What follows belongs to an exercise in optimizing a design on an open flow for small area; a production flow would make more cautious choices. At most, simulation tests tie the RTL to the original design; equivalence was not proved. Some runs may be left out. An edit can pass the tests and still lose a function that they never use. For run 3, only the layout was checked, not whether the RTL still works. The flow treats the clock pin as an ideal source, which a real chip does not have. Power and IR-drop figures of this design are not reliable: the tool's default activity estimate is inflated in some of its runs.

Run 1, port wiring:
(1 px per um)
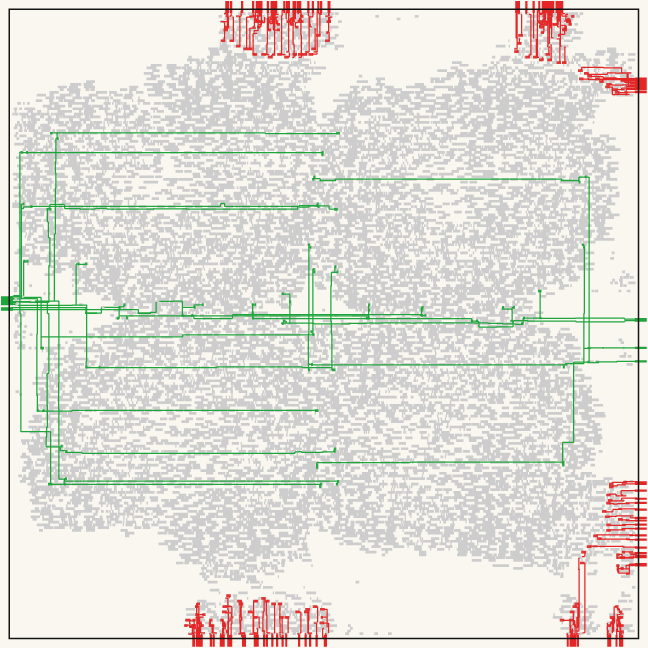
Run 1, IR drop over the die:
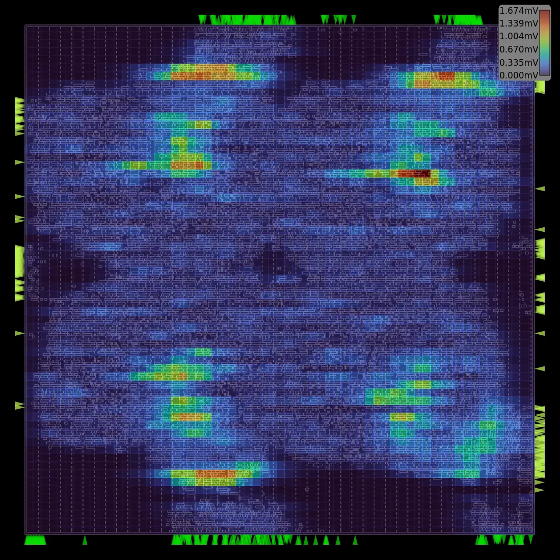
Run 1, placement by cell class:
(1 px per um)
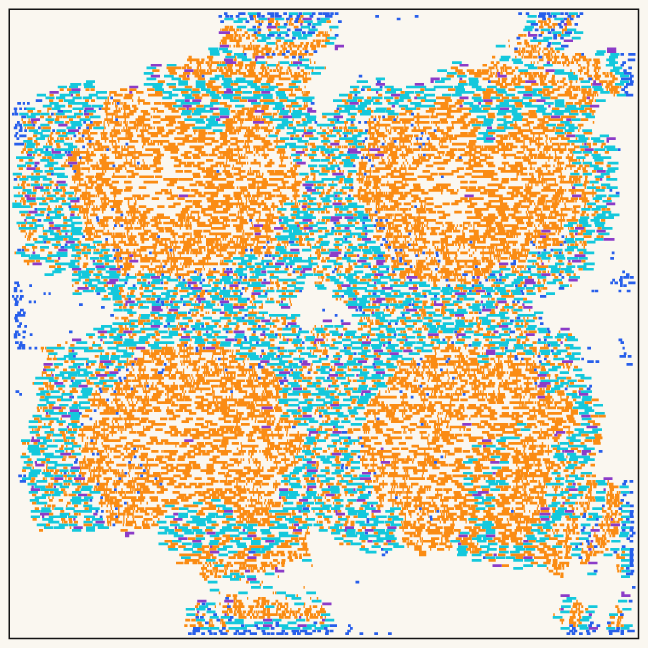
Run 1, pin placement:
Pins as bars across the die edge, other pins in grey.
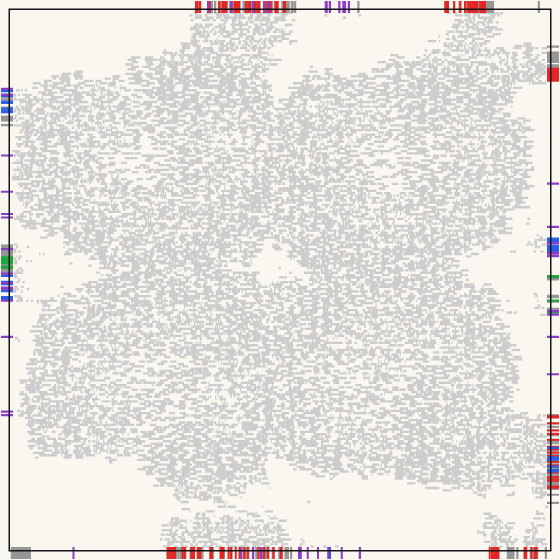
`design/flow/config.mk`:
```
export PLATFORM = sky130hd
export DESIGN_NAME = PE_Matrix
export DESIGN_NICKNAME = PE_Matrix
export VERILOG_FILES = /design/flow/design.v
export SDC_FILE = /design/flow/constraint.sdc
export NUM_CORES = 4
export LEC_CHECK = 0
export CAP_MARGIN = 20
export CORE_MARGIN = 2
export CORE_UTILIZATION = 40
export PLACE_DENSITY = 0.6
export SLEW_MARGIN = 20
export SYNTH_HIERARCHICAL = 1
```
`design/flow/constraint.sdc`:
```
create_clock -name core_clock -period 5.0 [get_ports {clk}]
set_input_delay 1.0000 -clock core_clock [delete_from_list [all_inputs] [get_ports {clk}]]
set_output_delay 1.0000 -clock core_clock [all_outputs]
set_load 0.01 [all_outputs]
```
`design/flow/design.v`:
```
module ProcessingElement(
    input wire clk,
    input wire rst,
    input wire enable,
    input wire read_weight,
    input wire read_data,
    input wire forwarding_enable,
    input wire [7:0] data_bus,
    input wire [7:0] weight_bus,
    input wire [7:0] forwarded_input,
    output reg [7:0] forwarded_data,
    output reg [7:0] product_weight
);
    reg [7:0] data;
    reg [7:0] weight;
    wire sel_fwd = enable & forwarding_enable;
    wire sel_bus = enable & ~forwarding_enable & read_data;
    wire sel_hold = ~(enable & (forwarding_enable | read_data));
    wire [7:0] data_next;
    Select3 data_sel(
        .s0(sel_fwd), .d0(forwarded_input),
        .s1(sel_bus), .d1(data_bus),
        .s2(sel_hold), .d2(data),
        .y(data_next)
    );
    always @(posedge clk or posedge rst) begin
        if (rst) begin
            data <= 8'd0;
            weight <= 8'd0;
            forwarded_data <= 8'd0;
        end else begin
            data <= data_next;
            if (enable & read_weight) weight <= weight_bus;
            if (enable) forwarded_data <= data;
        end
    end
    always @(posedge clk) begin
        if (enable) product_weight <= weight;
    end
endmodule
module Select3(
    input wire s0, input wire [7:0] d0,
    input wire s1, input wire [7:0] d1,
    input wire s2, input wire [7:0] d2,
    output wire [7:0] y
);
    assign y = ({8{s0}} & d0) | ({8{s1}} & d1) | ({8{s2}} & d2);
endmodule
module FullAdder(input a, input b, input c, output s, output co);
    assign s = a ^ b ^ c;
    assign co = (a & b) | (a & c) | (b & c);
endmodule
module AccumulatorTree(
    input clk,
    input rst,
    input [95:0] fwd,    
    input [95:0] wgt,    
    input [31:0] partial_sum,
    output reg [31:0] accumulated_output
);
    reg [101:0] sum_a;
    reg [19:0] sum_b_n;
    wire pp1, pp2, pp3, pp4, pp5, pp6, pp7, pp8, pp9, pp10, pp11, pp12, pp13, pp14, pp15, pp16;
    wire pp17, pp18, pp19, pp20, pp21, pp22, pp23, pp24, pp25, pp26, pp27, pp28, pp29, pp30, pp31, pp32;
    wire pp33, pp34, pp35, pp36, pp37, pp38, pp39, pp40, pp41, pp42, pp43, pp44, pp45, pp46, pp47, pp48;
    wire pp49, pp50, pp51, pp52, pp53, pp54, pp55, pp56, pp57, pp58, pp59, pp60, pp61, pp62, pp63, pp64;
    wire pp65, pp66, pp67, pp68, pp69, pp70, pp71, pp72, pp73, pp74, pp75, pp76, pp77, pp78, pp79, pp80;
    wire pp81, pp82, pp83, pp84, pp85, pp86, pp87, pp88, pp89, pp90, pp91, pp92, pp93, pp94, pp95, pp96;
    wire pp97, pp98, pp99, pp100, pp101, pp102, pp103, pp104, pp105, pp106, pp107, pp108, pp109, pp110, pp111, pp112;
    wire pp113, pp114, pp115, pp116, pp117, pp118, pp119, pp120, pp121, pp122, pp123, pp124, pp125, pp126, pp127, pp128;
    wire pp129, pp130, pp131, pp132, pp133, pp134, pp135, pp136, pp137, pp138, pp139, pp140, pp141, pp142, pp143, pp144;
    wire pp145, pp146, pp147, pp148, pp149, pp150, pp151, pp152, pp153, pp154, pp155, pp156, pp157, pp158, pp159, pp160;
    wire pp161, pp162, pp163, pp164, pp165, pp166, pp167, pp168, pp169, pp170, pp171, pp172, pp173, pp174, pp175, pp176;
    wire pp177, pp178, pp179, pp180, pp181, pp182, pp183, pp184, pp185, pp186, pp187, pp188, pp189, pp190, pp191, pp192;
    wire pp193, pp194, pp195, pp196, pp197, pp198, pp199, pp200, pp201, pp202, pp203, pp204, pp205, pp206, pp207, pp208;
    wire pp209, pp210, pp211, pp212, pp213, pp214, pp215, pp216, pp217, pp218, pp219, pp220, pp221, pp222, pp223, pp224;
    wire pp225, pp226, pp227, pp228, pp229, pp230, pp231, pp232, pp233, pp234, pp235, pp236, pp237, pp238, pp239, pp240;
    wire pp241, pp242, pp243, pp244, pp245, pp246, pp247, pp248, pp249, pp250, pp251, pp252, pp253, pp254, pp255, pp256;
    wire pp257, pp258, pp259, pp260, pp261, pp262, pp263, pp264, pp265, pp266, pp267, pp268, pp269, pp270, pp271, pp272;
    wire pp273, pp274, pp275, pp276, pp277, pp278, pp279, pp280, pp281, pp282, pp283, pp284, pp285, pp286, pp287, pp288;
    wire pp289, pp290, pp291, pp292, pp293, pp294, pp295, pp296, pp297, pp298, pp299, pp300, pp301, pp302, pp303, pp304;
    wire pp305, pp306, pp307, pp308, pp309, pp310, pp311, pp312, pp313, pp314, pp315, pp316, pp317, pp318, pp319, pp320;
    wire pp321, pp322, pp323, pp324, pp325, pp326, pp327, pp328, pp329, pp330, pp331, pp332, pp333, pp334, pp335, pp336;
    wire pp337, pp338, pp339, pp340, pp341, pp342, pp343, pp344, pp345, pp346, pp347, pp348, pp349, pp350, pp351, pp352;
    wire pp353, pp354, pp355, pp356, pp357, pp358, pp359, pp360, pp361, pp362, pp363, pp364, pp365, pp366, pp367, pp368;
    wire pp369, pp370, pp371, pp372, pp373, pp374, pp375, pp376, pp377, pp378, pp379, pp380, pp381, pp382, pp383, pp384;
    wire pp385, pp386, pp387, pp388, pp389, pp390, pp391, pp392, pp393, pp394, pp395, pp396, pp397, pp398, pp399, pp400;
    wire pp401, pp402, pp403, pp404, pp405, pp406, pp407, pp408, pp409, pp410, pp411, pp412, pp413, pp414, pp415, pp416;
    wire pp417, pp418, pp419, pp420, pp421, pp422, pp423, pp424, pp425, pp426, pp427, pp428, pp429, pp430, pp431, pp432;
    wire pp433, pp434, pp435, pp436, pp437, pp438, pp439, pp440, pp441, pp442, pp443, pp444, pp445, pp446, pp447, pp448;
    wire pp449, pp450, pp451, pp452, pp453, pp454, pp455, pp456, pp457, pp458, pp459, pp460, pp461, pp462, pp463, pp464;
    wire pp465, pp466, pp467, pp468, pp469, pp470, pp471, pp472, pp473, pp474, pp475, pp476, pp477, pp478, pp479, pp480;
    wire pp481, pp482, pp483, pp484, pp485, pp486, pp487, pp488, pp489, pp490, pp491, pp492, pp493, pp494, pp495, pp496;
    wire pp497, pp498, pp499, pp500, pp501, pp502, pp503, pp504, pp505, pp506, pp507, pp508, pp509, pp510, pp511, pp512;
    wire pp513, pp514, pp515, pp516, pp517, pp518, pp519, pp520, pp521, pp522, pp523, pp524, pp525, pp526, pp527, pp528;
    wire pp529, pp530, pp531, pp532, pp533, pp534, pp535, pp536, pp537, pp538, pp539, pp540, pp541, pp542, pp543, pp544;
    wire pp545, pp546, pp547, pp548, pp549, pp550, pp551, pp552, pp553, pp554, pp555, pp556, pp557, pp558, pp559, pp560;
    wire pp561, pp562, pp563, pp564, pp565, pp566, pp567, pp568, pp569, pp570, pp571, pp572, pp573, pp574, pp575, pp576;
    wire pp577, pp578, pp579, pp580, pp581, pp582, pp583, pp584, pp585, pp586, pp587, pp588, pp589, pp590, pp591, pp592;
    wire pp593, pp594, pp595, pp596, pp597, pp598, pp599, pp600, pp601, pp602, pp603, pp604, pp605, pp606, pp607, pp608;
    wire pp609, pp610, pp611, pp612, pp613, pp614, pp615, pp616, pp617, pp618, pp619, pp620, pp621, pp622, pp623, pp624;
    wire pp625, pp626, pp627, pp628, pp629, pp630, pp631, pp632, pp633, pp634, pp635, pp636, pp637, pp638, pp639, pp640;
    wire pp641, pp642, pp643, pp644, pp645, pp646, pp647, pp648, pp649, pp650, pp651, pp652, pp653, pp654, pp655, pp656;
    wire pp657, pp658, pp659, pp660, pp661, pp662, pp663, pp664, pp665, pp666, pp667, pp668, pp669, pp670, pp671, pp672;
    wire pp673, pp674, pp675, pp676, pp677, pp678, pp679, pp680, pp681, pp682, pp683, pp684, pp685, pp686, pp687, pp688;
    wire pp689, pp690, pp691, pp692, pp693, pp694, pp695, pp696, pp697, pp698, pp699, pp700, pp701, pp702, pp703, pp704;
    wire pp705, pp706, pp707, pp708, pp709, pp710, pp711, pp712, pp713, pp714, pp715, pp716, pp717, pp718, pp719, pp720;
    wire pp721, pp722, pp723, pp724, pp725, pp726, pp727, pp728, pp729, pp730, pp731, pp732, pp733, pp734, pp735, pp736;
    wire pp737, pp738, pp739, pp740, pp741, pp742, pp743, pp744, pp745, pp746, pp747, pp748, pp749, pp750, pp751, pp752;
    wire pp753, pp754, pp755, pp756, pp757, pp758, pp759, pp760, pp761, pp762, pp763, pp764, pp765, pp766, pp767, pp768;
    wire s769, c770, s771, c772, s773, c774, s775, c776, s777, c778, s779, c780, s781, c782, s783, c784;
    wire s785, c786, s787, c788, s789, c790, s791, c792, s793, c794, s795, c796, s797, c798, s799, c800;
    wire s801, c802, s803, c804, s805, c806, s807, c808, s809, c810, s811, c812, s813, c814, s815, c816;
    wire s817, c818, s819, c820, s821, c822, s823, c824, s825, c826, s827, c828, s829, c830, s831, c832;
    wire s833, c834, s835, c836, s837, c838, s839, c840, s841, c842, s843, c844, s845, c846, s847, c848;
    wire s849, c850, s851, c852, s853, c854, s855, c856, s857, c858, s859, c860, s861, c862, s863, c864;
    wire s865, c866, s867, c868, s869, c870, s871, c872, s873, c874, s875, c876, s877, c878, s879, c880;
    wire s881, c882, s883, c884, s885, c886, s887, c888, s889, c890, s891, c892, s893, c894, s895, c896;
    wire s897, c898, s899, c900, s901, c902, s903, c904, s905, c906, s907, c908, s909, c910, s911, c912;
    wire s913, c914, s915, c916, s917, c918, s919, c920, s921, c922, s923, c924, s925, c926, s927, c928;
    wire s929, c930, s931, c932, s933, c934, s935, c936, s937, c938, s939, c940, s941, c942, s943, c944;
    wire s945, c946, s947, c948, s949, c950, s951, c952, s953, c954, s955, c956, s957, c958, s959, c960;
    wire s961, c962, s963, c964, s965, c966, s967, c968, s969, c970, s971, c972, s973, c974, s975, c976;
    wire s977, c978, s979, c980, s981, c982, s983, c984, s985, c986, s987, c988, s989, c990, s991, c992;
    wire s993, c994, s995, c996, s997, c998, s999, c1000, s1001, c1002, s1003, c1004, s1005, c1006, s1007, c1008;
    wire s1009, c1010, s1011, c1012, s1013, c1014, s1015, c1016, s1017, c1018, s1019, c1020, s1021, c1022, s1023, c1024;
    wire s1025, c1026, s1027, c1028, s1029, c1030, s1031, c1032, s1033, c1034, s1035, c1036, s1037, c1038, s1039, c1040;
    wire s1041, c1042, s1043, c1044, s1045, c1046, s1047, c1048, s1049, c1050, s1051, c1052, s1053, c1054, s1055, c1056;
    wire s1057, c1058, s1059, c1060, s1061, c1062, s1063, c1064, s1065, c1066, s1067, c1068, s1069, c1070, s1071, c1072;
    wire s1073, c1074, s1075, c1076, s1077, c1078, s1079, c1080, s1081, c1082, s1083, c1084, s1085, c1086, s1087, c1088;
    wire s1089, c1090, s1091, c1092, s1093, c1094, s1095, c1096, s1097, c1098, s1099, c1100, s1101, c1102, s1103, c1104;
    wire s1105, c1106, s1107, c1108, s1109, c1110, s1111, c1112, s1113, c1114, s1115, c1116, s1117, c1118, s1119, c1120;
    wire s1121, c1122, s1123, c1124, s1125, c1126, s1127, c1128, s1129, c1130, s1131, c1132, s1133, c1134, s1135, c1136;
    wire s1137, c1138, s1139, c1140, s1141, c1142, s1143, c1144, s1145, c1146, s1147, c1148, s1149, c1150, s1151, c1152;
    wire s1153, c1154, s1155, c1156, s1157, c1158, s1159, c1160, s1161, c1162, s1163, c1164, s1165, c1166, s1167, c1168;
    wire s1169, c1170, s1171, c1172, s1173, c1174, s1175, c1176, s1177, c1178, s1179, c1180, s1181, c1182, s1183, c1184;
    wire s1185, c1186, s1187, c1188, s1189, c1190, s1191, c1192, s1193, c1194, s1195, c1196, s1197, c1198, s1199, c1200;
    wire s1201, c1202, s1203, c1204, s1205, c1206, s1207, c1208, s1209, c1210, s1211, c1212, s1213, c1214, s1215, c1216;
    wire s1217, c1218, s1219, c1220, s1221, c1222, s1223, c1224, s1225, c1226, s1227, c1228, s1229, c1230, s1231, c1232;
    wire s1233, c1234, s1235, c1236, s1237, c1238, s1239, c1240, s1241, c1242, s1243, c1244, s1245, c1246, s1247, c1248;
    wire s1249, c1250, s1251, c1252, s1253, c1254, s1255, c1256, s1257, c1258, s1259, c1260, s1261, c1262, s1263, c1264;
    wire s1265, c1266, s1267, c1268, s1269, c1270, s1271, c1272, s1273, c1274, s1275, c1276, s1277, c1278, s1279, c1280;
    wire s1281, c1282, s1283, c1284, s1285, c1286, s1287, c1288, s1289, c1290, s1291, c1292, s1293, c1294, s1295, c1296;
    wire s1297, c1298, s1299, c1300, s1301, c1302, s1303, c1304, s1305, c1306, s1307, c1308, s1309, c1310, s1311, c1312;
    wire s1313, c1314, s1315, c1316, s1317, c1318, s1319, c1320, s1321, c1322, s1323, c1324, s1325, c1326, s1327, c1328;
    wire s1329, c1330, s1331, c1332, s1333, c1334, s1335, c1336, s1337, c1338, s1339, c1340, s1341, c1342, s1343, c1344;
    wire s1345, c1346, s1347, c1348, s1349, c1350, s1351, c1352, s1353, c1354, s1355, c1356, s1357, c1358, s1359, c1360;
    wire s1361, c1362, s1363, c1364, s1365, c1366, s1367, c1368, s1369, c1370, s1371, c1372, s1373, c1374, s1375, c1376;
    wire s1377, c1378, s1379, c1380, s1381, c1382, s1383, c1384, s1385, c1386, s1387, c1388, s1389, c1390, s1391, c1392;
    wire s1393, c1394, s1395, c1396, s1397, c1398, s1399, c1400, s1401, c1402, s1403, c1404, s1405, c1406, s1407, c1408;
    wire s1409, c1410, s1411, c1412, s1413, c1414, s1415, c1416, s1417, c1418, s1419, c1420, s1421, c1422, s1423, c1424;
    wire s1425, c1426, s1427, c1428, s1429, c1430, s1431, c1432, s1433, c1434, s1435, c1436, s1437, c1438, s1439, c1440;
    wire s1441, c1442, s1443, c1444, s1445, c1446, s1447, c1448, s1449, c1450, s1451, c1452, s1453, c1454, s1455, c1456;
    wire s1457, c1458, s1459, c1460, s1461, c1462, s1463, c1464, s1465, c1466, s1467, c1468, s1469, c1470, s1471, c1472;
    wire s1473, c1474, s1475, c1476, s1477, c1478, s1479, c1480, s1481, c1482, s1483, c1484, s1485, c1486, s1487, c1488;
    wire s1489, c1490, s1491, c1492, s1493, c1494, s1495, c1496, s1497, c1498, s1499, c1500, s1501, c1502, s1503, c1504;
    wire s1505, c1506, s1507, c1508, s1509, c1510, s1511, c1512, s1513, c1514, s1515, c1516, s1517, c1518, s1519, c1520;
    wire s1521, c1522, s1523, c1524, s1525, c1526, s1527, c1528, s1529, c1530, s1531, c1532, s1533, c1534, s1535, c1536;
    wire s1537, c1538, s1539, c1540, s1541, c1542, s1543, c1544, s1545, c1546, s1547, c1548, s1549, c1550, s1551, c1552;
    wire s1553, c1554, s1555, c1556, s1557, c1558, s1559, c1560, s1561, c1562, s1563, c1564, s1565, c1566, s1567, c1568;
    wire s1569, c1570, s1571, c1572, s1573, c1574, s1575, c1576, s1577, c1578, s1579, c1580, s1581, c1582, s1583, c1584;
    wire s1585, c1586, s1587, c1588, s1589, c1590, s1591, c1592, s1593, c1594, s1595, c1596, s1597, c1598, s1599, c1600;
    wire s1601, c1602, s1603, c1604, s1605, c1606, s1607, c1608, s1609, c1610, s1611, c1612, s1613, c1614, s1615, c1616;
    wire s1617, c1618, s1619, c1620, s1621, c1622, s1623, c1624, s1625, c1626, s1627, c1628, s1629, c1630, s1631, c1632;
    wire s1633, c1634, s1635, c1636, s1637, c1638, s1639, c1640, s1641, c1642, s1643, c1644, s1645, c1646, s1647, c1648;
    wire s1649, c1650, s1651, c1652, s1653, c1654, s1655, c1656, s1657, c1658, s1659, c1660, s1661, c1662, s1663, c1664;
    wire s1665, c1666, s1667, c1668, s1669, c1670, s1671, c1672, s1673, c1674, s1675, c1676, s1677, c1678, s1679, c1680;
    wire s1681, c1682, s1683, c1684, s1685, c1686, s1687, c1688, s1689, c1690, s1691, c1692, s1693, c1694, s1695, c1696;
    wire s1697, c1698, s1699, c1700, s1701, c1702, s1703, c1704, s1705, c1706, s1707, c1708, s1709, c1710, s1711, c1712;
    wire s1713, c1714, s1715, c1716, s1717, c1718, s1719, c1720, s1721, c1722, s1723, c1724, s1725, c1726, s1727, c1728;
    wire s1729, c1730, s1731, c1732, s1733, c1734, s1735, c1736, s1737, c1738, s1739, c1740, s1741, c1742, s1743, c1744;
    wire s1745, c1746, s1747, c1748, s1749, c1750, s1751, c1752, s1753, c1754, s1755, c1756, s1757, c1758, s1759, c1760;
    wire s1761, c1762, s1763, c1764, s1765, c1766, s1767, c1768, s1769, c1770, s1771, c1772, s1773, c1774, s1775, c1776;
    wire s1777, c1778, s1779, c1780, s1781, c1782, s1783, c1784, s1785, c1786, s1787, c1788, s1789, c1790, s1791, c1792;
    wire s1793, c1794, s1795, c1796, s1797, c1798, s1799, c1800, s1801, c1802, s1803, c1804, s1805, c1806, s1807, c1808;
    wire s1809, c1810, s1811, c1812, s1813, c1814, s1815, c1816, s1817, c1818, s1819, c1820, s1821, c1822, s1823, c1824;
    wire s1825, c1826, s1827, c1828, s1829, c1830, s1831, c1832, s1833, c1834, s1835, c1836, s1837, c1838, s1839, c1840;
    wire s1841, c1842, s1843, c1844, s1845, c1846, s1847, c1848, s1849, c1850, s1851, c1852, s1853, c1854, s1855, c1856;
    wire s1857, c1858, s1859, c1860, s1861, c1862, s1863, c1864, s1865, c1866, s1867, c1868, s1869, c1870, s1871, c1872;
    wire s1873, c1874, s1875, c1876, s1877, c1878, s1879, c1880, s1881, c1882, s1883, c1884, s1885, c1886, s1887, c1888;
    wire s1889, c1890, s1891, c1892, s1893, c1894, s1895, c1896, s1897, c1898, s1899, c1900, s1901, c1902, s1903, c1904;
    wire s1905, c1906, s1907, c1908, s1909, c1910, s1911, c1912, s1913, c1914, s1915, c1916, s1917, c1918, s1919, c1920;
    wire s1921, c1922, s1923, c1924, s1925, c1926, s1927, c1928, s1929, c1930, s1931, c1932, s1933, c1934, s1935, c1936;
    wire s1937, c1938, s1939, c1940, s1941, c1942, s1943, c1944, s1945, c1946, s1947, c1948, s1949, c1950, s1951, c1952;
    wire s1953, c1954, s1955, c1956, s1957, c1958, s1959, c1960, s1961, c1962, s1963, c1964, s1965, c1966, s1967, c1968;
    wire s1969, c1970, s1971, c1972, s1973, c1974, s1975, c1976, s1977, c1978, s1979, c1980, s1981, c1982, s1983, c1984;
    wire s1985, c1986, s1987, c1988, s1989, c1990, s1991, c1992, s1993, c1994, s1995, c1996, s1997, c1998, s1999, c2000;
    wire s2001, c2002, s2003, c2004, s2005, c2006, s2007, c2008, s2009, c2010, s2011, c2012, s2013, c2014, s2015, c2016;
    wire s2017, c2018, s2019, c2020, s2021, c2022, s2023, c2024, s2025, c2026, s2027, c2028, s2029, c2030, s2031, c2032;
    wire s2033, c2034, s2035, c2036, s2037, c2038, s2039, c2040, s2041, c2042, s2043, c2044, s2045, c2046, s2047, c2048;
    wire s2049, c2050, s2051, c2052, s2053, c2054, s2055, c2056, s2057, c2058, s2059, c2060, s2061, c2062, s2063, c2064;
    wire s2065, c2066, s2067, c2068, s2069, c2070, s2071, c2072, s2073, c2074, s2075, c2076, s2077, c2078, s2079, c2080;
    wire s2081, c2082, s2083, c2084, s2085, c2086, s2087, c2088, s2089, c2090, s2091, c2092, s2093, c2094, s2095, c2096;
    wire s2097, c2098, s2099, c2100, s2101, c2102, s2103, c2104, s2105, c2106, s2107, c2108, s2109, c2110, s2111, c2112;
    wire s2113, c2114, s2115, c2116, s2117, c2118, s2119, c2120, s2121, c2122, s2123, c2124, s2125, c2126, s2127, c2128;
    wire s2129, c2130, s2131, c2132, s2133, c2134, s2135, c2136, s2137, c2138, s2139, c2140, s2141, c2142, s2143, c2144;
    wire s2145, c2146, s2147, c2148, s2149, c2150, s2151, c2152, s2153, c2154, s2155, c2156, s2157, c2158, s2159, c2160;
    wire s2161, c2162, s2163, c2164, s2165, c2166, s2167, c2168, s2169, c2170, s2171, c2172, s2173, c2174, s2175, c2176;
    wire s2177, c2178, s2179, c2180, s2181, c2182, s2183, c2184, s2185, c2186, s2187, c2188, s2189, c2190, s2191, c2192;
    wire s2193, c2194, s2195, c2196, s2197, c2198, s2199, c2200, s2201, c2202, s2203, c2204, s2205, c2206, s2207, c2208;
    wire s2209, c2210, s2211, c2212, s2213, c2214, s2215, c2216, s2217, c2218, s2219, c2220, s2221, c2222, s2223, c2224;
    wire s2225, c2226, s2227, c2228, s2229, c2230, s2231, c2232, s2233, c2234, s2235, c2236, s2237, c2238, s2239, c2240;
    wire s2241, c2242, s2243, c2244, s2245, c2246, s2247, c2248, s2249, c2250, s2251, c2252, s2253, c2254, s2255, c2256;
    wire s2257, c2258, s2259, c2260, s2261, c2262, s2263, c2264, s2265, c2266, s2267, c2268, s2269, c2270, s2271, c2272;
    assign pp1 = ~(fwd[0] & wgt[0]);
    assign pp2 = ~(fwd[0] & wgt[1]);
    assign pp3 = ~(fwd[0] & wgt[2]);
    assign pp4 = ~(fwd[0] & wgt[3]);
    assign pp5 = ~(fwd[0] & wgt[4]);
    assign pp6 = ~(fwd[0] & wgt[5]);
    assign pp7 = ~(fwd[0] & wgt[6]);
    assign pp8 = ~(fwd[0] & wgt[7]);
    assign pp9 = ~(fwd[1] & wgt[0]);
    assign pp10 = ~(fwd[1] & wgt[1]);
    assign pp11 = ~(fwd[1] & wgt[2]);
    assign pp12 = ~(fwd[1] & wgt[3]);
    assign pp13 = ~(fwd[1] & wgt[4]);
    assign pp14 = ~(fwd[1] & wgt[5]);
    assign pp15 = ~(fwd[1] & wgt[6]);
    assign pp16 = ~(fwd[1] & wgt[7]);
    assign pp17 = ~(fwd[2] & wgt[0]);
    assign pp18 = ~(fwd[2] & wgt[1]);
    assign pp19 = ~(fwd[2] & wgt[2]);
    assign pp20 = ~(fwd[2] & wgt[3]);
    assign pp21 = ~(fwd[2] & wgt[4]);
    assign pp22 = ~(fwd[2] & wgt[5]);
    assign pp23 = ~(fwd[2] & wgt[6]);
    assign pp24 = ~(fwd[2] & wgt[7]);
    assign pp25 = ~(fwd[3] & wgt[0]);
    assign pp26 = ~(fwd[3] & wgt[1]);
    assign pp27 = ~(fwd[3] & wgt[2]);
    assign pp28 = ~(fwd[3] & wgt[3]);
    assign pp29 = ~(fwd[3] & wgt[4]);
    assign pp30 = ~(fwd[3] & wgt[5]);
    assign pp31 = ~(fwd[3] & wgt[6]);
    assign pp32 = ~(fwd[3] & wgt[7]);
    assign pp33 = ~(fwd[4] & wgt[0]);
    assign pp34 = ~(fwd[4] & wgt[1]);
    assign pp35 = ~(fwd[4] & wgt[2]);
    assign pp36 = ~(fwd[4] & wgt[3]);
    assign pp37 = ~(fwd[4] & wgt[4]);
    assign pp38 = ~(fwd[4] & wgt[5]);
    assign pp39 = ~(fwd[4] & wgt[6]);
    assign pp40 = ~(fwd[4] & wgt[7]);
    assign pp41 = ~(fwd[5] & wgt[0]);
    assign pp42 = ~(fwd[5] & wgt[1]);
    assign pp43 = ~(fwd[5] & wgt[2]);
    assign pp44 = ~(fwd[5] & wgt[3]);
    assign pp45 = ~(fwd[5] & wgt[4]);
    assign pp46 = ~(fwd[5] & wgt[5]);
    assign pp47 = ~(fwd[5] & wgt[6]);
    assign pp48 = ~(fwd[5] & wgt[7]);
    assign pp49 = ~(fwd[6] & wgt[0]);
    assign pp50 = ~(fwd[6] & wgt[1]);
    assign pp51 = ~(fwd[6] & wgt[2]);
    assign pp52 = ~(fwd[6] & wgt[3]);
    assign pp53 = ~(fwd[6] & wgt[4]);
    assign pp54 = ~(fwd[6] & wgt[5]);
    assign pp55 = ~(fwd[6] & wgt[6]);
    assign pp56 = ~(fwd[6] & wgt[7]);
    assign pp57 = ~(fwd[7] & wgt[0]);
    assign pp58 = ~(fwd[7] & wgt[1]);
    assign pp59 = ~(fwd[7] & wgt[2]);
    assign pp60 = ~(fwd[7] & wgt[3]);
    assign pp61 = ~(fwd[7] & wgt[4]);
    assign pp62 = ~(fwd[7] & wgt[5]);
    assign pp63 = ~(fwd[7] & wgt[6]);
    assign pp64 = ~(fwd[7] & wgt[7]);
    assign pp65 = ~(fwd[8] & wgt[8]);
    assign pp66 = ~(fwd[8] & wgt[9]);
    assign pp67 = ~(fwd[8] & wgt[10]);
    assign pp68 = ~(fwd[8] & wgt[11]);
    assign pp69 = ~(fwd[8] & wgt[12]);
    assign pp70 = ~(fwd[8] & wgt[13]);
    assign pp71 = ~(fwd[8] & wgt[14]);
    assign pp72 = ~(fwd[8] & wgt[15]);
    assign pp73 = ~(fwd[9] & wgt[8]);
    assign pp74 = ~(fwd[9] & wgt[9]);
    assign pp75 = ~(fwd[9] & wgt[10]);
    assign pp76 = ~(fwd[9] & wgt[11]);
    assign pp77 = ~(fwd[9] & wgt[12]);
    assign pp78 = ~(fwd[9] & wgt[13]);
    assign pp79 = ~(fwd[9] & wgt[14]);
    assign pp80 = ~(fwd[9] & wgt[15]);
    assign pp81 = ~(fwd[10] & wgt[8]);
    assign pp82 = ~(fwd[10] & wgt[9]);
    assign pp83 = ~(fwd[10] & wgt[10]);
    assign pp84 = ~(fwd[10] & wgt[11]);
    assign pp85 = ~(fwd[10] & wgt[12]);
    assign pp86 = ~(fwd[10] & wgt[13]);
    assign pp87 = ~(fwd[10] & wgt[14]);
    assign pp88 = ~(fwd[10] & wgt[15]);
    assign pp89 = ~(fwd[11] & wgt[8]);
    assign pp90 = ~(fwd[11] & wgt[9]);
    assign pp91 = ~(fwd[11] & wgt[10]);
    assign pp92 = ~(fwd[11] & wgt[11]);
    assign pp93 = ~(fwd[11] & wgt[12]);
    assign pp94 = ~(fwd[11] & wgt[13]);
    assign pp95 = ~(fwd[11] & wgt[14]);
    assign pp96 = ~(fwd[11] & wgt[15]);
    assign pp97 = ~(fwd[12] & wgt[8]);
    assign pp98 = ~(fwd[12] & wgt[9]);
    assign pp99 = ~(fwd[12] & wgt[10]);
    assign pp100 = ~(fwd[12] & wgt[11]);
    assign pp101 = ~(fwd[12] & wgt[12]);
    assign pp102 = ~(fwd[12] & wgt[13]);
    assign pp103 = ~(fwd[12] & wgt[14]);
    assign pp104 = ~(fwd[12] & wgt[15]);
    assign pp105 = ~(fwd[13] & wgt[8]);
    assign pp106 = ~(fwd[13] & wgt[9]);
    assign pp107 = ~(fwd[13] & wgt[10]);
    assign pp108 = ~(fwd[13] & wgt[11]);
    assign pp109 = ~(fwd[13] & wgt[12]);
    assign pp110 = ~(fwd[13] & wgt[13]);
    assign pp111 = ~(fwd[13] & wgt[14]);
    assign pp112 = ~(fwd[13] & wgt[15]);
    assign pp113 = ~(fwd[14] & wgt[8]);
    assign pp114 = ~(fwd[14] & wgt[9]);
    assign pp115 = ~(fwd[14] & wgt[10]);
    assign pp116 = ~(fwd[14] & wgt[11]);
    assign pp117 = ~(fwd[14] & wgt[12]);
    assign pp118 = ~(fwd[14] & wgt[13]);
    assign pp119 = ~(fwd[14] & wgt[14]);
    assign pp120 = ~(fwd[14] & wgt[15]);
    assign pp121 = ~(fwd[15] & wgt[8]);
    assign pp122 = ~(fwd[15] & wgt[9]);
    assign pp123 = ~(fwd[15] & wgt[10]);
    assign pp124 = ~(fwd[15] & wgt[11]);
    assign pp125 = ~(fwd[15] & wgt[12]);
    assign pp126 = ~(fwd[15] & wgt[13]);
    assign pp127 = ~(fwd[15] & wgt[14]);
    assign pp128 = ~(fwd[15] & wgt[15]);
    assign pp129 = ~(fwd[16] & wgt[16]);
    assign pp130 = ~(fwd[16] & wgt[17]);
    assign pp131 = ~(fwd[16] & wgt[18]);
    assign pp132 = ~(fwd[16] & wgt[19]);
    assign pp133 = ~(fwd[16] & wgt[20]);
    assign pp134 = ~(fwd[16] & wgt[21]);
    assign pp135 = ~(fwd[16] & wgt[22]);
    assign pp136 = ~(fwd[16] & wgt[23]);
    assign pp137 = ~(fwd[17] & wgt[16]);
    assign pp138 = ~(fwd[17] & wgt[17]);
    assign pp139 = ~(fwd[17] & wgt[18]);
    assign pp140 = ~(fwd[17] & wgt[19]);
    assign pp141 = ~(fwd[17] & wgt[20]);
    assign pp142 = ~(fwd[17] & wgt[21]);
    assign pp143 = ~(fwd[17] & wgt[22]);
    assign pp144 = ~(fwd[17] & wgt[23]);
    assign pp145 = ~(fwd[18] & wgt[16]);
    assign pp146 = ~(fwd[18] & wgt[17]);
    assign pp147 = ~(fwd[18] & wgt[18]);
    assign pp148 = ~(fwd[18] & wgt[19]);
    assign pp149 = ~(fwd[18] & wgt[20]);
    assign pp150 = ~(fwd[18] & wgt[21]);
    assign pp151 = ~(fwd[18] & wgt[22]);
    assign pp152 = ~(fwd[18] & wgt[23]);
    assign pp153 = ~(fwd[19] & wgt[16]);
    assign pp154 = ~(fwd[19] & wgt[17]);
    assign pp155 = ~(fwd[19] & wgt[18]);
    assign pp156 = ~(fwd[19] & wgt[19]);
    assign pp157 = ~(fwd[19] & wgt[20]);
    assign pp158 = ~(fwd[19] & wgt[21]);
    assign pp159 = ~(fwd[19] & wgt[22]);
    assign pp160 = ~(fwd[19] & wgt[23]);
    assign pp161 = ~(fwd[20] & wgt[16]);
    assign pp162 = ~(fwd[20] & wgt[17]);
    assign pp163 = ~(fwd[20] & wgt[18]);
    assign pp164 = ~(fwd[20] & wgt[19]);
    assign pp165 = ~(fwd[20] & wgt[20]);
    assign pp166 = ~(fwd[20] & wgt[21]);
    assign pp167 = ~(fwd[20] & wgt[22]);
    assign pp168 = ~(fwd[20] & wgt[23]);
    assign pp169 = ~(fwd[21] & wgt[16]);
    assign pp170 = ~(fwd[21] & wgt[17]);
    assign pp171 = ~(fwd[21] & wgt[18]);
    assign pp172 = ~(fwd[21] & wgt[19]);
    assign pp173 = ~(fwd[21] & wgt[20]);
    assign pp174 = ~(fwd[21] & wgt[21]);
    assign pp175 = ~(fwd[21] & wgt[22]);
    assign pp176 = ~(fwd[21] & wgt[23]);
    assign pp177 = ~(fwd[22] & wgt[16]);
    assign pp178 = ~(fwd[22] & wgt[17]);
    assign pp179 = ~(fwd[22] & wgt[18]);
    assign pp180 = ~(fwd[22] & wgt[19]);
    assign pp181 = ~(fwd[22] & wgt[20]);
    assign pp182 = ~(fwd[22] & wgt[21]);
    assign pp183 = ~(fwd[22] & wgt[22]);
    assign pp184 = ~(fwd[22] & wgt[23]);
    assign pp185 = ~(fwd[23] & wgt[16]);
    assign pp186 = ~(fwd[23] & wgt[17]);
    assign pp187 = ~(fwd[23] & wgt[18]);
    assign pp188 = ~(fwd[23] & wgt[19]);
    assign pp189 = ~(fwd[23] & wgt[20]);
    assign pp190 = ~(fwd[23] & wgt[21]);
    assign pp191 = ~(fwd[23] & wgt[22]);
    assign pp192 = ~(fwd[23] & wgt[23]);
    assign pp193 = ~(fwd[24] & wgt[24]);
    assign pp194 = ~(fwd[24] & wgt[25]);
    assign pp195 = ~(fwd[24] & wgt[26]);
    assign pp196 = ~(fwd[24] & wgt[27]);
    assign pp197 = ~(fwd[24] & wgt[28]);
    assign pp198 = ~(fwd[24] & wgt[29]);
    assign pp199 = ~(fwd[24] & wgt[30]);
    assign pp200 = ~(fwd[24] & wgt[31]);
    assign pp201 = ~(fwd[25] & wgt[24]);
    assign pp202 = ~(fwd[25] & wgt[25]);
    assign pp203 = ~(fwd[25] & wgt[26]);
    assign pp204 = ~(fwd[25] & wgt[27]);
    assign pp205 = ~(fwd[25] & wgt[28]);
    assign pp206 = ~(fwd[25] & wgt[29]);
    assign pp207 = ~(fwd[25] & wgt[30]);
    assign pp208 = ~(fwd[25] & wgt[31]);
    assign pp209 = ~(fwd[26] & wgt[24]);
    assign pp210 = ~(fwd[26] & wgt[25]);
    assign pp211 = ~(fwd[26] & wgt[26]);
    assign pp212 = ~(fwd[26] & wgt[27]);
    assign pp213 = ~(fwd[26] & wgt[28]);
    assign pp214 = ~(fwd[26] & wgt[29]);
    assign pp215 = ~(fwd[26] & wgt[30]);
    assign pp216 = ~(fwd[26] & wgt[31]);
    assign pp217 = ~(fwd[27] & wgt[24]);
    assign pp218 = ~(fwd[27] & wgt[25]);
    assign pp219 = ~(fwd[27] & wgt[26]);
    assign pp220 = ~(fwd[27] & wgt[27]);
    assign pp221 = ~(fwd[27] & wgt[28]);
    assign pp222 = ~(fwd[27] & wgt[29]);
    assign pp223 = ~(fwd[27] & wgt[30]);
    assign pp224 = ~(fwd[27] & wgt[31]);
    assign pp225 = ~(fwd[28] & wgt[24]);
    assign pp226 = ~(fwd[28] & wgt[25]);
    assign pp227 = ~(fwd[28] & wgt[26]);
    assign pp228 = ~(fwd[28] & wgt[27]);
    assign pp229 = ~(fwd[28] & wgt[28]);
    assign pp230 = ~(fwd[28] & wgt[29]);
    assign pp231 = ~(fwd[28] & wgt[30]);
    assign pp232 = ~(fwd[28] & wgt[31]);
    assign pp233 = ~(fwd[29] & wgt[24]);
    assign pp234 = ~(fwd[29] & wgt[25]);
    assign pp235 = ~(fwd[29] & wgt[26]);
    assign pp236 = ~(fwd[29] & wgt[27]);
    assign pp237 = ~(fwd[29] & wgt[28]);
    assign pp238 = ~(fwd[29] & wgt[29]);
    assign pp239 = ~(fwd[29] & wgt[30]);
    assign pp240 = ~(fwd[29] & wgt[31]);
    assign pp241 = ~(fwd[30] & wgt[24]);
    assign pp242 = ~(fwd[30] & wgt[25]);
    assign pp243 = ~(fwd[30] & wgt[26]);
    assign pp244 = ~(fwd[30] & wgt[27]);
    assign pp245 = ~(fwd[30] & wgt[28]);
    assign pp246 = ~(fwd[30] & wgt[29]);
    assign pp247 = ~(fwd[30] & wgt[30]);
    assign pp248 = ~(fwd[30] & wgt[31]);
    assign pp249 = ~(fwd[31] & wgt[24]);
    assign pp250 = ~(fwd[31] & wgt[25]);
    assign pp251 = ~(fwd[31] & wgt[26]);
    assign pp252 = ~(fwd[31] & wgt[27]);
    assign pp253 = ~(fwd[31] & wgt[28]);
    assign pp254 = ~(fwd[31] & wgt[29]);
    assign pp255 = ~(fwd[31] & wgt[30]);
    assign pp256 = ~(fwd[31] & wgt[31]);
    assign pp257 = ~(fwd[32] & wgt[32]);
    assign pp258 = ~(fwd[32] & wgt[33]);
    assign pp259 = ~(fwd[32] & wgt[34]);
    assign pp260 = ~(fwd[32] & wgt[35]);
    assign pp261 = ~(fwd[32] & wgt[36]);
    assign pp262 = ~(fwd[32] & wgt[37]);
    assign pp263 = ~(fwd[32] & wgt[38]);
    assign pp264 = ~(fwd[32] & wgt[39]);
    assign pp265 = ~(fwd[33] & wgt[32]);
    assign pp266 = ~(fwd[33] & wgt[33]);
    assign pp267 = ~(fwd[33] & wgt[34]);
    assign pp268 = ~(fwd[33] & wgt[35]);
    assign pp269 = ~(fwd[33] & wgt[36]);
    assign pp270 = ~(fwd[33] & wgt[37]);
    assign pp271 = ~(fwd[33] & wgt[38]);
    assign pp272 = ~(fwd[33] & wgt[39]);
    assign pp273 = ~(fwd[34] & wgt[32]);
    assign pp274 = ~(fwd[34] & wgt[33]);
    assign pp275 = ~(fwd[34] & wgt[34]);
    assign pp276 = ~(fwd[34] & wgt[35]);
    assign pp277 = ~(fwd[34] & wgt[36]);
    assign pp278 = ~(fwd[34] & wgt[37]);
    assign pp279 = ~(fwd[34] & wgt[38]);
    assign pp280 = ~(fwd[34] & wgt[39]);
    assign pp281 = ~(fwd[35] & wgt[32]);
    assign pp282 = ~(fwd[35] & wgt[33]);
    assign pp283 = ~(fwd[35] & wgt[34]);
    assign pp284 = ~(fwd[35] & wgt[35]);
    assign pp285 = ~(fwd[35] & wgt[36]);
    assign pp286 = ~(fwd[35] & wgt[37]);
    assign pp287 = ~(fwd[35] & wgt[38]);
    assign pp288 = ~(fwd[35] & wgt[39]);
    assign pp289 = ~(fwd[36] & wgt[32]);
    assign pp290 = ~(fwd[36] & wgt[33]);
    assign pp291 = ~(fwd[36] & wgt[34]);
    assign pp292 = ~(fwd[36] & wgt[35]);
    assign pp293 = ~(fwd[36] & wgt[36]);
    assign pp294 = ~(fwd[36] & wgt[37]);
    assign pp295 = ~(fwd[36] & wgt[38]);
    assign pp296 = ~(fwd[36] & wgt[39]);
    assign pp297 = ~(fwd[37] & wgt[32]);
    assign pp298 = ~(fwd[37] & wgt[33]);
    assign pp299 = ~(fwd[37] & wgt[34]);
    assign pp300 = ~(fwd[37] & wgt[35]);
    assign pp301 = ~(fwd[37] & wgt[36]);
    assign pp302 = ~(fwd[37] & wgt[37]);
    assign pp303 = ~(fwd[37] & wgt[38]);
    assign pp304 = ~(fwd[37] & wgt[39]);
    assign pp305 = ~(fwd[38] & wgt[32]);
    assign pp306 = ~(fwd[38] & wgt[33]);
    assign pp307 = ~(fwd[38] & wgt[34]);
    assign pp308 = ~(fwd[38] & wgt[35]);
    assign pp309 = ~(fwd[38] & wgt[36]);
    assign pp310 = ~(fwd[38] & wgt[37]);
    assign pp311 = ~(fwd[38] & wgt[38]);
    assign pp312 = ~(fwd[38] & wgt[39]);
    assign pp313 = ~(fwd[39] & wgt[32]);
    assign pp314 = ~(fwd[39] & wgt[33]);
    assign pp315 = ~(fwd[39] & wgt[34]);
    assign pp316 = ~(fwd[39] & wgt[35]);
    assign pp317 = ~(fwd[39] & wgt[36]);
    assign pp318 = ~(fwd[39] & wgt[37]);
    assign pp319 = ~(fwd[39] & wgt[38]);
    assign pp320 = ~(fwd[39] & wgt[39]);
    assign pp321 = ~(fwd[40] & wgt[40]);
    assign pp322 = ~(fwd[40] & wgt[41]);
    assign pp323 = ~(fwd[40] & wgt[42]);
    assign pp324 = ~(fwd[40] & wgt[43]);
    assign pp325 = ~(fwd[40] & wgt[44]);
    assign pp326 = ~(fwd[40] & wgt[45]);
    assign pp327 = ~(fwd[40] & wgt[46]);
    assign pp328 = ~(fwd[40] & wgt[47]);
    assign pp329 = ~(fwd[41] & wgt[40]);
    assign pp330 = ~(fwd[41] & wgt[41]);
    assign pp331 = ~(fwd[41] & wgt[42]);
    assign pp332 = ~(fwd[41] & wgt[43]);
    assign pp333 = ~(fwd[41] & wgt[44]);
    assign pp334 = ~(fwd[41] & wgt[45]);
    assign pp335 = ~(fwd[41] & wgt[46]);
    assign pp336 = ~(fwd[41] & wgt[47]);
    assign pp337 = ~(fwd[42] & wgt[40]);
    assign pp338 = ~(fwd[42] & wgt[41]);
    assign pp339 = ~(fwd[42] & wgt[42]);
    assign pp340 = ~(fwd[42] & wgt[43]);
    assign pp341 = ~(fwd[42] & wgt[44]);
    assign pp342 = ~(fwd[42] & wgt[45]);
    assign pp343 = ~(fwd[42] & wgt[46]);
    assign pp344 = ~(fwd[42] & wgt[47]);
    assign pp345 = ~(fwd[43] & wgt[40]);
    assign pp346 = ~(fwd[43] & wgt[41]);
    assign pp347 = ~(fwd[43] & wgt[42]);
    assign pp348 = ~(fwd[43] & wgt[43]);
    assign pp349 = ~(fwd[43] & wgt[44]);
    assign pp350 = ~(fwd[43] & wgt[45]);
    assign pp351 = ~(fwd[43] & wgt[46]);
    assign pp352 = ~(fwd[43] & wgt[47]);
    assign pp353 = ~(fwd[44] & wgt[40]);
    assign pp354 = ~(fwd[44] & wgt[41]);
    assign pp355 = ~(fwd[44] & wgt[42]);
    assign pp356 = ~(fwd[44] & wgt[43]);
    assign pp357 = ~(fwd[44] & wgt[44]);
    assign pp358 = ~(fwd[44] & wgt[45]);
    assign pp359 = ~(fwd[44] & wgt[46]);
    assign pp360 = ~(fwd[44] & wgt[47]);
    assign pp361 = ~(fwd[45] & wgt[40]);
    assign pp362 = ~(fwd[45] & wgt[41]);
    assign pp363 = ~(fwd[45] & wgt[42]);
    assign pp364 = ~(fwd[45] & wgt[43]);
    assign pp365 = ~(fwd[45] & wgt[44]);
    assign pp366 = ~(fwd[45] & wgt[45]);
    assign pp367 = ~(fwd[45] & wgt[46]);
    assign pp368 = ~(fwd[45] & wgt[47]);
    assign pp369 = ~(fwd[46] & wgt[40]);
    assign pp370 = ~(fwd[46] & wgt[41]);
    assign pp371 = ~(fwd[46] & wgt[42]);
    assign pp372 = ~(fwd[46] & wgt[43]);
    assign pp373 = ~(fwd[46] & wgt[44]);
    assign pp374 = ~(fwd[46] & wgt[45]);
    assign pp375 = ~(fwd[46] & wgt[46]);
    assign pp376 = ~(fwd[46] & wgt[47]);
    assign pp377 = ~(fwd[47] & wgt[40]);
    assign pp378 = ~(fwd[47] & wgt[41]);
    assign pp379 = ~(fwd[47] & wgt[42]);
    assign pp380 = ~(fwd[47] & wgt[43]);
    assign pp381 = ~(fwd[47] & wgt[44]);
    assign pp382 = ~(fwd[47] & wgt[45]);
    assign pp383 = ~(fwd[47] & wgt[46]);
    assign pp384 = ~(fwd[47] & wgt[47]);
    assign pp385 = ~(fwd[48] & wgt[48]);
    assign pp386 = ~(fwd[48] & wgt[49]);
    assign pp387 = ~(fwd[48] & wgt[50]);
    assign pp388 = ~(fwd[48] & wgt[51]);
    assign pp389 = ~(fwd[48] & wgt[52]);
    assign pp390 = ~(fwd[48] & wgt[53]);
    assign pp391 = ~(fwd[48] & wgt[54]);
    assign pp392 = ~(fwd[48] & wgt[55]);
    assign pp393 = ~(fwd[49] & wgt[48]);
    assign pp394 = ~(fwd[49] & wgt[49]);
    assign pp395 = ~(fwd[49] & wgt[50]);
    assign pp396 = ~(fwd[49] & wgt[51]);
    assign pp397 = ~(fwd[49] & wgt[52]);
    assign pp398 = ~(fwd[49] & wgt[53]);
    assign pp399 = ~(fwd[49] & wgt[54]);
    assign pp400 = ~(fwd[49] & wgt[55]);
    assign pp401 = ~(fwd[50] & wgt[48]);
    assign pp402 = ~(fwd[50] & wgt[49]);
    assign pp403 = ~(fwd[50] & wgt[50]);
    assign pp404 = ~(fwd[50] & wgt[51]);
    assign pp405 = ~(fwd[50] & wgt[52]);
    assign pp406 = ~(fwd[50] & wgt[53]);
    assign pp407 = ~(fwd[50] & wgt[54]);
    assign pp408 = ~(fwd[50] & wgt[55]);
    assign pp409 = ~(fwd[51] & wgt[48]);
    assign pp410 = ~(fwd[51] & wgt[49]);
    assign pp411 = ~(fwd[51] & wgt[50]);
    assign pp412 = ~(fwd[51] & wgt[51]);
    assign pp413 = ~(fwd[51] & wgt[52]);
    assign pp414 = ~(fwd[51] & wgt[53]);
    assign pp415 = ~(fwd[51] & wgt[54]);
    assign pp416 = ~(fwd[51] & wgt[55]);
    assign pp417 = ~(fwd[52] & wgt[48]);
    assign pp418 = ~(fwd[52] & wgt[49]);
    assign pp419 = ~(fwd[52] & wgt[50]);
    assign pp420 = ~(fwd[52] & wgt[51]);
    assign pp421 = ~(fwd[52] & wgt[52]);
    assign pp422 = ~(fwd[52] & wgt[53]);
    assign pp423 = ~(fwd[52] & wgt[54]);
    assign pp424 = ~(fwd[52] & wgt[55]);
    assign pp425 = ~(fwd[53] & wgt[48]);
    assign pp426 = ~(fwd[53] & wgt[49]);
    assign pp427 = ~(fwd[53] & wgt[50]);
    assign pp428 = ~(fwd[53] & wgt[51]);
    assign pp429 = ~(fwd[53] & wgt[52]);
    assign pp430 = ~(fwd[53] & wgt[53]);
    assign pp431 = ~(fwd[53] & wgt[54]);
    assign pp432 = ~(fwd[53] & wgt[55]);
    assign pp433 = ~(fwd[54] & wgt[48]);
    assign pp434 = ~(fwd[54] & wgt[49]);
    assign pp435 = ~(fwd[54] & wgt[50]);
    assign pp436 = ~(fwd[54] & wgt[51]);
    assign pp437 = ~(fwd[54] & wgt[52]);
    assign pp438 = ~(fwd[54] & wgt[53]);
    assign pp439 = ~(fwd[54] & wgt[54]);
    assign pp440 = ~(fwd[54] & wgt[55]);
    assign pp441 = ~(fwd[55] & wgt[48]);
    assign pp442 = ~(fwd[55] & wgt[49]);
    assign pp443 = ~(fwd[55] & wgt[50]);
    assign pp444 = ~(fwd[55] & wgt[51]);
    assign pp445 = ~(fwd[55] & wgt[52]);
    assign pp446 = ~(fwd[55] & wgt[53]);
    assign pp447 = ~(fwd[55] & wgt[54]);
    assign pp448 = ~(fwd[55] & wgt[55]);
    assign pp449 = ~(fwd[56] & wgt[56]);
    assign pp450 = ~(fwd[56] & wgt[57]);
    assign pp451 = ~(fwd[56] & wgt[58]);
    assign pp452 = ~(fwd[56] & wgt[59]);
    assign pp453 = ~(fwd[56] & wgt[60]);
    assign pp454 = ~(fwd[56] & wgt[61]);
    assign pp455 = ~(fwd[56] & wgt[62]);
    assign pp456 = ~(fwd[56] & wgt[63]);
    assign pp457 = ~(fwd[57] & wgt[56]);
    assign pp458 = ~(fwd[57] & wgt[57]);
    assign pp459 = ~(fwd[57] & wgt[58]);
    assign pp460 = ~(fwd[57] & wgt[59]);
    assign pp461 = ~(fwd[57] & wgt[60]);
    assign pp462 = ~(fwd[57] & wgt[61]);
    assign pp463 = ~(fwd[57] & wgt[62]);
    assign pp464 = ~(fwd[57] & wgt[63]);
    assign pp465 = ~(fwd[58] & wgt[56]);
    assign pp466 = ~(fwd[58] & wgt[57]);
    assign pp467 = ~(fwd[58] & wgt[58]);
    assign pp468 = ~(fwd[58] & wgt[59]);
    assign pp469 = ~(fwd[58] & wgt[60]);
    assign pp470 = ~(fwd[58] & wgt[61]);
    assign pp471 = ~(fwd[58] & wgt[62]);
    assign pp472 = ~(fwd[58] & wgt[63]);
    assign pp473 = ~(fwd[59] & wgt[56]);
    assign pp474 = ~(fwd[59] & wgt[57]);
    assign pp475 = ~(fwd[59] & wgt[58]);
    assign pp476 = ~(fwd[59] & wgt[59]);
    assign pp477 = ~(fwd[59] & wgt[60]);
    assign pp478 = ~(fwd[59] & wgt[61]);
    assign pp479 = ~(fwd[59] & wgt[62]);
    assign pp480 = ~(fwd[59] & wgt[63]);
    assign pp481 = ~(fwd[60] & wgt[56]);
    assign pp482 = ~(fwd[60] & wgt[57]);
    assign pp483 = ~(fwd[60] & wgt[58]);
    assign pp484 = ~(fwd[60] & wgt[59]);
    assign pp485 = ~(fwd[60] & wgt[60]);
    assign pp486 = ~(fwd[60] & wgt[61]);
    assign pp487 = ~(fwd[60] & wgt[62]);
    assign pp488 = ~(fwd[60] & wgt[63]);
    assign pp489 = ~(fwd[61] & wgt[56]);
    assign pp490 = ~(fwd[61] & wgt[57]);
    assign pp491 = ~(fwd[61] & wgt[58]);
    assign pp492 = ~(fwd[61] & wgt[59]);
    assign pp493 = ~(fwd[61] & wgt[60]);
    assign pp494 = ~(fwd[61] & wgt[61]);
    assign pp495 = ~(fwd[61] & wgt[62]);
    assign pp496 = ~(fwd[61] & wgt[63]);
    assign pp497 = ~(fwd[62] & wgt[56]);
    assign pp498 = ~(fwd[62] & wgt[57]);
    assign pp499 = ~(fwd[62] & wgt[58]);
    assign pp500 = ~(fwd[62] & wgt[59]);
    assign pp501 = ~(fwd[62] & wgt[60]);
    assign pp502 = ~(fwd[62] & wgt[61]);
    assign pp503 = ~(fwd[62] & wgt[62]);
    assign pp504 = ~(fwd[62] & wgt[63]);
    assign pp505 = ~(fwd[63] & wgt[56]);
    assign pp506 = ~(fwd[63] & wgt[57]);
    assign pp507 = ~(fwd[63] & wgt[58]);
    assign pp508 = ~(fwd[63] & wgt[59]);
    assign pp509 = ~(fwd[63] & wgt[60]);
    assign pp510 = ~(fwd[63] & wgt[61]);
    assign pp511 = ~(fwd[63] & wgt[62]);
    assign pp512 = ~(fwd[63] & wgt[63]);
    assign pp513 = ~(fwd[64] & wgt[64]);
    assign pp514 = ~(fwd[64] & wgt[65]);
    assign pp515 = ~(fwd[64] & wgt[66]);
    assign pp516 = ~(fwd[64] & wgt[67]);
    assign pp517 = ~(fwd[64] & wgt[68]);
    assign pp518 = ~(fwd[64] & wgt[69]);
    assign pp519 = ~(fwd[64] & wgt[70]);
    assign pp520 = ~(fwd[64] & wgt[71]);
    assign pp521 = ~(fwd[65] & wgt[64]);
    assign pp522 = ~(fwd[65] & wgt[65]);
    assign pp523 = ~(fwd[65] & wgt[66]);
    assign pp524 = ~(fwd[65] & wgt[67]);
    assign pp525 = ~(fwd[65] & wgt[68]);
    assign pp526 = ~(fwd[65] & wgt[69]);
    assign pp527 = ~(fwd[65] & wgt[70]);
    assign pp528 = ~(fwd[65] & wgt[71]);
    assign pp529 = ~(fwd[66] & wgt[64]);
    assign pp530 = ~(fwd[66] & wgt[65]);
    assign pp531 = ~(fwd[66] & wgt[66]);
    assign pp532 = ~(fwd[66] & wgt[67]);
    assign pp533 = ~(fwd[66] & wgt[68]);
    assign pp534 = ~(fwd[66] & wgt[69]);
    assign pp535 = ~(fwd[66] & wgt[70]);
    assign pp536 = ~(fwd[66] & wgt[71]);
    assign pp537 = ~(fwd[67] & wgt[64]);
    assign pp538 = ~(fwd[67] & wgt[65]);
    assign pp539 = ~(fwd[67] & wgt[66]);
    assign pp540 = ~(fwd[67] & wgt[67]);
    assign pp541 = ~(fwd[67] & wgt[68]);
    assign pp542 = ~(fwd[67] & wgt[69]);
    assign pp543 = ~(fwd[67] & wgt[70]);
    assign pp544 = ~(fwd[67] & wgt[71]);
    assign pp545 = ~(fwd[68] & wgt[64]);
    assign pp546 = ~(fwd[68] & wgt[65]);
    assign pp547 = ~(fwd[68] & wgt[66]);
    assign pp548 = ~(fwd[68] & wgt[67]);
    assign pp549 = ~(fwd[68] & wgt[68]);
    assign pp550 = ~(fwd[68] & wgt[69]);
    assign pp551 = ~(fwd[68] & wgt[70]);
    assign pp552 = ~(fwd[68] & wgt[71]);
    assign pp553 = ~(fwd[69] & wgt[64]);
    assign pp554 = ~(fwd[69] & wgt[65]);
    assign pp555 = ~(fwd[69] & wgt[66]);
    assign pp556 = ~(fwd[69] & wgt[67]);
    assign pp557 = ~(fwd[69] & wgt[68]);
    assign pp558 = ~(fwd[69] & wgt[69]);
    assign pp559 = ~(fwd[69] & wgt[70]);
    assign pp560 = ~(fwd[69] & wgt[71]);
    assign pp561 = ~(fwd[70] & wgt[64]);
    assign pp562 = ~(fwd[70] & wgt[65]);
    assign pp563 = ~(fwd[70] & wgt[66]);
    assign pp564 = ~(fwd[70] & wgt[67]);
    assign pp565 = ~(fwd[70] & wgt[68]);
    assign pp566 = ~(fwd[70] & wgt[69]);
    assign pp567 = ~(fwd[70] & wgt[70]);
    assign pp568 = ~(fwd[70] & wgt[71]);
    assign pp569 = ~(fwd[71] & wgt[64]);
    assign pp570 = ~(fwd[71] & wgt[65]);
    assign pp571 = ~(fwd[71] & wgt[66]);
    assign pp572 = ~(fwd[71] & wgt[67]);
    assign pp573 = ~(fwd[71] & wgt[68]);
    assign pp574 = ~(fwd[71] & wgt[69]);
    assign pp575 = ~(fwd[71] & wgt[70]);
    assign pp576 = ~(fwd[71] & wgt[71]);
    assign pp577 = ~(fwd[72] & wgt[72]);
    assign pp578 = ~(fwd[72] & wgt[73]);
    assign pp579 = ~(fwd[72] & wgt[74]);
    assign pp580 = ~(fwd[72] & wgt[75]);
    assign pp581 = ~(fwd[72] & wgt[76]);
    assign pp582 = ~(fwd[72] & wgt[77]);
    assign pp583 = ~(fwd[72] & wgt[78]);
    assign pp584 = ~(fwd[72] & wgt[79]);
    assign pp585 = ~(fwd[73] & wgt[72]);
    assign pp586 = ~(fwd[73] & wgt[73]);
    assign pp587 = ~(fwd[73] & wgt[74]);
    assign pp588 = ~(fwd[73] & wgt[75]);
    assign pp589 = ~(fwd[73] & wgt[76]);
    assign pp590 = ~(fwd[73] & wgt[77]);
    assign pp591 = ~(fwd[73] & wgt[78]);
    assign pp592 = ~(fwd[73] & wgt[79]);
    assign pp593 = ~(fwd[74] & wgt[72]);
    assign pp594 = ~(fwd[74] & wgt[73]);
    assign pp595 = ~(fwd[74] & wgt[74]);
    assign pp596 = ~(fwd[74] & wgt[75]);
    assign pp597 = ~(fwd[74] & wgt[76]);
    assign pp598 = ~(fwd[74] & wgt[77]);
    assign pp599 = ~(fwd[74] & wgt[78]);
    assign pp600 = ~(fwd[74] & wgt[79]);
    assign pp601 = ~(fwd[75] & wgt[72]);
    assign pp602 = ~(fwd[75] & wgt[73]);
    assign pp603 = ~(fwd[75] & wgt[74]);
    assign pp604 = ~(fwd[75] & wgt[75]);
    assign pp605 = ~(fwd[75] & wgt[76]);
    assign pp606 = ~(fwd[75] & wgt[77]);
    assign pp607 = ~(fwd[75] & wgt[78]);
    assign pp608 = ~(fwd[75] & wgt[79]);
    assign pp609 = ~(fwd[76] & wgt[72]);
    assign pp610 = ~(fwd[76] & wgt[73]);
    assign pp611 = ~(fwd[76] & wgt[74]);
    assign pp612 = ~(fwd[76] & wgt[75]);
    assign pp613 = ~(fwd[76] & wgt[76]);
    assign pp614 = ~(fwd[76] & wgt[77]);
    assign pp615 = ~(fwd[76] & wgt[78]);
    assign pp616 = ~(fwd[76] & wgt[79]);
    assign pp617 = ~(fwd[77] & wgt[72]);
    assign pp618 = ~(fwd[77] & wgt[73]);
    assign pp619 = ~(fwd[77] & wgt[74]);
    assign pp620 = ~(fwd[77] & wgt[75]);
    assign pp621 = ~(fwd[77] & wgt[76]);
    assign pp622 = ~(fwd[77] & wgt[77]);
    assign pp623 = ~(fwd[77] & wgt[78]);
    assign pp624 = ~(fwd[77] & wgt[79]);
    assign pp625 = ~(fwd[78] & wgt[72]);
    assign pp626 = ~(fwd[78] & wgt[73]);
    assign pp627 = ~(fwd[78] & wgt[74]);
    assign pp628 = ~(fwd[78] & wgt[75]);
    assign pp629 = ~(fwd[78] & wgt[76]);
    assign pp630 = ~(fwd[78] & wgt[77]);
    assign pp631 = ~(fwd[78] & wgt[78]);
    assign pp632 = ~(fwd[78] & wgt[79]);
    assign pp633 = ~(fwd[79] & wgt[72]);
    assign pp634 = ~(fwd[79] & wgt[73]);
    assign pp635 = ~(fwd[79] & wgt[74]);
    assign pp636 = ~(fwd[79] & wgt[75]);
    assign pp637 = ~(fwd[79] & wgt[76]);
    assign pp638 = ~(fwd[79] & wgt[77]);
    assign pp639 = ~(fwd[79] & wgt[78]);
    assign pp640 = ~(fwd[79] & wgt[79]);
    assign pp641 = ~(fwd[80] & wgt[80]);
    assign pp642 = ~(fwd[80] & wgt[81]);
    assign pp643 = ~(fwd[80] & wgt[82]);
    assign pp644 = ~(fwd[80] & wgt[83]);
    assign pp645 = ~(fwd[80] & wgt[84]);
    assign pp646 = ~(fwd[80] & wgt[85]);
    assign pp647 = ~(fwd[80] & wgt[86]);
    assign pp648 = ~(fwd[80] & wgt[87]);
    assign pp649 = ~(fwd[81] & wgt[80]);
    assign pp650 = ~(fwd[81] & wgt[81]);
    assign pp651 = ~(fwd[81] & wgt[82]);
    assign pp652 = ~(fwd[81] & wgt[83]);
    assign pp653 = ~(fwd[81] & wgt[84]);
    assign pp654 = ~(fwd[81] & wgt[85]);
    assign pp655 = ~(fwd[81] & wgt[86]);
    assign pp656 = ~(fwd[81] & wgt[87]);
    assign pp657 = ~(fwd[82] & wgt[80]);
    assign pp658 = ~(fwd[82] & wgt[81]);
    assign pp659 = ~(fwd[82] & wgt[82]);
    assign pp660 = ~(fwd[82] & wgt[83]);
    assign pp661 = ~(fwd[82] & wgt[84]);
    assign pp662 = ~(fwd[82] & wgt[85]);
    assign pp663 = ~(fwd[82] & wgt[86]);
    assign pp664 = ~(fwd[82] & wgt[87]);
    assign pp665 = ~(fwd[83] & wgt[80]);
    assign pp666 = ~(fwd[83] & wgt[81]);
    assign pp667 = ~(fwd[83] & wgt[82]);
    assign pp668 = ~(fwd[83] & wgt[83]);
    assign pp669 = ~(fwd[83] & wgt[84]);
    assign pp670 = ~(fwd[83] & wgt[85]);
    assign pp671 = ~(fwd[83] & wgt[86]);
    assign pp672 = ~(fwd[83] & wgt[87]);
    assign pp673 = ~(fwd[84] & wgt[80]);
    assign pp674 = ~(fwd[84] & wgt[81]);
    assign pp675 = ~(fwd[84] & wgt[82]);
    assign pp676 = ~(fwd[84] & wgt[83]);
    assign pp677 = ~(fwd[84] & wgt[84]);
    assign pp678 = ~(fwd[84] & wgt[85]);
    assign pp679 = ~(fwd[84] & wgt[86]);
    assign pp680 = ~(fwd[84] & wgt[87]);
    assign pp681 = ~(fwd[85] & wgt[80]);
    assign pp682 = ~(fwd[85] & wgt[81]);
    assign pp683 = ~(fwd[85] & wgt[82]);
    assign pp684 = ~(fwd[85] & wgt[83]);
    assign pp685 = ~(fwd[85] & wgt[84]);
    assign pp686 = ~(fwd[85] & wgt[85]);
    assign pp687 = ~(fwd[85] & wgt[86]);
    assign pp688 = ~(fwd[85] & wgt[87]);
    assign pp689 = ~(fwd[86] & wgt[80]);
    assign pp690 = ~(fwd[86] & wgt[81]);
    assign pp691 = ~(fwd[86] & wgt[82]);
    assign pp692 = ~(fwd[86] & wgt[83]);
    assign pp693 = ~(fwd[86] & wgt[84]);
    assign pp694 = ~(fwd[86] & wgt[85]);
    assign pp695 = ~(fwd[86] & wgt[86]);
    assign pp696 = ~(fwd[86] & wgt[87]);
    assign pp697 = ~(fwd[87] & wgt[80]);
    assign pp698 = ~(fwd[87] & wgt[81]);
    assign pp699 = ~(fwd[87] & wgt[82]);
    assign pp700 = ~(fwd[87] & wgt[83]);
    assign pp701 = ~(fwd[87] & wgt[84]);
    assign pp702 = ~(fwd[87] & wgt[85]);
    assign pp703 = ~(fwd[87] & wgt[86]);
    assign pp704 = ~(fwd[87] & wgt[87]);
    assign pp705 = ~(fwd[88] & wgt[88]);
    assign pp706 = ~(fwd[88] & wgt[89]);
    assign pp707 = ~(fwd[88] & wgt[90]);
    assign pp708 = ~(fwd[88] & wgt[91]);
    assign pp709 = ~(fwd[88] & wgt[92]);
    assign pp710 = ~(fwd[88] & wgt[93]);
    assign pp711 = ~(fwd[88] & wgt[94]);
    assign pp712 = ~(fwd[88] & wgt[95]);
    assign pp713 = ~(fwd[89] & wgt[88]);
    assign pp714 = ~(fwd[89] & wgt[89]);
    assign pp715 = ~(fwd[89] & wgt[90]);
    assign pp716 = ~(fwd[89] & wgt[91]);
    assign pp717 = ~(fwd[89] & wgt[92]);
    assign pp718 = ~(fwd[89] & wgt[93]);
    assign pp719 = ~(fwd[89] & wgt[94]);
    assign pp720 = ~(fwd[89] & wgt[95]);
    assign pp721 = ~(fwd[90] & wgt[88]);
    assign pp722 = ~(fwd[90] & wgt[89]);
    assign pp723 = ~(fwd[90] & wgt[90]);
    assign pp724 = ~(fwd[90] & wgt[91]);
    assign pp725 = ~(fwd[90] & wgt[92]);
    assign pp726 = ~(fwd[90] & wgt[93]);
    assign pp727 = ~(fwd[90] & wgt[94]);
    assign pp728 = ~(fwd[90] & wgt[95]);
    assign pp729 = ~(fwd[91] & wgt[88]);
    assign pp730 = ~(fwd[91] & wgt[89]);
    assign pp731 = ~(fwd[91] & wgt[90]);
    assign pp732 = ~(fwd[91] & wgt[91]);
    assign pp733 = ~(fwd[91] & wgt[92]);
    assign pp734 = ~(fwd[91] & wgt[93]);
    assign pp735 = ~(fwd[91] & wgt[94]);
    assign pp736 = ~(fwd[91] & wgt[95]);
    assign pp737 = ~(fwd[92] & wgt[88]);
    assign pp738 = ~(fwd[92] & wgt[89]);
    assign pp739 = ~(fwd[92] & wgt[90]);
    assign pp740 = ~(fwd[92] & wgt[91]);
    assign pp741 = ~(fwd[92] & wgt[92]);
    assign pp742 = ~(fwd[92] & wgt[93]);
    assign pp743 = ~(fwd[92] & wgt[94]);
    assign pp744 = ~(fwd[92] & wgt[95]);
    assign pp745 = ~(fwd[93] & wgt[88]);
    assign pp746 = ~(fwd[93] & wgt[89]);
    assign pp747 = ~(fwd[93] & wgt[90]);
    assign pp748 = ~(fwd[93] & wgt[91]);
    assign pp749 = ~(fwd[93] & wgt[92]);
    assign pp750 = ~(fwd[93] & wgt[93]);
    assign pp751 = ~(fwd[93] & wgt[94]);
    assign pp752 = ~(fwd[93] & wgt[95]);
    assign pp753 = ~(fwd[94] & wgt[88]);
    assign pp754 = ~(fwd[94] & wgt[89]);
    assign pp755 = ~(fwd[94] & wgt[90]);
    assign pp756 = ~(fwd[94] & wgt[91]);
    assign pp757 = ~(fwd[94] & wgt[92]);
    assign pp758 = ~(fwd[94] & wgt[93]);
    assign pp759 = ~(fwd[94] & wgt[94]);
    assign pp760 = ~(fwd[94] & wgt[95]);
    assign pp761 = ~(fwd[95] & wgt[88]);
    assign pp762 = ~(fwd[95] & wgt[89]);
    assign pp763 = ~(fwd[95] & wgt[90]);
    assign pp764 = ~(fwd[95] & wgt[91]);
    assign pp765 = ~(fwd[95] & wgt[92]);
    assign pp766 = ~(fwd[95] & wgt[93]);
    assign pp767 = ~(fwd[95] & wgt[94]);
    assign pp768 = ~(fwd[95] & wgt[95]);
    FullAdder fa1 (.a(pp100), .b(pp107), .c(pp114), .s(s769), .co(c770));
    FullAdder fa2 (.a(pp105), .b(pp13), .c(pp134), .s(s771), .co(c772));
    FullAdder fa3 (.a(pp141), .b(pp148), .c(pp155), .s(s773), .co(c774));
    FullAdder fa4 (.a(pp162), .b(pp169), .c(pp198), .s(s775), .co(c776));
    FullAdder fa5 (.a(pp20), .b(pp205), .c(pp212), .s(s777), .co(c778));
    assign s779 = ~(pp219 ^ pp226);
    assign c780 = pp219 | pp226;
    FullAdder fa6 (.a(pp106), .b(pp113), .c(pp135), .s(s781), .co(c782));
    FullAdder fa7 (.a(pp14), .b(pp142), .c(pp149), .s(s783), .co(c784));
    FullAdder fa8 (.a(pp156), .b(pp163), .c(pp170), .s(s785), .co(c786));
    FullAdder fa9 (.a(pp177), .b(pp199), .c(pp206), .s(s787), .co(c788));
    FullAdder fa10 (.a(pp21), .b(pp213), .c(pp220), .s(s789), .co(c790));
    FullAdder fa11 (.a(pp227), .b(pp234), .c(pp241), .s(s791), .co(c792));
    FullAdder fa12 (.a(pp263), .b(pp270), .c(pp277), .s(s793), .co(c794));
    FullAdder fa13 (.a(pp28), .b(pp284), .c(pp291), .s(s795), .co(c796));
    FullAdder fa14 (.a(pp298), .b(pp305), .c(pp327), .s(s797), .co(c798));
    FullAdder fa15 (.a(pp334), .b(pp341), .c(pp348), .s(s799), .co(c800));
    FullAdder fa16 (.a(pp35), .b(pp355), .c(pp362), .s(s801), .co(c802));
    FullAdder fa17 (.a(pp369), .b(pp391), .c(pp398), .s(s803), .co(c804));
    FullAdder fa18 (.a(pp405), .b(pp412), .c(pp419), .s(s805), .co(c806));
    FullAdder fa19 (.a(pp121), .b(pp136), .c(pp143), .s(s807), .co(c808));
    FullAdder fa20 (.a(pp15), .b(pp150), .c(pp157), .s(s809), .co(c810));
    FullAdder fa21 (.a(pp164), .b(pp171), .c(pp178), .s(s811), .co(c812));
    FullAdder fa22 (.a(pp185), .b(pp200), .c(pp207), .s(s813), .co(c814));
    FullAdder fa23 (.a(pp214), .b(pp22), .c(pp221), .s(s815), .co(c816));
    FullAdder fa24 (.a(pp228), .b(pp235), .c(pp242), .s(s817), .co(c818));
    FullAdder fa25 (.a(pp249), .b(pp264), .c(pp271), .s(s819), .co(c820));
    FullAdder fa26 (.a(pp278), .b(pp285), .c(pp29), .s(s821), .co(c822));
    FullAdder fa27 (.a(pp292), .b(pp299), .c(pp306), .s(s823), .co(c824));
    FullAdder fa28 (.a(pp313), .b(pp328), .c(pp335), .s(s825), .co(c826));
    FullAdder fa29 (.a(pp342), .b(pp349), .c(pp356), .s(s827), .co(c828));
    FullAdder fa30 (.a(pp36), .b(pp363), .c(pp370), .s(s829), .co(c830));
    FullAdder fa31 (.a(pp377), .b(pp392), .c(pp399), .s(s831), .co(c832));
    FullAdder fa32 (.a(pp406), .b(pp413), .c(pp420), .s(s833), .co(c834));
    FullAdder fa33 (.a(pp427), .b(pp43), .c(pp434), .s(s835), .co(c836));
    FullAdder fa34 (.a(pp441), .b(pp456), .c(pp463), .s(s837), .co(c838));
    FullAdder fa35 (.a(pp470), .b(pp477), .c(pp484), .s(s839), .co(c840));
    FullAdder fa36 (.a(pp491), .b(pp498), .c(pp50), .s(s841), .co(c842));
    FullAdder fa37 (.a(pp505), .b(pp520), .c(pp527), .s(s843), .co(c844));
    FullAdder fa38 (.a(pp534), .b(pp541), .c(pp548), .s(s845), .co(c846));
    FullAdder fa39 (.a(pp555), .b(pp562), .c(pp569), .s(s847), .co(c848));
    FullAdder fa40 (.a(pp57), .b(pp584), .c(pp591), .s(s849), .co(c850));
    FullAdder fa41 (.a(pp101), .b(pp108), .c(pp115), .s(s851), .co(c852));
    FullAdder fa42 (.a(pp122), .b(pp144), .c(pp151), .s(s853), .co(c854));
    FullAdder fa43 (.a(pp158), .b(pp16), .c(pp165), .s(s855), .co(c856));
    FullAdder fa44 (.a(pp172), .b(pp179), .c(pp186), .s(s857), .co(c858));
    FullAdder fa45 (.a(pp208), .b(pp215), .c(pp222), .s(s859), .co(c860));
    FullAdder fa46 (.a(pp229), .b(pp23), .c(pp236), .s(s861), .co(c862));
    FullAdder fa47 (.a(pp243), .b(pp250), .c(pp272), .s(s863), .co(c864));
    FullAdder fa48 (.a(pp279), .b(pp286), .c(pp293), .s(s865), .co(c866));
    FullAdder fa49 (.a(pp30), .b(pp300), .c(pp307), .s(s867), .co(c868));
    FullAdder fa50 (.a(pp314), .b(pp336), .c(pp343), .s(s869), .co(c870));
    FullAdder fa51 (.a(pp350), .b(pp357), .c(pp364), .s(s871), .co(c872));
    FullAdder fa52 (.a(pp37), .b(pp371), .c(pp378), .s(s873), .co(c874));
    FullAdder fa53 (.a(pp400), .b(pp407), .c(pp414), .s(s875), .co(c876));
    FullAdder fa54 (.a(pp421), .b(pp428), .c(pp435), .s(s877), .co(c878));
    FullAdder fa55 (.a(pp44), .b(pp442), .c(pp464), .s(s879), .co(c880));
    FullAdder fa56 (.a(pp471), .b(pp478), .c(pp485), .s(s881), .co(c882));
    FullAdder fa57 (.a(pp492), .b(pp499), .c(pp506), .s(s883), .co(c884));
    FullAdder fa58 (.a(pp51), .b(pp528), .c(pp535), .s(s885), .co(c886));
    FullAdder fa59 (.a(pp542), .b(pp549), .c(pp556), .s(s887), .co(c888));
    FullAdder fa60 (.a(pp563), .b(pp570), .c(pp58), .s(s889), .co(c890));
    FullAdder fa61 (.a(pp592), .b(pp599), .c(pp606), .s(s891), .co(c892));
    FullAdder fa62 (.a(pp613), .b(pp620), .c(pp627), .s(s893), .co(c894));
    FullAdder fa63 (.a(pp102), .b(pp109), .c(pp116), .s(s895), .co(c896));
    FullAdder fa64 (.a(pp123), .b(pp152), .c(pp159), .s(s897), .co(c898));
    FullAdder fa65 (.a(pp166), .b(pp173), .c(pp180), .s(s899), .co(c900));
    FullAdder fa66 (.a(pp187), .b(pp216), .c(pp223), .s(s901), .co(c902));
    FullAdder fa67 (.a(pp230), .b(pp237), .c(pp24), .s(s903), .co(c904));
    FullAdder fa68 (.a(pp244), .b(pp251), .c(pp280), .s(s905), .co(c906));
    FullAdder fa69 (.a(pp287), .b(pp294), .c(pp301), .s(s907), .co(c908));
    FullAdder fa70 (.a(pp308), .b(pp31), .c(pp315), .s(s909), .co(c910));
    FullAdder fa71 (.a(pp344), .b(pp351), .c(pp358), .s(s911), .co(c912));
    FullAdder fa72 (.a(pp365), .b(pp372), .c(pp379), .s(s913), .co(c914));
    FullAdder fa73 (.a(pp38), .b(pp408), .c(pp415), .s(s915), .co(c916));
    FullAdder fa74 (.a(pp422), .b(pp429), .c(pp436), .s(s917), .co(c918));
    FullAdder fa75 (.a(pp443), .b(pp45), .c(pp472), .s(s919), .co(c920));
    FullAdder fa76 (.a(pp479), .b(pp486), .c(pp493), .s(s921), .co(c922));
    FullAdder fa77 (.a(pp500), .b(pp507), .c(pp52), .s(s923), .co(c924));
    assign s925 = ~(pp536 ^ pp543);
    assign c926 = pp536 | pp543;
    FullAdder fa78 (.a(pp103), .b(pp110), .c(pp117), .s(s927), .co(c928));
    FullAdder fa79 (.a(pp124), .b(pp160), .c(pp167), .s(s929), .co(c930));
    FullAdder fa80 (.a(pp174), .b(pp181), .c(pp188), .s(s931), .co(c932));
    FullAdder fa81 (.a(pp224), .b(pp231), .c(pp238), .s(s933), .co(c934));
    FullAdder fa82 (.a(pp245), .b(pp252), .c(pp288), .s(s935), .co(c936));
    FullAdder fa83 (.a(pp295), .b(pp302), .c(pp309), .s(s937), .co(c938));
    assign s939 = ~(pp316 ^ pp32);
    assign c940 = pp316 | pp32;
    FullAdder fa84 (.a(pp11), .b(pp132), .c(pp139), .s(s941), .co(c942));
    FullAdder fa85 (.a(pp146), .b(pp153), .c(pp18), .s(s943), .co(c944));
    FullAdder fa86 (.a(pp196), .b(pp203), .c(pp210), .s(s945), .co(c946));
    FullAdder fa87 (.a(pp12), .b(pp133), .c(pp140), .s(s947), .co(c948));
    FullAdder fa88 (.a(pp147), .b(pp154), .c(pp161), .s(s949), .co(c950));
    FullAdder fa89 (.a(pp19), .b(pp197), .c(pp204), .s(s951), .co(c952));
    FullAdder fa90 (.a(pp211), .b(pp218), .c(pp225), .s(s953), .co(c954));
    FullAdder fa91 (.a(pp26), .b(pp261), .c(pp268), .s(s955), .co(c956));
    FullAdder fa92 (.a(pp275), .b(pp282), .c(pp289), .s(s957), .co(c958));
    FullAdder fa93 (.a(pp325), .b(pp33), .c(pp332), .s(s959), .co(c960));
    FullAdder fa94 (.a(pp339), .b(pp346), .c(pp353), .s(s961), .co(c962));
    FullAdder fa95 (.a(pp389), .b(pp396), .c(pp403), .s(s963), .co(c964));
    FullAdder fa96 (.a(pp410), .b(pp417), .c(pp453), .s(s965), .co(c966));
    assign s967 = ~(pp460 ^ pp467);
    assign c968 = pp460 | pp467;
    FullAdder fa97 (.a(pp233), .b(pp262), .c(pp269), .s(s969), .co(c970));
    FullAdder fa98 (.a(pp27), .b(pp276), .c(pp283), .s(s971), .co(c972));
    FullAdder fa99 (.a(pp290), .b(pp297), .c(pp326), .s(s973), .co(c974));
    FullAdder fa100 (.a(pp333), .b(pp34), .c(pp340), .s(s975), .co(c976));
    FullAdder fa101 (.a(pp347), .b(pp354), .c(pp361), .s(s977), .co(c978));
    FullAdder fa102 (.a(pp390), .b(pp397), .c(pp404), .s(s979), .co(c980));
    FullAdder fa103 (.a(pp41), .b(pp411), .c(pp418), .s(s981), .co(c982));
    FullAdder fa104 (.a(pp425), .b(pp454), .c(pp461), .s(s983), .co(c984));
    FullAdder fa105 (.a(pp468), .b(pp475), .c(pp482), .s(s985), .co(c986));
    FullAdder fa106 (.a(pp489), .b(pp518), .c(pp525), .s(s987), .co(c988));
    FullAdder fa107 (.a(pp532), .b(pp539), .c(pp546), .s(s989), .co(c990));
    FullAdder fa108 (.a(pp553), .b(pp582), .c(pp589), .s(s991), .co(c992));
    FullAdder fa109 (.a(pp596), .b(pp6), .c(pp603), .s(s993), .co(c994));
    FullAdder fa110 (.a(pp610), .b(pp617), .c(pp646), .s(s995), .co(c996));
    FullAdder fa111 (.a(pp653), .b(pp660), .c(pp667), .s(s997), .co(c998));
    FullAdder fa112 (.a(pp674), .b(pp681), .c(pp70), .s(s999), .co(c1000));
    FullAdder fa113 (.a(pp42), .b(pp426), .c(pp433), .s(s1001), .co(c1002));
    FullAdder fa114 (.a(pp455), .b(pp462), .c(pp469), .s(s1003), .co(c1004));
    FullAdder fa115 (.a(pp476), .b(pp483), .c(pp49), .s(s1005), .co(c1006));
    FullAdder fa116 (.a(pp490), .b(pp497), .c(pp519), .s(s1007), .co(c1008));
    FullAdder fa117 (.a(pp526), .b(pp533), .c(pp540), .s(s1009), .co(c1010));
    FullAdder fa118 (.a(pp547), .b(pp554), .c(pp561), .s(s1011), .co(c1012));
    FullAdder fa119 (.a(pp583), .b(pp590), .c(pp597), .s(s1013), .co(c1014));
    FullAdder fa120 (.a(pp604), .b(pp611), .c(pp618), .s(s1015), .co(c1016));
    FullAdder fa121 (.a(pp625), .b(pp647), .c(pp654), .s(s1017), .co(c1018));
    FullAdder fa122 (.a(pp661), .b(pp668), .c(pp675), .s(s1019), .co(c1020));
    FullAdder fa123 (.a(pp682), .b(pp689), .c(pp7), .s(s1021), .co(c1022));
    FullAdder fa124 (.a(pp71), .b(pp711), .c(pp718), .s(s1023), .co(c1024));
    FullAdder fa125 (.a(pp725), .b(pp732), .c(pp739), .s(s1025), .co(c1026));
    FullAdder fa126 (.a(pp746), .b(pp753), .c(pp78), .s(s1027), .co(c1028));
    FullAdder fa127 (.a(pp85), .b(pp92), .c(pp99), .s(s1029), .co(c1030));
    FullAdder fa128 (.a(c780), .b(c772), .c(c774), .s(s1031), .co(c1032));
    FullAdder fa129 (.a(c776), .b(c778), .c(s781), .s(s1033), .co(c1034));
    FullAdder fa130 (.a(s783), .b(s785), .c(s787), .s(s1035), .co(c1036));
    assign s1037 = ~(s789 ^ s791);
    assign c1038 = s789 | s791;
    FullAdder fa131 (.a(pp598), .b(pp605), .c(pp612), .s(s1039), .co(c1040));
    FullAdder fa132 (.a(pp619), .b(pp626), .c(pp633), .s(s1041), .co(c1042));
    FullAdder fa133 (.a(pp648), .b(pp655), .c(pp662), .s(s1043), .co(c1044));
    FullAdder fa134 (.a(pp669), .b(pp676), .c(pp683), .s(s1045), .co(c1046));
    FullAdder fa135 (.a(pp690), .b(pp697), .c(pp712), .s(s1047), .co(c1048));
    FullAdder fa136 (.a(pp719), .b(pp72), .c(pp726), .s(s1049), .co(c1050));
    FullAdder fa137 (.a(pp733), .b(pp740), .c(pp747), .s(s1051), .co(c1052));
    FullAdder fa138 (.a(pp754), .b(pp761), .c(pp79), .s(s1053), .co(c1054));
    FullAdder fa139 (.a(pp8), .b(pp86), .c(pp93), .s(s1055), .co(c1056));
    FullAdder fa140 (.a(c782), .b(c784), .c(c786), .s(s1057), .co(c1058));
    FullAdder fa141 (.a(c788), .b(c790), .c(c792), .s(s1059), .co(c1060));
    FullAdder fa142 (.a(c794), .b(c796), .c(c798), .s(s1061), .co(c1062));
    FullAdder fa143 (.a(c800), .b(c802), .c(c804), .s(s1063), .co(c1064));
    FullAdder fa144 (.a(c806), .b(s769), .c(s807), .s(s1065), .co(c1066));
    FullAdder fa145 (.a(s809), .b(s811), .c(s813), .s(s1067), .co(c1068));
    FullAdder fa146 (.a(s815), .b(s817), .c(s819), .s(s1069), .co(c1070));
    FullAdder fa147 (.a(s821), .b(s823), .c(s825), .s(s1071), .co(c1072));
    FullAdder fa148 (.a(s827), .b(s829), .c(s831), .s(s1073), .co(c1074));
    FullAdder fa149 (.a(s833), .b(s835), .c(s837), .s(s1075), .co(c1076));
    FullAdder fa150 (.a(s839), .b(s841), .c(s843), .s(s1077), .co(c1078));
    FullAdder fa151 (.a(pp634), .b(pp656), .c(pp663), .s(s1079), .co(c1080));
    FullAdder fa152 (.a(pp670), .b(pp677), .c(pp684), .s(s1081), .co(c1082));
    FullAdder fa153 (.a(pp691), .b(pp698), .c(pp720), .s(s1083), .co(c1084));
    FullAdder fa154 (.a(pp727), .b(pp734), .c(pp741), .s(s1085), .co(c1086));
    FullAdder fa155 (.a(pp748), .b(pp755), .c(pp762), .s(s1087), .co(c1088));
    FullAdder fa156 (.a(pp80), .b(pp87), .c(pp94), .s(s1089), .co(c1090));
    FullAdder fa157 (.a(c770), .b(c808), .c(c810), .s(s1091), .co(c1092));
    FullAdder fa158 (.a(c812), .b(c814), .c(c816), .s(s1093), .co(c1094));
    FullAdder fa159 (.a(c818), .b(c820), .c(c822), .s(s1095), .co(c1096));
    FullAdder fa160 (.a(c824), .b(c826), .c(c828), .s(s1097), .co(c1098));
    FullAdder fa161 (.a(c830), .b(c832), .c(c834), .s(s1099), .co(c1100));
    FullAdder fa162 (.a(c836), .b(c838), .c(c840), .s(s1101), .co(c1102));
    FullAdder fa163 (.a(c842), .b(c844), .c(c846), .s(s1103), .co(c1104));
    FullAdder fa164 (.a(c848), .b(c850), .c(s851), .s(s1105), .co(c1106));
    FullAdder fa165 (.a(s853), .b(s855), .c(s857), .s(s1107), .co(c1108));
    FullAdder fa166 (.a(s859), .b(s861), .c(s863), .s(s1109), .co(c1110));
    FullAdder fa167 (.a(s865), .b(s867), .c(s869), .s(s1111), .co(c1112));
    FullAdder fa168 (.a(s871), .b(s873), .c(s875), .s(s1113), .co(c1114));
    FullAdder fa169 (.a(s877), .b(s879), .c(s881), .s(s1115), .co(c1116));
    FullAdder fa170 (.a(s883), .b(s885), .c(s887), .s(s1117), .co(c1118));
    assign s1119 = ~(s889 ^ s891);
    assign c1120 = s889 | s891;
    FullAdder fa171 (.a(pp550), .b(pp557), .c(pp564), .s(s1121), .co(c1122));
    FullAdder fa172 (.a(pp571), .b(pp59), .c(pp600), .s(s1123), .co(c1124));
    FullAdder fa173 (.a(pp607), .b(pp614), .c(pp621), .s(s1125), .co(c1126));
    FullAdder fa174 (.a(pp628), .b(pp635), .c(pp664), .s(s1127), .co(c1128));
    FullAdder fa175 (.a(pp671), .b(pp678), .c(pp685), .s(s1129), .co(c1130));
    FullAdder fa176 (.a(pp692), .b(pp699), .c(pp728), .s(s1131), .co(c1132));
    FullAdder fa177 (.a(pp735), .b(pp742), .c(pp749), .s(s1133), .co(c1134));
    FullAdder fa178 (.a(pp756), .b(pp763), .c(pp88), .s(s1135), .co(c1136));
    FullAdder fa179 (.a(pp95), .b(s925), .c(c852), .s(s1137), .co(c1138));
    FullAdder fa180 (.a(c854), .b(c856), .c(c858), .s(s1139), .co(c1140));
    FullAdder fa181 (.a(c860), .b(c862), .c(c864), .s(s1141), .co(c1142));
    FullAdder fa182 (.a(c866), .b(c868), .c(c870), .s(s1143), .co(c1144));
    FullAdder fa183 (.a(c872), .b(c874), .c(c876), .s(s1145), .co(c1146));
    FullAdder fa184 (.a(c878), .b(c880), .c(c882), .s(s1147), .co(c1148));
    FullAdder fa185 (.a(c884), .b(c886), .c(c888), .s(s1149), .co(c1150));
    FullAdder fa186 (.a(c890), .b(c892), .c(c894), .s(s1151), .co(c1152));
    FullAdder fa187 (.a(s895), .b(s897), .c(s899), .s(s1153), .co(c1154));
    FullAdder fa188 (.a(s901), .b(s903), .c(s905), .s(s1155), .co(c1156));
    FullAdder fa189 (.a(s907), .b(s909), .c(s911), .s(s1157), .co(c1158));
    FullAdder fa190 (.a(s913), .b(s915), .c(s917), .s(s1159), .co(c1160));
    FullAdder fa191 (.a(s919), .b(s921), .c(s923), .s(s1161), .co(c1162));
    FullAdder fa192 (.a(pp352), .b(pp359), .c(pp366), .s(s1163), .co(c1164));
    FullAdder fa193 (.a(pp373), .b(pp380), .c(pp39), .s(s1165), .co(c1166));
    FullAdder fa194 (.a(pp416), .b(pp423), .c(pp430), .s(s1167), .co(c1168));
    FullAdder fa195 (.a(pp437), .b(pp444), .c(pp46), .s(s1169), .co(c1170));
    FullAdder fa196 (.a(pp480), .b(pp487), .c(pp494), .s(s1171), .co(c1172));
    FullAdder fa197 (.a(pp501), .b(pp508), .c(pp53), .s(s1173), .co(c1174));
    FullAdder fa198 (.a(pp544), .b(pp551), .c(pp558), .s(s1175), .co(c1176));
    FullAdder fa199 (.a(pp565), .b(pp572), .c(pp60), .s(s1177), .co(c1178));
    FullAdder fa200 (.a(pp608), .b(pp615), .c(pp622), .s(s1179), .co(c1180));
    FullAdder fa201 (.a(pp629), .b(pp636), .c(pp672), .s(s1181), .co(c1182));
    FullAdder fa202 (.a(pp679), .b(pp686), .c(pp693), .s(s1183), .co(c1184));
    FullAdder fa203 (.a(pp700), .b(pp736), .c(pp743), .s(s1185), .co(c1186));
    FullAdder fa204 (.a(pp750), .b(pp757), .c(pp764), .s(s1187), .co(c1188));
    FullAdder fa205 (.a(pp96), .b(c926), .c(s939), .s(s1189), .co(c1190));
    FullAdder fa206 (.a(c896), .b(c898), .c(c900), .s(s1191), .co(c1192));
    FullAdder fa207 (.a(c902), .b(c904), .c(c906), .s(s1193), .co(c1194));
    FullAdder fa208 (.a(c908), .b(c910), .c(c912), .s(s1195), .co(c1196));
    FullAdder fa209 (.a(c914), .b(c916), .c(c918), .s(s1197), .co(c1198));
    FullAdder fa210 (.a(c920), .b(c922), .c(c924), .s(s1199), .co(c1200));
    FullAdder fa211 (.a(s927), .b(s929), .c(s931), .s(s1201), .co(c1202));
    FullAdder fa212 (.a(s933), .b(s935), .c(s937), .s(s1203), .co(c1204));
    FullAdder fa213 (.a(pp104), .b(pp111), .c(pp118), .s(s1205), .co(c1206));
    FullAdder fa214 (.a(pp125), .b(pp168), .c(pp175), .s(s1207), .co(c1208));
    FullAdder fa215 (.a(pp182), .b(pp189), .c(pp232), .s(s1209), .co(c1210));
    FullAdder fa216 (.a(pp239), .b(pp246), .c(pp253), .s(s1211), .co(c1212));
    FullAdder fa217 (.a(pp296), .b(pp303), .c(pp310), .s(s1213), .co(c1214));
    FullAdder fa218 (.a(pp317), .b(pp360), .c(pp367), .s(s1215), .co(c1216));
    FullAdder fa219 (.a(pp374), .b(pp381), .c(pp40), .s(s1217), .co(c1218));
    FullAdder fa220 (.a(pp424), .b(pp431), .c(pp438), .s(s1219), .co(c1220));
    FullAdder fa221 (.a(pp445), .b(pp47), .c(pp488), .s(s1221), .co(c1222));
    FullAdder fa222 (.a(pp495), .b(pp502), .c(pp509), .s(s1223), .co(c1224));
    FullAdder fa223 (.a(pp54), .b(pp552), .c(pp559), .s(s1225), .co(c1226));
    FullAdder fa224 (.a(pp566), .b(pp573), .c(pp61), .s(s1227), .co(c1228));
    FullAdder fa225 (.a(pp616), .b(pp623), .c(pp630), .s(s1229), .co(c1230));
    FullAdder fa226 (.a(pp637), .b(pp680), .c(pp687), .s(s1231), .co(c1232));
    FullAdder fa227 (.a(pp694), .b(pp701), .c(pp744), .s(s1233), .co(c1234));
    FullAdder fa228 (.a(pp751), .b(pp758), .c(pp765), .s(s1235), .co(c1236));
    FullAdder fa229 (.a(c940), .b(c928), .c(c930), .s(s1237), .co(c1238));
    FullAdder fa230 (.a(pp112), .b(pp119), .c(pp126), .s(s1239), .co(c1240));
    FullAdder fa231 (.a(pp176), .b(pp183), .c(pp190), .s(s1241), .co(c1242));
    FullAdder fa232 (.a(pp240), .b(pp247), .c(pp254), .s(s1243), .co(c1244));
    FullAdder fa233 (.a(pp304), .b(pp311), .c(pp318), .s(s1245), .co(c1246));
    FullAdder fa234 (.a(pp368), .b(pp375), .c(pp382), .s(s1247), .co(c1248));
    assign s1249 = ~(pp432 ^ pp439);
    assign c1250 = pp432 | pp439;
    FullAdder fa235 (.a(pp10), .b(pp131), .c(pp138), .s(s1251), .co(c1252));
    FullAdder fa236 (.a(pp145), .b(pp17), .c(pp195), .s(s1253), .co(c1254));
    FullAdder fa237 (.a(pp202), .b(pp209), .c(pp259), .s(s1255), .co(c1256));
    FullAdder fa238 (.a(pp266), .b(pp273), .c(pp3), .s(s1257), .co(c1258));
    FullAdder fa239 (.a(pp217), .b(pp25), .c(pp260), .s(s1259), .co(c1260));
    FullAdder fa240 (.a(pp267), .b(pp274), .c(pp281), .s(s1261), .co(c1262));
    FullAdder fa241 (.a(pp324), .b(pp331), .c(pp338), .s(s1263), .co(c1264));
    FullAdder fa242 (.a(pp345), .b(pp388), .c(pp395), .s(s1265), .co(c1266));
    FullAdder fa243 (.a(pp4), .b(pp402), .c(pp409), .s(s1267), .co(c1268));
    FullAdder fa244 (.a(pp452), .b(pp459), .c(pp466), .s(s1269), .co(c1270));
    FullAdder fa245 (.a(pp473), .b(pp516), .c(pp523), .s(s1271), .co(c1272));
    FullAdder fa246 (.a(pp530), .b(pp537), .c(pp580), .s(s1273), .co(c1274));
    FullAdder fa247 (.a(pp587), .b(pp594), .c(pp601), .s(s1275), .co(c1276));
    FullAdder fa248 (.a(pp474), .b(pp481), .c(pp5), .s(s1277), .co(c1278));
    FullAdder fa249 (.a(pp517), .b(pp524), .c(pp531), .s(s1279), .co(c1280));
    FullAdder fa250 (.a(pp538), .b(pp545), .c(pp581), .s(s1281), .co(c1282));
    FullAdder fa251 (.a(pp588), .b(pp595), .c(pp602), .s(s1283), .co(c1284));
    FullAdder fa252 (.a(pp609), .b(pp645), .c(pp652), .s(s1285), .co(c1286));
    FullAdder fa253 (.a(pp659), .b(pp666), .c(pp673), .s(s1287), .co(c1288));
    FullAdder fa254 (.a(pp69), .b(pp709), .c(pp716), .s(s1289), .co(c1290));
    FullAdder fa255 (.a(pp723), .b(pp730), .c(pp737), .s(s1291), .co(c1292));
    FullAdder fa256 (.a(pp76), .b(pp83), .c(pp90), .s(s1293), .co(c1294));
    FullAdder fa257 (.a(pp97), .b(s967), .c(c942), .s(s1295), .co(c1296));
    FullAdder fa258 (.a(c944), .b(c946), .c(s947), .s(s1297), .co(c1298));
    assign s1299 = ~(s949 ^ s951);
    assign c1300 = s949 | s951;
    FullAdder fa259 (.a(pp710), .b(pp717), .c(pp724), .s(s1301), .co(c1302));
    FullAdder fa260 (.a(pp731), .b(pp738), .c(pp745), .s(s1303), .co(c1304));
    FullAdder fa261 (.a(pp77), .b(pp84), .c(pp91), .s(s1305), .co(c1306));
    FullAdder fa262 (.a(pp98), .b(c968), .c(s779), .s(s1307), .co(c1308));
    FullAdder fa263 (.a(c948), .b(c950), .c(c952), .s(s1309), .co(c1310));
    FullAdder fa264 (.a(c954), .b(c956), .c(c958), .s(s1311), .co(c1312));
    FullAdder fa265 (.a(c960), .b(c962), .c(c964), .s(s1313), .co(c1314));
    FullAdder fa266 (.a(c966), .b(s771), .c(s773), .s(s1315), .co(c1316));
    FullAdder fa267 (.a(s775), .b(s777), .c(s969), .s(s1317), .co(c1318));
    FullAdder fa268 (.a(s971), .b(s973), .c(s975), .s(s1319), .co(c1320));
    FullAdder fa269 (.a(s977), .b(s979), .c(s981), .s(s1321), .co(c1322));
    FullAdder fa270 (.a(s983), .b(s985), .c(s987), .s(s1323), .co(c1324));
    FullAdder fa271 (.a(s989), .b(s991), .c(s993), .s(s1325), .co(c1326));
    FullAdder fa272 (.a(c1000), .b(c970), .c(c972), .s(s1327), .co(c1328));
    FullAdder fa273 (.a(c974), .b(c976), .c(c978), .s(s1329), .co(c1330));
    FullAdder fa274 (.a(c980), .b(c982), .c(c984), .s(s1331), .co(c1332));
    FullAdder fa275 (.a(c986), .b(c988), .c(c990), .s(s1333), .co(c1334));
    FullAdder fa276 (.a(c992), .b(c994), .c(c996), .s(s1335), .co(c1336));
    FullAdder fa277 (.a(c998), .b(s1001), .c(s1003), .s(s1337), .co(c1338));
    FullAdder fa278 (.a(s1005), .b(s1007), .c(s1009), .s(s1339), .co(c1340));
    FullAdder fa279 (.a(s1011), .b(s1013), .c(s1015), .s(s1341), .co(c1342));
    FullAdder fa280 (.a(s1017), .b(s1019), .c(s1021), .s(s1343), .co(c1344));
    FullAdder fa281 (.a(s1023), .b(s1025), .c(s1027), .s(s1345), .co(c1346));
    FullAdder fa282 (.a(s1029), .b(s793), .c(s795), .s(s1347), .co(c1348));
    FullAdder fa283 (.a(s797), .b(s799), .c(s801), .s(s1349), .co(c1350));
    FullAdder fa284 (.a(s803), .b(s805), .c(s1037), .s(s1351), .co(c1352));
    assign s1353 = ~(s1031 ^ s1033);
    assign c1354 = s1031 | s1033;
    FullAdder fa285 (.a(c1002), .b(c1004), .c(c1006), .s(s1355), .co(c1356));
    FullAdder fa286 (.a(c1008), .b(c1010), .c(c1012), .s(s1357), .co(c1358));
    FullAdder fa287 (.a(c1014), .b(c1016), .c(c1018), .s(s1359), .co(c1360));
    FullAdder fa288 (.a(c1020), .b(c1022), .c(c1024), .s(s1361), .co(c1362));
    FullAdder fa289 (.a(c1026), .b(c1028), .c(c1030), .s(s1363), .co(c1364));
    FullAdder fa290 (.a(s1039), .b(s1041), .c(s1043), .s(s1365), .co(c1366));
    FullAdder fa291 (.a(s1045), .b(s1047), .c(s1049), .s(s1367), .co(c1368));
    FullAdder fa292 (.a(s1051), .b(s1053), .c(s1055), .s(s1369), .co(c1370));
    FullAdder fa293 (.a(s845), .b(s847), .c(s849), .s(s1371), .co(c1372));
    FullAdder fa294 (.a(c1032), .b(c1038), .c(c1034), .s(s1373), .co(c1374));
    FullAdder fa295 (.a(c1036), .b(s1057), .c(s1059), .s(s1375), .co(c1376));
    FullAdder fa296 (.a(s1061), .b(s1063), .c(s1065), .s(s1377), .co(c1378));
    FullAdder fa297 (.a(s1067), .b(s1069), .c(s1071), .s(s1379), .co(c1380));
    FullAdder fa298 (.a(s1073), .b(s1075), .c(s1077), .s(s1381), .co(c1382));
    FullAdder fa299 (.a(c1040), .b(c1042), .c(c1044), .s(s1383), .co(c1384));
    FullAdder fa300 (.a(c1046), .b(c1048), .c(c1050), .s(s1385), .co(c1386));
    FullAdder fa301 (.a(c1052), .b(c1054), .c(c1056), .s(s1387), .co(c1388));
    FullAdder fa302 (.a(s1079), .b(s1081), .c(s1083), .s(s1389), .co(c1390));
    FullAdder fa303 (.a(s1085), .b(s1087), .c(s1089), .s(s1391), .co(c1392));
    FullAdder fa304 (.a(s893), .b(c1058), .c(c1060), .s(s1393), .co(c1394));
    FullAdder fa305 (.a(c1062), .b(c1064), .c(s1119), .s(s1395), .co(c1396));
    FullAdder fa306 (.a(c1066), .b(c1068), .c(c1070), .s(s1397), .co(c1398));
    FullAdder fa307 (.a(c1072), .b(c1074), .c(c1076), .s(s1399), .co(c1400));
    FullAdder fa308 (.a(c1078), .b(s1091), .c(s1093), .s(s1401), .co(c1402));
    FullAdder fa309 (.a(s1095), .b(s1097), .c(s1099), .s(s1403), .co(c1404));
    FullAdder fa310 (.a(s1101), .b(s1103), .c(s1105), .s(s1405), .co(c1406));
    FullAdder fa311 (.a(s1107), .b(s1109), .c(s1111), .s(s1407), .co(c1408));
    FullAdder fa312 (.a(s1113), .b(s1115), .c(s1117), .s(s1409), .co(c1410));
    FullAdder fa313 (.a(c1080), .b(c1082), .c(c1084), .s(s1411), .co(c1412));
    FullAdder fa314 (.a(c1086), .b(c1088), .c(c1090), .s(s1413), .co(c1414));
    FullAdder fa315 (.a(s1121), .b(s1123), .c(s1125), .s(s1415), .co(c1416));
    FullAdder fa316 (.a(s1127), .b(s1129), .c(s1131), .s(s1417), .co(c1418));
    FullAdder fa317 (.a(s1133), .b(s1135), .c(c1092), .s(s1419), .co(c1420));
    FullAdder fa318 (.a(c1094), .b(c1096), .c(c1098), .s(s1421), .co(c1422));
    FullAdder fa319 (.a(c1100), .b(c1102), .c(c1104), .s(s1423), .co(c1424));
    FullAdder fa320 (.a(c1120), .b(c1106), .c(c1108), .s(s1425), .co(c1426));
    FullAdder fa321 (.a(c1110), .b(c1112), .c(c1114), .s(s1427), .co(c1428));
    FullAdder fa322 (.a(c1116), .b(c1118), .c(s1137), .s(s1429), .co(c1430));
    FullAdder fa323 (.a(s1139), .b(s1141), .c(s1143), .s(s1431), .co(c1432));
    FullAdder fa324 (.a(s1145), .b(s1147), .c(s1149), .s(s1433), .co(c1434));
    FullAdder fa325 (.a(s1151), .b(s1153), .c(s1155), .s(s1435), .co(c1436));
    FullAdder fa326 (.a(s1157), .b(s1159), .c(s1161), .s(s1437), .co(c1438));
    FullAdder fa327 (.a(c1122), .b(c1124), .c(c1126), .s(s1439), .co(c1440));
    FullAdder fa328 (.a(c1128), .b(c1130), .c(c1132), .s(s1441), .co(c1442));
    FullAdder fa329 (.a(c1134), .b(c1136), .c(s1163), .s(s1443), .co(c1444));
    FullAdder fa330 (.a(s1165), .b(s1167), .c(s1169), .s(s1445), .co(c1446));
    FullAdder fa331 (.a(s1171), .b(s1173), .c(s1175), .s(s1447), .co(c1448));
    FullAdder fa332 (.a(s1177), .b(s1179), .c(s1181), .s(s1449), .co(c1450));
    FullAdder fa333 (.a(s1183), .b(s1185), .c(s1187), .s(s1451), .co(c1452));
    FullAdder fa334 (.a(c1138), .b(c1140), .c(c1142), .s(s1453), .co(c1454));
    FullAdder fa335 (.a(c1144), .b(c1146), .c(c1148), .s(s1455), .co(c1456));
    FullAdder fa336 (.a(c1150), .b(c1152), .c(s1189), .s(s1457), .co(c1458));
    FullAdder fa337 (.a(c1154), .b(c1156), .c(c1158), .s(s1459), .co(c1460));
    FullAdder fa338 (.a(c1160), .b(c1162), .c(s1191), .s(s1461), .co(c1462));
    FullAdder fa339 (.a(s1193), .b(s1195), .c(s1197), .s(s1463), .co(c1464));
    FullAdder fa340 (.a(s1199), .b(s1201), .c(s1203), .s(s1465), .co(c1466));
    FullAdder fa341 (.a(c1164), .b(c1166), .c(c1168), .s(s1467), .co(c1468));
    FullAdder fa342 (.a(c1170), .b(c1172), .c(c1174), .s(s1469), .co(c1470));
    FullAdder fa343 (.a(c1176), .b(c1178), .c(c1180), .s(s1471), .co(c1472));
    FullAdder fa344 (.a(c1182), .b(c1184), .c(c1186), .s(s1473), .co(c1474));
    FullAdder fa345 (.a(c1188), .b(c932), .c(c934), .s(s1475), .co(c1476));
    FullAdder fa346 (.a(c936), .b(c938), .c(s1205), .s(s1477), .co(c1478));
    FullAdder fa347 (.a(s1207), .b(s1209), .c(s1211), .s(s1479), .co(c1480));
    FullAdder fa348 (.a(s1213), .b(s1215), .c(s1217), .s(s1481), .co(c1482));
    FullAdder fa349 (.a(s1219), .b(s1221), .c(s1223), .s(s1483), .co(c1484));
    FullAdder fa350 (.a(s1225), .b(s1227), .c(s1229), .s(s1485), .co(c1486));
    FullAdder fa351 (.a(s1231), .b(s1233), .c(s1235), .s(s1487), .co(c1488));
    FullAdder fa352 (.a(c1190), .b(c1192), .c(c1194), .s(s1489), .co(c1490));
    FullAdder fa353 (.a(c1196), .b(c1198), .c(c1200), .s(s1491), .co(c1492));
    FullAdder fa354 (.a(c1202), .b(c1204), .c(s1237), .s(s1493), .co(c1494));
    FullAdder fa355 (.a(pp446), .b(pp48), .c(pp496), .s(s1495), .co(c1496));
    FullAdder fa356 (.a(pp503), .b(pp510), .c(pp55), .s(s1497), .co(c1498));
    FullAdder fa357 (.a(pp560), .b(pp567), .c(pp574), .s(s1499), .co(c1500));
    FullAdder fa358 (.a(pp62), .b(pp624), .c(pp631), .s(s1501), .co(c1502));
    FullAdder fa359 (.a(pp638), .b(pp688), .c(pp695), .s(s1503), .co(c1504));
    FullAdder fa360 (.a(pp702), .b(pp752), .c(pp759), .s(s1505), .co(c1506));
    FullAdder fa361 (.a(pp766), .b(s1249), .c(c1206), .s(s1507), .co(c1508));
    FullAdder fa362 (.a(c1208), .b(c1210), .c(c1212), .s(s1509), .co(c1510));
    FullAdder fa363 (.a(c1214), .b(c1216), .c(c1218), .s(s1511), .co(c1512));
    FullAdder fa364 (.a(c1220), .b(c1222), .c(c1224), .s(s1513), .co(c1514));
    FullAdder fa365 (.a(c1226), .b(c1228), .c(c1230), .s(s1515), .co(c1516));
    FullAdder fa366 (.a(c1232), .b(c1234), .c(c1236), .s(s1517), .co(c1518));
    FullAdder fa367 (.a(s1239), .b(s1241), .c(s1243), .s(s1519), .co(c1520));
    FullAdder fa368 (.a(s1245), .b(s1247), .c(c1238), .s(s1521), .co(c1522));
    FullAdder fa369 (.a(pp120), .b(pp127), .c(pp184), .s(s1523), .co(c1524));
    FullAdder fa370 (.a(pp191), .b(pp248), .c(pp255), .s(s1525), .co(c1526));
    FullAdder fa371 (.a(pp312), .b(pp319), .c(pp376), .s(s1527), .co(c1528));
    FullAdder fa372 (.a(pp383), .b(pp440), .c(pp447), .s(s1529), .co(c1530));
    FullAdder fa373 (.a(pp504), .b(pp511), .c(pp56), .s(s1531), .co(c1532));
    FullAdder fa374 (.a(pp568), .b(pp575), .c(pp63), .s(s1533), .co(c1534));
    FullAdder fa375 (.a(pp632), .b(pp639), .c(pp696), .s(s1535), .co(c1536));
    FullAdder fa376 (.a(pp703), .b(pp760), .c(pp767), .s(s1537), .co(c1538));
    FullAdder fa377 (.a(pp130), .b(pp137), .c(pp194), .s(s1539), .co(c1540));
    FullAdder fa378 (.a(pp2), .b(pp201), .c(pp258), .s(s1541), .co(c1542));
    assign s1543 = ~(pp265 ^ pp322);
    assign c1544 = pp265 | pp322;
    FullAdder fa379 (.a(pp323), .b(pp330), .c(pp337), .s(s1545), .co(c1546));
    FullAdder fa380 (.a(pp387), .b(pp394), .c(pp401), .s(s1547), .co(c1548));
    FullAdder fa381 (.a(pp451), .b(pp458), .c(pp465), .s(s1549), .co(c1550));
    FullAdder fa382 (.a(pp515), .b(pp522), .c(pp529), .s(s1551), .co(c1552));
    FullAdder fa383 (.a(pp579), .b(pp586), .c(pp593), .s(s1553), .co(c1554));
    FullAdder fa384 (.a(pp643), .b(pp650), .c(pp657), .s(s1555), .co(c1556));
    FullAdder fa385 (.a(pp644), .b(pp651), .c(pp658), .s(s1557), .co(c1558));
    FullAdder fa386 (.a(pp665), .b(pp68), .c(pp708), .s(s1559), .co(c1560));
    FullAdder fa387 (.a(pp715), .b(pp722), .c(pp729), .s(s1561), .co(c1562));
    FullAdder fa388 (.a(pp75), .b(pp82), .c(pp89), .s(s1563), .co(c1564));
    FullAdder fa389 (.a(c1252), .b(c1254), .c(c1256), .s(s1565), .co(c1566));
    FullAdder fa390 (.a(c1258), .b(s1259), .c(s1261), .s(s1567), .co(c1568));
    FullAdder fa391 (.a(s1263), .b(s1265), .c(s1267), .s(s1569), .co(c1570));
    assign s1571 = ~(s1269 ^ s1271);
    assign c1572 = s1269 | s1271;
    FullAdder fa392 (.a(c1260), .b(c1262), .c(c1264), .s(s1573), .co(c1574));
    FullAdder fa393 (.a(c1266), .b(c1268), .c(c1270), .s(s1575), .co(c1576));
    FullAdder fa394 (.a(c1272), .b(c1274), .c(c1276), .s(s1577), .co(c1578));
    FullAdder fa395 (.a(s1277), .b(s1279), .c(s1281), .s(s1579), .co(c1580));
    FullAdder fa396 (.a(s1283), .b(s1285), .c(s1287), .s(s1581), .co(c1582));
    FullAdder fa397 (.a(s1289), .b(s1291), .c(s1293), .s(s1583), .co(c1584));
    FullAdder fa398 (.a(s953), .b(s955), .c(s957), .s(s1585), .co(c1586));
    FullAdder fa399 (.a(s959), .b(s961), .c(s963), .s(s1587), .co(c1588));
    assign s1589 = ~(s965 ^ s1299);
    assign c1590 = s965 | s1299;
    FullAdder fa400 (.a(c1278), .b(c1280), .c(c1282), .s(s1591), .co(c1592));
    FullAdder fa401 (.a(c1284), .b(c1286), .c(c1288), .s(s1593), .co(c1594));
    FullAdder fa402 (.a(c1290), .b(c1292), .c(c1294), .s(s1595), .co(c1596));
    FullAdder fa403 (.a(s1301), .b(s1303), .c(s1305), .s(s1597), .co(c1598));
    FullAdder fa404 (.a(s995), .b(s997), .c(s999), .s(s1599), .co(c1600));
    FullAdder fa405 (.a(c1296), .b(c1300), .c(s1307), .s(s1601), .co(c1602));
    FullAdder fa406 (.a(c1298), .b(s1309), .c(s1311), .s(s1603), .co(c1604));
    FullAdder fa407 (.a(s1313), .b(s1315), .c(s1317), .s(s1605), .co(c1606));
    FullAdder fa408 (.a(s1319), .b(s1321), .c(s1323), .s(s1607), .co(c1608));
    FullAdder fa409 (.a(c1302), .b(c1304), .c(c1306), .s(s1609), .co(c1610));
    FullAdder fa410 (.a(c1308), .b(c1310), .c(c1312), .s(s1611), .co(c1612));
    FullAdder fa411 (.a(c1314), .b(c1316), .c(c1318), .s(s1613), .co(c1614));
    FullAdder fa412 (.a(c1320), .b(c1322), .c(c1324), .s(s1615), .co(c1616));
    FullAdder fa413 (.a(c1326), .b(s1327), .c(s1329), .s(s1617), .co(c1618));
    FullAdder fa414 (.a(s1331), .b(s1333), .c(s1335), .s(s1619), .co(c1620));
    FullAdder fa415 (.a(s1035), .b(s1337), .c(s1339), .s(s1621), .co(c1622));
    FullAdder fa416 (.a(s1341), .b(s1343), .c(s1345), .s(s1623), .co(c1624));
    FullAdder fa417 (.a(s1347), .b(s1349), .c(s1351), .s(s1625), .co(c1626));
    FullAdder fa418 (.a(c1328), .b(c1330), .c(c1332), .s(s1627), .co(c1628));
    FullAdder fa419 (.a(c1334), .b(c1336), .c(c1338), .s(s1629), .co(c1630));
    FullAdder fa420 (.a(c1340), .b(c1342), .c(c1344), .s(s1631), .co(c1632));
    FullAdder fa421 (.a(c1346), .b(c1348), .c(c1350), .s(s1633), .co(c1634));
    FullAdder fa422 (.a(s1355), .b(s1357), .c(s1359), .s(s1635), .co(c1636));
    FullAdder fa423 (.a(s1361), .b(s1363), .c(s1365), .s(s1637), .co(c1638));
    FullAdder fa424 (.a(s1367), .b(s1369), .c(s1371), .s(s1639), .co(c1640));
    FullAdder fa425 (.a(c1352), .b(c1354), .c(s1373), .s(s1641), .co(c1642));
    FullAdder fa426 (.a(s1375), .b(s1377), .c(s1379), .s(s1643), .co(c1644));
    FullAdder fa427 (.a(c1356), .b(c1358), .c(c1360), .s(s1645), .co(c1646));
    FullAdder fa428 (.a(c1362), .b(c1364), .c(c1366), .s(s1647), .co(c1648));
    FullAdder fa429 (.a(c1368), .b(c1370), .c(c1372), .s(s1649), .co(c1650));
    FullAdder fa430 (.a(s1383), .b(s1385), .c(s1387), .s(s1651), .co(c1652));
    FullAdder fa431 (.a(s1389), .b(s1391), .c(c1374), .s(s1653), .co(c1654));
    FullAdder fa432 (.a(c1376), .b(s1393), .c(s1395), .s(s1655), .co(c1656));
    FullAdder fa433 (.a(c1378), .b(c1380), .c(c1382), .s(s1657), .co(c1658));
    FullAdder fa434 (.a(s1397), .b(s1399), .c(s1401), .s(s1659), .co(c1660));
    FullAdder fa435 (.a(s1403), .b(s1405), .c(s1407), .s(s1661), .co(c1662));
    FullAdder fa436 (.a(c1384), .b(c1386), .c(c1388), .s(s1663), .co(c1664));
    FullAdder fa437 (.a(c1390), .b(c1392), .c(s1411), .s(s1665), .co(c1666));
    FullAdder fa438 (.a(s1413), .b(s1415), .c(s1417), .s(s1667), .co(c1668));
    FullAdder fa439 (.a(c1394), .b(c1396), .c(c1398), .s(s1669), .co(c1670));
    FullAdder fa440 (.a(c1400), .b(c1402), .c(c1404), .s(s1671), .co(c1672));
    FullAdder fa441 (.a(s1419), .b(s1421), .c(s1423), .s(s1673), .co(c1674));
    FullAdder fa442 (.a(c1406), .b(c1408), .c(c1410), .s(s1675), .co(c1676));
    FullAdder fa443 (.a(s1425), .b(s1427), .c(s1429), .s(s1677), .co(c1678));
    FullAdder fa444 (.a(s1431), .b(s1433), .c(s1435), .s(s1679), .co(c1680));
    FullAdder fa445 (.a(c1412), .b(c1414), .c(c1416), .s(s1681), .co(c1682));
    FullAdder fa446 (.a(c1418), .b(s1439), .c(s1441), .s(s1683), .co(c1684));
    FullAdder fa447 (.a(s1443), .b(s1445), .c(s1447), .s(s1685), .co(c1686));
    FullAdder fa448 (.a(s1449), .b(s1451), .c(c1420), .s(s1687), .co(c1688));
    FullAdder fa449 (.a(c1422), .b(c1424), .c(c1426), .s(s1689), .co(c1690));
    FullAdder fa450 (.a(c1428), .b(c1430), .c(c1432), .s(s1691), .co(c1692));
    FullAdder fa451 (.a(c1434), .b(s1453), .c(s1455), .s(s1693), .co(c1694));
    FullAdder fa452 (.a(s1457), .b(c1436), .c(c1438), .s(s1695), .co(c1696));
    FullAdder fa453 (.a(s1459), .b(s1461), .c(s1463), .s(s1697), .co(c1698));
    FullAdder fa454 (.a(c1440), .b(c1442), .c(c1444), .s(s1699), .co(c1700));
    FullAdder fa455 (.a(c1446), .b(c1448), .c(c1450), .s(s1701), .co(c1702));
    FullAdder fa456 (.a(c1452), .b(s1467), .c(s1469), .s(s1703), .co(c1704));
    FullAdder fa457 (.a(s1471), .b(s1473), .c(s1475), .s(s1705), .co(c1706));
    FullAdder fa458 (.a(s1477), .b(s1479), .c(s1481), .s(s1707), .co(c1708));
    FullAdder fa459 (.a(s1483), .b(s1485), .c(s1487), .s(s1709), .co(c1710));
    FullAdder fa460 (.a(c1454), .b(c1456), .c(c1458), .s(s1711), .co(c1712));
    FullAdder fa461 (.a(c1460), .b(c1462), .c(c1464), .s(s1713), .co(c1714));
    FullAdder fa462 (.a(s1489), .b(s1491), .c(c1466), .s(s1715), .co(c1716));
    FullAdder fa463 (.a(s1495), .b(s1497), .c(s1499), .s(s1717), .co(c1718));
    FullAdder fa464 (.a(s1501), .b(s1503), .c(s1505), .s(s1719), .co(c1720));
    FullAdder fa465 (.a(c1468), .b(c1470), .c(c1472), .s(s1721), .co(c1722));
    FullAdder fa466 (.a(c1474), .b(c1476), .c(c1478), .s(s1723), .co(c1724));
    FullAdder fa467 (.a(c1480), .b(c1482), .c(c1484), .s(s1725), .co(c1726));
    FullAdder fa468 (.a(c1486), .b(c1488), .c(s1507), .s(s1727), .co(c1728));
    FullAdder fa469 (.a(s1509), .b(s1511), .c(s1513), .s(s1729), .co(c1730));
    FullAdder fa470 (.a(s1515), .b(s1517), .c(s1519), .s(s1731), .co(c1732));
    FullAdder fa471 (.a(c1490), .b(c1492), .c(c1494), .s(s1733), .co(c1734));
    FullAdder fa472 (.a(c1250), .b(c1240), .c(c1242), .s(s1735), .co(c1736));
    FullAdder fa473 (.a(c1244), .b(c1246), .c(c1248), .s(s1737), .co(c1738));
    FullAdder fa474 (.a(c1496), .b(c1498), .c(c1500), .s(s1739), .co(c1740));
    FullAdder fa475 (.a(c1502), .b(c1504), .c(c1506), .s(s1741), .co(c1742));
    FullAdder fa476 (.a(s1523), .b(s1525), .c(s1527), .s(s1743), .co(c1744));
    FullAdder fa477 (.a(s1529), .b(s1531), .c(s1533), .s(s1745), .co(c1746));
    FullAdder fa478 (.a(s1535), .b(s1537), .c(c1508), .s(s1747), .co(c1748));
    FullAdder fa479 (.a(c1510), .b(c1512), .c(c1514), .s(s1749), .co(c1750));
    FullAdder fa480 (.a(c1516), .b(c1518), .c(c1520), .s(s1751), .co(c1752));
    FullAdder fa481 (.a(pp128), .b(pp192), .c(pp256), .s(s1753), .co(c1754));
    FullAdder fa482 (.a(pp320), .b(pp384), .c(pp448), .s(s1755), .co(c1756));
    FullAdder fa483 (.a(pp512), .b(pp576), .c(pp64), .s(s1757), .co(c1758));
    FullAdder fa484 (.a(pp640), .b(pp704), .c(pp768), .s(s1759), .co(c1760));
    FullAdder fa485 (.a(c1524), .b(c1526), .c(c1528), .s(s1761), .co(c1762));
    FullAdder fa486 (.a(pp329), .b(pp386), .c(pp393), .s(s1763), .co(c1764));
    FullAdder fa487 (.a(pp450), .b(pp457), .c(pp514), .s(s1765), .co(c1766));
    FullAdder fa488 (.a(pp521), .b(pp578), .c(pp585), .s(s1767), .co(c1768));
    FullAdder fa489 (.a(pp67), .b(pp707), .c(pp714), .s(s1769), .co(c1770));
    FullAdder fa490 (.a(pp721), .b(pp74), .c(pp81), .s(s1771), .co(c1772));
    FullAdder fa491 (.a(c1544), .b(c1540), .c(c1542), .s(s1773), .co(c1774));
    FullAdder fa492 (.a(s1251), .b(s1253), .c(s1255), .s(s1775), .co(c1776));
    assign s1777 = ~(s1257 ^ s1545);
    assign c1778 = s1257 | s1545;
    FullAdder fa493 (.a(c1546), .b(c1548), .c(c1550), .s(s1779), .co(c1780));
    FullAdder fa494 (.a(c1552), .b(c1554), .c(c1556), .s(s1781), .co(c1782));
    FullAdder fa495 (.a(s1273), .b(s1275), .c(s1557), .s(s1783), .co(c1784));
    FullAdder fa496 (.a(s1559), .b(s1561), .c(s1563), .s(s1785), .co(c1786));
    FullAdder fa497 (.a(s941), .b(s943), .c(s945), .s(s1787), .co(c1788));
    assign s1789 = ~(s1571 ^ s1565);
    assign c1790 = s1571 | s1565;
    FullAdder fa498 (.a(c1558), .b(c1560), .c(c1562), .s(s1791), .co(c1792));
    FullAdder fa499 (.a(c1564), .b(c1566), .c(c1572), .s(s1793), .co(c1794));
    FullAdder fa500 (.a(c1568), .b(c1570), .c(s1295), .s(s1795), .co(c1796));
    FullAdder fa501 (.a(s1573), .b(s1575), .c(s1577), .s(s1797), .co(c1798));
    FullAdder fa502 (.a(s1297), .b(s1579), .c(s1581), .s(s1799), .co(c1800));
    FullAdder fa503 (.a(s1583), .b(s1585), .c(s1587), .s(s1801), .co(c1802));
    FullAdder fa504 (.a(c1574), .b(c1576), .c(c1578), .s(s1803), .co(c1804));
    FullAdder fa505 (.a(c1580), .b(c1582), .c(c1584), .s(s1805), .co(c1806));
    FullAdder fa506 (.a(c1586), .b(c1588), .c(s1591), .s(s1807), .co(c1808));
    FullAdder fa507 (.a(s1593), .b(s1595), .c(s1325), .s(s1809), .co(c1810));
    FullAdder fa508 (.a(s1597), .b(s1599), .c(c1590), .s(s1811), .co(c1812));
    FullAdder fa509 (.a(s1601), .b(s1603), .c(s1605), .s(s1813), .co(c1814));
    FullAdder fa510 (.a(c1592), .b(c1594), .c(c1596), .s(s1815), .co(c1816));
    FullAdder fa511 (.a(c1598), .b(c1600), .c(s1609), .s(s1817), .co(c1818));
    FullAdder fa512 (.a(c1602), .b(c1604), .c(s1611), .s(s1819), .co(c1820));
    FullAdder fa513 (.a(s1353), .b(c1606), .c(c1608), .s(s1821), .co(c1822));
    FullAdder fa514 (.a(s1613), .b(s1615), .c(s1617), .s(s1823), .co(c1824));
    FullAdder fa515 (.a(s1619), .b(s1621), .c(s1623), .s(s1825), .co(c1826));
    FullAdder fa516 (.a(c1610), .b(c1612), .c(c1614), .s(s1827), .co(c1828));
    FullAdder fa517 (.a(c1616), .b(c1618), .c(c1620), .s(s1829), .co(c1830));
    FullAdder fa518 (.a(s1627), .b(c1622), .c(c1624), .s(s1831), .co(c1832));
    FullAdder fa519 (.a(s1629), .b(s1631), .c(s1633), .s(s1833), .co(c1834));
    FullAdder fa520 (.a(s1635), .b(s1381), .c(s1637), .s(s1835), .co(c1836));
    FullAdder fa521 (.a(s1639), .b(c1626), .c(s1641), .s(s1837), .co(c1838));
    FullAdder fa522 (.a(c1628), .b(c1630), .c(c1632), .s(s1839), .co(c1840));
    FullAdder fa523 (.a(c1634), .b(c1636), .c(s1645), .s(s1841), .co(c1842));
    FullAdder fa524 (.a(c1638), .b(c1640), .c(s1647), .s(s1843), .co(c1844));
    FullAdder fa525 (.a(s1649), .b(s1651), .c(s1409), .s(s1845), .co(c1846));
    FullAdder fa526 (.a(c1642), .b(s1653), .c(s1655), .s(s1847), .co(c1848));
    FullAdder fa527 (.a(c1644), .b(s1657), .c(s1659), .s(s1849), .co(c1850));
    FullAdder fa528 (.a(c1646), .b(c1648), .c(c1650), .s(s1851), .co(c1852));
    FullAdder fa529 (.a(c1652), .b(s1663), .c(s1665), .s(s1853), .co(c1854));
    FullAdder fa530 (.a(s1437), .b(s1667), .c(c1654), .s(s1855), .co(c1856));
    FullAdder fa531 (.a(c1656), .b(c1658), .c(c1660), .s(s1857), .co(c1858));
    FullAdder fa532 (.a(s1669), .b(s1671), .c(s1673), .s(s1859), .co(c1860));
    FullAdder fa533 (.a(c1662), .b(s1675), .c(s1677), .s(s1861), .co(c1862));
    FullAdder fa534 (.a(c1664), .b(c1666), .c(c1668), .s(s1863), .co(c1864));
    FullAdder fa535 (.a(s1681), .b(s1683), .c(s1465), .s(s1865), .co(c1866));
    FullAdder fa536 (.a(s1685), .b(c1670), .c(c1672), .s(s1867), .co(c1868));
    FullAdder fa537 (.a(c1674), .b(s1687), .c(c1676), .s(s1869), .co(c1870));
    FullAdder fa538 (.a(c1678), .b(s1689), .c(s1691), .s(s1871), .co(c1872));
    FullAdder fa539 (.a(s1693), .b(c1680), .c(s1695), .s(s1873), .co(c1874));
    FullAdder fa540 (.a(c1682), .b(c1684), .c(c1686), .s(s1875), .co(c1876));
    FullAdder fa541 (.a(s1493), .b(s1699), .c(s1701), .s(s1877), .co(c1878));
    FullAdder fa542 (.a(s1703), .b(s1705), .c(s1707), .s(s1879), .co(c1880));
    FullAdder fa543 (.a(s1709), .b(c1688), .c(c1690), .s(s1881), .co(c1882));
    FullAdder fa544 (.a(c1692), .b(c1694), .c(s1711), .s(s1883), .co(c1884));
    FullAdder fa545 (.a(c1696), .b(c1698), .c(s1713), .s(s1885), .co(c1886));
    FullAdder fa546 (.a(s1717), .b(s1719), .c(c1700), .s(s1887), .co(c1888));
    FullAdder fa547 (.a(c1702), .b(c1704), .c(c1706), .s(s1889), .co(c1890));
    FullAdder fa548 (.a(s1521), .b(s1721), .c(c1708), .s(s1891), .co(c1892));
    FullAdder fa549 (.a(c1710), .b(s1723), .c(s1725), .s(s1893), .co(c1894));
    FullAdder fa550 (.a(s1727), .b(s1729), .c(s1731), .s(s1895), .co(c1896));
    FullAdder fa551 (.a(c1712), .b(c1714), .c(c1716), .s(s1897), .co(c1898));
    FullAdder fa552 (.a(c1718), .b(c1720), .c(s1735), .s(s1899), .co(c1900));
    FullAdder fa553 (.a(s1737), .b(s1739), .c(s1741), .s(s1901), .co(c1902));
    FullAdder fa554 (.a(s1743), .b(s1745), .c(c1522), .s(s1903), .co(c1904));
    FullAdder fa555 (.a(c1722), .b(c1724), .c(c1726), .s(s1905), .co(c1906));
    FullAdder fa556 (.a(c1728), .b(c1730), .c(s1747), .s(s1907), .co(c1908));
    FullAdder fa557 (.a(s1749), .b(c1732), .c(s1751), .s(s1909), .co(c1910));
    FullAdder fa558 (.a(c1530), .b(c1532), .c(c1534), .s(s1911), .co(c1912));
    FullAdder fa559 (.a(c1536), .b(c1538), .c(s1753), .s(s1913), .co(c1914));
    FullAdder fa560 (.a(s1755), .b(s1757), .c(s1759), .s(s1915), .co(c1916));
    FullAdder fa561 (.a(c1736), .b(c1738), .c(c1740), .s(s1917), .co(c1918));
    FullAdder fa562 (.a(c1742), .b(c1744), .c(c1746), .s(s1919), .co(c1920));
    FullAdder fa563 (.a(s1761), .b(c1748), .c(c1750), .s(s1921), .co(c1922));
    FullAdder fa564 (.a(pp1), .b(pp129), .c(pp193), .s(s1923), .co(c1924));
    assign s1925 = ~(pp257 ^ pp321);
    assign c1926 = pp257 | pp321;
    FullAdder fa565 (.a(pp642), .b(pp649), .c(pp66), .s(s1927), .co(c1928));
    FullAdder fa566 (.a(pp706), .b(pp713), .c(pp73), .s(s1929), .co(c1930));
    FullAdder fa567 (.a(pp9), .b(s1543), .c(s1539), .s(s1931), .co(c1932));
    FullAdder fa568 (.a(c1764), .b(c1766), .c(c1768), .s(s1933), .co(c1934));
    FullAdder fa569 (.a(s1547), .b(s1549), .c(s1551), .s(s1935), .co(c1936));
    FullAdder fa570 (.a(s1553), .b(s1555), .c(s1769), .s(s1937), .co(c1938));
    assign s1939 = ~(s1771 ^ s1777);
    assign c1940 = s1771 | s1777;
    FullAdder fa571 (.a(c1770), .b(c1772), .c(c1774), .s(s1941), .co(c1942));
    FullAdder fa572 (.a(c1778), .b(c1776), .c(s1779), .s(s1943), .co(c1944));
    FullAdder fa573 (.a(s1781), .b(s1567), .c(s1569), .s(s1945), .co(c1946));
    FullAdder fa574 (.a(s1783), .b(s1785), .c(s1787), .s(s1947), .co(c1948));
    FullAdder fa575 (.a(c1780), .b(c1782), .c(c1784), .s(s1949), .co(c1950));
    FullAdder fa576 (.a(c1786), .b(c1788), .c(s1791), .s(s1951), .co(c1952));
    FullAdder fa577 (.a(s1589), .b(c1790), .c(s1793), .s(s1953), .co(c1954));
    FullAdder fa578 (.a(s1795), .b(s1797), .c(s1799), .s(s1955), .co(c1956));
    FullAdder fa579 (.a(c1792), .b(c1794), .c(c1796), .s(s1957), .co(c1958));
    FullAdder fa580 (.a(c1798), .b(s1803), .c(c1800), .s(s1959), .co(c1960));
    FullAdder fa581 (.a(c1802), .b(s1805), .c(s1807), .s(s1961), .co(c1962));
    FullAdder fa582 (.a(s1607), .b(s1809), .c(s1811), .s(s1963), .co(c1964));
    FullAdder fa583 (.a(c1804), .b(c1806), .c(c1808), .s(s1965), .co(c1966));
    FullAdder fa584 (.a(s1815), .b(c1810), .c(s1817), .s(s1967), .co(c1968));
    FullAdder fa585 (.a(c1812), .b(s1819), .c(s1625), .s(s1969), .co(c1970));
    FullAdder fa586 (.a(c1814), .b(s1821), .c(s1823), .s(s1971), .co(c1972));
    FullAdder fa587 (.a(c1816), .b(c1818), .c(c1820), .s(s1973), .co(c1974));
    FullAdder fa588 (.a(c1822), .b(c1824), .c(s1827), .s(s1975), .co(c1976));
    FullAdder fa589 (.a(s1829), .b(c1826), .c(s1831), .s(s1977), .co(c1978));
    FullAdder fa590 (.a(s1833), .b(s1643), .c(s1835), .s(s1979), .co(c1980));
    FullAdder fa591 (.a(c1828), .b(c1830), .c(c1832), .s(s1981), .co(c1982));
    FullAdder fa592 (.a(c1834), .b(s1839), .c(s1841), .s(s1983), .co(c1984));
    FullAdder fa593 (.a(c1836), .b(s1843), .c(s1661), .s(s1985), .co(c1986));
    FullAdder fa594 (.a(s1845), .b(c1838), .c(s1847), .s(s1987), .co(c1988));
    FullAdder fa595 (.a(c1840), .b(c1842), .c(c1844), .s(s1989), .co(c1990));
    FullAdder fa596 (.a(s1851), .b(c1846), .c(s1853), .s(s1991), .co(c1992));
    FullAdder fa597 (.a(s1679), .b(s1855), .c(c1848), .s(s1993), .co(c1994));
    FullAdder fa598 (.a(c1850), .b(s1857), .c(s1859), .s(s1995), .co(c1996));
    FullAdder fa599 (.a(c1852), .b(c1854), .c(s1697), .s(s1997), .co(c1998));
    FullAdder fa600 (.a(s1863), .b(s1865), .c(c1856), .s(s1999), .co(c2000));
    FullAdder fa601 (.a(c1858), .b(c1860), .c(s1867), .s(s2001), .co(c2002));
    FullAdder fa602 (.a(c1862), .b(s1869), .c(s1871), .s(s2003), .co(c2004));
    FullAdder fa603 (.a(c1864), .b(c1866), .c(s1715), .s(s2005), .co(c2006));
    FullAdder fa604 (.a(s1875), .b(s1877), .c(s1879), .s(s2007), .co(c2008));
    FullAdder fa605 (.a(c1868), .b(c1870), .c(c1872), .s(s2009), .co(c2010));
    FullAdder fa606 (.a(s1881), .b(s1883), .c(c1874), .s(s2011), .co(c2012));
    FullAdder fa607 (.a(c1876), .b(c1878), .c(s1733), .s(s2013), .co(c2014));
    FullAdder fa608 (.a(s1887), .b(s1889), .c(c1880), .s(s2015), .co(c2016));
    FullAdder fa609 (.a(s1891), .b(s1893), .c(s1895), .s(s2017), .co(c2018));
    FullAdder fa610 (.a(c1882), .b(c1884), .c(c1886), .s(s2019), .co(c2020));
    FullAdder fa611 (.a(s1899), .b(s1901), .c(c1734), .s(s2021), .co(c2022));
    FullAdder fa612 (.a(c1888), .b(c1890), .c(s1903), .s(s2023), .co(c2024));
    FullAdder fa613 (.a(c1892), .b(c1894), .c(s1905), .s(s2025), .co(c2026));
    FullAdder fa614 (.a(s1907), .b(c1896), .c(s1909), .s(s2027), .co(c2028));
    FullAdder fa615 (.a(s1911), .b(s1913), .c(s1915), .s(s2029), .co(c2030));
    FullAdder fa616 (.a(c1752), .b(c1900), .c(c1902), .s(s2031), .co(c2032));
    FullAdder fa617 (.a(s1917), .b(s1919), .c(c1904), .s(s2033), .co(c2034));
    FullAdder fa618 (.a(c1906), .b(c1908), .c(s1921), .s(s2035), .co(c2036));
    FullAdder fa619 (.a(c1754), .b(c1756), .c(c1758), .s(s2037), .co(c2038));
    FullAdder fa620 (.a(c1760), .b(c1762), .c(c1912), .s(s2039), .co(c2040));
    FullAdder fa621 (.a(c1914), .b(c1916), .c(c1918), .s(s2041), .co(c2042));
    FullAdder fa622 (.a(pp385), .b(pp449), .c(pp513), .s(s2043), .co(c2044));
    assign s2045 = ~(pp577 ^ pp641);
    assign c2046 = pp577 | pp641;
    FullAdder fa623 (.a(c1926), .b(c1924), .c(s1541), .s(s2047), .co(c2048));
    FullAdder fa624 (.a(s1763), .b(s1765), .c(s1767), .s(s2049), .co(c2050));
    assign s2051 = ~(s1927 ^ s1929);
    assign c2052 = s1927 | s1929;
    FullAdder fa625 (.a(c1928), .b(c1930), .c(c1932), .s(s2053), .co(c2054));
    FullAdder fa626 (.a(s1773), .b(s1933), .c(s1775), .s(s2055), .co(c2056));
    FullAdder fa627 (.a(s1935), .b(s1937), .c(s1939), .s(s2057), .co(c2058));
    FullAdder fa628 (.a(c1934), .b(c1936), .c(c1938), .s(s2059), .co(c2060));
    FullAdder fa629 (.a(c1940), .b(s1789), .c(s1941), .s(s2061), .co(c2062));
    FullAdder fa630 (.a(s1943), .b(s1945), .c(s1947), .s(s2063), .co(c2064));
    FullAdder fa631 (.a(c1942), .b(c1944), .c(c1946), .s(s2065), .co(c2066));
    FullAdder fa632 (.a(c1948), .b(s1949), .c(s1951), .s(s2067), .co(c2068));
    FullAdder fa633 (.a(s1801), .b(s1953), .c(s1955), .s(s2069), .co(c2070));
    FullAdder fa634 (.a(c1950), .b(c1952), .c(c1954), .s(s2071), .co(c2072));
    FullAdder fa635 (.a(s1957), .b(c1956), .c(s1959), .s(s2073), .co(c2074));
    FullAdder fa636 (.a(s1961), .b(s1813), .c(s1963), .s(s2075), .co(c2076));
    FullAdder fa637 (.a(c1958), .b(c1960), .c(c1962), .s(s2077), .co(c2078));
    FullAdder fa638 (.a(s1965), .b(s1967), .c(c1964), .s(s2079), .co(c2080));
    FullAdder fa639 (.a(s1825), .b(s1969), .c(s1971), .s(s2081), .co(c2082));
    FullAdder fa640 (.a(c1966), .b(c1968), .c(s1973), .s(s2083), .co(c2084));
    FullAdder fa641 (.a(c1970), .b(c1972), .c(s1975), .s(s2085), .co(c2086));
    FullAdder fa642 (.a(s1837), .b(s1977), .c(s1979), .s(s2087), .co(c2088));
    FullAdder fa643 (.a(c1974), .b(c1976), .c(c1978), .s(s2089), .co(c2090));
    FullAdder fa644 (.a(s1981), .b(s1983), .c(c1980), .s(s2091), .co(c2092));
    FullAdder fa645 (.a(s1849), .b(s1985), .c(s1987), .s(s2093), .co(c2094));
    FullAdder fa646 (.a(c1982), .b(c1984), .c(s1989), .s(s2095), .co(c2096));
    FullAdder fa647 (.a(c1986), .b(s1861), .c(s1991), .s(s2097), .co(c2098));
    FullAdder fa648 (.a(c1988), .b(s1993), .c(s1995), .s(s2099), .co(c2100));
    FullAdder fa649 (.a(c1990), .b(c1992), .c(s1873), .s(s2101), .co(c2102));
    FullAdder fa650 (.a(s1997), .b(s1999), .c(c1994), .s(s2103), .co(c2104));
    FullAdder fa651 (.a(c1996), .b(s2001), .c(s2003), .s(s2105), .co(c2106));
    FullAdder fa652 (.a(c1998), .b(s1885), .c(s2005), .s(s2107), .co(c2108));
    FullAdder fa653 (.a(c2000), .b(s2007), .c(c2002), .s(s2109), .co(c2110));
    FullAdder fa654 (.a(c2004), .b(s2009), .c(s2011), .s(s2111), .co(c2112));
    FullAdder fa655 (.a(c2006), .b(s1897), .c(s2013), .s(s2113), .co(c2114));
    FullAdder fa656 (.a(c2008), .b(s2015), .c(s2017), .s(s2115), .co(c2116));
    FullAdder fa657 (.a(c2010), .b(c2012), .c(s2019), .s(s2117), .co(c2118));
    FullAdder fa658 (.a(c1898), .b(c2014), .c(s2021), .s(s2119), .co(c2120));
    FullAdder fa659 (.a(s2023), .b(c2016), .c(s2025), .s(s2121), .co(c2122));
    FullAdder fa660 (.a(c2018), .b(s2027), .c(c2020), .s(s2123), .co(c2124));
    FullAdder fa661 (.a(s2029), .b(c1910), .c(s2031), .s(s2125), .co(c2126));
    FullAdder fa662 (.a(c2022), .b(c2024), .c(s2033), .s(s2127), .co(c2128));
    FullAdder fa663 (.a(c2026), .b(s2035), .c(c2028), .s(s2129), .co(c2130));
    FullAdder fa664 (.a(s2037), .b(c1920), .c(s2039), .s(s2131), .co(c2132));
    FullAdder fa665 (.a(c2030), .b(c1922), .c(c2032), .s(s2133), .co(c2134));
    FullAdder fa666 (.a(s2041), .b(c2034), .c(c2036), .s(s2135), .co(c2136));
    FullAdder fa667 (.a(sum_a[0]), .b(sum_a[1]), .c(sum_a[2]), .s(s2137), .co(c2138));
    FullAdder fa668 (.a(sum_a[10]), .b(sum_a[11]), .c(sum_a[6]), .s(s2139), .co(c2140));
    assign s2141 = ~(sum_a[7] ^ sum_a[8]);
    assign c2142 = sum_a[7] | sum_a[8];
    FullAdder fa669 (.a(sum_a[12]), .b(sum_a[13]), .c(sum_a[14]), .s(s2143), .co(c2144));
    FullAdder fa670 (.a(sum_a[15]), .b(sum_a[16]), .c(sum_a[17]), .s(s2145), .co(c2146));
    FullAdder fa671 (.a(sum_a[18]), .b(sum_a[19]), .c(sum_a[20]), .s(s2147), .co(c2148));
    FullAdder fa672 (.a(sum_a[21]), .b(sum_a[22]), .c(sum_a[23]), .s(s2149), .co(c2150));
    FullAdder fa673 (.a(sum_a[24]), .b(sum_a[25]), .c(sum_a[26]), .s(s2151), .co(c2152));
    FullAdder fa674 (.a(sum_a[27]), .b(sum_a[28]), .c(sum_a[29]), .s(s2153), .co(c2154));
    FullAdder fa675 (.a(sum_a[30]), .b(sum_a[31]), .c(sum_a[32]), .s(s2155), .co(c2156));
    FullAdder fa676 (.a(sum_a[33]), .b(sum_a[34]), .c(sum_a[35]), .s(s2157), .co(c2158));
    FullAdder fa677 (.a(sum_a[36]), .b(sum_a[37]), .c(sum_a[38]), .s(s2159), .co(c2160));
    FullAdder fa678 (.a(sum_a[39]), .b(sum_a[40]), .c(sum_a[41]), .s(s2161), .co(c2162));
    FullAdder fa679 (.a(sum_a[42]), .b(sum_a[43]), .c(sum_a[44]), .s(s2163), .co(c2164));
    FullAdder fa680 (.a(sum_a[45]), .b(sum_a[46]), .c(sum_a[47]), .s(s2165), .co(c2166));
    FullAdder fa681 (.a(sum_a[48]), .b(sum_a[49]), .c(sum_a[50]), .s(s2167), .co(c2168));
    FullAdder fa682 (.a(sum_a[51]), .b(sum_a[52]), .c(sum_a[53]), .s(s2169), .co(c2170));
    FullAdder fa683 (.a(sum_a[54]), .b(sum_a[55]), .c(sum_a[56]), .s(s2171), .co(c2172));
    FullAdder fa684 (.a(sum_a[57]), .b(sum_a[58]), .c(sum_a[59]), .s(s2173), .co(c2174));
    FullAdder fa685 (.a(sum_a[60]), .b(sum_a[61]), .c(sum_a[62]), .s(s2175), .co(c2176));
    FullAdder fa686 (.a(sum_a[63]), .b(sum_a[64]), .c(sum_a[65]), .s(s2177), .co(c2178));
    FullAdder fa687 (.a(sum_a[66]), .b(sum_a[67]), .c(sum_a[68]), .s(s2179), .co(c2180));
    FullAdder fa688 (.a(sum_a[69]), .b(sum_a[70]), .c(sum_a[71]), .s(s2181), .co(c2182));
    FullAdder fa689 (.a(sum_a[72]), .b(sum_a[73]), .c(sum_a[74]), .s(s2183), .co(c2184));
    FullAdder fa690 (.a(sum_a[75]), .b(sum_a[76]), .c(sum_a[77]), .s(s2185), .co(c2186));
    FullAdder fa691 (.a(sum_a[78]), .b(sum_a[79]), .c(sum_a[80]), .s(s2187), .co(c2188));
    FullAdder fa692 (.a(sum_a[81]), .b(sum_a[82]), .c(sum_a[83]), .s(s2189), .co(c2190));
    FullAdder fa693 (.a(sum_a[84]), .b(sum_a[85]), .c(sum_a[86]), .s(s2191), .co(c2192));
    FullAdder fa694 (.a(sum_a[87]), .b(sum_a[88]), .c(sum_a[89]), .s(s2193), .co(c2194));
    FullAdder fa695 (.a(sum_a[90]), .b(sum_a[91]), .c(sum_a[92]), .s(s2195), .co(c2196));
    FullAdder fa696 (.a(sum_a[93]), .b(sum_a[94]), .c(sum_a[95]), .s(s2197), .co(c2198));
    FullAdder fa697 (.a(sum_a[100]), .b(sum_a[101]), .c(sum_a[96]), .s(s2199), .co(c2200));
    FullAdder fa698 (.a(sum_a[97]), .b(sum_a[98]), .c(sum_a[99]), .s(s2201), .co(c2202));
    assign s2203 = ~(sum_a[3] ^ sum_a[4]);
    assign c2204 = sum_a[3] | sum_a[4];
    FullAdder fa699 (.a(sum_a[9]), .b(s2141), .c(c2138), .s(s2205), .co(c2206));
    FullAdder fa700 (.a(c2142), .b(c2140), .c(s2143), .s(s2207), .co(c2208));
    FullAdder fa701 (.a(c2144), .b(c2146), .c(s2147), .s(s2209), .co(c2210));
    FullAdder fa702 (.a(c2148), .b(c2150), .c(s2151), .s(s2211), .co(c2212));
    FullAdder fa703 (.a(c2152), .b(c2154), .c(s2155), .s(s2213), .co(c2214));
    FullAdder fa704 (.a(c2156), .b(c2158), .c(s2159), .s(s2215), .co(c2216));
    FullAdder fa705 (.a(c2160), .b(c2162), .c(s2163), .s(s2217), .co(c2218));
    FullAdder fa706 (.a(c2164), .b(c2166), .c(s2167), .s(s2219), .co(c2220));
    FullAdder fa707 (.a(c2168), .b(c2170), .c(s2171), .s(s2221), .co(c2222));
    FullAdder fa708 (.a(c2172), .b(c2174), .c(s2175), .s(s2223), .co(c2224));
    FullAdder fa709 (.a(c2176), .b(c2178), .c(s2179), .s(s2225), .co(c2226));
    FullAdder fa710 (.a(c2180), .b(c2182), .c(s2183), .s(s2227), .co(c2228));
    FullAdder fa711 (.a(c2184), .b(c2186), .c(s2187), .s(s2229), .co(c2230));
    FullAdder fa712 (.a(c2188), .b(c2190), .c(s2191), .s(s2231), .co(c2232));
    FullAdder fa713 (.a(c2192), .b(c2194), .c(s2195), .s(s2233), .co(c2234));
    FullAdder fa714 (.a(c2196), .b(c2198), .c(s2199), .s(s2235), .co(c2236));
    assign s2237 = ~(sum_a[5] ^ s2203);
    assign c2238 = sum_a[5] | s2203;
    FullAdder fa715 (.a(c2204), .b(s2139), .c(s2205), .s(s2239), .co(c2240));
    FullAdder fa716 (.a(s2145), .b(c2206), .c(s2207), .s(s2241), .co(c2242));
    FullAdder fa717 (.a(s2149), .b(c2208), .c(s2209), .s(s2243), .co(c2244));
    FullAdder fa718 (.a(s2153), .b(c2210), .c(s2211), .s(s2245), .co(c2246));
    FullAdder fa719 (.a(s2157), .b(c2212), .c(s2213), .s(s2247), .co(c2248));
    FullAdder fa720 (.a(s2161), .b(c2214), .c(s2215), .s(s2249), .co(c2250));
    FullAdder fa721 (.a(s2165), .b(c2216), .c(s2217), .s(s2251), .co(c2252));
    FullAdder fa722 (.a(s2169), .b(c2218), .c(s2219), .s(s2253), .co(c2254));
    FullAdder fa723 (.a(s2173), .b(c2220), .c(s2221), .s(s2255), .co(c2256));
    FullAdder fa724 (.a(s2177), .b(c2222), .c(s2223), .s(s2257), .co(c2258));
    FullAdder fa725 (.a(s2181), .b(c2224), .c(s2225), .s(s2259), .co(c2260));
    FullAdder fa726 (.a(s2185), .b(c2226), .c(s2227), .s(s2261), .co(c2262));
    FullAdder fa727 (.a(s2189), .b(c2228), .c(s2229), .s(s2263), .co(c2264));
    FullAdder fa728 (.a(s2193), .b(c2230), .c(s2231), .s(s2265), .co(c2266));
    FullAdder fa729 (.a(s2197), .b(c2232), .c(s2233), .s(s2267), .co(c2268));
    FullAdder fa730 (.a(s2201), .b(c2234), .c(s2235), .s(s2269), .co(c2270));
    FullAdder fa731 (.a(c2200), .b(c2202), .c(c2236), .s(s2271), .co(c2272));
    wire [101:0] sum_a_d = {c2136, c2134, c2132, c2042, c2040, c2038, c2130, s2135, c2128, s2133, c2126, s2131, c2124, s2129, c2122, s2127, c2120, s2125, s2123, c2118, c2116, s2121, s2119, c2114, s2117, c2112, s2115, c2110, s2113, c2108, s2111, c2106, s2109, c2104, s2107, c2102, s2105, c2100, s2103, s2101, c2098, c2096, s2099, c2094, s2097, s2095, c2092, c2090, s2093, s2091, c2088, s2089, c2086, c2084, s2087, s2085, c2082, s2083, c2080, c2078, s2081, s2079, c2076, s2077, c2074, c2072, s2075, s2073, c2070, s2071, c2068, c2066, s2069, s2067, s2065, c2064, c2062, c2060, s2063, s2061, c2058, s2059, c2056, c2054, s2057, s2055, s2053, c2050, c2048, c2052, s2049, s2047, s1931, s2051, c2044, c2046, s2043, s1923, s2045, s1925, pp705, pp65};
    wire [19:0] row_a = {1'b1, c2272, c2270, c2268, c2266, c2264, c2262, c2260, c2258, c2256, c2254, c2252, c2250, c2248, c2246, c2244, c2242, c2240, c2238, s2237};
    wire [19:0] row_b = {1'b1, 1'b1, s2271, s2269, s2267, s2265, s2263, s2261, s2259, s2257, s2255, s2253, s2251, s2249, s2247, s2245, s2243, s2241, s2239, s2137};
    always @(posedge clk or posedge rst) begin
        if (rst) begin
            sum_a <= {102{1'b1}};
            sum_b_n <= {20{1'b1}};
            accumulated_output <= 32'd0;
        end else begin
            sum_a <= sum_a_d;
            sum_b_n <= row_a + row_b + 1'b1;
            accumulated_output <= {12'd0, ~sum_b_n} + partial_sum;
        end
    end
endmodule
module PE_Array(
    input clk,
    input rst,
    input [11:0] enable,
    input [11:0] read_weight,
    input [11:0] read_data,
    input [11:0] forwarding_enable,
    input [7:0] data_bus,
    input [7:0] weight_bus,
    input [31:0] partial_sum,
    output [31:0] accumulated_output
);
    wire [95:0] fwd;
    wire [95:0] wgt;
    genvar i;
    generate
        for (i = 0; i < 12; i = i + 1) begin : pe_block
            ProcessingElement pe(
                .clk(clk),
                .rst(rst),
                .enable(enable[i]),
                .read_weight(read_weight[i]),
                .read_data(read_data[i]),
                .forwarding_enable(forwarding_enable[i]),
                .data_bus(data_bus),
                .weight_bus(weight_bus),
                .forwarded_input(i == 0 ? 8'd0 : fwd[(i-1)*8 +: 8]),
                .forwarded_data(fwd[i*8 +: 8]),
                .product_weight(wgt[i*8 +: 8])
            );
        end
    endgenerate
    AccumulatorTree accum_tree(
        .clk(clk),
        .rst(rst),
        .fwd(fwd),
        .wgt(wgt),
        .partial_sum(partial_sum),
        .accumulated_output(accumulated_output)
    );
endmodule
module PE_Matrix(
    input clk,
    input rst,                 
    input [47:0] enable,       
    input [11:0] read_weight,  
    input [11:0] read_data,    
    input [11:0] forwarding_enable,  
    input [31:0] data_bus,     
    input [31:0] weight_bus,   
    input [127:0] partial_sum,  
    output [127:0] accumulated_output  
);
    genvar i;
    generate
        for (i = 0; i < 4; i = i + 1) begin : pe_array_block
            PE_Array pe_array(
                .clk(clk),
                .rst(rst),
                .enable(enable[i*12 +: 12]),
                .read_weight(read_weight),
                .read_data(read_data),
                .forwarding_enable(forwarding_enable),
                .data_bus(data_bus[7:0]),
                .weight_bus(weight_bus[i*8 +: 8]),
                .partial_sum(partial_sum[i*32 +: 32]),
                .accumulated_output(accumulated_output[i*32 +: 32])
            );
        end
    endgenerate
endmodule
```
`design/flow/run.sh`:
```
#!/bin/bash
# synth_recipe.tcl (not shown) runs the flow's synth.tcl, then flattens the netlist and writes it again
# the make line also repeats each setting of config.mk as NAME=value (left out here)
make -C /OpenROAD-flow-scripts/flow DESIGN_CONFIG=/design/flow/config.mk WORK_HOME=/design/flow/orfs CLKGATE_MAP_FILE= SYNTH_SCRIPT=/design/flow/synth_recipe.tcl finish
```
==> impl_metrics.toml, run 1 <==
[drt]
via_per_inst = 5.660
num_vias = 102000
drtAntennaViolNets = 0
wire_per_inst_um = 31.20
highest_layer = "met5"
routed_wl_mm = 562.5

[critical_path]
startpoint_type = "flip-flop"
critPathBufInv = 2
path_cells = "nand2_1 > fa_1 > inv_1 > ha_1 > inv_1 > fa_1 > fa_1 > fa_1 > fa_1 > fa_1"
crit_top_cell = "fa_1"
r2r_setup_slack_ns = 0.28
crit_path_end = "pe_array_block[1].pe_array.accum_tree.sum_a[53]$_DFF_PP1_"

[synth]
yosys-top-cells-count = "3144 x nand2_1, 2932 x fa_1, 1280 x dfrtp_1"
syn_inst = 12300
synth_most_common_cell = "nand2_1"
yosys.area_share.simple = 0.09170
syn-cell-area_mm2 = 0.1557
synth_top_family_by_area = "adder cells"
synth_xor_area_frac = 0.009903
synthArstFlopShare = 0.8216
synthDominantCellAreaShare = 0.3771

[hold_path]
hold_depth = 0

[timing]
fin_skew_ns = 0.06152
setup_slack_ns = 0.2793
finalSetupViolations = 0
hold_viol = 0
fmax_mhz = 211.8
worst_pin_slew_ns = 1.073
relSlewSlack = 0.2825

[clock_network]
cts_resized = 0
cts_tree = "yes"

[run_status]
status = "timing/DRC/antenna clean"

[grt]
grtUsageTotal = 0.2883
grt-ovfl-total = 0
antenna_found_initial = 48

[cells_and_area]
layout_commonest_cell = "nand2_1"
final_cells = 18030
largest_reg_flops = 408
multi_input_area_share = 0.5326
clk_share = 0.04789
multi_input_area_mm2 = 0.09297
nonClkBufAreaFrac = 0.04133

[floorplanning]
core_region_area_mm2 = 0.3882
start_util = 0.4009

[place]
dp_slack_ns = 0.3816

[run]
maxCapViolCount = 0
About 'port wiring':
- red: `partial_sum` (bits 128; direction input; edge 54 north, 46 south, 28 east; end cells 176; buffers 128; wire 4490 um)
- green: `read_data` (bits 12; direction input; edge 8 west, 4 east; end cells 96; buffers 15; wire 7930 um)

About 'IR drop over the die':

About 'placement by cell class':
- orange: all other logic (cells 9360)
- purple: clock drivers and dummy loads (cells 451)
- blue: other buffers and delay cells (cells 840)
- cyan: flip-flops (cells 2152)

About 'pin placement':
- blue: `weight_bus` (pins 32; direction input; edge 16 west, 14 east, 2 south)
- green: `read_data` (pins 12; direction input; edge 8 west, 4 east)
- purple: `enable` (pins 48; direction input; edge 15 west, 12 north, 11 south, 10 east)
- red: `partial_sum` (pins 128; direction input; edge 54 north, 46 south, 28 east)
IO Port Bufs: 381
Die Ht: 627.8 um
DIE WIDTH: 627.8 um

Run 1, final layout:
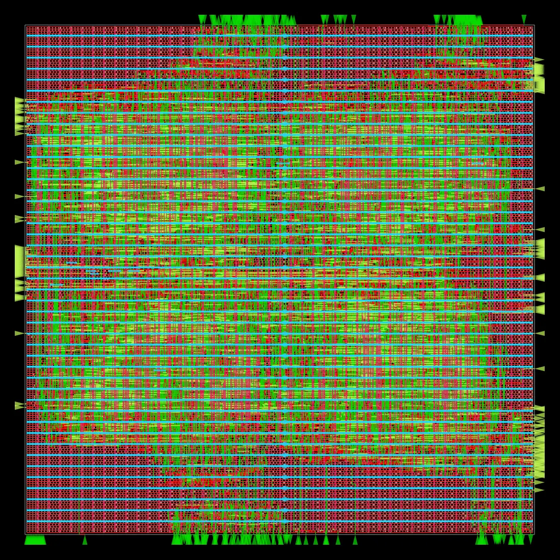

==> run 1 -> run 2 <==
--- a/design/flow/config.mk
+++ b/design/flow/config.mk
@@ -9,4 +9,7 @@
 export CORE_MARGIN = 2
 export CORE_UTILIZATION = 40
+export CTS_BUF_LIST = sky130_fd_sc_hd__clkbuf_16
+export CTS_CLUSTER_DIAMETER = 100
+export CTS_CLUSTER_SIZE = 24
 export PLACE_DENSITY = 0.6
 export SLEW_MARGIN = 20
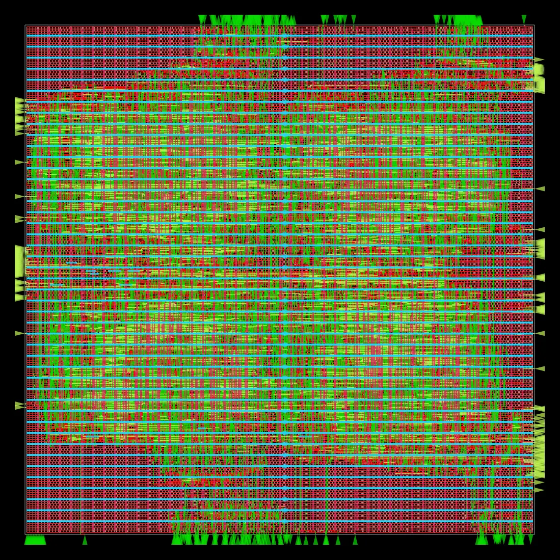
Run 2: final layout
full die area: 0.3941 mm^2
Layout Cells excl Fill: 17790

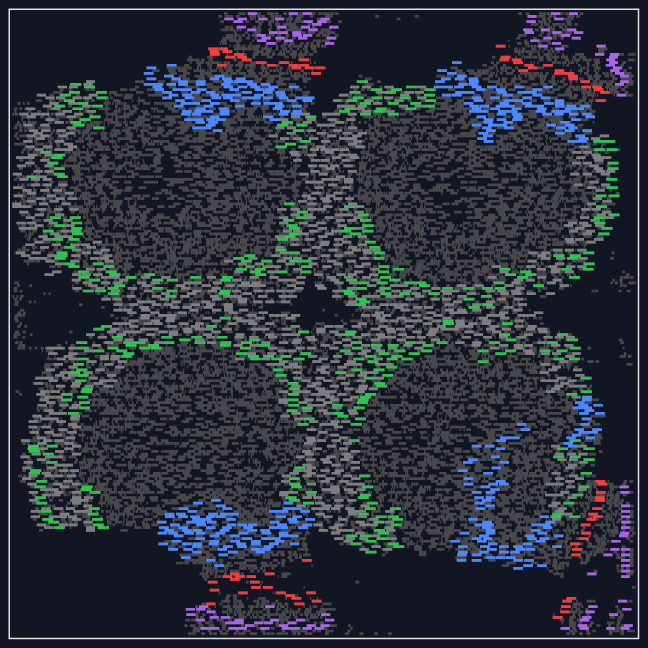
Run 2: sequential cells coloured by netlist name
(1 px per um) Other sequential cells in the stronger grey, the rest of the logic in the fainter grey.
- blue: `pe_array_block.pe_array.accum_tree.sum_a` (placed flops 408)
- purple: `pe_array_block.pe_array.accum_tree.accumulated_output` (placed flops 128; where spread over the die)
- red: `pe_array_block.pe_array.accum_tree.sum_b_n` (placed flops 80)
- green: `pe_array_block.pe_array.pe_block.pe.product_weight` (placed flops 384)
register area: 0.05638 mm^2
final core occ: 0.4382
Seq area share: 0.3314

==> impl_metrics.toml, run 2 <==
[run_status]
status = "timing/DRC/antenna clean"

[timing]
setup_slack_ns = 0.2754
relSlewSlack = 0.2662
worst_pin_slew_ns = 1.097
hold_viol = 0
fin_skew_ns = 0.06369
finalSetupViolations = 0
fmax_mhz = 211.7

[synth]
netlist.top_cell.by_area = "fa_1"
synthArstFlopShare = 0.8216
syn_inst = 12300
syn-cell-area_mm2 = 0.1557
synth_top_family_by_area = "adder cells"
yosys-top-cells-count = "3144 x nand2_1, 2932 x fa_1, 1280 x dfrtp_1"
synth_most_common_cell = "nand2_1"
synthDominantCellAreaShare = 0.3771
synth_xor_area_frac = 0.009903
yosys.area_share.simple = 0.09170

[grt]
grt_pass1_vias = 106200
antenna_found_initial = 51
grt_max_degree = 112
grtUsageMet1 = 0.3944
grt-ovfl-total = 0
globalRoute.busiestLayer = "met2"
grtUsageTotal = 0.2863

[place]
gp_congestion = 1.042
dp_slack_ns = 0.3816
numPortBuffers = 381
hpwl_mm = 445.7

[drt]
drtAntennaViolNets = 0
highest_layer = "met5"
met3_length_mm = 61.84
wire_per_inst_um = 31.40
via_per_inst = 5.680
routed_wl_mm = 558.6
num_vias = 101000

[cells_and_area]
n_antenna_cell = 21
final_net_count = 15920
inverters_excl_clock = 808
layout.cells.most_common_list = "3144 x nand2_1, 2932 x fa_1, 1280 x dfrtp_1, 853 x inv_1, 768 x mux2_2"
multi_input_cells = 8552
multi_input_area_mm2 = 0.09297
regMostFlops = "pe_array_block.pe_array.accum_tree.sum_a"
multi_input_area_share = 0.5465
layout_commonest_cell = "nand2_1"
largest_reg_flops = 408
clk_share = 0.02317
area_growth_pct = 9.299
nonClkBufAreaFrac = 0.04244
dominant_cells = "multi-input combinational cells"
drive_above_1_share = 0.1592
design.seq.count = 2152

[floorplanning]
die_w_um = 627.8
start_util = 0.4009
die_h_um = 627.8

[critical_path]
crit_type = "reg -> reg"
startpoint_type = "flip-flop"
crit_top_cell = "fa_1"
crit_path_max_incr_delay_ns = 0.66
crit_arrival_ns = 5.59
critPathBufInv = 2
crit_cells = 10
path_cells = "nand2_1 > fa_1 > inv_1 > ha_1 > inv_1 > fa_1 > fa_1 > fa_1 > fa_1 > fa_1"
r2r_setup_slack_ns = 0.28
crit_path_end = "pe_array_block[1].pe_array.accum_tree.sum_a[53]$_DFF_PP1_"

[run]
maxCapViolCount = 0

[clock_network]
cts_resized = 0
cts_tree = "yes"

[hold_path]
hold_depth = 0
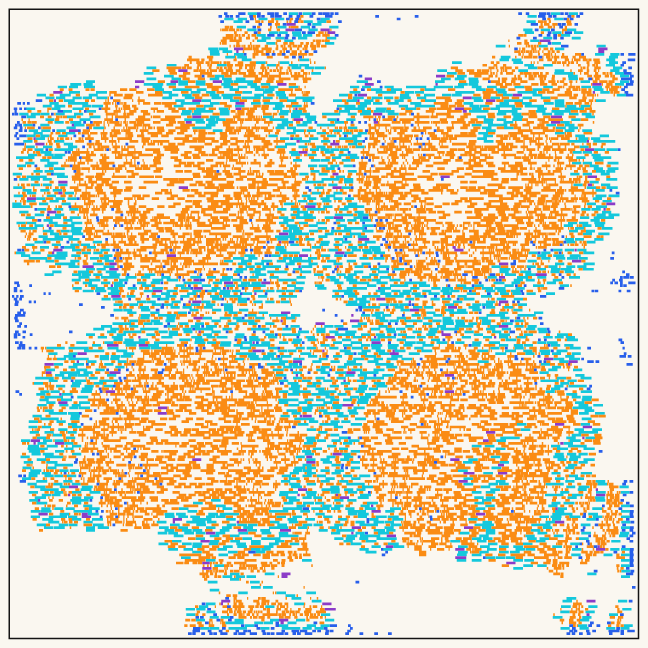
Run 2: placement by cell class
(1 px per um)
- blue: other buffers and delay cells (cells 839)
- cyan: flip-flops (cells 2152)
- purple: clock drivers and dummy loads (cells 222)
- orange: all other logic (cells 9360)
Design Area, Final: 0.1701 mm^2
core area: 0.3882 mm^2
Rows: 229

Run 2, port wiring:
(1 px per um)
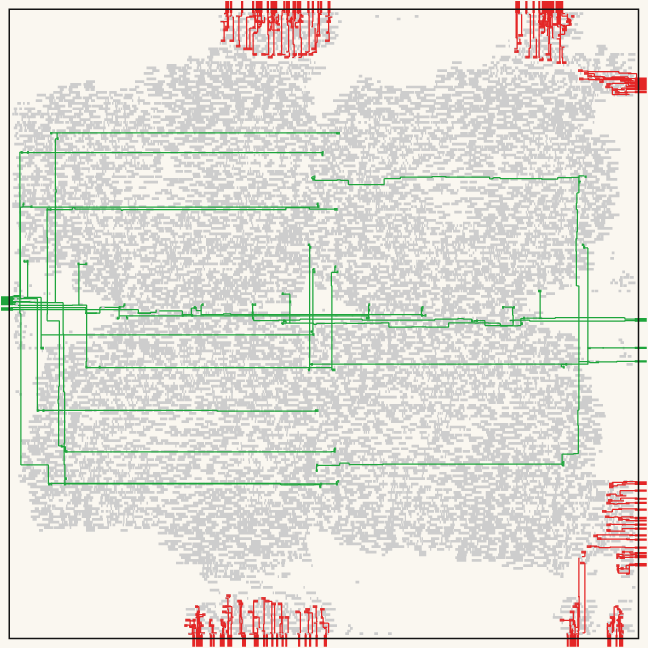

==> run 2 -> run 3 <==
--- a/design/flow/design.v
+++ b/design/flow/design.v
@@ -14,14 +14,4 @@
     reg [7:0] data;
     reg [7:0] weight;
-    wire sel_fwd = enable & forwarding_enable;
-    wire sel_bus = enable & ~forwarding_enable & read_data;
-    wire sel_hold = ~(enable & (forwarding_enable | read_data));
-    wire [7:0] data_next;
-    Select3 data_sel(
-        .s0(sel_fwd), .d0(forwarded_input),
-        .s1(sel_bus), .d1(data_bus),
-        .s2(sel_hold), .d2(data),
-        .y(data_next)
-    );
     always @(posedge clk or posedge rst) begin
         if (rst) begin
@@ -29,8 +19,9 @@
             weight <= 8'd0;
             forwarded_data <= 8'd0;
-        end else begin
-            data <= data_next;
-            if (enable & read_weight) weight <= weight_bus;
-            if (enable) forwarded_data <= data;
+        end else if (enable) begin
+            if (read_weight) weight <= weight_bus;
+            if (forwarding_enable) data <= forwarded_input;
+            else if (read_data) data <= data_bus;
+            forwarded_data <= data;
         end
     end
@@ -39,12 +30,4 @@
     end
 endmodule
-module Select3(
-    input wire s0, input wire [7:0] d0,
-    input wire s1, input wire [7:0] d1,
-    input wire s2, input wire [7:0] d2,
-    output wire [7:0] y
-);
-    assign y = ({8{s0}} & d0) | ({8{s1}} & d1) | ({8{s2}} & d2);
-endmodule
 module FullAdder(input a, input b, input c, output s, output co);
     assign s = a ^ b ^ c;
@@ -59,5 +42,5 @@
     output reg [31:0] accumulated_output
 );
-    reg [101:0] sum_a;
+    reg [53:0] sum_a;
     reg [19:0] sum_b_n;
     wire pp1, pp2, pp3, pp4, pp5, pp6, pp7, pp8, pp9, pp10, pp11, pp12, pp13, pp14, pp15, pp16;
@@ -1673,81 +1656,81 @@
     FullAdder fa665 (.a(c2030), .b(c1922), .c(c2032), .s(s2133), .co(c2134));
     FullAdder fa666 (.a(s2041), .b(c2034), .c(c2036), .s(s2135), .co(c2136));
-    FullAdder fa667 (.a(sum_a[0]), .b(sum_a[1]), .c(sum_a[2]), .s(s2137), .co(c2138));
-    FullAdder fa668 (.a(sum_a[10]), .b(sum_a[11]), .c(sum_a[6]), .s(s2139), .co(c2140));
-    assign s2141 = ~(sum_a[7] ^ sum_a[8]);
-    assign c2142 = sum_a[7] | sum_a[8];
-    FullAdder fa669 (.a(sum_a[12]), .b(sum_a[13]), .c(sum_a[14]), .s(s2143), .co(c2144));
-    FullAdder fa670 (.a(sum_a[15]), .b(sum_a[16]), .c(sum_a[17]), .s(s2145), .co(c2146));
-    FullAdder fa671 (.a(sum_a[18]), .b(sum_a[19]), .c(sum_a[20]), .s(s2147), .co(c2148));
-    FullAdder fa672 (.a(sum_a[21]), .b(sum_a[22]), .c(sum_a[23]), .s(s2149), .co(c2150));
-    FullAdder fa673 (.a(sum_a[24]), .b(sum_a[25]), .c(sum_a[26]), .s(s2151), .co(c2152));
-    FullAdder fa674 (.a(sum_a[27]), .b(sum_a[28]), .c(sum_a[29]), .s(s2153), .co(c2154));
-    FullAdder fa675 (.a(sum_a[30]), .b(sum_a[31]), .c(sum_a[32]), .s(s2155), .co(c2156));
-    FullAdder fa676 (.a(sum_a[33]), .b(sum_a[34]), .c(sum_a[35]), .s(s2157), .co(c2158));
-    FullAdder fa677 (.a(sum_a[36]), .b(sum_a[37]), .c(sum_a[38]), .s(s2159), .co(c2160));
-    FullAdder fa678 (.a(sum_a[39]), .b(sum_a[40]), .c(sum_a[41]), .s(s2161), .co(c2162));
-    FullAdder fa679 (.a(sum_a[42]), .b(sum_a[43]), .c(sum_a[44]), .s(s2163), .co(c2164));
-    FullAdder fa680 (.a(sum_a[45]), .b(sum_a[46]), .c(sum_a[47]), .s(s2165), .co(c2166));
-    FullAdder fa681 (.a(sum_a[48]), .b(sum_a[49]), .c(sum_a[50]), .s(s2167), .co(c2168));
-    FullAdder fa682 (.a(sum_a[51]), .b(sum_a[52]), .c(sum_a[53]), .s(s2169), .co(c2170));
-    FullAdder fa683 (.a(sum_a[54]), .b(sum_a[55]), .c(sum_a[56]), .s(s2171), .co(c2172));
-    FullAdder fa684 (.a(sum_a[57]), .b(sum_a[58]), .c(sum_a[59]), .s(s2173), .co(c2174));
-    FullAdder fa685 (.a(sum_a[60]), .b(sum_a[61]), .c(sum_a[62]), .s(s2175), .co(c2176));
-    FullAdder fa686 (.a(sum_a[63]), .b(sum_a[64]), .c(sum_a[65]), .s(s2177), .co(c2178));
-    FullAdder fa687 (.a(sum_a[66]), .b(sum_a[67]), .c(sum_a[68]), .s(s2179), .co(c2180));
-    FullAdder fa688 (.a(sum_a[69]), .b(sum_a[70]), .c(sum_a[71]), .s(s2181), .co(c2182));
-    FullAdder fa689 (.a(sum_a[72]), .b(sum_a[73]), .c(sum_a[74]), .s(s2183), .co(c2184));
-    FullAdder fa690 (.a(sum_a[75]), .b(sum_a[76]), .c(sum_a[77]), .s(s2185), .co(c2186));
-    FullAdder fa691 (.a(sum_a[78]), .b(sum_a[79]), .c(sum_a[80]), .s(s2187), .co(c2188));
-    FullAdder fa692 (.a(sum_a[81]), .b(sum_a[82]), .c(sum_a[83]), .s(s2189), .co(c2190));
-    FullAdder fa693 (.a(sum_a[84]), .b(sum_a[85]), .c(sum_a[86]), .s(s2191), .co(c2192));
-    FullAdder fa694 (.a(sum_a[87]), .b(sum_a[88]), .c(sum_a[89]), .s(s2193), .co(c2194));
-    FullAdder fa695 (.a(sum_a[90]), .b(sum_a[91]), .c(sum_a[92]), .s(s2195), .co(c2196));
-    FullAdder fa696 (.a(sum_a[93]), .b(sum_a[94]), .c(sum_a[95]), .s(s2197), .co(c2198));
-    FullAdder fa697 (.a(sum_a[100]), .b(sum_a[101]), .c(sum_a[96]), .s(s2199), .co(c2200));
-    FullAdder fa698 (.a(sum_a[97]), .b(sum_a[98]), .c(sum_a[99]), .s(s2201), .co(c2202));
-    assign s2203 = ~(sum_a[3] ^ sum_a[4]);
-    assign c2204 = sum_a[3] | sum_a[4];
-    FullAdder fa699 (.a(sum_a[9]), .b(s2141), .c(c2138), .s(s2205), .co(c2206));
-    FullAdder fa700 (.a(c2142), .b(c2140), .c(s2143), .s(s2207), .co(c2208));
-    FullAdder fa701 (.a(c2144), .b(c2146), .c(s2147), .s(s2209), .co(c2210));
+    FullAdder fa667 (.a(pp65), .b(pp705), .c(s1925), .s(s2137), .co(c2138));
+    FullAdder fa668 (.a(c2046), .b(c2044), .c(s2051), .s(s2139), .co(c2140));
+    assign s2141 = ~(s1931 ^ s2047);
+    assign c2142 = s1931 | s2047;
+    FullAdder fa669 (.a(c2052), .b(c2048), .c(c2050), .s(s2143), .co(c2144));
+    FullAdder fa670 (.a(s2053), .b(s2055), .c(s2057), .s(s2145), .co(c2146));
+    FullAdder fa671 (.a(c2054), .b(c2056), .c(s2059), .s(s2147), .co(c2148));
+    FullAdder fa672 (.a(c2058), .b(s2061), .c(s2063), .s(s2149), .co(c2150));
+    FullAdder fa673 (.a(c2060), .b(c2062), .c(c2064), .s(s2151), .co(c2152));
+    FullAdder fa674 (.a(s2065), .b(s2067), .c(s2069), .s(s2153), .co(c2154));
+    FullAdder fa675 (.a(c2066), .b(c2068), .c(s2071), .s(s2155), .co(c2156));
+    FullAdder fa676 (.a(c2070), .b(s2073), .c(s2075), .s(s2157), .co(c2158));
+    FullAdder fa677 (.a(c2072), .b(c2074), .c(s2077), .s(s2159), .co(c2160));
+    FullAdder fa678 (.a(c2076), .b(s2079), .c(s2081), .s(s2161), .co(c2162));
+    FullAdder fa679 (.a(c2078), .b(c2080), .c(s2083), .s(s2163), .co(c2164));
+    FullAdder fa680 (.a(c2082), .b(s2085), .c(s2087), .s(s2165), .co(c2166));
+    FullAdder fa681 (.a(c2084), .b(c2086), .c(s2089), .s(s2167), .co(c2168));
+    FullAdder fa682 (.a(c2088), .b(s2091), .c(s2093), .s(s2169), .co(c2170));
+    FullAdder fa683 (.a(c2090), .b(c2092), .c(s2095), .s(s2171), .co(c2172));
+    FullAdder fa684 (.a(s2097), .b(c2094), .c(s2099), .s(s2173), .co(c2174));
+    FullAdder fa685 (.a(c2096), .b(c2098), .c(s2101), .s(s2175), .co(c2176));
+    FullAdder fa686 (.a(s2103), .b(c2100), .c(s2105), .s(s2177), .co(c2178));
+    FullAdder fa687 (.a(c2102), .b(s2107), .c(c2104), .s(s2179), .co(c2180));
+    FullAdder fa688 (.a(s2109), .b(c2106), .c(s2111), .s(s2181), .co(c2182));
+    FullAdder fa689 (.a(c2108), .b(s2113), .c(c2110), .s(s2183), .co(c2184));
+    FullAdder fa690 (.a(s2115), .b(c2112), .c(s2117), .s(s2185), .co(c2186));
+    FullAdder fa691 (.a(c2114), .b(s2119), .c(s2121), .s(s2187), .co(c2188));
+    FullAdder fa692 (.a(c2116), .b(c2118), .c(s2123), .s(s2189), .co(c2190));
+    FullAdder fa693 (.a(s2125), .b(c2120), .c(s2127), .s(s2191), .co(c2192));
+    FullAdder fa694 (.a(c2122), .b(s2129), .c(c2124), .s(s2193), .co(c2194));
+    FullAdder fa695 (.a(s2131), .b(c2126), .c(s2133), .s(s2195), .co(c2196));
+    FullAdder fa696 (.a(c2128), .b(s2135), .c(c2130), .s(s2197), .co(c2198));
+    FullAdder fa697 (.a(c2038), .b(c2040), .c(c2042), .s(s2199), .co(c2200));
+    FullAdder fa698 (.a(c2132), .b(c2134), .c(c2136), .s(s2201), .co(c2202));
+    assign s2203 = ~(s2045 ^ s1923);
+    assign c2204 = s2045 | s1923;
+    FullAdder fa699 (.a(c2138), .b(s2049), .c(s2139), .s(s2205), .co(c2206));
+    FullAdder fa700 (.a(c2140), .b(c2142), .c(s2143), .s(s2207), .co(c2208));
+    FullAdder fa701 (.a(c2144), .b(s2147), .c(c2146), .s(s2209), .co(c2210));
     FullAdder fa702 (.a(c2148), .b(c2150), .c(s2151), .s(s2211), .co(c2212));
-    FullAdder fa703 (.a(c2152), .b(c2154), .c(s2155), .s(s2213), .co(c2214));
-    FullAdder fa704 (.a(c2156), .b(c2158), .c(s2159), .s(s2215), .co(c2216));
-    FullAdder fa705 (.a(c2160), .b(c2162), .c(s2163), .s(s2217), .co(c2218));
-    FullAdder fa706 (.a(c2164), .b(c2166), .c(s2167), .s(s2219), .co(c2220));
-    FullAdder fa707 (.a(c2168), .b(c2170), .c(s2171), .s(s2221), .co(c2222));
-    FullAdder fa708 (.a(c2172), .b(c2174), .c(s2175), .s(s2223), .co(c2224));
-    FullAdder fa709 (.a(c2176), .b(c2178), .c(s2179), .s(s2225), .co(c2226));
-    FullAdder fa710 (.a(c2180), .b(c2182), .c(s2183), .s(s2227), .co(c2228));
-    FullAdder fa711 (.a(c2184), .b(c2186), .c(s2187), .s(s2229), .co(c2230));
-    FullAdder fa712 (.a(c2188), .b(c2190), .c(s2191), .s(s2231), .co(c2232));
-    FullAdder fa713 (.a(c2192), .b(c2194), .c(s2195), .s(s2233), .co(c2234));
-    FullAdder fa714 (.a(c2196), .b(c2198), .c(s2199), .s(s2235), .co(c2236));
-    assign s2237 = ~(sum_a[5] ^ s2203);
-    assign c2238 = sum_a[5] | s2203;
-    FullAdder fa715 (.a(c2204), .b(s2139), .c(s2205), .s(s2239), .co(c2240));
-    FullAdder fa716 (.a(s2145), .b(c2206), .c(s2207), .s(s2241), .co(c2242));
-    FullAdder fa717 (.a(s2149), .b(c2208), .c(s2209), .s(s2243), .co(c2244));
-    FullAdder fa718 (.a(s2153), .b(c2210), .c(s2211), .s(s2245), .co(c2246));
-    FullAdder fa719 (.a(s2157), .b(c2212), .c(s2213), .s(s2247), .co(c2248));
-    FullAdder fa720 (.a(s2161), .b(c2214), .c(s2215), .s(s2249), .co(c2250));
-    FullAdder fa721 (.a(s2165), .b(c2216), .c(s2217), .s(s2251), .co(c2252));
-    FullAdder fa722 (.a(s2169), .b(c2218), .c(s2219), .s(s2253), .co(c2254));
-    FullAdder fa723 (.a(s2173), .b(c2220), .c(s2221), .s(s2255), .co(c2256));
-    FullAdder fa724 (.a(s2177), .b(c2222), .c(s2223), .s(s2257), .co(c2258));
-    FullAdder fa725 (.a(s2181), .b(c2224), .c(s2225), .s(s2259), .co(c2260));
-    FullAdder fa726 (.a(s2185), .b(c2226), .c(s2227), .s(s2261), .co(c2262));
-    FullAdder fa727 (.a(s2189), .b(c2228), .c(s2229), .s(s2263), .co(c2264));
-    FullAdder fa728 (.a(s2193), .b(c2230), .c(s2231), .s(s2265), .co(c2266));
-    FullAdder fa729 (.a(s2197), .b(c2232), .c(s2233), .s(s2267), .co(c2268));
-    FullAdder fa730 (.a(s2201), .b(c2234), .c(s2235), .s(s2269), .co(c2270));
-    FullAdder fa731 (.a(c2200), .b(c2202), .c(c2236), .s(s2271), .co(c2272));
-    wire [101:0] sum_a_d = {c2136, c2134, c2132, c2042, c2040, c2038, c2130, s2135, c2128, s2133, c2126, s2131, c2124, s2129, c2122, s2127, c2120, s2125, s2123, c2118, c2116, s2121, s2119, c2114, s2117, c2112, s2115, c2110, s2113, c2108, s2111, c2106, s2109, c2104, s2107, c2102, s2105, c2100, s2103, s2101, c2098, c2096, s2099, c2094, s2097, s2095, c2092, c2090, s2093, s2091, c2088, s2089, c2086, c2084, s2087, s2085, c2082, s2083, c2080, c2078, s2081, s2079, c2076, s2077, c2074, c2072, s2075, s2073, c2070, s2071, c2068, c2066, s2069, s2067, s2065, c2064, c2062, c2060, s2063, s2061, c2058, s2059, c2056, c2054, s2057, s2055, s2053, c2050, c2048, c2052, s2049, s2047, s1931, s2051, c2044, c2046, s2043, s1923, s2045, s1925, pp705, pp65};
+    FullAdder fa703 (.a(c2152), .b(s2155), .c(c2154), .s(s2213), .co(c2214));
+    FullAdder fa704 (.a(c2156), .b(s2159), .c(c2158), .s(s2215), .co(c2216));
+    FullAdder fa705 (.a(c2160), .b(s2163), .c(c2162), .s(s2217), .co(c2218));
+    FullAdder fa706 (.a(c2164), .b(s2167), .c(c2166), .s(s2219), .co(c2220));
+    FullAdder fa707 (.a(c2168), .b(s2171), .c(c2170), .s(s2221), .co(c2222));
+    FullAdder fa708 (.a(c2172), .b(s2175), .c(c2174), .s(s2223), .co(c2224));
+    FullAdder fa709 (.a(c2176), .b(s2179), .c(c2178), .s(s2225), .co(c2226));
+    FullAdder fa710 (.a(c2180), .b(s2183), .c(c2182), .s(s2227), .co(c2228));
+    FullAdder fa711 (.a(s2187), .b(c2184), .c(c2186), .s(s2229), .co(c2230));
+    FullAdder fa712 (.a(s2191), .b(c2188), .c(c2190), .s(s2231), .co(c2232));
+    FullAdder fa713 (.a(s2195), .b(c2192), .c(s2197), .s(s2233), .co(c2234));
+    FullAdder fa714 (.a(s2199), .b(c2196), .c(s2201), .s(s2235), .co(c2236));
+    assign s2237 = ~(sum_a[0] ^ sum_a[1]);
+    assign c2238 = sum_a[0] | sum_a[1];
+    FullAdder fa715 (.a(sum_a[3]), .b(sum_a[4]), .c(sum_a[5]), .s(s2239), .co(c2240));
+    FullAdder fa716 (.a(sum_a[6]), .b(sum_a[7]), .c(sum_a[8]), .s(s2241), .co(c2242));
+    FullAdder fa717 (.a(sum_a[10]), .b(sum_a[11]), .c(sum_a[9]), .s(s2243), .co(c2244));
+    FullAdder fa718 (.a(sum_a[12]), .b(sum_a[13]), .c(sum_a[14]), .s(s2245), .co(c2246));
+    FullAdder fa719 (.a(sum_a[15]), .b(sum_a[16]), .c(sum_a[17]), .s(s2247), .co(c2248));
+    FullAdder fa720 (.a(sum_a[18]), .b(sum_a[19]), .c(sum_a[20]), .s(s2249), .co(c2250));
+    FullAdder fa721 (.a(sum_a[21]), .b(sum_a[22]), .c(sum_a[23]), .s(s2251), .co(c2252));
+    FullAdder fa722 (.a(sum_a[24]), .b(sum_a[25]), .c(sum_a[26]), .s(s2253), .co(c2254));
+    FullAdder fa723 (.a(sum_a[27]), .b(sum_a[28]), .c(sum_a[29]), .s(s2255), .co(c2256));
+    FullAdder fa724 (.a(sum_a[30]), .b(sum_a[31]), .c(sum_a[32]), .s(s2257), .co(c2258));
+    FullAdder fa725 (.a(sum_a[33]), .b(sum_a[34]), .c(sum_a[35]), .s(s2259), .co(c2260));
+    FullAdder fa726 (.a(sum_a[36]), .b(sum_a[37]), .c(sum_a[38]), .s(s2261), .co(c2262));
+    FullAdder fa727 (.a(sum_a[39]), .b(sum_a[40]), .c(sum_a[41]), .s(s2263), .co(c2264));
+    FullAdder fa728 (.a(sum_a[42]), .b(sum_a[43]), .c(sum_a[44]), .s(s2265), .co(c2266));
+    FullAdder fa729 (.a(sum_a[45]), .b(sum_a[46]), .c(sum_a[47]), .s(s2267), .co(c2268));
+    FullAdder fa730 (.a(sum_a[48]), .b(sum_a[49]), .c(sum_a[50]), .s(s2269), .co(c2270));
+    FullAdder fa731 (.a(sum_a[51]), .b(sum_a[52]), .c(sum_a[53]), .s(s2271), .co(c2272));
+    wire [53:0] sum_a_d = {c2236, c2202, c2200, c2234, s2235, c2198, c2232, s2233, c2194, s2231, c2230, s2193, s2229, c2228, s2189, s2227, c2226, s2185, s2225, c2224, s2181, s2223, c2222, s2177, s2221, s2173, c2220, s2219, s2169, c2218, s2217, s2165, c2216, s2215, s2161, c2214, s2213, s2157, c2212, s2153, s2211, c2210, s2149, s2209, c2208, s2145, s2207, c2206, s2205, s2141, c2204, s2203, s2137, s2043};
     wire [19:0] row_a = {1'b1, c2272, c2270, c2268, c2266, c2264, c2262, c2260, c2258, c2256, c2254, c2252, c2250, c2248, c2246, c2244, c2242, c2240, c2238, s2237};
-    wire [19:0] row_b = {1'b1, 1'b1, s2271, s2269, s2267, s2265, s2263, s2261, s2259, s2257, s2255, s2253, s2251, s2249, s2247, s2245, s2243, s2241, s2239, s2137};
+    wire [19:0] row_b = {1'b1, 1'b1, s2271, s2269, s2267, s2265, s2263, s2261, s2259, s2257, s2255, s2253, s2251, s2249, s2247, s2245, s2243, s2241, s2239, sum_a[2]};
     always @(posedge clk or posedge rst) begin
         if (rst) begin
-            sum_a <= {102{1'b1}};
+            sum_a <= {54{1'b1}};
             sum_b_n <= {20{1'b1}};
             accumulated_output <= 32'd0;
--- a/design/flow/config.mk
+++ b/design/flow/config.mk
@@ -9,7 +9,5 @@
 export CORE_MARGIN = 2
 export CORE_UTILIZATION = 40
-export CTS_BUF_LIST = sky130_fd_sc_hd__clkbuf_16
-export CTS_CLUSTER_DIAMETER = 100
-export CTS_CLUSTER_SIZE = 24
+export GPL_TIMING_DRIVEN = 0
 export PLACE_DENSITY = 0.6
 export SLEW_MARGIN = 20
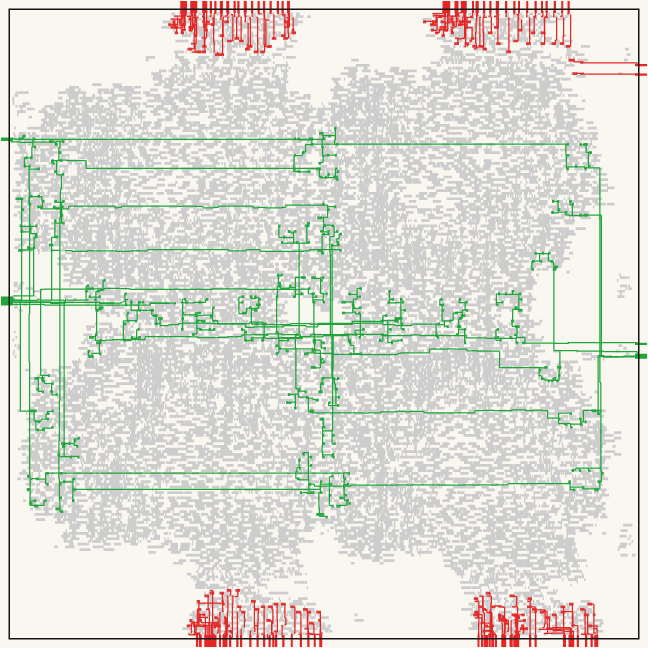
Run 3: port wiring
(1 px per um)
- red: `partial_sum` (bits 128; direction input; edge 64 south, 62 north, 2 east; end cells 184; buffers 128; wire 4540 um)
- green: `read_data` (bits 12; direction input; edge 8 west, 4 east; end cells 432; buffers 21; wire 10900 um)

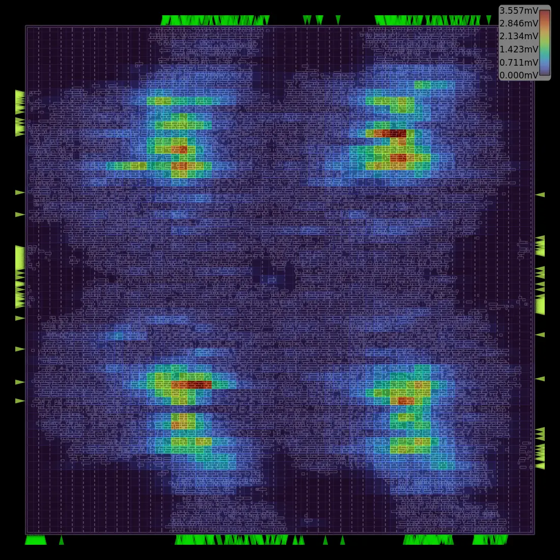
Run 3: IR drop over the die

==> impl_metrics.toml, run 3 <==
[run_status]
status = "finished with violations"
failed_checks = "negative setup slack"

[synth]
syn-cell-area_mm2 = 0.1558
synth_most_common_cell = "nand2_1"
synth_xor_area_frac = 0.008546
synthArstFlopShare = 0.8041
synth_cell_types = 66
netlist.top_cell.by_area = "fa_1"
synth_top_family_by_area = "adder cells"
synthDominantCellAreaShare = 0.3768
syn_inst = 12820
yosys.area_share.simple = 0.1137
yosys-top-cells-count = "3132 x nand2_1, 2932 x fa_1, 1280 x dfrtp_1"
ys_warn_count = 8

[place]
numPortBuffers = 381
gp_congestion = 1.045
hpwl_mm = 434.6
dp_slack_ns = -1.025

[grt]
globalRoute.busiestLayer = "met2"
grt_use_met2 = 0.4439
grt_pass1_vias = 114900
grt_max_degree = 72
grt-ovfl-total = 0
grtUsageMet1 = 0.3863
grtUsageTotal = 0.2900
antenna_found_initial = 58

[floorplanning]
core_region_area_mm2 = 0.3882
start_util = 0.4012
std_cell_rows = 229
die_area_mm2 = 0.3944

[clock_network]
cts_tree = "yes"
clkSinkCount = 1960
cts_resized = 913

[cells_and_area]
multi_input_area_share = 0.5309
post-route-util = 0.4786
design.seq.count = 1960
fillCellCount = 34820
area_growth_pct = 19.27
layout_commonest_cell = "nand2_1"
fin_area_mm2 = 0.1858
dominant_cells = "multi-input combinational cells"
inverters_excl_clock = 1140
n_antenna_cell = 22
multi_input_area_mm2 = 0.09864
drive_above_1_share = 0.2947
final_net_count = 17600
area.sequential_mm2 = 0.05179
final_cells = 19570
clk_share = 0.04055
nonClkBufAreaFrac = 0.09139
layout.cells.most_common_list = "3079 x nand2_1, 2290 x fa_1, 1177 x buf_4, 1124 x inv_1, 953 x dfrtp_1"
seq_area_frac = 0.2787
multi_input_cells = 8976

[critical_path]
crit_path_end = "pe_array_block[3].pe_array.accum_tree.sum_a[35]$_DFF_PP1_"
r2r_setup_slack_ns = -0.27
path_cells = "buf_8 > buf_6 > nand2_2 > fa_2 > fa_2 > fa_2 > fa_2 > fa_1 > fa_1 > fa_1 > fa_2 > fa_2"
startpoint_type = "flip-flop"
crit_arrival_ns = 6.11
crit_cells = 12
crit_path_max_incr_delay_ns = 0.63
crit_top_cell = "fa_2"
critPathBufInv = 2
crit_type = "reg -> reg"
crit_family = "adder cells"

[drt]
wire_per_inst_um = 29.31
routed_wl_mm = 573.5
drtAntennaViolNets = 0
via_per_inst = 5.585
highest_layer = "met5"
num_vias = 109300
met3_length_mm = 56.45
drcViolationCount = 0
drtPass1Iterations = 10

[timing]
relSlewSlack = 0.1432
fmax_mhz = 189.7
hold_viol = 0
hold_slack_ns = 0.3166
worst_pin_slew_ns = 1.281
final.period_utilization = 1.054
finalSetupViolations = 25
fin_skew_ns = 0.05294
setup_slack_ns = -0.2721

[hold_path]
hold_class = "in -> async"

[run]
maxCapViolCount = 0
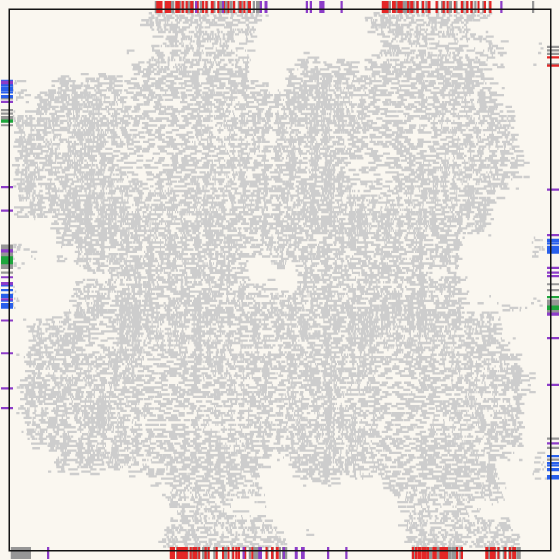
Run 3: pin placement
Pins as bars across the die edge, other pins in grey.
- blue: `weight_bus` (pins 32; direction input; edge 16 east, 16 west)
- purple: `enable` (pins 48; direction input; edge 15 west, 12 north, 11 south, 10 east)
- red: `partial_sum` (pins 128; direction input; edge 64 south, 62 north, 2 east)
- green: `read_data` (pins 12; direction input; edge 8 west, 4 east)
- all pins by edge: 163 south, 135 north, 59 west, 49 east
DIE WIDTH: 628.0 um
Die Ht: 628.0 um

Run 3, final layout:
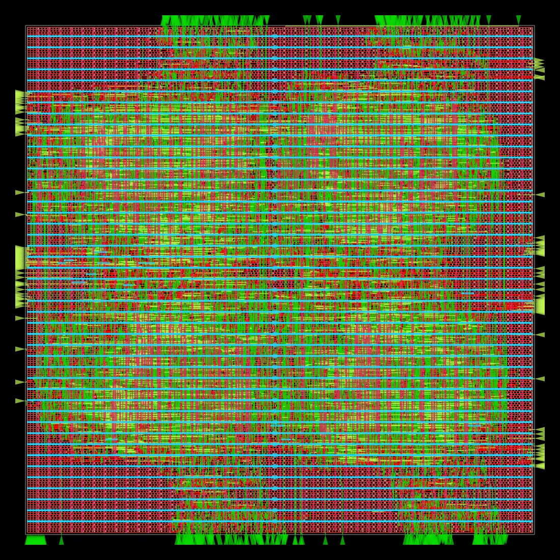

==> run 3 -> run 4 <==
--- a/design/flow/design.v
+++ b/design/flow/design.v
@@ -14,4 +14,14 @@
     reg [7:0] data;
     reg [7:0] weight;
+    wire sel_fwd = enable & forwarding_enable;
+    wire sel_bus = enable & ~forwarding_enable & read_data;
+    wire sel_hold = ~(enable & (forwarding_enable | read_data));
+    wire [7:0] data_next;
+    Select3 data_sel(
+        .s0(sel_fwd), .d0(forwarded_input),
+        .s1(sel_bus), .d1(data_bus),
+        .s2(sel_hold), .d2(data),
+        .y(data_next)
+    );
     always @(posedge clk or posedge rst) begin
         if (rst) begin
@@ -19,9 +29,8 @@
             weight <= 8'd0;
             forwarded_data <= 8'd0;
-        end else if (enable) begin
-            if (read_weight) weight <= weight_bus;
-            if (forwarding_enable) data <= forwarded_input;
-            else if (read_data) data <= data_bus;
-            forwarded_data <= data;
+        end else begin
+            data <= data_next;
+            if (enable & read_weight) weight <= weight_bus;
+            if (enable) forwarded_data <= data;
         end
     end
@@ -30,4 +39,12 @@
     end
 endmodule
+module Select3(
+    input wire s0, input wire [7:0] d0,
+    input wire s1, input wire [7:0] d1,
+    input wire s2, input wire [7:0] d2,
+    output wire [7:0] y
+);
+    assign y = ({8{s0}} & d0) | ({8{s1}} & d1) | ({8{s2}} & d2);
+endmodule
 module FullAdder(input a, input b, input c, output s, output co);
     assign s = a ^ b ^ c;
==> design/flow/flow/run.sh (new file) <==
#!/bin/bash
set -euo pipefail
bash standard.sh synth > synth.log 2>&1
sdc=orfs/results/$FLOW_PLATFORM/PE_Matrix/base/1_synth.sdc
test -f "$sdc"
# placement-time hint of the later clock; flow/skew.tcl removes it after CTS
echo 'set_clock_latency 1.0 [get_pins *accum_tree.sum_a*/CLK]' >> "$sdc"
SKIP_CTS_REPAIR_TIMING=1 POST_CTS_TCL="$PWD/flow/skew.tcl" bash standard.sh finish > layout.log 2>&1
==> design/flow/flow/skew.tcl (new file) <==
set dly_cell sky130_fd_sc_hd__clkdlybuf4s50_1
set n_dly 1
set pins_all [get_pins *accum_tree.sum_a*/CLK]
unset_clock_latency $pins_all

proc driver_of { pin } {
  set net [get_nets -of_objects $pin]
  return [get_cells -of_objects [get_pins -of_objects $net -filter "direction == output"]]
}

set groups [dict create]
foreach pin $pins_all {
  dict lappend groups [get_full_name [get_nets -of_objects $pin]] $pin
}
set arrays [dict create]
set i 0
dict for {net pins} $groups {
  set n [llength $pins]
  set cell [expr {$n <= 6 ? "sky130_fd_sc_hd__clkbuf_4" : ($n <= 12 ? "sky130_fd_sc_hd__clkbuf_8" : "sky130_fd_sc_hd__clkbuf_16")}]
  insert_buffer -buffer_cell $cell -net [get_nets $net] -load_pins $pins \
    -buffer_name skewbuf_$i -net_name skewnet_$i
  set b [driver_of [lindex $pins 0]]
  regexp {pe_array_block\[(\d+)\]} [get_full_name [lindex $pins 0]] -> a
  dict lappend arrays $a [sta::find_pin "[get_full_name $b]/A"]
  incr i
}
dict for {a bpins} $arrays {
  if { [llength $bpins] > 1 } {
    insert_buffer -buffer_cell sky130_fd_sc_hd__clkbuf_8 -load_pins $bpins -load_pins_on_diff_nets \
      -buffer_name skewroot_$a -net_name skewrootnet_$a
    set load [sta::find_pin "[get_full_name [driver_of [lindex $bpins 0]]]/A"]
  } else {
    set load [lindex $bpins 0]
  }
  for {set k 0} {$k < $n_dly} {incr k} {
    insert_buffer -buffer_cell $dly_cell -load_pins [list $load] \
      -buffer_name skewdly_${a}_$k -net_name skewdlynet_${a}_$k
    set load [sta::find_pin "[get_full_name [driver_of $load]]/A"]
  }
}
puts "skew: [llength $pins_all] sum_a clock pins in [dict size $groups] groups, [dict size $arrays] branches"
detailed_placement
estimate_parasitics -placement
report_clock_skew

# what the standard CTS step does after clock tree synthesis
repair_timing_helper
detailed_placement
check_placement -verbose
==> design/flow/standard.sh (new file) <==
#!/bin/bash
# synth_recipe.tcl (not shown) runs the flow's synth.tcl, then flattens the netlist and writes it again
# the make line also repeats each setting of config.mk as NAME=value (left out here)
make -C /OpenROAD-flow-scripts/flow DESIGN_CONFIG=/design/flow/config.mk WORK_HOME=/design/flow/orfs CLKGATE_MAP_FILE= SYNTH_SCRIPT=/design/flow/synth_recipe.tcl "${@:-finish}"
--- a/design/flow/config.mk
+++ b/design/flow/config.mk
@@ -9,4 +9,7 @@
 export CORE_MARGIN = 2
 export CORE_UTILIZATION = 40
+export CTS_BUF_LIST = sky130_fd_sc_hd__clkbuf_16
+export CTS_CLUSTER_DIAMETER = 100
+export CTS_CLUSTER_SIZE = 24
 export GPL_TIMING_DRIVEN = 0
 export PLACE_DENSITY = 0.6
removed: design/flow/run.sh
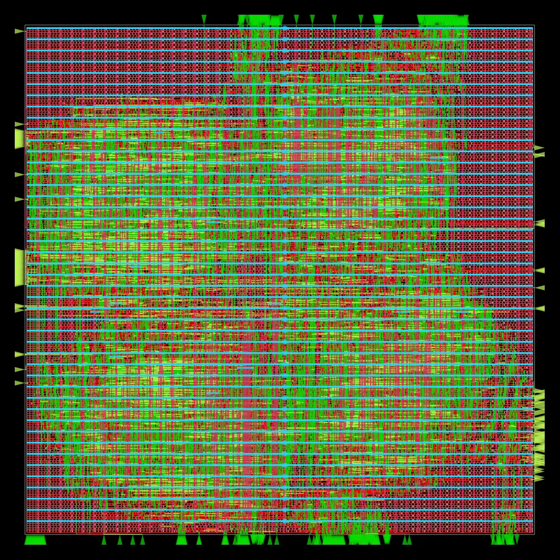
Run 4: final layout
Rows: 225
final core occ: 0.4413
DIE WIDTH: 618.6 um

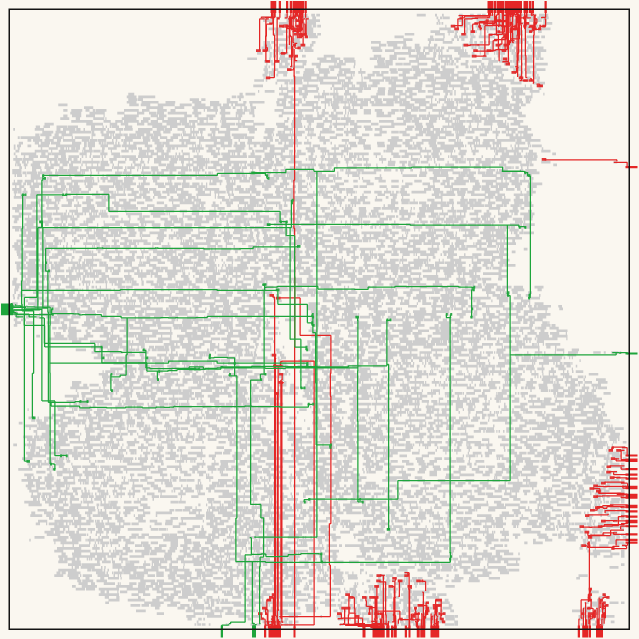
Run 4: port wiring
(1 px per um)
- red: `partial_sum` (bits 128; direction input; edge 57 south, 49 north, 22 east; end cells 184; buffers 128; wire 8110 um)
- green: `read_data` (bits 12; direction input; edge 8 west, 3 south, 1 east; end cells 96; buffers 14; wire 8850 um)

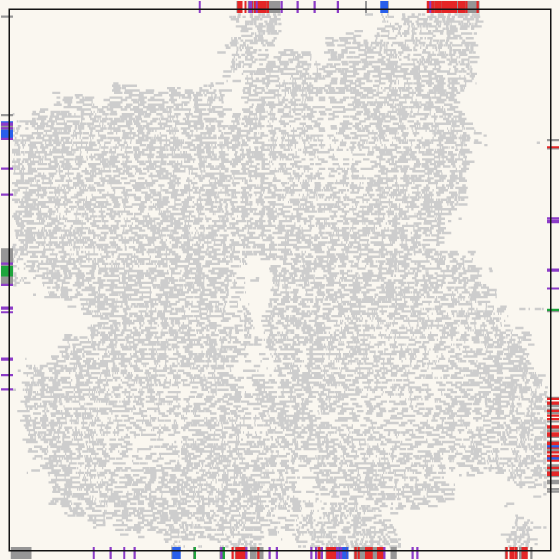
Run 4: pin placement
Pins as bars across the die edge, other pins in grey.
- red: `partial_sum` (pins 128; direction input; edge 57 south, 49 north, 22 east)
- purple: `enable` (pins 48; direction input; edge 17 south, 15 west, 10 north, 6 east)
- green: `read_data` (pins 12; direction input; edge 8 west, 3 south, 1 east)
- blue: `weight_bus` (pins 32; direction input; edge 14 south, 8 west, 8 north, 2 east)
- all pins by edge: 170 south, 120 north, 59 east, 57 west

==> impl_metrics.toml, run 4 <==
[cells_and_area]
n_antenna_cell = 39
layout_commonest_cell = "nand2_1"
multi_input_cells = 8592
seq_area_frac = 0.3095
drive_above_1_share = 0.1277
design.seq.count = 1960
fin_area_mm2 = 0.1659
dominant_cells = "multi-input combinational cells"
multi_input_area_mm2 = 0.09344
final_cells = 17800
layout.cells.most_common_list = "3132 x nand2_1, 2932 x fa_1, 1279 x dfrtp_1, 842 x inv_1, 768 x mux2_2"
multi_input_area_share = 0.5633
fillCellCount = 34910

[place]
hpwl_mm = 445.3
gp_congestion = 1.026
dp_slack_ns = -0.09527

[clock_network]
cts_tree = "yes"
clkSinkCount = 1960

[timing]
fmax_mhz = 195.6
fin_skew_ns = 1.047
hold_slack_ns = 0.07561
setup_slack_ns = -0.1137
relSlewSlack = 0.1045
finalSetupViolations = 4
final.period_utilization = 1.023
worst_pin_slew_ns = 1.337
hold_viol = 0

[synth]
synth_top_family_by_area = "adder cells"
synthDominantCellAreaShare = 0.3885
synth_xor_area_frac = 0.008811
netlist.top_cell.by_area = "fa_1"
synth-compound-area-share = 0.04595
synth_cell_types = 63
synth_edf_count = 384
syn-cell-area_mm2 = 0.1511
yosys.area_share.simple = 0.09699
ys_warn_count = 8
synthArstFlopShare = 0.8041
yosys-top-cells-count = "3132 x nand2_1, 2932 x fa_1, 1280 x dfrtp_1"

[grt]
grt_use_met2 = 0.4495
grt_max_degree = 76
grtUsageMet1 = 0.3784
antenna_found_initial = 59
grt-ovfl-total = 0
globalRoute.busiestLayer = "met2"
grt_pass1_vias = 106800

[run_status]
failed_checks = "negative setup slack"
status = "finished with violations"

[drt]
via_per_inst = 5.656
drtAntennaViolNets = 0
drtPass1Iterations = 12
routed_wl_mm = 553.9
drcViolationCount = 0
met3_length_mm = 54.10
wire_per_inst_um = 31.11

[floorplanning]
core_region_area_mm2 = 0.3758
start_util = 0.4020
die_area_mm2 = 0.3826

[critical_path]
critPathBufInv = 1
crit_arrival_ns = 6.81
crit_path_max_incr_delay_ns = 0.67
startpoint_type = "flip-flop"
crit_family = "adder cells"
end_kind = "flip-flop"
crit_top_cell = "fa_1"
r2r_setup_slack_ns = -0.11
crit_cells = 11
crit_path_end = "pe_array_block[0].pe_array.accum_tree.sum_a[32]$_DFF_PP1_"

[hold_path]
hold_class = "reg -> reg"
hold_depth = 3

[run]
maxCapViolCount = 0
Run 4, IR drop over the die:
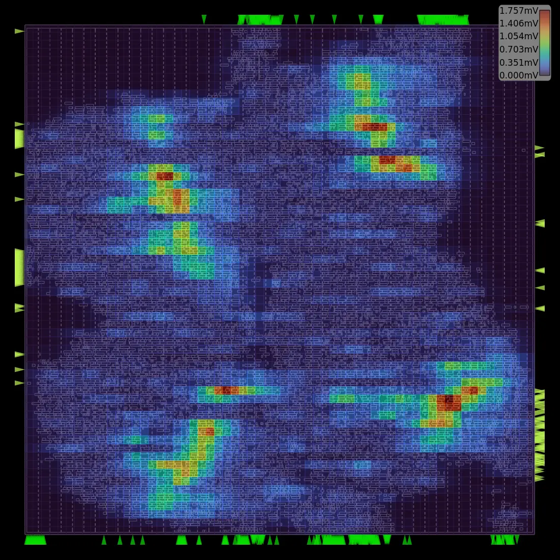

==> run 4 -> run 5 <==
--- a/design/flow/config.mk
+++ b/design/flow/config.mk
@@ -12,5 +12,4 @@
 export CTS_CLUSTER_DIAMETER = 100
 export CTS_CLUSTER_SIZE = 24
-export GPL_TIMING_DRIVEN = 0
 export PLACE_DENSITY = 0.6
 export SLEW_MARGIN = 20
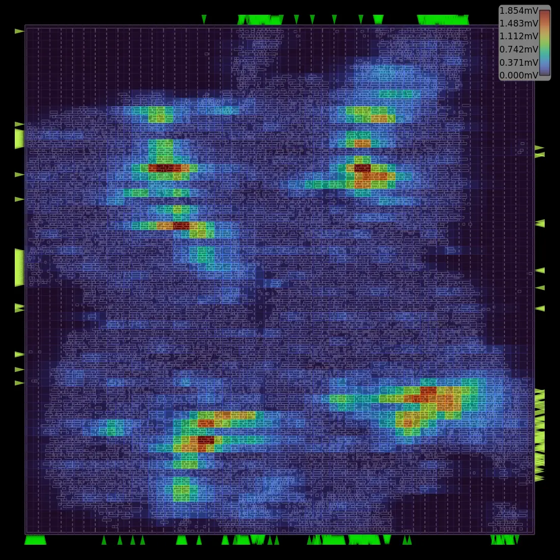
Run 5: IR drop over the die

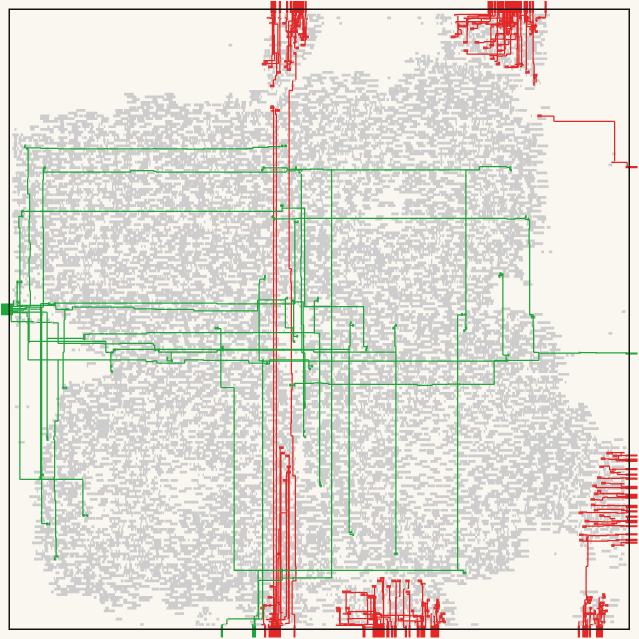
Run 5: port wiring
(1 px per um)
- green: `read_data` (bits 12; direction input; edge 8 west, 3 south, 1 east; end cells 96; buffers 20; wire 9270 um)
- red: `partial_sum` (bits 128; direction input; edge 57 south, 49 north, 22 east; end cells 184; buffers 130; wire 8040 um)
Ports: 406

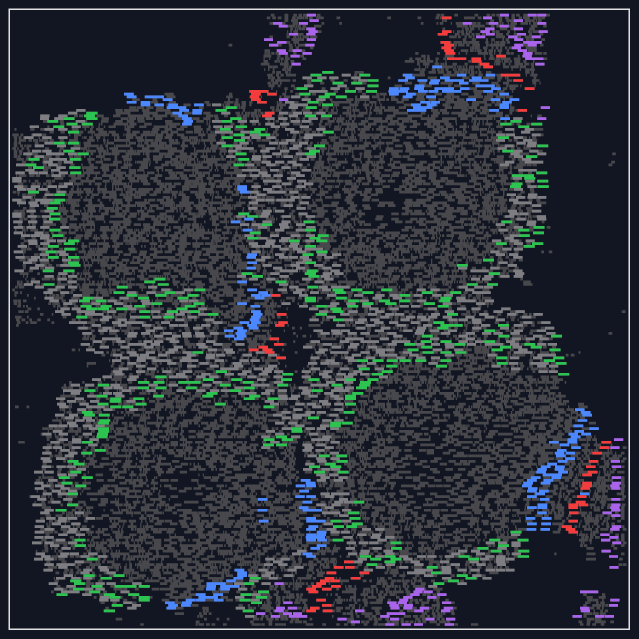
Run 5: sequential cells coloured by netlist name
(1 px per um) Other sequential cells in the stronger grey, the rest of the logic in the fainter grey.
- red: `pe_array_block.pe_array.accum_tree.sum_b_n` (placed flops 80)
- purple: `pe_array_block.pe_array.accum_tree.accumulated_output` (placed flops 128)
- green: `pe_array_block.pe_array.pe_block.pe.product_weight` (placed flops 384; where spread over the die)
- blue: `pe_array_block.pe_array.accum_tree.sum_a` (placed flops 216; where spread over the die)
- not coloured: 1152
register area: 0.05134 mm^2
Seq area share: 0.3099
final core occ: 0.4408

==> impl_metrics.toml, run 5 <==
[critical_path]
crit_top_cell = "fa_1"
crit_cells = 10
r2r_setup_slack_ns = 0.08
crit_path_max_incr_delay_ns = 0.86
critPathBufInv = 0
crit_arrival_ns = 6.63
crit_path_end = "pe_array_block[0].pe_array.accum_tree.sum_a[32]$_DFF_PP1_"
startpoint_type = "flip-flop"
end_kind = "flip-flop"
crit_type = "reg -> reg"
crit_family = "adder cells"
path_cells = "nand2_1 > fa_1 > fa_1 > fa_1 > fa_1 > fa_1 > fa_1 > fa_1 > fa_1 > fa_1"

[floorplanning]
die_h_um = 618.6
core_region_area_mm2 = 0.3758
die_w_um = 618.6
start_util = 0.4020

[cells_and_area]
drive_above_1_share = 0.1518
fin_area_mm2 = 0.1657
area_growth_pct = 9.654
layout.cells.most_common_list = "3132 x nand2_1, 2932 x fa_1, 1280 x dfrtp_1, 851 x inv_1, 768 x mux2_2"
dominant_cells = "multi-input combinational cells"
final_net_count = 15850
fillCellCount = 34720
multi_input_area_mm2 = 0.09342
multi_input_cells = 8592
n_antenna_cell = 30
layout_commonest_cell = "nand2_1"
design.seq.count = 1960
inverters_excl_clock = 804

[timing]
setup_slack_ns = 0.08055
finalSetupViolations = 0
hold_slack_ns = 0.05465
relSlewSlack = 0.2252
worst_pin_slew_ns = 1.159
hold_viol = 0
final.period_utilization = 0.9839

[grt]
globalRoute.busiestLayer = "met2"
grtUsageMet1 = 0.3786
grt_use_met2 = 0.4531
grt_pass1_vias = 105500
grt-ovfl-total = 0
antenna_found_initial = 51
grt_max_degree = 78
grtUsageTotal = 0.2962

[synth]
yosys.area_share.simple = 0.09699
synth_xor_area_frac = 0.008811
ys_warn_count = 8
syn-cell-area_mm2 = 0.1511
synthDominantCellAreaShare = 0.3885
synth_edf_count = 384
yosys-top-cells-count = "3132 x nand2_1, 2932 x fa_1, 1280 x dfrtp_1"
synth_top_family_by_area = "adder cells"
netlist.top_cell.by_area = "fa_1"
synth_cell_types = 63

[run_status]
status = "timing/DRC/antenna clean"

[place]
hpwl_mm = 451.9
gp_congestion = 1.058

[drt]
highest_layer = "met5"
wire_per_inst_um = 32.17
drcViolationCount = 0
drtPass1Iterations = 11
routed_wl_mm = 563.4
drtAntennaViolNets = 0
via_per_inst = 5.722
met3_length_mm = 56.74
num_vias = 100200

[clock_network]
clkSinkCount = 1960
cts_tree = "yes"

[run]
maxCapViolCount = 0

[hold_path]
hold_depth = 3
hold_class = "reg -> reg"
Run 5, placement by cell class:
(1 px per um)
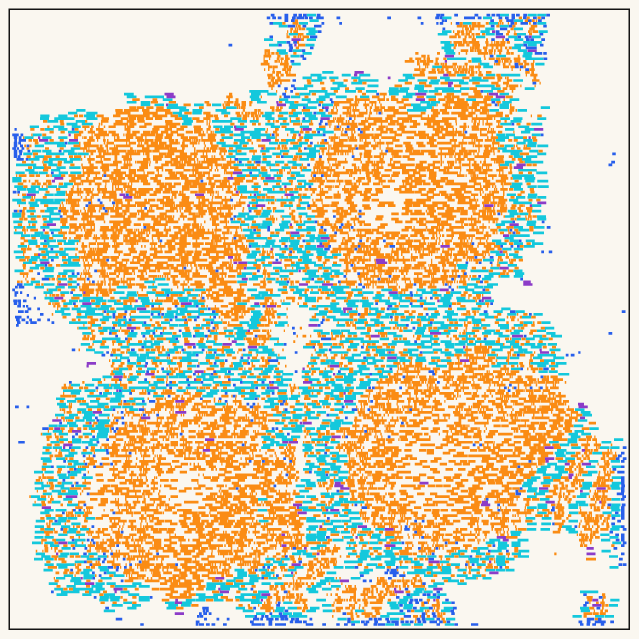

==> run 5 -> run 6 <==
--- a/design/flow/config.mk
+++ b/design/flow/config.mk
@@ -12,5 +12,5 @@
 export CTS_CLUSTER_DIAMETER = 100
 export CTS_CLUSTER_SIZE = 24
-export PLACE_DENSITY = 0.6
+export PLACE_DENSITY = 0.75
 export SLEW_MARGIN = 20
 export SYNTH_HIERARCHICAL = 1
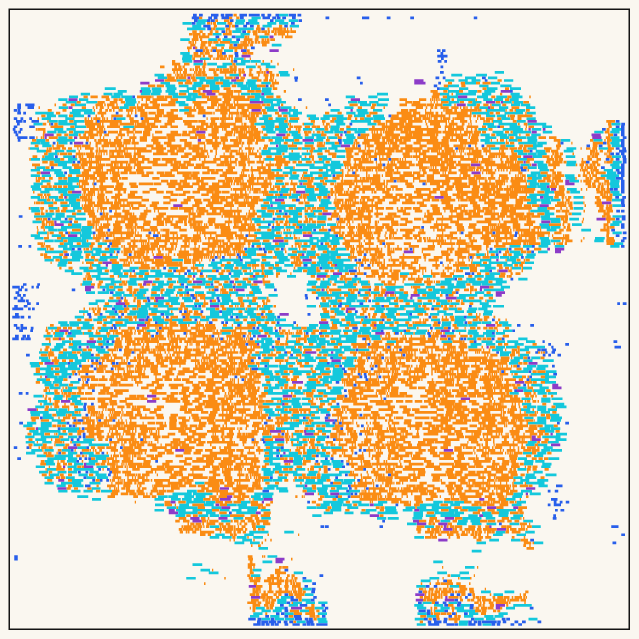
Run 6: placement by cell class
(1 px per um)
- blue: other buffers and delay cells (cells 845)
- purple: clock drivers and dummy loads (cells 232)
- cyan: flip-flops (cells 1960)
- orange: all other logic (cells 9396)

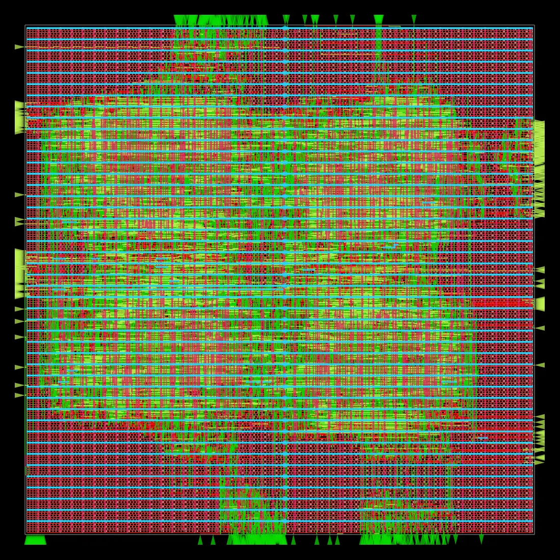
Run 6: final layout
full die area: 0.3826 mm^2
Layout Cells excl Fill: 17450
Die Ht: 618.6 um
final core occ: 0.4400
routed wire length: 531.1 mm

==> impl_metrics.toml, run 6 <==
[cells_and_area]
fillCellCount = 33960
inverters_excl_clock = 804
n_antenna_cell = 24
area_growth_pct = 9.453
layout_commonest_cell = "nand2_1"
fin_area_mm2 = 0.1654
layout.cells.most_common_list = "3132 x nand2_1, 2932 x fa_1, 1280 x dfrtp_1, 851 x inv_1, 768 x mux2_2"
drive_above_1_share = 0.1465
final_net_count = 15790
area.sequential_mm2 = 0.05134
multi_input_area_mm2 = 0.09342
dominant_cells = "multi-input combinational cells"
design.seq.count = 1960
multi_input_cells = 8592

[timing]
final.period_utilization = 0.9701
hold_viol = 0
fmax_mhz = 206.2
relSlewSlack = 0.2340
fin_skew_ns = 0.9344

[run_status]
status = "timing/DRC/antenna clean"

[grt]
grt_use_met2 = 0.4124
antenna_found_initial = 49
grtUsageTotal = 0.2788
grt_pass1_vias = 106700
grt-ovfl-total = 0
grt_max_degree = 65

[place]
numPortBuffers = 381
hpwl_mm = 420.8
gp_congestion = 1.094

[run]
maxCapViolCount = 0

[critical_path]
crit_path_end = "pe_array_block[3].pe_array.accum_tree.sum_a[32]$_DFF_PP1_"
crit_top_cell = "fa_1"
crit_family = "adder cells"
end_kind = "flip-flop"
path_cells = "nand2_1 > fa_1 > fa_1 > fa_1 > fa_1 > fa_1 > fa_1 > fa_1 > fa_1 > fa_1"
startpoint_type = "flip-flop"
critPathBufInv = 0

[drt]
wire_per_inst_um = 30.43
drcViolationCount = 0
num_vias = 101600

[synth]
synth_most_common_cell = "nand2_1"
yosys.area_share.simple = 0.09699
synth_cell_types = 63
syn_inst = 12140
yosys-top-cells-count = "3132 x nand2_1, 2932 x fa_1, 1280 x dfrtp_1"
synth-compound-area-share = 0.04595
syn-cell-area_mm2 = 0.1511
synthDominantCellAreaShare = 0.3885
synth_edf_count = 384

[clock_network]
clkSinkCount = 1960

[hold_path]
hold_depth = 2
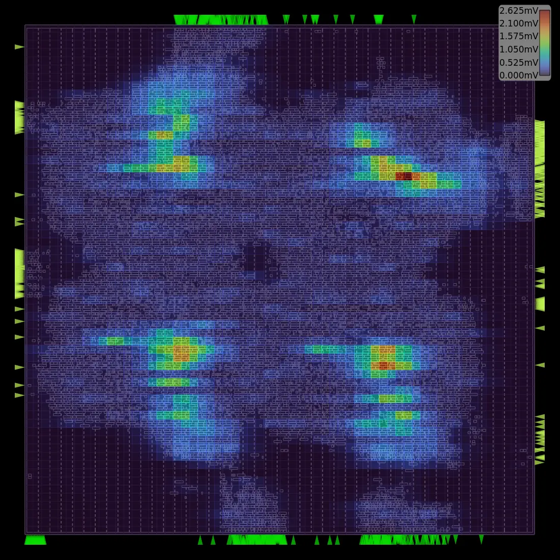
Run 6: IR drop over the die

Run 6, sequential cells coloured by netlist name:
(1 px per um) Other sequential cells in the stronger grey, the rest of the logic in the fainter grey.
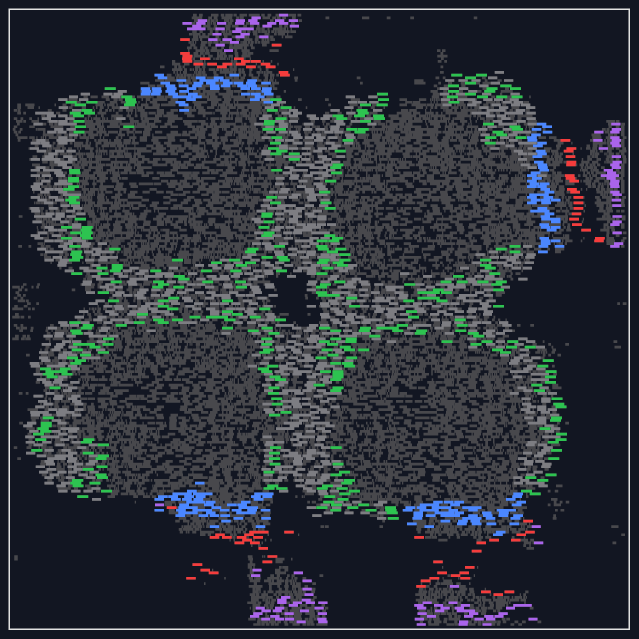

==> run 6 -> run 7 <==
==> design/flow/flow/run.sh (replaced) <==
#!/bin/bash
set -euo pipefail
bash standard.sh synth > synth.log 2>&1
sdc=orfs/results/$FLOW_PLATFORM/PE_Matrix/base/1_synth.sdc
test -f "$sdc"
# placement-time hint of the later clock; flow/skew.tcl removes it after CTS
echo 'set_clock_latency 1.0 [get_pins *accum_tree.sum_a*/CLK]' >> "$sdc"
SKIP_CTS_REPAIR_TIMING=1 POST_CTS_TCL="$PWD/flow/skew.tcl" \
  BUFFER_PORTS_ARGS="-buffer_cell sky130_fd_sc_hd__buf_1" bash standard.sh finish > layout.log 2>&1
--- a/design/flow/config.mk
+++ b/design/flow/config.mk
@@ -12,5 +12,5 @@
 export CTS_CLUSTER_DIAMETER = 100
 export CTS_CLUSTER_SIZE = 24
-export PLACE_DENSITY = 0.75
+export PLACE_DENSITY = 0.6
 export SLEW_MARGIN = 20
 export SYNTH_HIERARCHICAL = 1
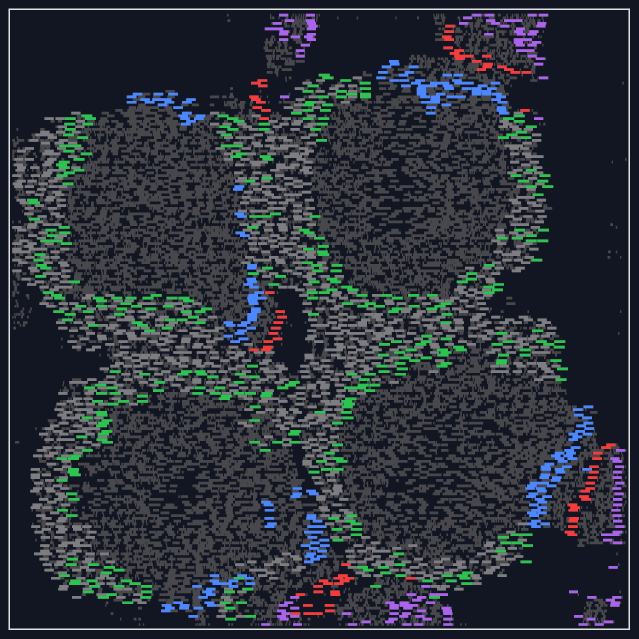
Run 7: sequential cells coloured by netlist name
(1 px per um) Other sequential cells in the stronger grey, the rest of the logic in the fainter grey.
- green: `pe_array_block.pe_array.pe_block.pe.product_weight` (placed flops 384; where spread over the die)
- purple: `pe_array_block.pe_array.accum_tree.accumulated_output` (placed flops 128)
- red: `pe_array_block.pe_array.accum_tree.sum_b_n` (placed flops 80)
- blue: `pe_array_block.pe_array.accum_tree.sum_a` (placed flops 216; where spread over the die)

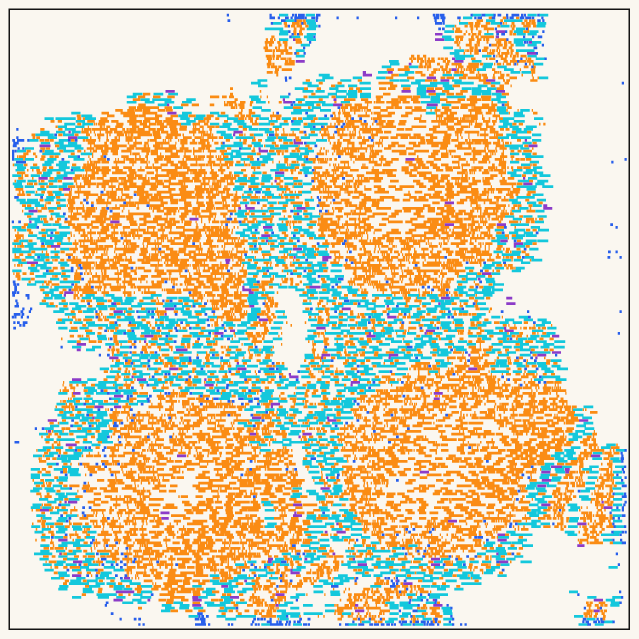
Run 7: placement by cell class
(1 px per um)
- orange: all other logic (cells 9396)
- purple: clock drivers and dummy loads (cells 229)
- cyan: flip-flops (cells 1960)
- blue: other buffers and delay cells (cells 879)

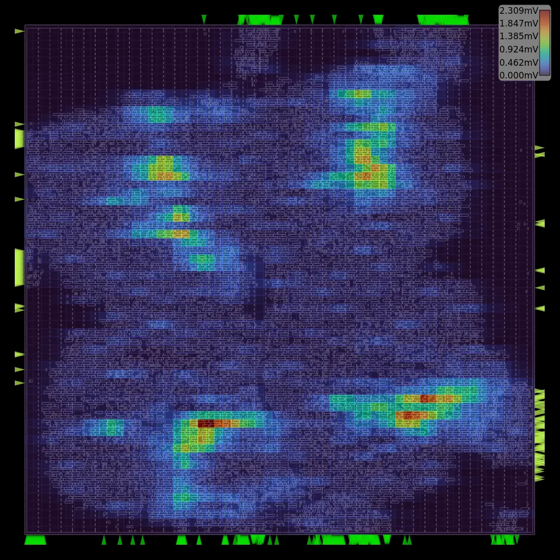
Run 7: IR drop over the die

==> impl_metrics.toml, run 7 <==
[run_status]
status = "timing/DRC/antenna clean"

[place]
numPortBuffers = 381
gp_congestion = 1.049
hpwl_mm = 454.5

[critical_path]
crit_family = "adder cells"
path_cells = "nand2_1 > fa_1 > fa_1 > fa_1 > fa_1 > fa_1 > fa_1 > fa_1 > fa_1 > fa_1"
crit_top_cell = "fa_1"
end_kind = "flip-flop"
crit_arrival_ns = 6.57
crit_cells = 10
crit_path_max_incr_delay_ns = 0.86

[grt]
grt_pass1_vias = 105800
grt_use_met2 = 0.4574
antenna_found_initial = 50
grtUsageMet1 = 0.3792
grt-ovfl-total = 0
globalRoute.busiestLayer = "met2"

[cells_and_area]
final_net_count = 15820
drive_above_1_share = 0.1516
design.seq.count = 1960
layout_commonest_cell = "nand2_1"
seq_area_frac = 0.3142
n_antenna_cell = 36
area_growth_pct = 8.164
dominant_cells = "multi-input combinational cells"

[synth]
netlist.top_cell.by_area = "fa_1"
synth_edf_count = 384
syn-cell-area_mm2 = 0.1511
ys_warn_count = 8
synthArstFlopShare = 0.8041
synth_xor_area_frac = 0.008811

[floorplanning]
start_util = 0.4020
die_w_um = 618.6
core_region_area_mm2 = 0.3758

[drt]
via_per_inst = 5.724
wire_per_inst_um = 32.34

[clock_network]
clkSinkCount = 1960

[timing]
setup_slack_ns = 0.09127
worst_pin_slew_ns = 1.212
hold_slack_ns = 0.04602

[hold_path]
hold_class = "reg -> reg"
Run 7, final layout:
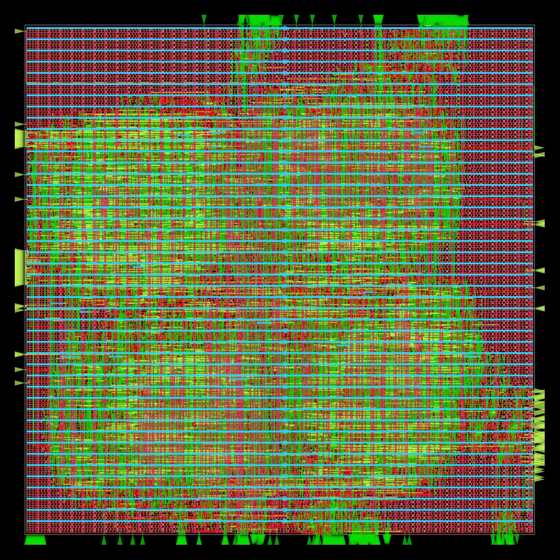

==> run 7 -> run 8 <==
==> design/flow/flow/run.sh (replaced) <==
#!/bin/bash
set -euo pipefail
bash standard.sh synth > synth.log 2>&1
sdc=orfs/results/$FLOW_PLATFORM/PE_Matrix/base/1_synth.sdc
test -f "$sdc"
# placement-time hint of the later clock; flow/skew.tcl removes it after CTS
echo 'set_clock_latency 1.5 [get_pins *accum_tree.sum_a*/CLK]' >> "$sdc"
# clock tree synthesis as the standard flow runs it, without dummy loads
cts_args="-sink_clustering_enable -repair_clock_nets -sink_clustering_size 24"
cts_args="$cts_args -sink_clustering_max_diameter 100 -buf_list sky130_fd_sc_hd__clkbuf_16 -dont_use_dummy_load"
CTS_ARGS="$cts_args" SKIP_CTS_REPAIR_TIMING=1 POST_CTS_TCL="$PWD/flow/skew.tcl" \
  bash standard.sh finish > layout.log 2>&1
--- a/design/flow/flow/skew.tcl
+++ b/design/flow/flow/skew.tcl
@@ -1,4 +1,4 @@
 set dly_cell sky130_fd_sc_hd__clkdlybuf4s50_1
-set n_dly 1
+set n_dly 2
 set pins_all [get_pins *accum_tree.sum_a*/CLK]
 unset_clock_latency $pins_all
@@ -39,4 +39,23 @@
   }
 }
+# The later clock leaves less time between a clock edge and the release of the
+# reset at the sum_a registers' asynchronous set pins (removal check): give
+# each array's sum_a set pins a delay cell and a buffer of their own, which
+# delay the reset to them a little (its recovery check has ample slack).
+foreach a {0 1 2 3} {
+  set rpins {}
+  foreach pin $pins_all {
+    if { [string match "pe_array_block?$a?.*" [get_full_name $pin]] } {
+      lappend rpins [sta::find_pin "[get_full_name [get_cells -of_objects $pin]]/SET_B"]
+    }
+  }
+  if { [llength $rpins] > 0 } {
+    insert_buffer -buffer_cell sky130_fd_sc_hd__buf_8 -load_pins $rpins -load_pins_on_diff_nets \
+      -buffer_name skewrst_$a -net_name skewrstnet_$a
+    set load [sta::find_pin "[get_full_name [driver_of [lindex $rpins 0]]]/A"]
+    insert_buffer -buffer_cell $dly_cell -load_pins [list $load] \
+      -buffer_name skewrstdly_$a -net_name skewrstdlynet_$a
+  }
+}
 puts "skew: [llength $pins_all] sum_a clock pins in [dict size $groups] groups, [dict size $arrays] branches"
 detailed_placement
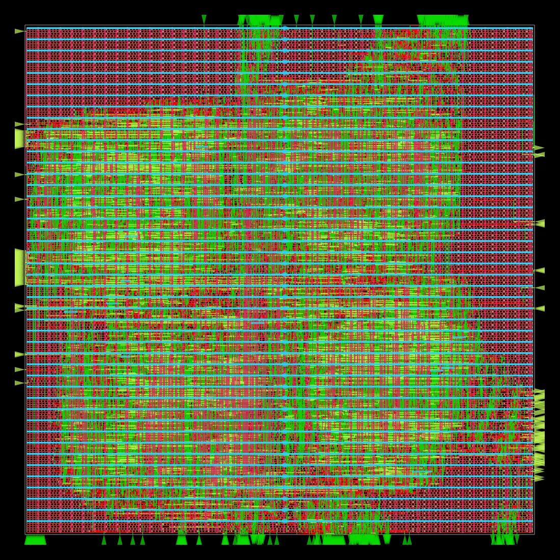
Run 8: final layout
routed wire length: 564.8 mm
Design Area, Final: 0.1640 mm^2
Layout Cells excl Fill: 17260
final core occ: 0.4364

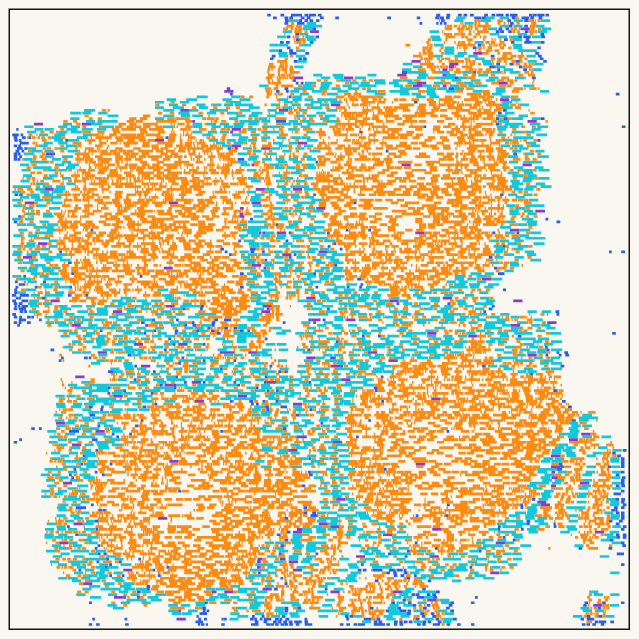
Run 8: placement by cell class
(1 px per um)
- blue: other buffers and delay cells (cells 719)
- purple: cells driving clock nets (cells 153)
- cyan: flip-flops (cells 1960)
- orange: all other logic (cells 9396)
Seq area share: 0.3131
core area: 0.3758 mm^2

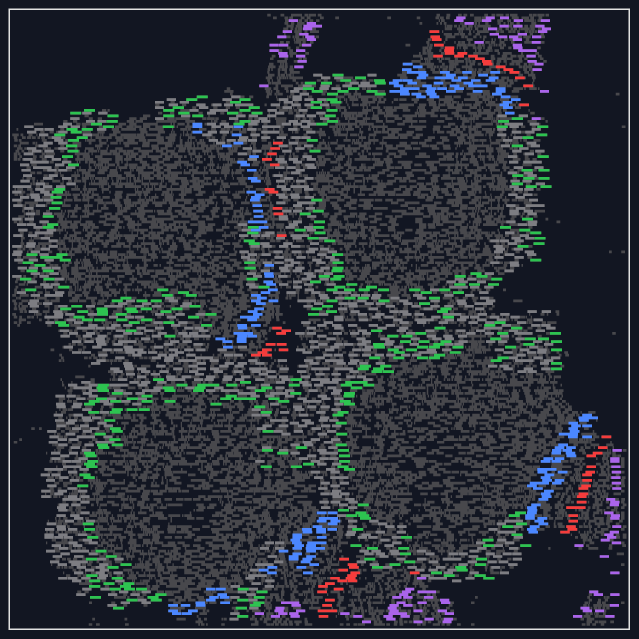
Run 8: sequential cells coloured by netlist name
(1 px per um) Other sequential cells in the stronger grey, the rest of the logic in the fainter grey.
- green: `pe_array_block.pe_array.pe_block.pe.product_weight` (placed flops 384; where spread over the die)
- blue: `pe_array_block.pe_array.accum_tree.sum_a` (placed flops 216)
- purple: `pe_array_block.pe_array.accum_tree.accumulated_output` (placed flops 128)
- red: `pe_array_block.pe_array.accum_tree.sum_b_n` (placed flops 80)
- not coloured: 1152

==> impl_metrics.toml, run 8 <==
[timing]
fmax_mhz = 208.8
hold_viol = 0
hold_slack_ns = 0.01857
period_minus_slack_ns = 4.789
setup_slack_ns = 0.2109
fin_skew_ns = 1.502
final.period_utilization = 0.9578
relSlewSlack = 0.2170
finalSetupViolations = 0
worst_pin_slew_ns = 1.175
slew_viol_final = 0

[drt]
dr_wl_met2_mm = 252.5
drtAntennaViolNets = 0
highest_layer = "met5"
wl_met1_mm = 210.1
drcViolationCount = 0
met3_length_mm = 58.80
wire_per_inst_um = 32.73
drtPass1Iterations = 12
drtIter0Drc = 13650
via_per_inst = 5.808
num_vias = 100200

[floorplanning]
start_util = 0.4020
std_cell_rows = 225
die_w_um = 618.6
die_area_mm2 = 0.3826
taps = 4994
boundaryPins = 406
die_h_um = 618.6

[synth]
synthAdderAreaFrac = 0.4080
syn-cell-area_mm2 = 0.1511
synth_top_family_by_area = "adder cells"
synthDominantCellAreaShare = 0.3885
syn_inst = 12140
synthMuxAreaShare = 0.05777
ys_warn_count = 8
netlist.top_cell.by_area = "fa_1"
synthArstFlopShare = 0.8041
synth_cell_types = 63
synth_most_common_cell = "nand2_1"
synth_xor_area_frac = 0.008811
synth-compound-area-share = 0.04595
yosys.area_share.simple = 0.09699
dominantRegCellSynth = "dfrtp_1"
synth_edf_count = 384
yosys-top-cells-count = "3132 x nand2_1, 2932 x fa_1, 1280 x dfrtp_1"

[cells_and_area]
layout.cells.most_common_list = "3132 x nand2_1, 2932 x fa_1, 1280 x dfrtp_1, 796 x inv_1, 768 x mux2_2"
multi_input_area_mm2 = 0.09342
n_antenna_cell = 34
multi_input_cells = 8592
design.seq.count = 1960
area.sequential_mm2 = 0.05134
drive_above_1_share = 0.1335
dominant_cells = "multi-input combinational cells"
area_growth_pct = 8.544
fillCellCount = 34690
multi_input_area_share = 0.5697
inverters_excl_clock = 804
layout_commonest_cell = "nand2_1"
final_net_count = 15680

[critical_path]
path_cells = "dlygate4sd3_1 > buf_4 > nand2_1 > fa_1 > fa_1 > fa_1 > fa_1 > fa_1 > fa_1 > fa_1 > fa_1 > fa_1"
crit_path_end = "pe_array_block[3].pe_array.accum_tree.sum_a[32]$_DFF_PP1_"
crit_cells = 12
r2r_setup_slack_ns = 0.21
cp.required_ns = 7.17
end_kind = "flip-flop"
r2r_cells = 12
crit_type = "reg -> reg"
critPathBufInv = 2
startpoint_type = "flip-flop"
crit_top_cell = "fa_1"
crit_path_top_delay_cell = "fa_1"
crit_arrival_ns = 6.96
crit_path_max_incr_delay_ns = 0.66
crit_family = "adder cells"

[hold_path]
hold_class = "reg -> reg"
hold_depth = 4
worstHoldEndpoint = "pe_array_block[3].pe_array.accum_tree.sum_a[51]$_DFF_PP1_"

[place]
numPortBuffers = 381
dpl.cell_count = 17000
gp_congestion = 1.070
dp_slack_ns = 0.2588
hpwl_mm = 445.8

[grt]
grtUsageMet1 = 0.3852
grtUsageTotal = 0.2973
grt_max_degree = 55
globalRoute.busiestLayer = "met2"
met3_usage = 0.07143
grt_pass1_vias = 104300
antenna_found_initial = 55
grt_use_met2 = 0.4501
grt-ovfl-total = 0

[clock_network]
clkSinkCount = 1960
cts_tree = "yes"
clk-insertion-delay-late_ns = 2.32
clkTransAtPathRegs_ns = 0.10

[run]
maxCapViolCount = 0

[run_status]
status = "timing/DRC/antenna clean"
Run 8, IR drop over the die:
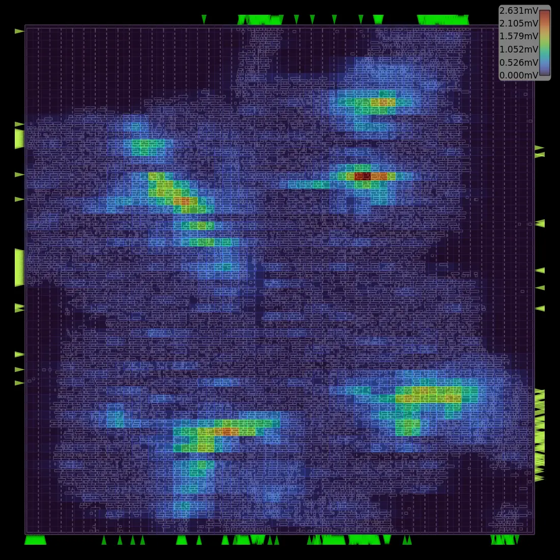

==> run 8 -> run 9 <==
--- a/design/flow/flow/run.sh
+++ b/design/flow/flow/run.sh
@@ -9,4 +9,5 @@
 cts_args="-sink_clustering_enable -repair_clock_nets -sink_clustering_size 24"
 cts_args="$cts_args -sink_clustering_max_diameter 100 -buf_list sky130_fd_sc_hd__clkbuf_16 -dont_use_dummy_load"
+# ports buffered with the smallest buffer
 CTS_ARGS="$cts_args" SKIP_CTS_REPAIR_TIMING=1 POST_CTS_TCL="$PWD/flow/skew.tcl" \
-  bash standard.sh finish > layout.log 2>&1
+  BUFFER_PORTS_ARGS="-buffer_cell sky130_fd_sc_hd__buf_1" bash standard.sh finish > layout.log 2>&1
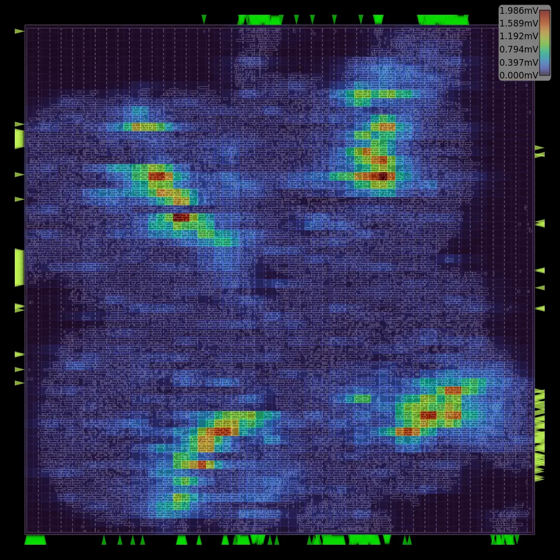
Run 9: IR drop over the die

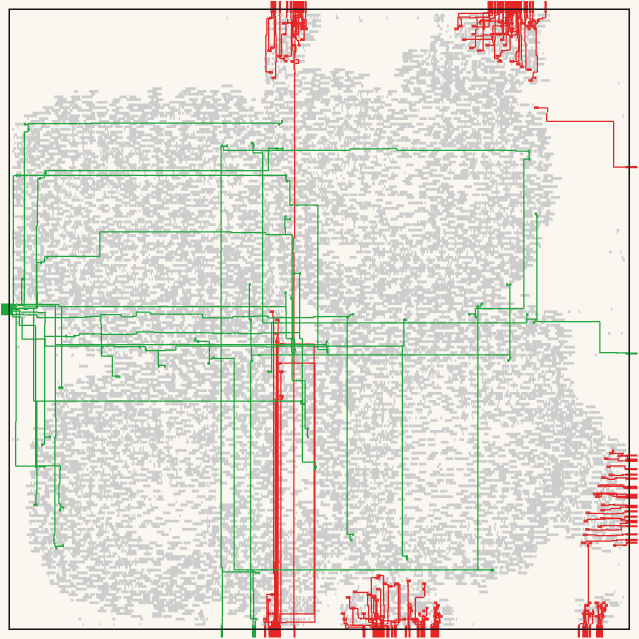
Run 9: port wiring
(1 px per um)
- green: `read_data` (bits 12; direction input; edge 8 west, 3 south, 1 east; end cells 96; buffers 17; wire 9560 um)
- red: `partial_sum` (bits 128; direction input; edge 57 south, 49 north, 22 east; end cells 184; buffers 128; wire 7640 um)

==> impl_metrics.toml, run 9 <==
[cells_and_area]
drive_above_1_share = 0.1331
area_growth_pct = 6.880
layout.cells.most_common_list = "3132 x nand2_1, 2932 x fa_1, 1280 x dfrtp_1, 796 x inv_1, 768 x mux2_2"
inverters_excl_clock = 804
multi_input_area_mm2 = 0.09342
area.sequential_mm2 = 0.05134
seq_area_frac = 0.3179
layout_commonest_cell = "nand2_1"
final_cells = 17230
multi_input_cells = 8592
multi_input_area_share = 0.5786
dominant_cells = "multi-input combinational cells"

[timing]
relSlewSlack = 0.2183
final.period_utilization = 0.9652
period_minus_slack_ns = 4.826
setup_slack_ns = 0.1738
slew_viol_final = 0
hold_slack_ns = 0.03738
finalSetupViolations = 0
hold_viol = 0

[run]
maxCapViolCount = 0

[drt]
met3_length_mm = 55.34
drtIter0Drc = 13720
highest_layer = "met5"
dr_wl_met2_mm = 262.3
drcViolationCount = 0
routed_wl_mm = 577.4
via_per_inst = 5.779
wl_met1_mm = 219.6
wire_per_inst_um = 33.52
drtAntennaViolNets = 0

[grt]
grt-ovfl-total = 0
grt_max_degree = 55
grtUsageTotal = 0.3038
grt_use_met2 = 0.4709
globalRoute.busiestLayer = "met2"
antenna_found_initial = 51
grtUsageMet1 = 0.3963
grt_pass1_vias = 104800

[synth]
synthArstFlopShare = 0.8041
synth_top_family_by_area = "adder cells"
synth-compound-area-share = 0.04595
synthDominantCellAreaShare = 0.3885
yosys.area_share.simple = 0.09699
synthMuxAreaShare = 0.05777
synth_cell_types = 63
yosys-top-cells-count = "3132 x nand2_1, 2932 x fa_1, 1280 x dfrtp_1"
synth_most_common_cell = "nand2_1"
synth_xor_area_frac = 0.008811
ys_warn_count = 8
dominantRegCellSynth = "dfrtp_1"
syn_inst = 12140
synthAdderAreaFrac = 0.4080
netlist.top_cell.by_area = "fa_1"

[critical_path]
crit_arrival_ns = 5.68
crit_path_max_incr_delay_ns = 0.74
critPathBufInv = 1
crit_type = "reg -> reg"
startpoint_type = "flip-flop"
crit_path_top_delay_cell = "o41ai_1"
crit_path_end = "pe_array_block[1].pe_array.accum_tree.sum_b_n[19]$_DFF_PP1_"
crit_family = "compound AO/OA/AOI/OAI gates"

[hold_path]
hold_class = "reg -> reg"
hold_depth = 4
worstHoldEndpoint = "pe_array_block[3].pe_array.accum_tree.sum_a[51]$_DFF_PP1_"

[floorplanning]
core_region_area_mm2 = 0.3758
start_util = 0.4020
std_cell_rows = 225
die_h_um = 618.6
boundaryPins = 406
die_w_um = 618.6
die_area_mm2 = 0.3826

[run_status]
status = "timing/DRC/antenna clean"

[place]
dpl.cell_count = 16990
dp_slack_ns = 0.07630
gp_congestion = 1.047

[clock_network]
clk-insertion-delay-late_ns = 2.30
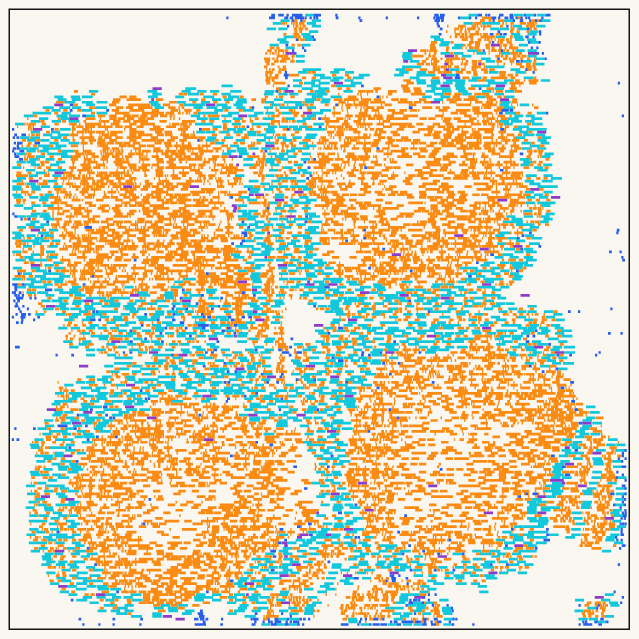
Run 9: placement by cell class
(1 px per um)
- orange: all other logic (cells 9396)
- blue: other buffers and delay cells (cells 702)
- cyan: flip-flops (cells 1960)
- purple: cells driving clock nets (cells 143)
final core occ: 0.4297
Design Area, Final: 0.1615 mm^2

Run 9, final layout:
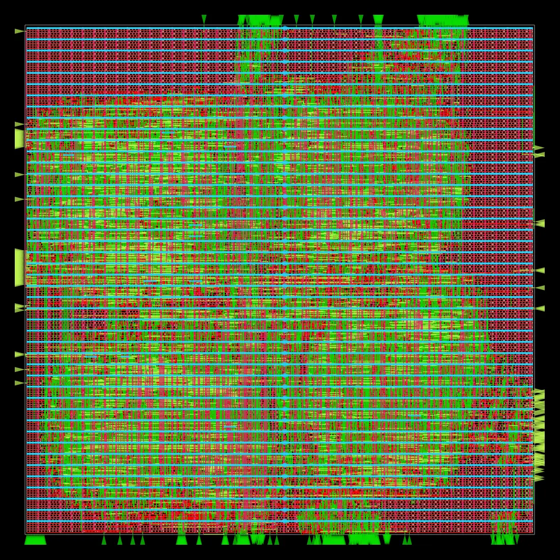

==> run 9 -> run 10 <==
--- a/design/flow/config.mk
+++ b/design/flow/config.mk
@@ -8,5 +8,5 @@
 export CAP_MARGIN = 20
 export CORE_MARGIN = 2
-export CORE_UTILIZATION = 40
+export CORE_UTILIZATION = 55
 export CTS_BUF_LIST = sky130_fd_sc_hd__clkbuf_16
 export CTS_CLUSTER_DIAMETER = 100
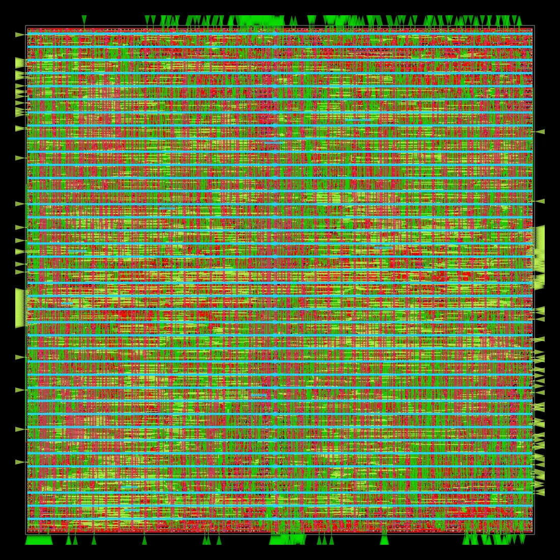
Run 10: final layout
routed wire length: 564.1 mm
Design Area, Final: 0.1591 mm^2
Layout Cells excl Fill: 15770

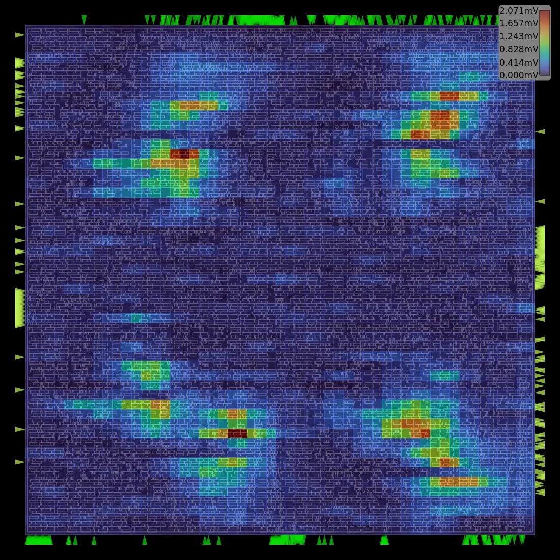
Run 10: IR drop over the die

==> impl_metrics.toml, run 10 <==
[run_status]
status = "timing/DRC/antenna clean"

[cells_and_area]
layout.cells.most_common_list = "3132 x nand2_1, 2932 x fa_1, 1280 x dfrtp_1, 800 x inv_1, 768 x mux2_2"
dominant_cells = "multi-input combinational cells"
fillCellCount = 22260
n_antenna_cell = 49
design.seq.count = 1960
inverters_excl_clock = 804
drive_above_1_share = 0.1280
seq_area_frac = 0.3226
layout_commonest_cell = "nand2_1"
area_growth_pct = 5.325

[clock_network]
clkTransAtPathRegs_ns = 0.09
cts_tree = "yes"
clkSinkCount = 1960
clk-insertion-delay-late_ns = 2.30

[synth]
yosys.area_share.simple = 0.09699
netlist.top_cell.by_area = "fa_1"
synthArstFlopShare = 0.8041
syn-cell-area_mm2 = 0.1511
dominantRegCellSynth = "dfrtp_1"
yosys-top-cells-count = "3132 x nand2_1, 2932 x fa_1, 1280 x dfrtp_1"
synth-compound-area-share = 0.04595
syn_inst = 12140
synth_most_common_cell = "nand2_1"
synth_top_family_by_area = "adder cells"
synth_xor_area_frac = 0.008811
synthMuxAreaShare = 0.05777

[timing]
slew_viol_final = 0
finalSetupViolations = 0
hold_viol = 0
period_minus_slack_ns = 4.749
fin_skew_ns = 1.446
relSlewSlack = 0.1503
setup_slack_ns = 0.2509
fmax_mhz = 210.6

[drt]
highest_layer = "met5"
dr_wl_met2_mm = 253.3
via_per_inst = 6.405
drtPass1Iterations = 14
wl_met1_mm = 208.2
wire_per_inst_um = 35.76
num_vias = 101000

[critical_path]
crit_cells = 9
crit_type = "reg -> reg"
r2r_setup_slack_ns = 0.25
cp.required_ns = 5.77
critPathBufInv = 0
path_cells = "fa_1 > ha_1 > nor2b_1 > o31a_1 > o21ai_1 > o41ai_1 > nor2_1 > o311ai_2 > xor2_1"
end_kind = "flip-flop"
crit_family = "compound AO/OA/AOI/OAI gates"

[floorplanning]
start_util = 0.5527
core_region_area_mm2 = 0.2734
die_area_mm2 = 0.2789
std_cell_rows = 192

[grt]
globalRoute.busiestLayer = "met2"
grtUsageTotal = 0.4122
grt-ovfl-total = 0
grt_max_degree = 55
grt_use_met2 = 0.6161
grt_pass1_vias = 106900

[hold_path]
hold_depth = 4

[place]
gp_congestion = 1.053
numPortBuffers = 381
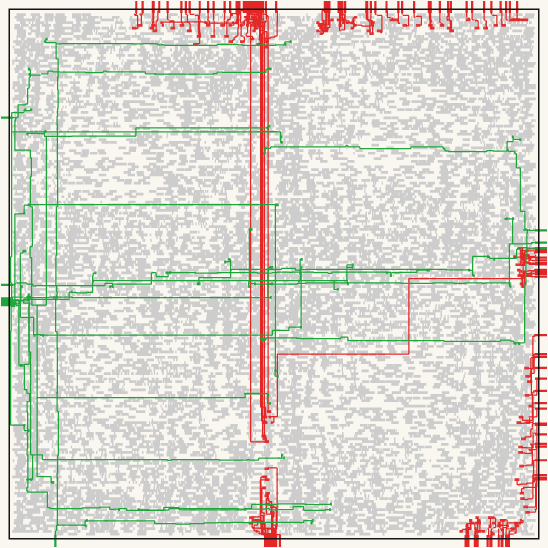
Run 10: port wiring
(1 px per um)
- green: `read_data` (bits 12; direction input; edge 8 west, 3 east, 1 south; end cells 96; buffers 16; wire 8310 um)
- red: `partial_sum` (bits 128; direction input; edge 70 north, 29 east, 29 south; end cells 184; buffers 128; wire 6790 um)

Run 10, sequential cells coloured by netlist name:
(1 px per um) Other sequential cells in the stronger grey, the rest of the logic in the fainter grey.
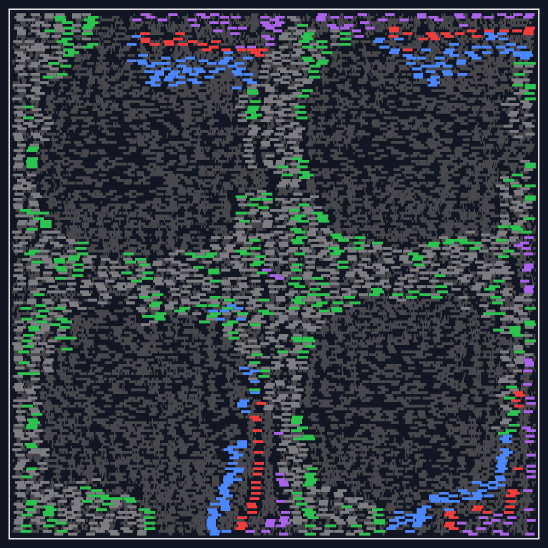

==> run 10 -> run 11 <==
--- a/design/flow/design.v
+++ b/design/flow/design.v
@@ -59,5 +59,5 @@
     output reg [31:0] accumulated_output
 );
-    reg [53:0] sum_a;
+    reg [36:0] sum_a;
     reg [19:0] sum_b_n;
     wire pp1, pp2, pp3, pp4, pp5, pp6, pp7, pp8, pp9, pp10, pp11, pp12, pp13, pp14, pp15, pp16;
@@ -1725,29 +1725,29 @@
     FullAdder fa713 (.a(s2195), .b(c2192), .c(s2197), .s(s2233), .co(c2234));
     FullAdder fa714 (.a(s2199), .b(c2196), .c(s2201), .s(s2235), .co(c2236));
-    assign s2237 = ~(sum_a[0] ^ sum_a[1]);
-    assign c2238 = sum_a[0] | sum_a[1];
-    FullAdder fa715 (.a(sum_a[3]), .b(sum_a[4]), .c(sum_a[5]), .s(s2239), .co(c2240));
-    FullAdder fa716 (.a(sum_a[6]), .b(sum_a[7]), .c(sum_a[8]), .s(s2241), .co(c2242));
-    FullAdder fa717 (.a(sum_a[10]), .b(sum_a[11]), .c(sum_a[9]), .s(s2243), .co(c2244));
-    FullAdder fa718 (.a(sum_a[12]), .b(sum_a[13]), .c(sum_a[14]), .s(s2245), .co(c2246));
-    FullAdder fa719 (.a(sum_a[15]), .b(sum_a[16]), .c(sum_a[17]), .s(s2247), .co(c2248));
-    FullAdder fa720 (.a(sum_a[18]), .b(sum_a[19]), .c(sum_a[20]), .s(s2249), .co(c2250));
-    FullAdder fa721 (.a(sum_a[21]), .b(sum_a[22]), .c(sum_a[23]), .s(s2251), .co(c2252));
-    FullAdder fa722 (.a(sum_a[24]), .b(sum_a[25]), .c(sum_a[26]), .s(s2253), .co(c2254));
-    FullAdder fa723 (.a(sum_a[27]), .b(sum_a[28]), .c(sum_a[29]), .s(s2255), .co(c2256));
-    FullAdder fa724 (.a(sum_a[30]), .b(sum_a[31]), .c(sum_a[32]), .s(s2257), .co(c2258));
-    FullAdder fa725 (.a(sum_a[33]), .b(sum_a[34]), .c(sum_a[35]), .s(s2259), .co(c2260));
-    FullAdder fa726 (.a(sum_a[36]), .b(sum_a[37]), .c(sum_a[38]), .s(s2261), .co(c2262));
-    FullAdder fa727 (.a(sum_a[39]), .b(sum_a[40]), .c(sum_a[41]), .s(s2263), .co(c2264));
-    FullAdder fa728 (.a(sum_a[42]), .b(sum_a[43]), .c(sum_a[44]), .s(s2265), .co(c2266));
-    FullAdder fa729 (.a(sum_a[45]), .b(sum_a[46]), .c(sum_a[47]), .s(s2267), .co(c2268));
-    FullAdder fa730 (.a(sum_a[48]), .b(sum_a[49]), .c(sum_a[50]), .s(s2269), .co(c2270));
-    FullAdder fa731 (.a(sum_a[51]), .b(sum_a[52]), .c(sum_a[53]), .s(s2271), .co(c2272));
-    wire [53:0] sum_a_d = {c2236, c2202, c2200, c2234, s2235, c2198, c2232, s2233, c2194, s2231, c2230, s2193, s2229, c2228, s2189, s2227, c2226, s2185, s2225, c2224, s2181, s2223, c2222, s2177, s2221, s2173, c2220, s2219, s2169, c2218, s2217, s2165, c2216, s2215, s2161, c2214, s2213, s2157, c2212, s2153, s2211, c2210, s2149, s2209, c2208, s2145, s2207, c2206, s2205, s2141, c2204, s2203, s2137, s2043};
-    wire [19:0] row_a = {1'b1, c2272, c2270, c2268, c2266, c2264, c2262, c2260, c2258, c2256, c2254, c2252, c2250, c2248, c2246, c2244, c2242, c2240, c2238, s2237};
-    wire [19:0] row_b = {1'b1, 1'b1, s2271, s2269, s2267, s2265, s2263, s2261, s2259, s2257, s2255, s2253, s2251, s2249, s2247, s2245, s2243, s2241, s2239, sum_a[2]};
+    assign s2237 = ~(s2043 ^ s2137);
+    assign c2238 = s2043 | s2137;
+    FullAdder fa715 (.a(c2204), .b(s2141), .c(s2205), .s(s2239), .co(c2240));
+    FullAdder fa716 (.a(c2206), .b(s2207), .c(s2145), .s(s2241), .co(c2242));
+    FullAdder fa717 (.a(c2208), .b(s2209), .c(s2149), .s(s2243), .co(c2244));
+    FullAdder fa718 (.a(c2210), .b(s2211), .c(s2153), .s(s2245), .co(c2246));
+    FullAdder fa719 (.a(c2212), .b(s2157), .c(s2213), .s(s2247), .co(c2248));
+    FullAdder fa720 (.a(c2214), .b(s2161), .c(s2215), .s(s2249), .co(c2250));
+    FullAdder fa721 (.a(c2216), .b(s2165), .c(s2217), .s(s2251), .co(c2252));
+    FullAdder fa722 (.a(c2218), .b(s2169), .c(s2219), .s(s2253), .co(c2254));
+    FullAdder fa723 (.a(c2220), .b(s2173), .c(s2221), .s(s2255), .co(c2256));
+    FullAdder fa724 (.a(s2177), .b(c2222), .c(s2223), .s(s2257), .co(c2258));
+    FullAdder fa725 (.a(s2181), .b(c2224), .c(s2225), .s(s2259), .co(c2260));
+    FullAdder fa726 (.a(s2185), .b(c2226), .c(s2227), .s(s2261), .co(c2262));
+    FullAdder fa727 (.a(s2189), .b(c2228), .c(s2229), .s(s2263), .co(c2264));
+    FullAdder fa728 (.a(s2193), .b(c2230), .c(s2231), .s(s2265), .co(c2266));
+    FullAdder fa729 (.a(c2194), .b(s2233), .c(c2232), .s(s2267), .co(c2268));
+    FullAdder fa730 (.a(c2198), .b(s2235), .c(c2234), .s(s2269), .co(c2270));
+    FullAdder fa731 (.a(c2200), .b(c2202), .c(c2236), .s(s2271), .co(c2272));
+    wire [36:0] sum_a_d = {c2272, c2270, s2271, c2268, s2269, s2267, c2266, s2265, c2264, s2263, c2262, s2261, c2260, s2259, c2258, s2257, c2256, s2255, c2254, s2253, c2252, s2251, c2250, s2249, c2248, s2247, c2246, s2245, c2244, s2243, c2242, s2241, c2240, s2239, c2238, s2237, s2203};
+    wire [19:0] row_a = {1'b1, sum_a[36], sum_a[34], sum_a[32], sum_a[30], sum_a[28], sum_a[26], sum_a[24], sum_a[22], sum_a[20], sum_a[18], sum_a[16], sum_a[14], sum_a[12], sum_a[10], sum_a[8], sum_a[6], sum_a[4], sum_a[2], sum_a[0]};
+    wire [19:0] row_b = {1'b1, 1'b1, sum_a[35], sum_a[33], sum_a[31], sum_a[29], sum_a[27], sum_a[25], sum_a[23], sum_a[21], sum_a[19], sum_a[17], sum_a[15], sum_a[13], sum_a[11], sum_a[9], sum_a[7], sum_a[5], sum_a[3], sum_a[1]};
     always @(posedge clk or posedge rst) begin
         if (rst) begin
-            sum_a <= {54{1'b1}};
+            sum_a <= {37{1'b1}};
             sum_b_n <= {20{1'b1}};
             accumulated_output <= 32'd0;
--- a/design/flow/flow/run.sh
+++ b/design/flow/flow/run.sh
@@ -5,5 +5,5 @@
 test -f "$sdc"
 # placement-time hint of the later clock; flow/skew.tcl removes it after CTS
-echo 'set_clock_latency 1.5 [get_pins *accum_tree.sum_a*/CLK]' >> "$sdc"
+echo 'set_clock_latency 2.0 [get_pins *accum_tree.sum_a*/CLK]' >> "$sdc"
 # clock tree synthesis as the standard flow runs it, without dummy loads
 cts_args="-sink_clustering_enable -repair_clock_nets -sink_clustering_size 24"
--- a/design/flow/flow/skew.tcl
+++ b/design/flow/flow/skew.tcl
@@ -1,4 +1,4 @@
 set dly_cell sky130_fd_sc_hd__clkdlybuf4s50_1
-set n_dly 2
+set n_dly 3
 set pins_all [get_pins *accum_tree.sum_a*/CLK]
 unset_clock_latency $pins_all
@@ -54,6 +54,9 @@
       -buffer_name skewrst_$a -net_name skewrstnet_$a
     set load [sta::find_pin "[get_full_name [driver_of [lindex $rpins 0]]]/A"]
-    insert_buffer -buffer_cell $dly_cell -load_pins [list $load] \
-      -buffer_name skewrstdly_$a -net_name skewrstdlynet_$a
+    for {set k 1} {$k < $n_dly} {incr k} {
+      insert_buffer -buffer_cell $dly_cell -load_pins [list $load] \
+        -buffer_name skewrstdly_${a}_$k -net_name skewrstdlynet_${a}_$k
+      set load [sta::find_pin "[get_full_name [driver_of $load]]/A"]
+    }
   }
 }
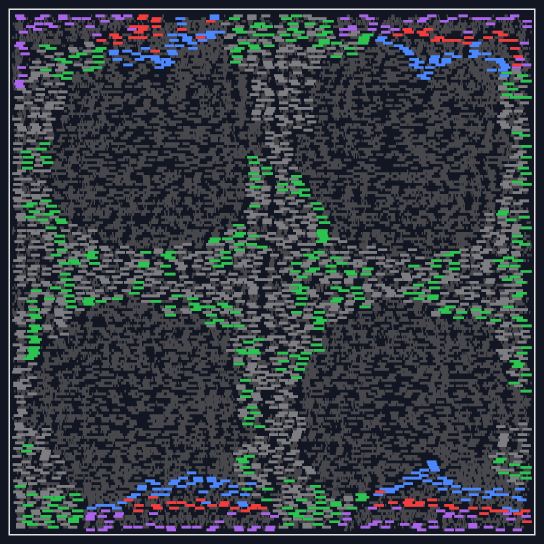
Run 11: sequential cells coloured by netlist name
(1 px per um) Other sequential cells in the stronger grey, the rest of the logic in the fainter grey.
- purple: `pe_array_block.pe_array.accum_tree.accumulated_output` (placed flops 128; where spread over the die)
- green: `pe_array_block.pe_array.pe_block.pe.product_weight` (placed flops 384; where spread over the die)
- red: `pe_array_block.pe_array.accum_tree.sum_b_n` (placed flops 80; where spread over the die)
- blue: `pe_array_block.pe_array.accum_tree.sum_a` (placed flops 148; where spread over the die)
Seq area share: 0.3135
register area: 0.04955 mm^2
final core occ: 0.5890

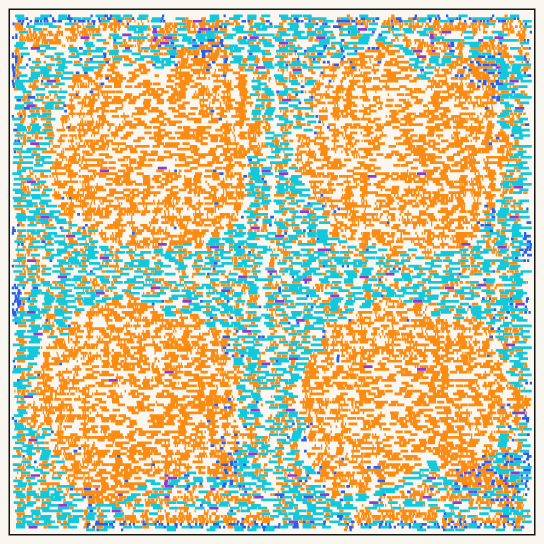
Run 11: placement by cell class
(1 px per um)
- blue: other buffers and delay cells (cells 803)
- cyan: flip-flops (cells 1892)
- purple: cells driving clock nets (cells 124)
- orange: all other logic (cells 9380)

==> impl_metrics.toml, run 11 <==
[run_status]
status = "timing/DRC/antenna clean"

[critical_path]
crit_path_max_incr_delay_ns = 0.65
r2r_cells = 12
crit_arrival_ns = 7.33
end_kind = "flip-flop"
crit_type = "reg -> reg"
crit_path_top_delay_cell = "dlygate4sd3_1"
startpoint_type = "flip-flop"
crit_cells = 12
cp.required_ns = 7.53
critPathBufInv = 6
path_cells = "dlygate4sd3_1 > nand2_1 > dlygate4sd3_1 > fa_1 > dlygate4sd3_1 > fa_1 > dlygate4sd3_1 > fa_1 > fa_1 > dlygate4sd3_1 > fa_1 > dlygate4sd3_1"
r2r_setup_slack_ns = 0.19
crit_family = "buffers and inverters"

[cells_and_area]
multi_input_area_mm2 = 0.09290
drive_above_1_share = 0.1198
design.seq.count = 1892
inverters_excl_clock = 808
multi_input_cells = 8572
final_net_count = 15650
dominant_cells = "multi-input combinational cells"
layout_commonest_cell = "nand2_1"
multi_input_area_share = 0.5877
final_cells = 15790
area_growth_pct = 6.298
fin_area_mm2 = 0.1581
fillCellCount = 21820
layout.cells.most_common_list = "3172 x nand2_1, 2932 x fa_1, 1280 x dfrtp_1, 801 x inv_1, 768 x mux2_2"
n_antenna_cell = 39

[grt]
grt-ovfl-total = 0
antenna_found_initial = 35
grt_use_met2 = 0.5978
grtUsageTotal = 0.4082
grt_max_degree = 54
grtUsageMet1 = 0.5576
grt_pass1_vias = 106300
globalRoute.busiestLayer = "met2"
met3_usage = 0.09929

[floorplanning]
start_util = 0.5541
core_region_area_mm2 = 0.2684
die_area_mm2 = 0.2746
die_h_um = 524.0
std_cell_rows = 190
boundaryPins = 406
taps = 3552
die_w_um = 524.0

[synth]
synth_xor_area_frac = 0.01060
syn_inst = 12050
syn-cell-area_mm2 = 0.1487
yosys-top-cells-count = "3172 x nand2_1, 2932 x fa_1, 1280 x dfrtp_1"
ys_warn_count = 8
netlist.top_cell.by_area = "fa_1"
synthMuxAreaShare = 0.05816
synth_cell_types = 55
synthArstFlopShare = 0.7970
synth_most_common_cell = "nand2_1"
synth_edf_count = 384
yosys.area_share.simple = 0.09615
synth-compound-area-share = 0.04446
dominantRegCellSynth = "dfrtp_1"
synth_top_family_by_area = "adder cells"
synthDominantCellAreaShare = 0.3947

[clock_network]
cts_tree = "yes"
clk-insertion-delay-late_ns = 2.68
clkTransAtPathRegs_ns = 0.09
clkSinkCount = 1892

[drt]
num_vias = 100400
drcViolationCount = 0
met3_length_mm = 59.67
highest_layer = "met5"
drtIter0Drc = 14240
wl_met1_mm = 205.7
via_per_inst = 6.361
routed_wl_mm = 547.5
drtPass1Iterations = 9
drtAntennaViolNets = 0
dr_wl_met2_mm = 241.8

[place]
gp_congestion = 1.075
dpl.cell_count = 15400
dp_slack_ns = 0.4479
hpwl_mm = 426.1

[hold_path]
hold_depth = 8
worstHoldEndpoint = "pe_array_block[2].pe_array.accum_tree.sum_a[10]$_DFF_PP1_"
hold_class = "reg -> reg"

[timing]
hold_slack_ns = 0.02090
fmax_mhz = 208.0
final.period_utilization = 0.9614
slew_viol_final = 0
finalSetupViolations = 0
fin_skew_ns = 1.920
worst_pin_slew_ns = 1.169
relSlewSlack = 0.2204
period_minus_slack_ns = 4.807
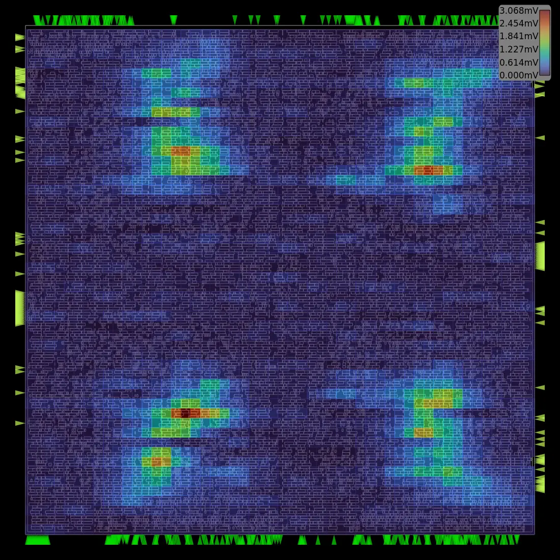
Run 11: IR drop over the die

Run 11, final layout:
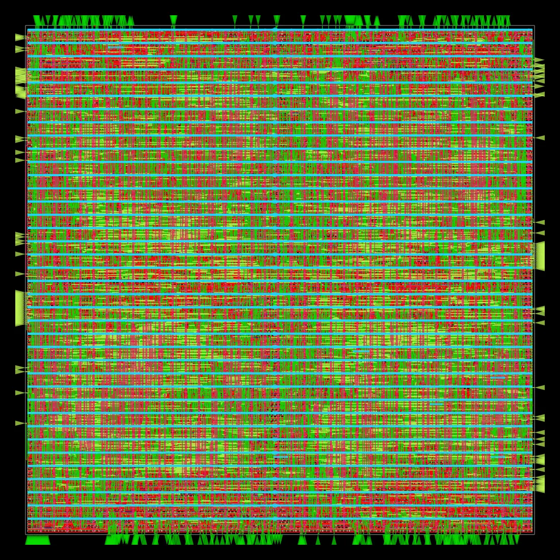

==> run 11 -> run 12 <==
--- a/design/flow/config.mk
+++ b/design/flow/config.mk
@@ -8,5 +8,5 @@
 export CAP_MARGIN = 20
 export CORE_MARGIN = 2
-export CORE_UTILIZATION = 55
+export CORE_UTILIZATION = 40
 export CTS_BUF_LIST = sky130_fd_sc_hd__clkbuf_16
 export CTS_CLUSTER_DIAMETER = 100
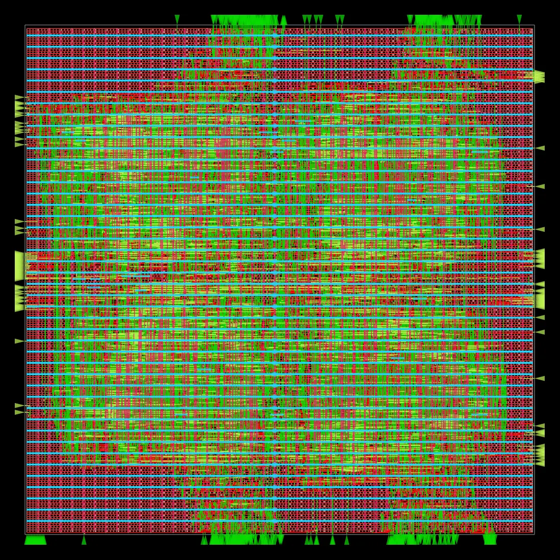
Run 12: final layout
final core occ: 0.4341
Rows: 223

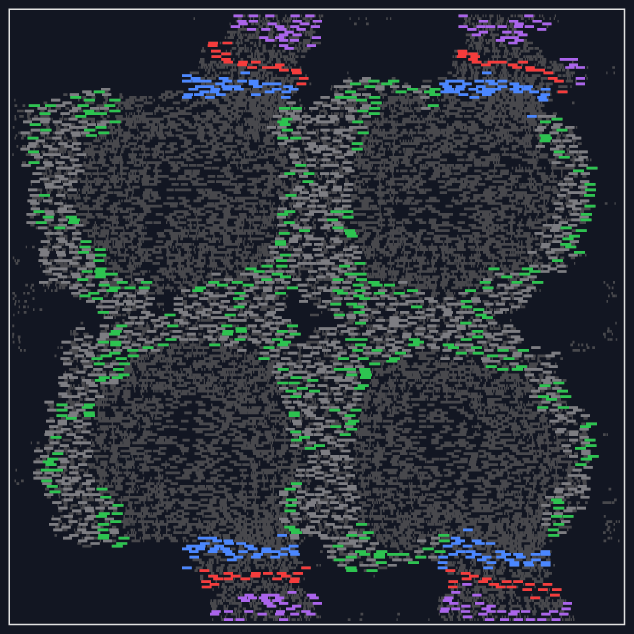
Run 12: sequential cells coloured by netlist name
(1 px per um) Other sequential cells in the stronger grey, the rest of the logic in the fainter grey.
- purple: `pe_array_block.pe_array.accum_tree.accumulated_output` (placed flops 128)
- red: `pe_array_block.pe_array.accum_tree.sum_b_n` (placed flops 80)
- blue: `pe_array_block.pe_array.accum_tree.sum_a` (placed flops 148)
- green: `pe_array_block.pe_array.pe_block.pe.product_weight` (placed flops 384; where spread over the die)
Seq area share: 0.3090

==> impl_metrics.toml, run 12 <==
[run_status]
status = "timing/DRC/antenna clean"

[clock_network]
cts_tree = "yes"
clkTransAtPathRegs_ns = 0.09

[floorplanning]
core_region_area_mm2 = 0.3694
start_util = 0.4025
die_area_mm2 = 0.3767
boundaryPins = 406

[critical_path]
crit_type = "reg -> reg"
crit_top_cell = "dlygate4sd3_1"
cp.required_ns = 7.64
crit_family = "buffers and inverters"
crit_arrival_ns = 7.46
end_kind = "flip-flop"
crit_path_top_delay_cell = "dlygate4sd3_1"
startpoint_type = "flip-flop"
crit_cells = 12

[synth]
synth_edf_count = 384
yosys-top-cells-count = "3172 x nand2_1, 2932 x fa_1, 1280 x dfrtp_1"
synth_most_common_cell = "nand2_1"
dominantRegCellSynth = "dfrtp_1"
synthMuxAreaShare = 0.05816
syn_inst = 12050
netlist.top_cell.by_area = "fa_1"
synth-compound-area-share = 0.04446
synth_cell_types = 55

[timing]
setup_slack_ns = 0.1843
period_minus_slack_ns = 4.816
hold_viol = 0
fin_skew_ns = 1.898
relSlewSlack = 0.2559
hold_slack_ns = 0.03841

[grt]
antenna_found_initial = 38
grt_max_degree = 55
grt_use_met2 = 0.4403
met3_usage = 0.07161
grt-ovfl-total = 0

[cells_and_area]
inverters_excl_clock = 808
multi_input_cells = 8572
layout.cells.most_common_list = "3172 x nand2_1, 2932 x fa_1, 1280 x dfrtp_1, 802 x inv_1, 768 x mux2_2"
area_growth_pct = 7.838
area.sequential_mm2 = 0.04955
multi_input_area_mm2 = 0.09290

[drt]
highest_layer = "met5"
drtPass1Iterations = 10
dr_wl_met2_mm = 243.1

[place]
dpl.cell_count = 16830
numPortBuffers = 381

[run]
maxCapViolCount = 0

[hold_path]
hold_depth = 6
hold_class = "reg -> reg"
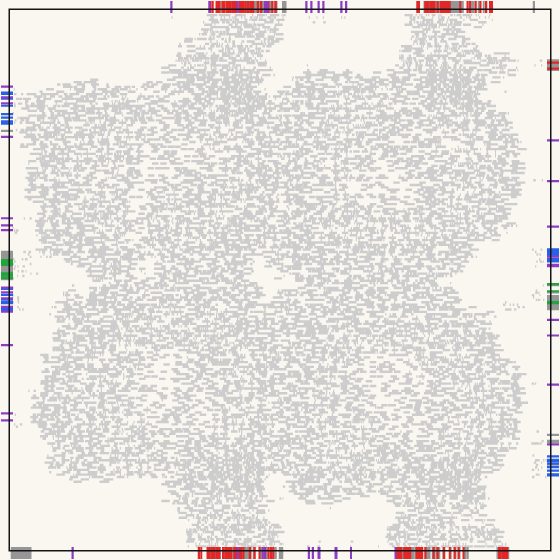
Run 12: pin placement
Pins as bars across the die edge, other pins in grey.
- blue: `weight_bus` (pins 32; direction input; edge 16 east, 16 west)
- purple: `enable` (pins 48; direction input; edge 15 west, 12 south, 11 north, 10 east)
- green: `read_data` (pins 12; direction input; edge 8 west, 4 east)
- red: `partial_sum` (pins 128; direction input; edge 64 south, 62 north, 2 east)
- all pins by edge: 164 south, 131 north, 56 west, 55 east

port drivers added, routing unchanged:
Ports are ideal in the flow. The routed layouts listed here were re-timed in OpenROAD.
Step 1 sets driving cells, clkbuf_16 on the clock port and buf_2 on the other inputs (assumed; they add their load-dependent delay and slew).
Step 2, shift: input delay + t, output delay - t, t = (earliest + latest rising clock arrival at the registers) / 2. This alone moves slack from input paths to output paths.
Slacks: no drivers / after step 1 / after step 2; pairs: no drivers / after step 1.
run	t (ns)	setup slack, ns	latest minus earliest clock arrival (ns)	cell pins on the clock port's net
run 1	1.063	0.279 / 0.279 / 0.279	0.070 / 0.069	1
run 2	1.063	0.275 / 0.275 / 0.275	0.067 / 0.068	1
run 3	1.038	-0.272 / -0.272 / -0.272	0.067 / 0.067	1
run 4	1.486	-0.114 / -0.114 / -0.239	1.094 / 1.093	1
run 5	1.478	0.081 / 0.081 / 0.075	1.025 / 1.025	1
run 6	1.426	0.149 / 0.149 / 0.149	1.027 / 1.027	1
run 7	1.480	0.091 / 0.091 / 0.091	1.034 / 1.034	1
run 8	1.681	0.211 / 0.211 / -0.194	1.501 / 1.502	1
run 9	1.672	0.174 / 0.174 / -0.010	1.479 / 1.479	1
run 10	1.659	0.251 / 0.251 / 0.251	1.508 / 1.508	1
run 11	1.801	0.193 / 0.193 / 0.193	1.966 / 1.966	1
run 12	1.900	0.184 / 0.184 / 0.184	1.902 / 1.902	1
Clock arrivals are far apart in 9 of these runs, so t is only a midpoint there and step 2 fits no single register. The setup slack of run 8, which loses most, moves by 0.000 ns with the drivers and by -0.405 ns with both steps.
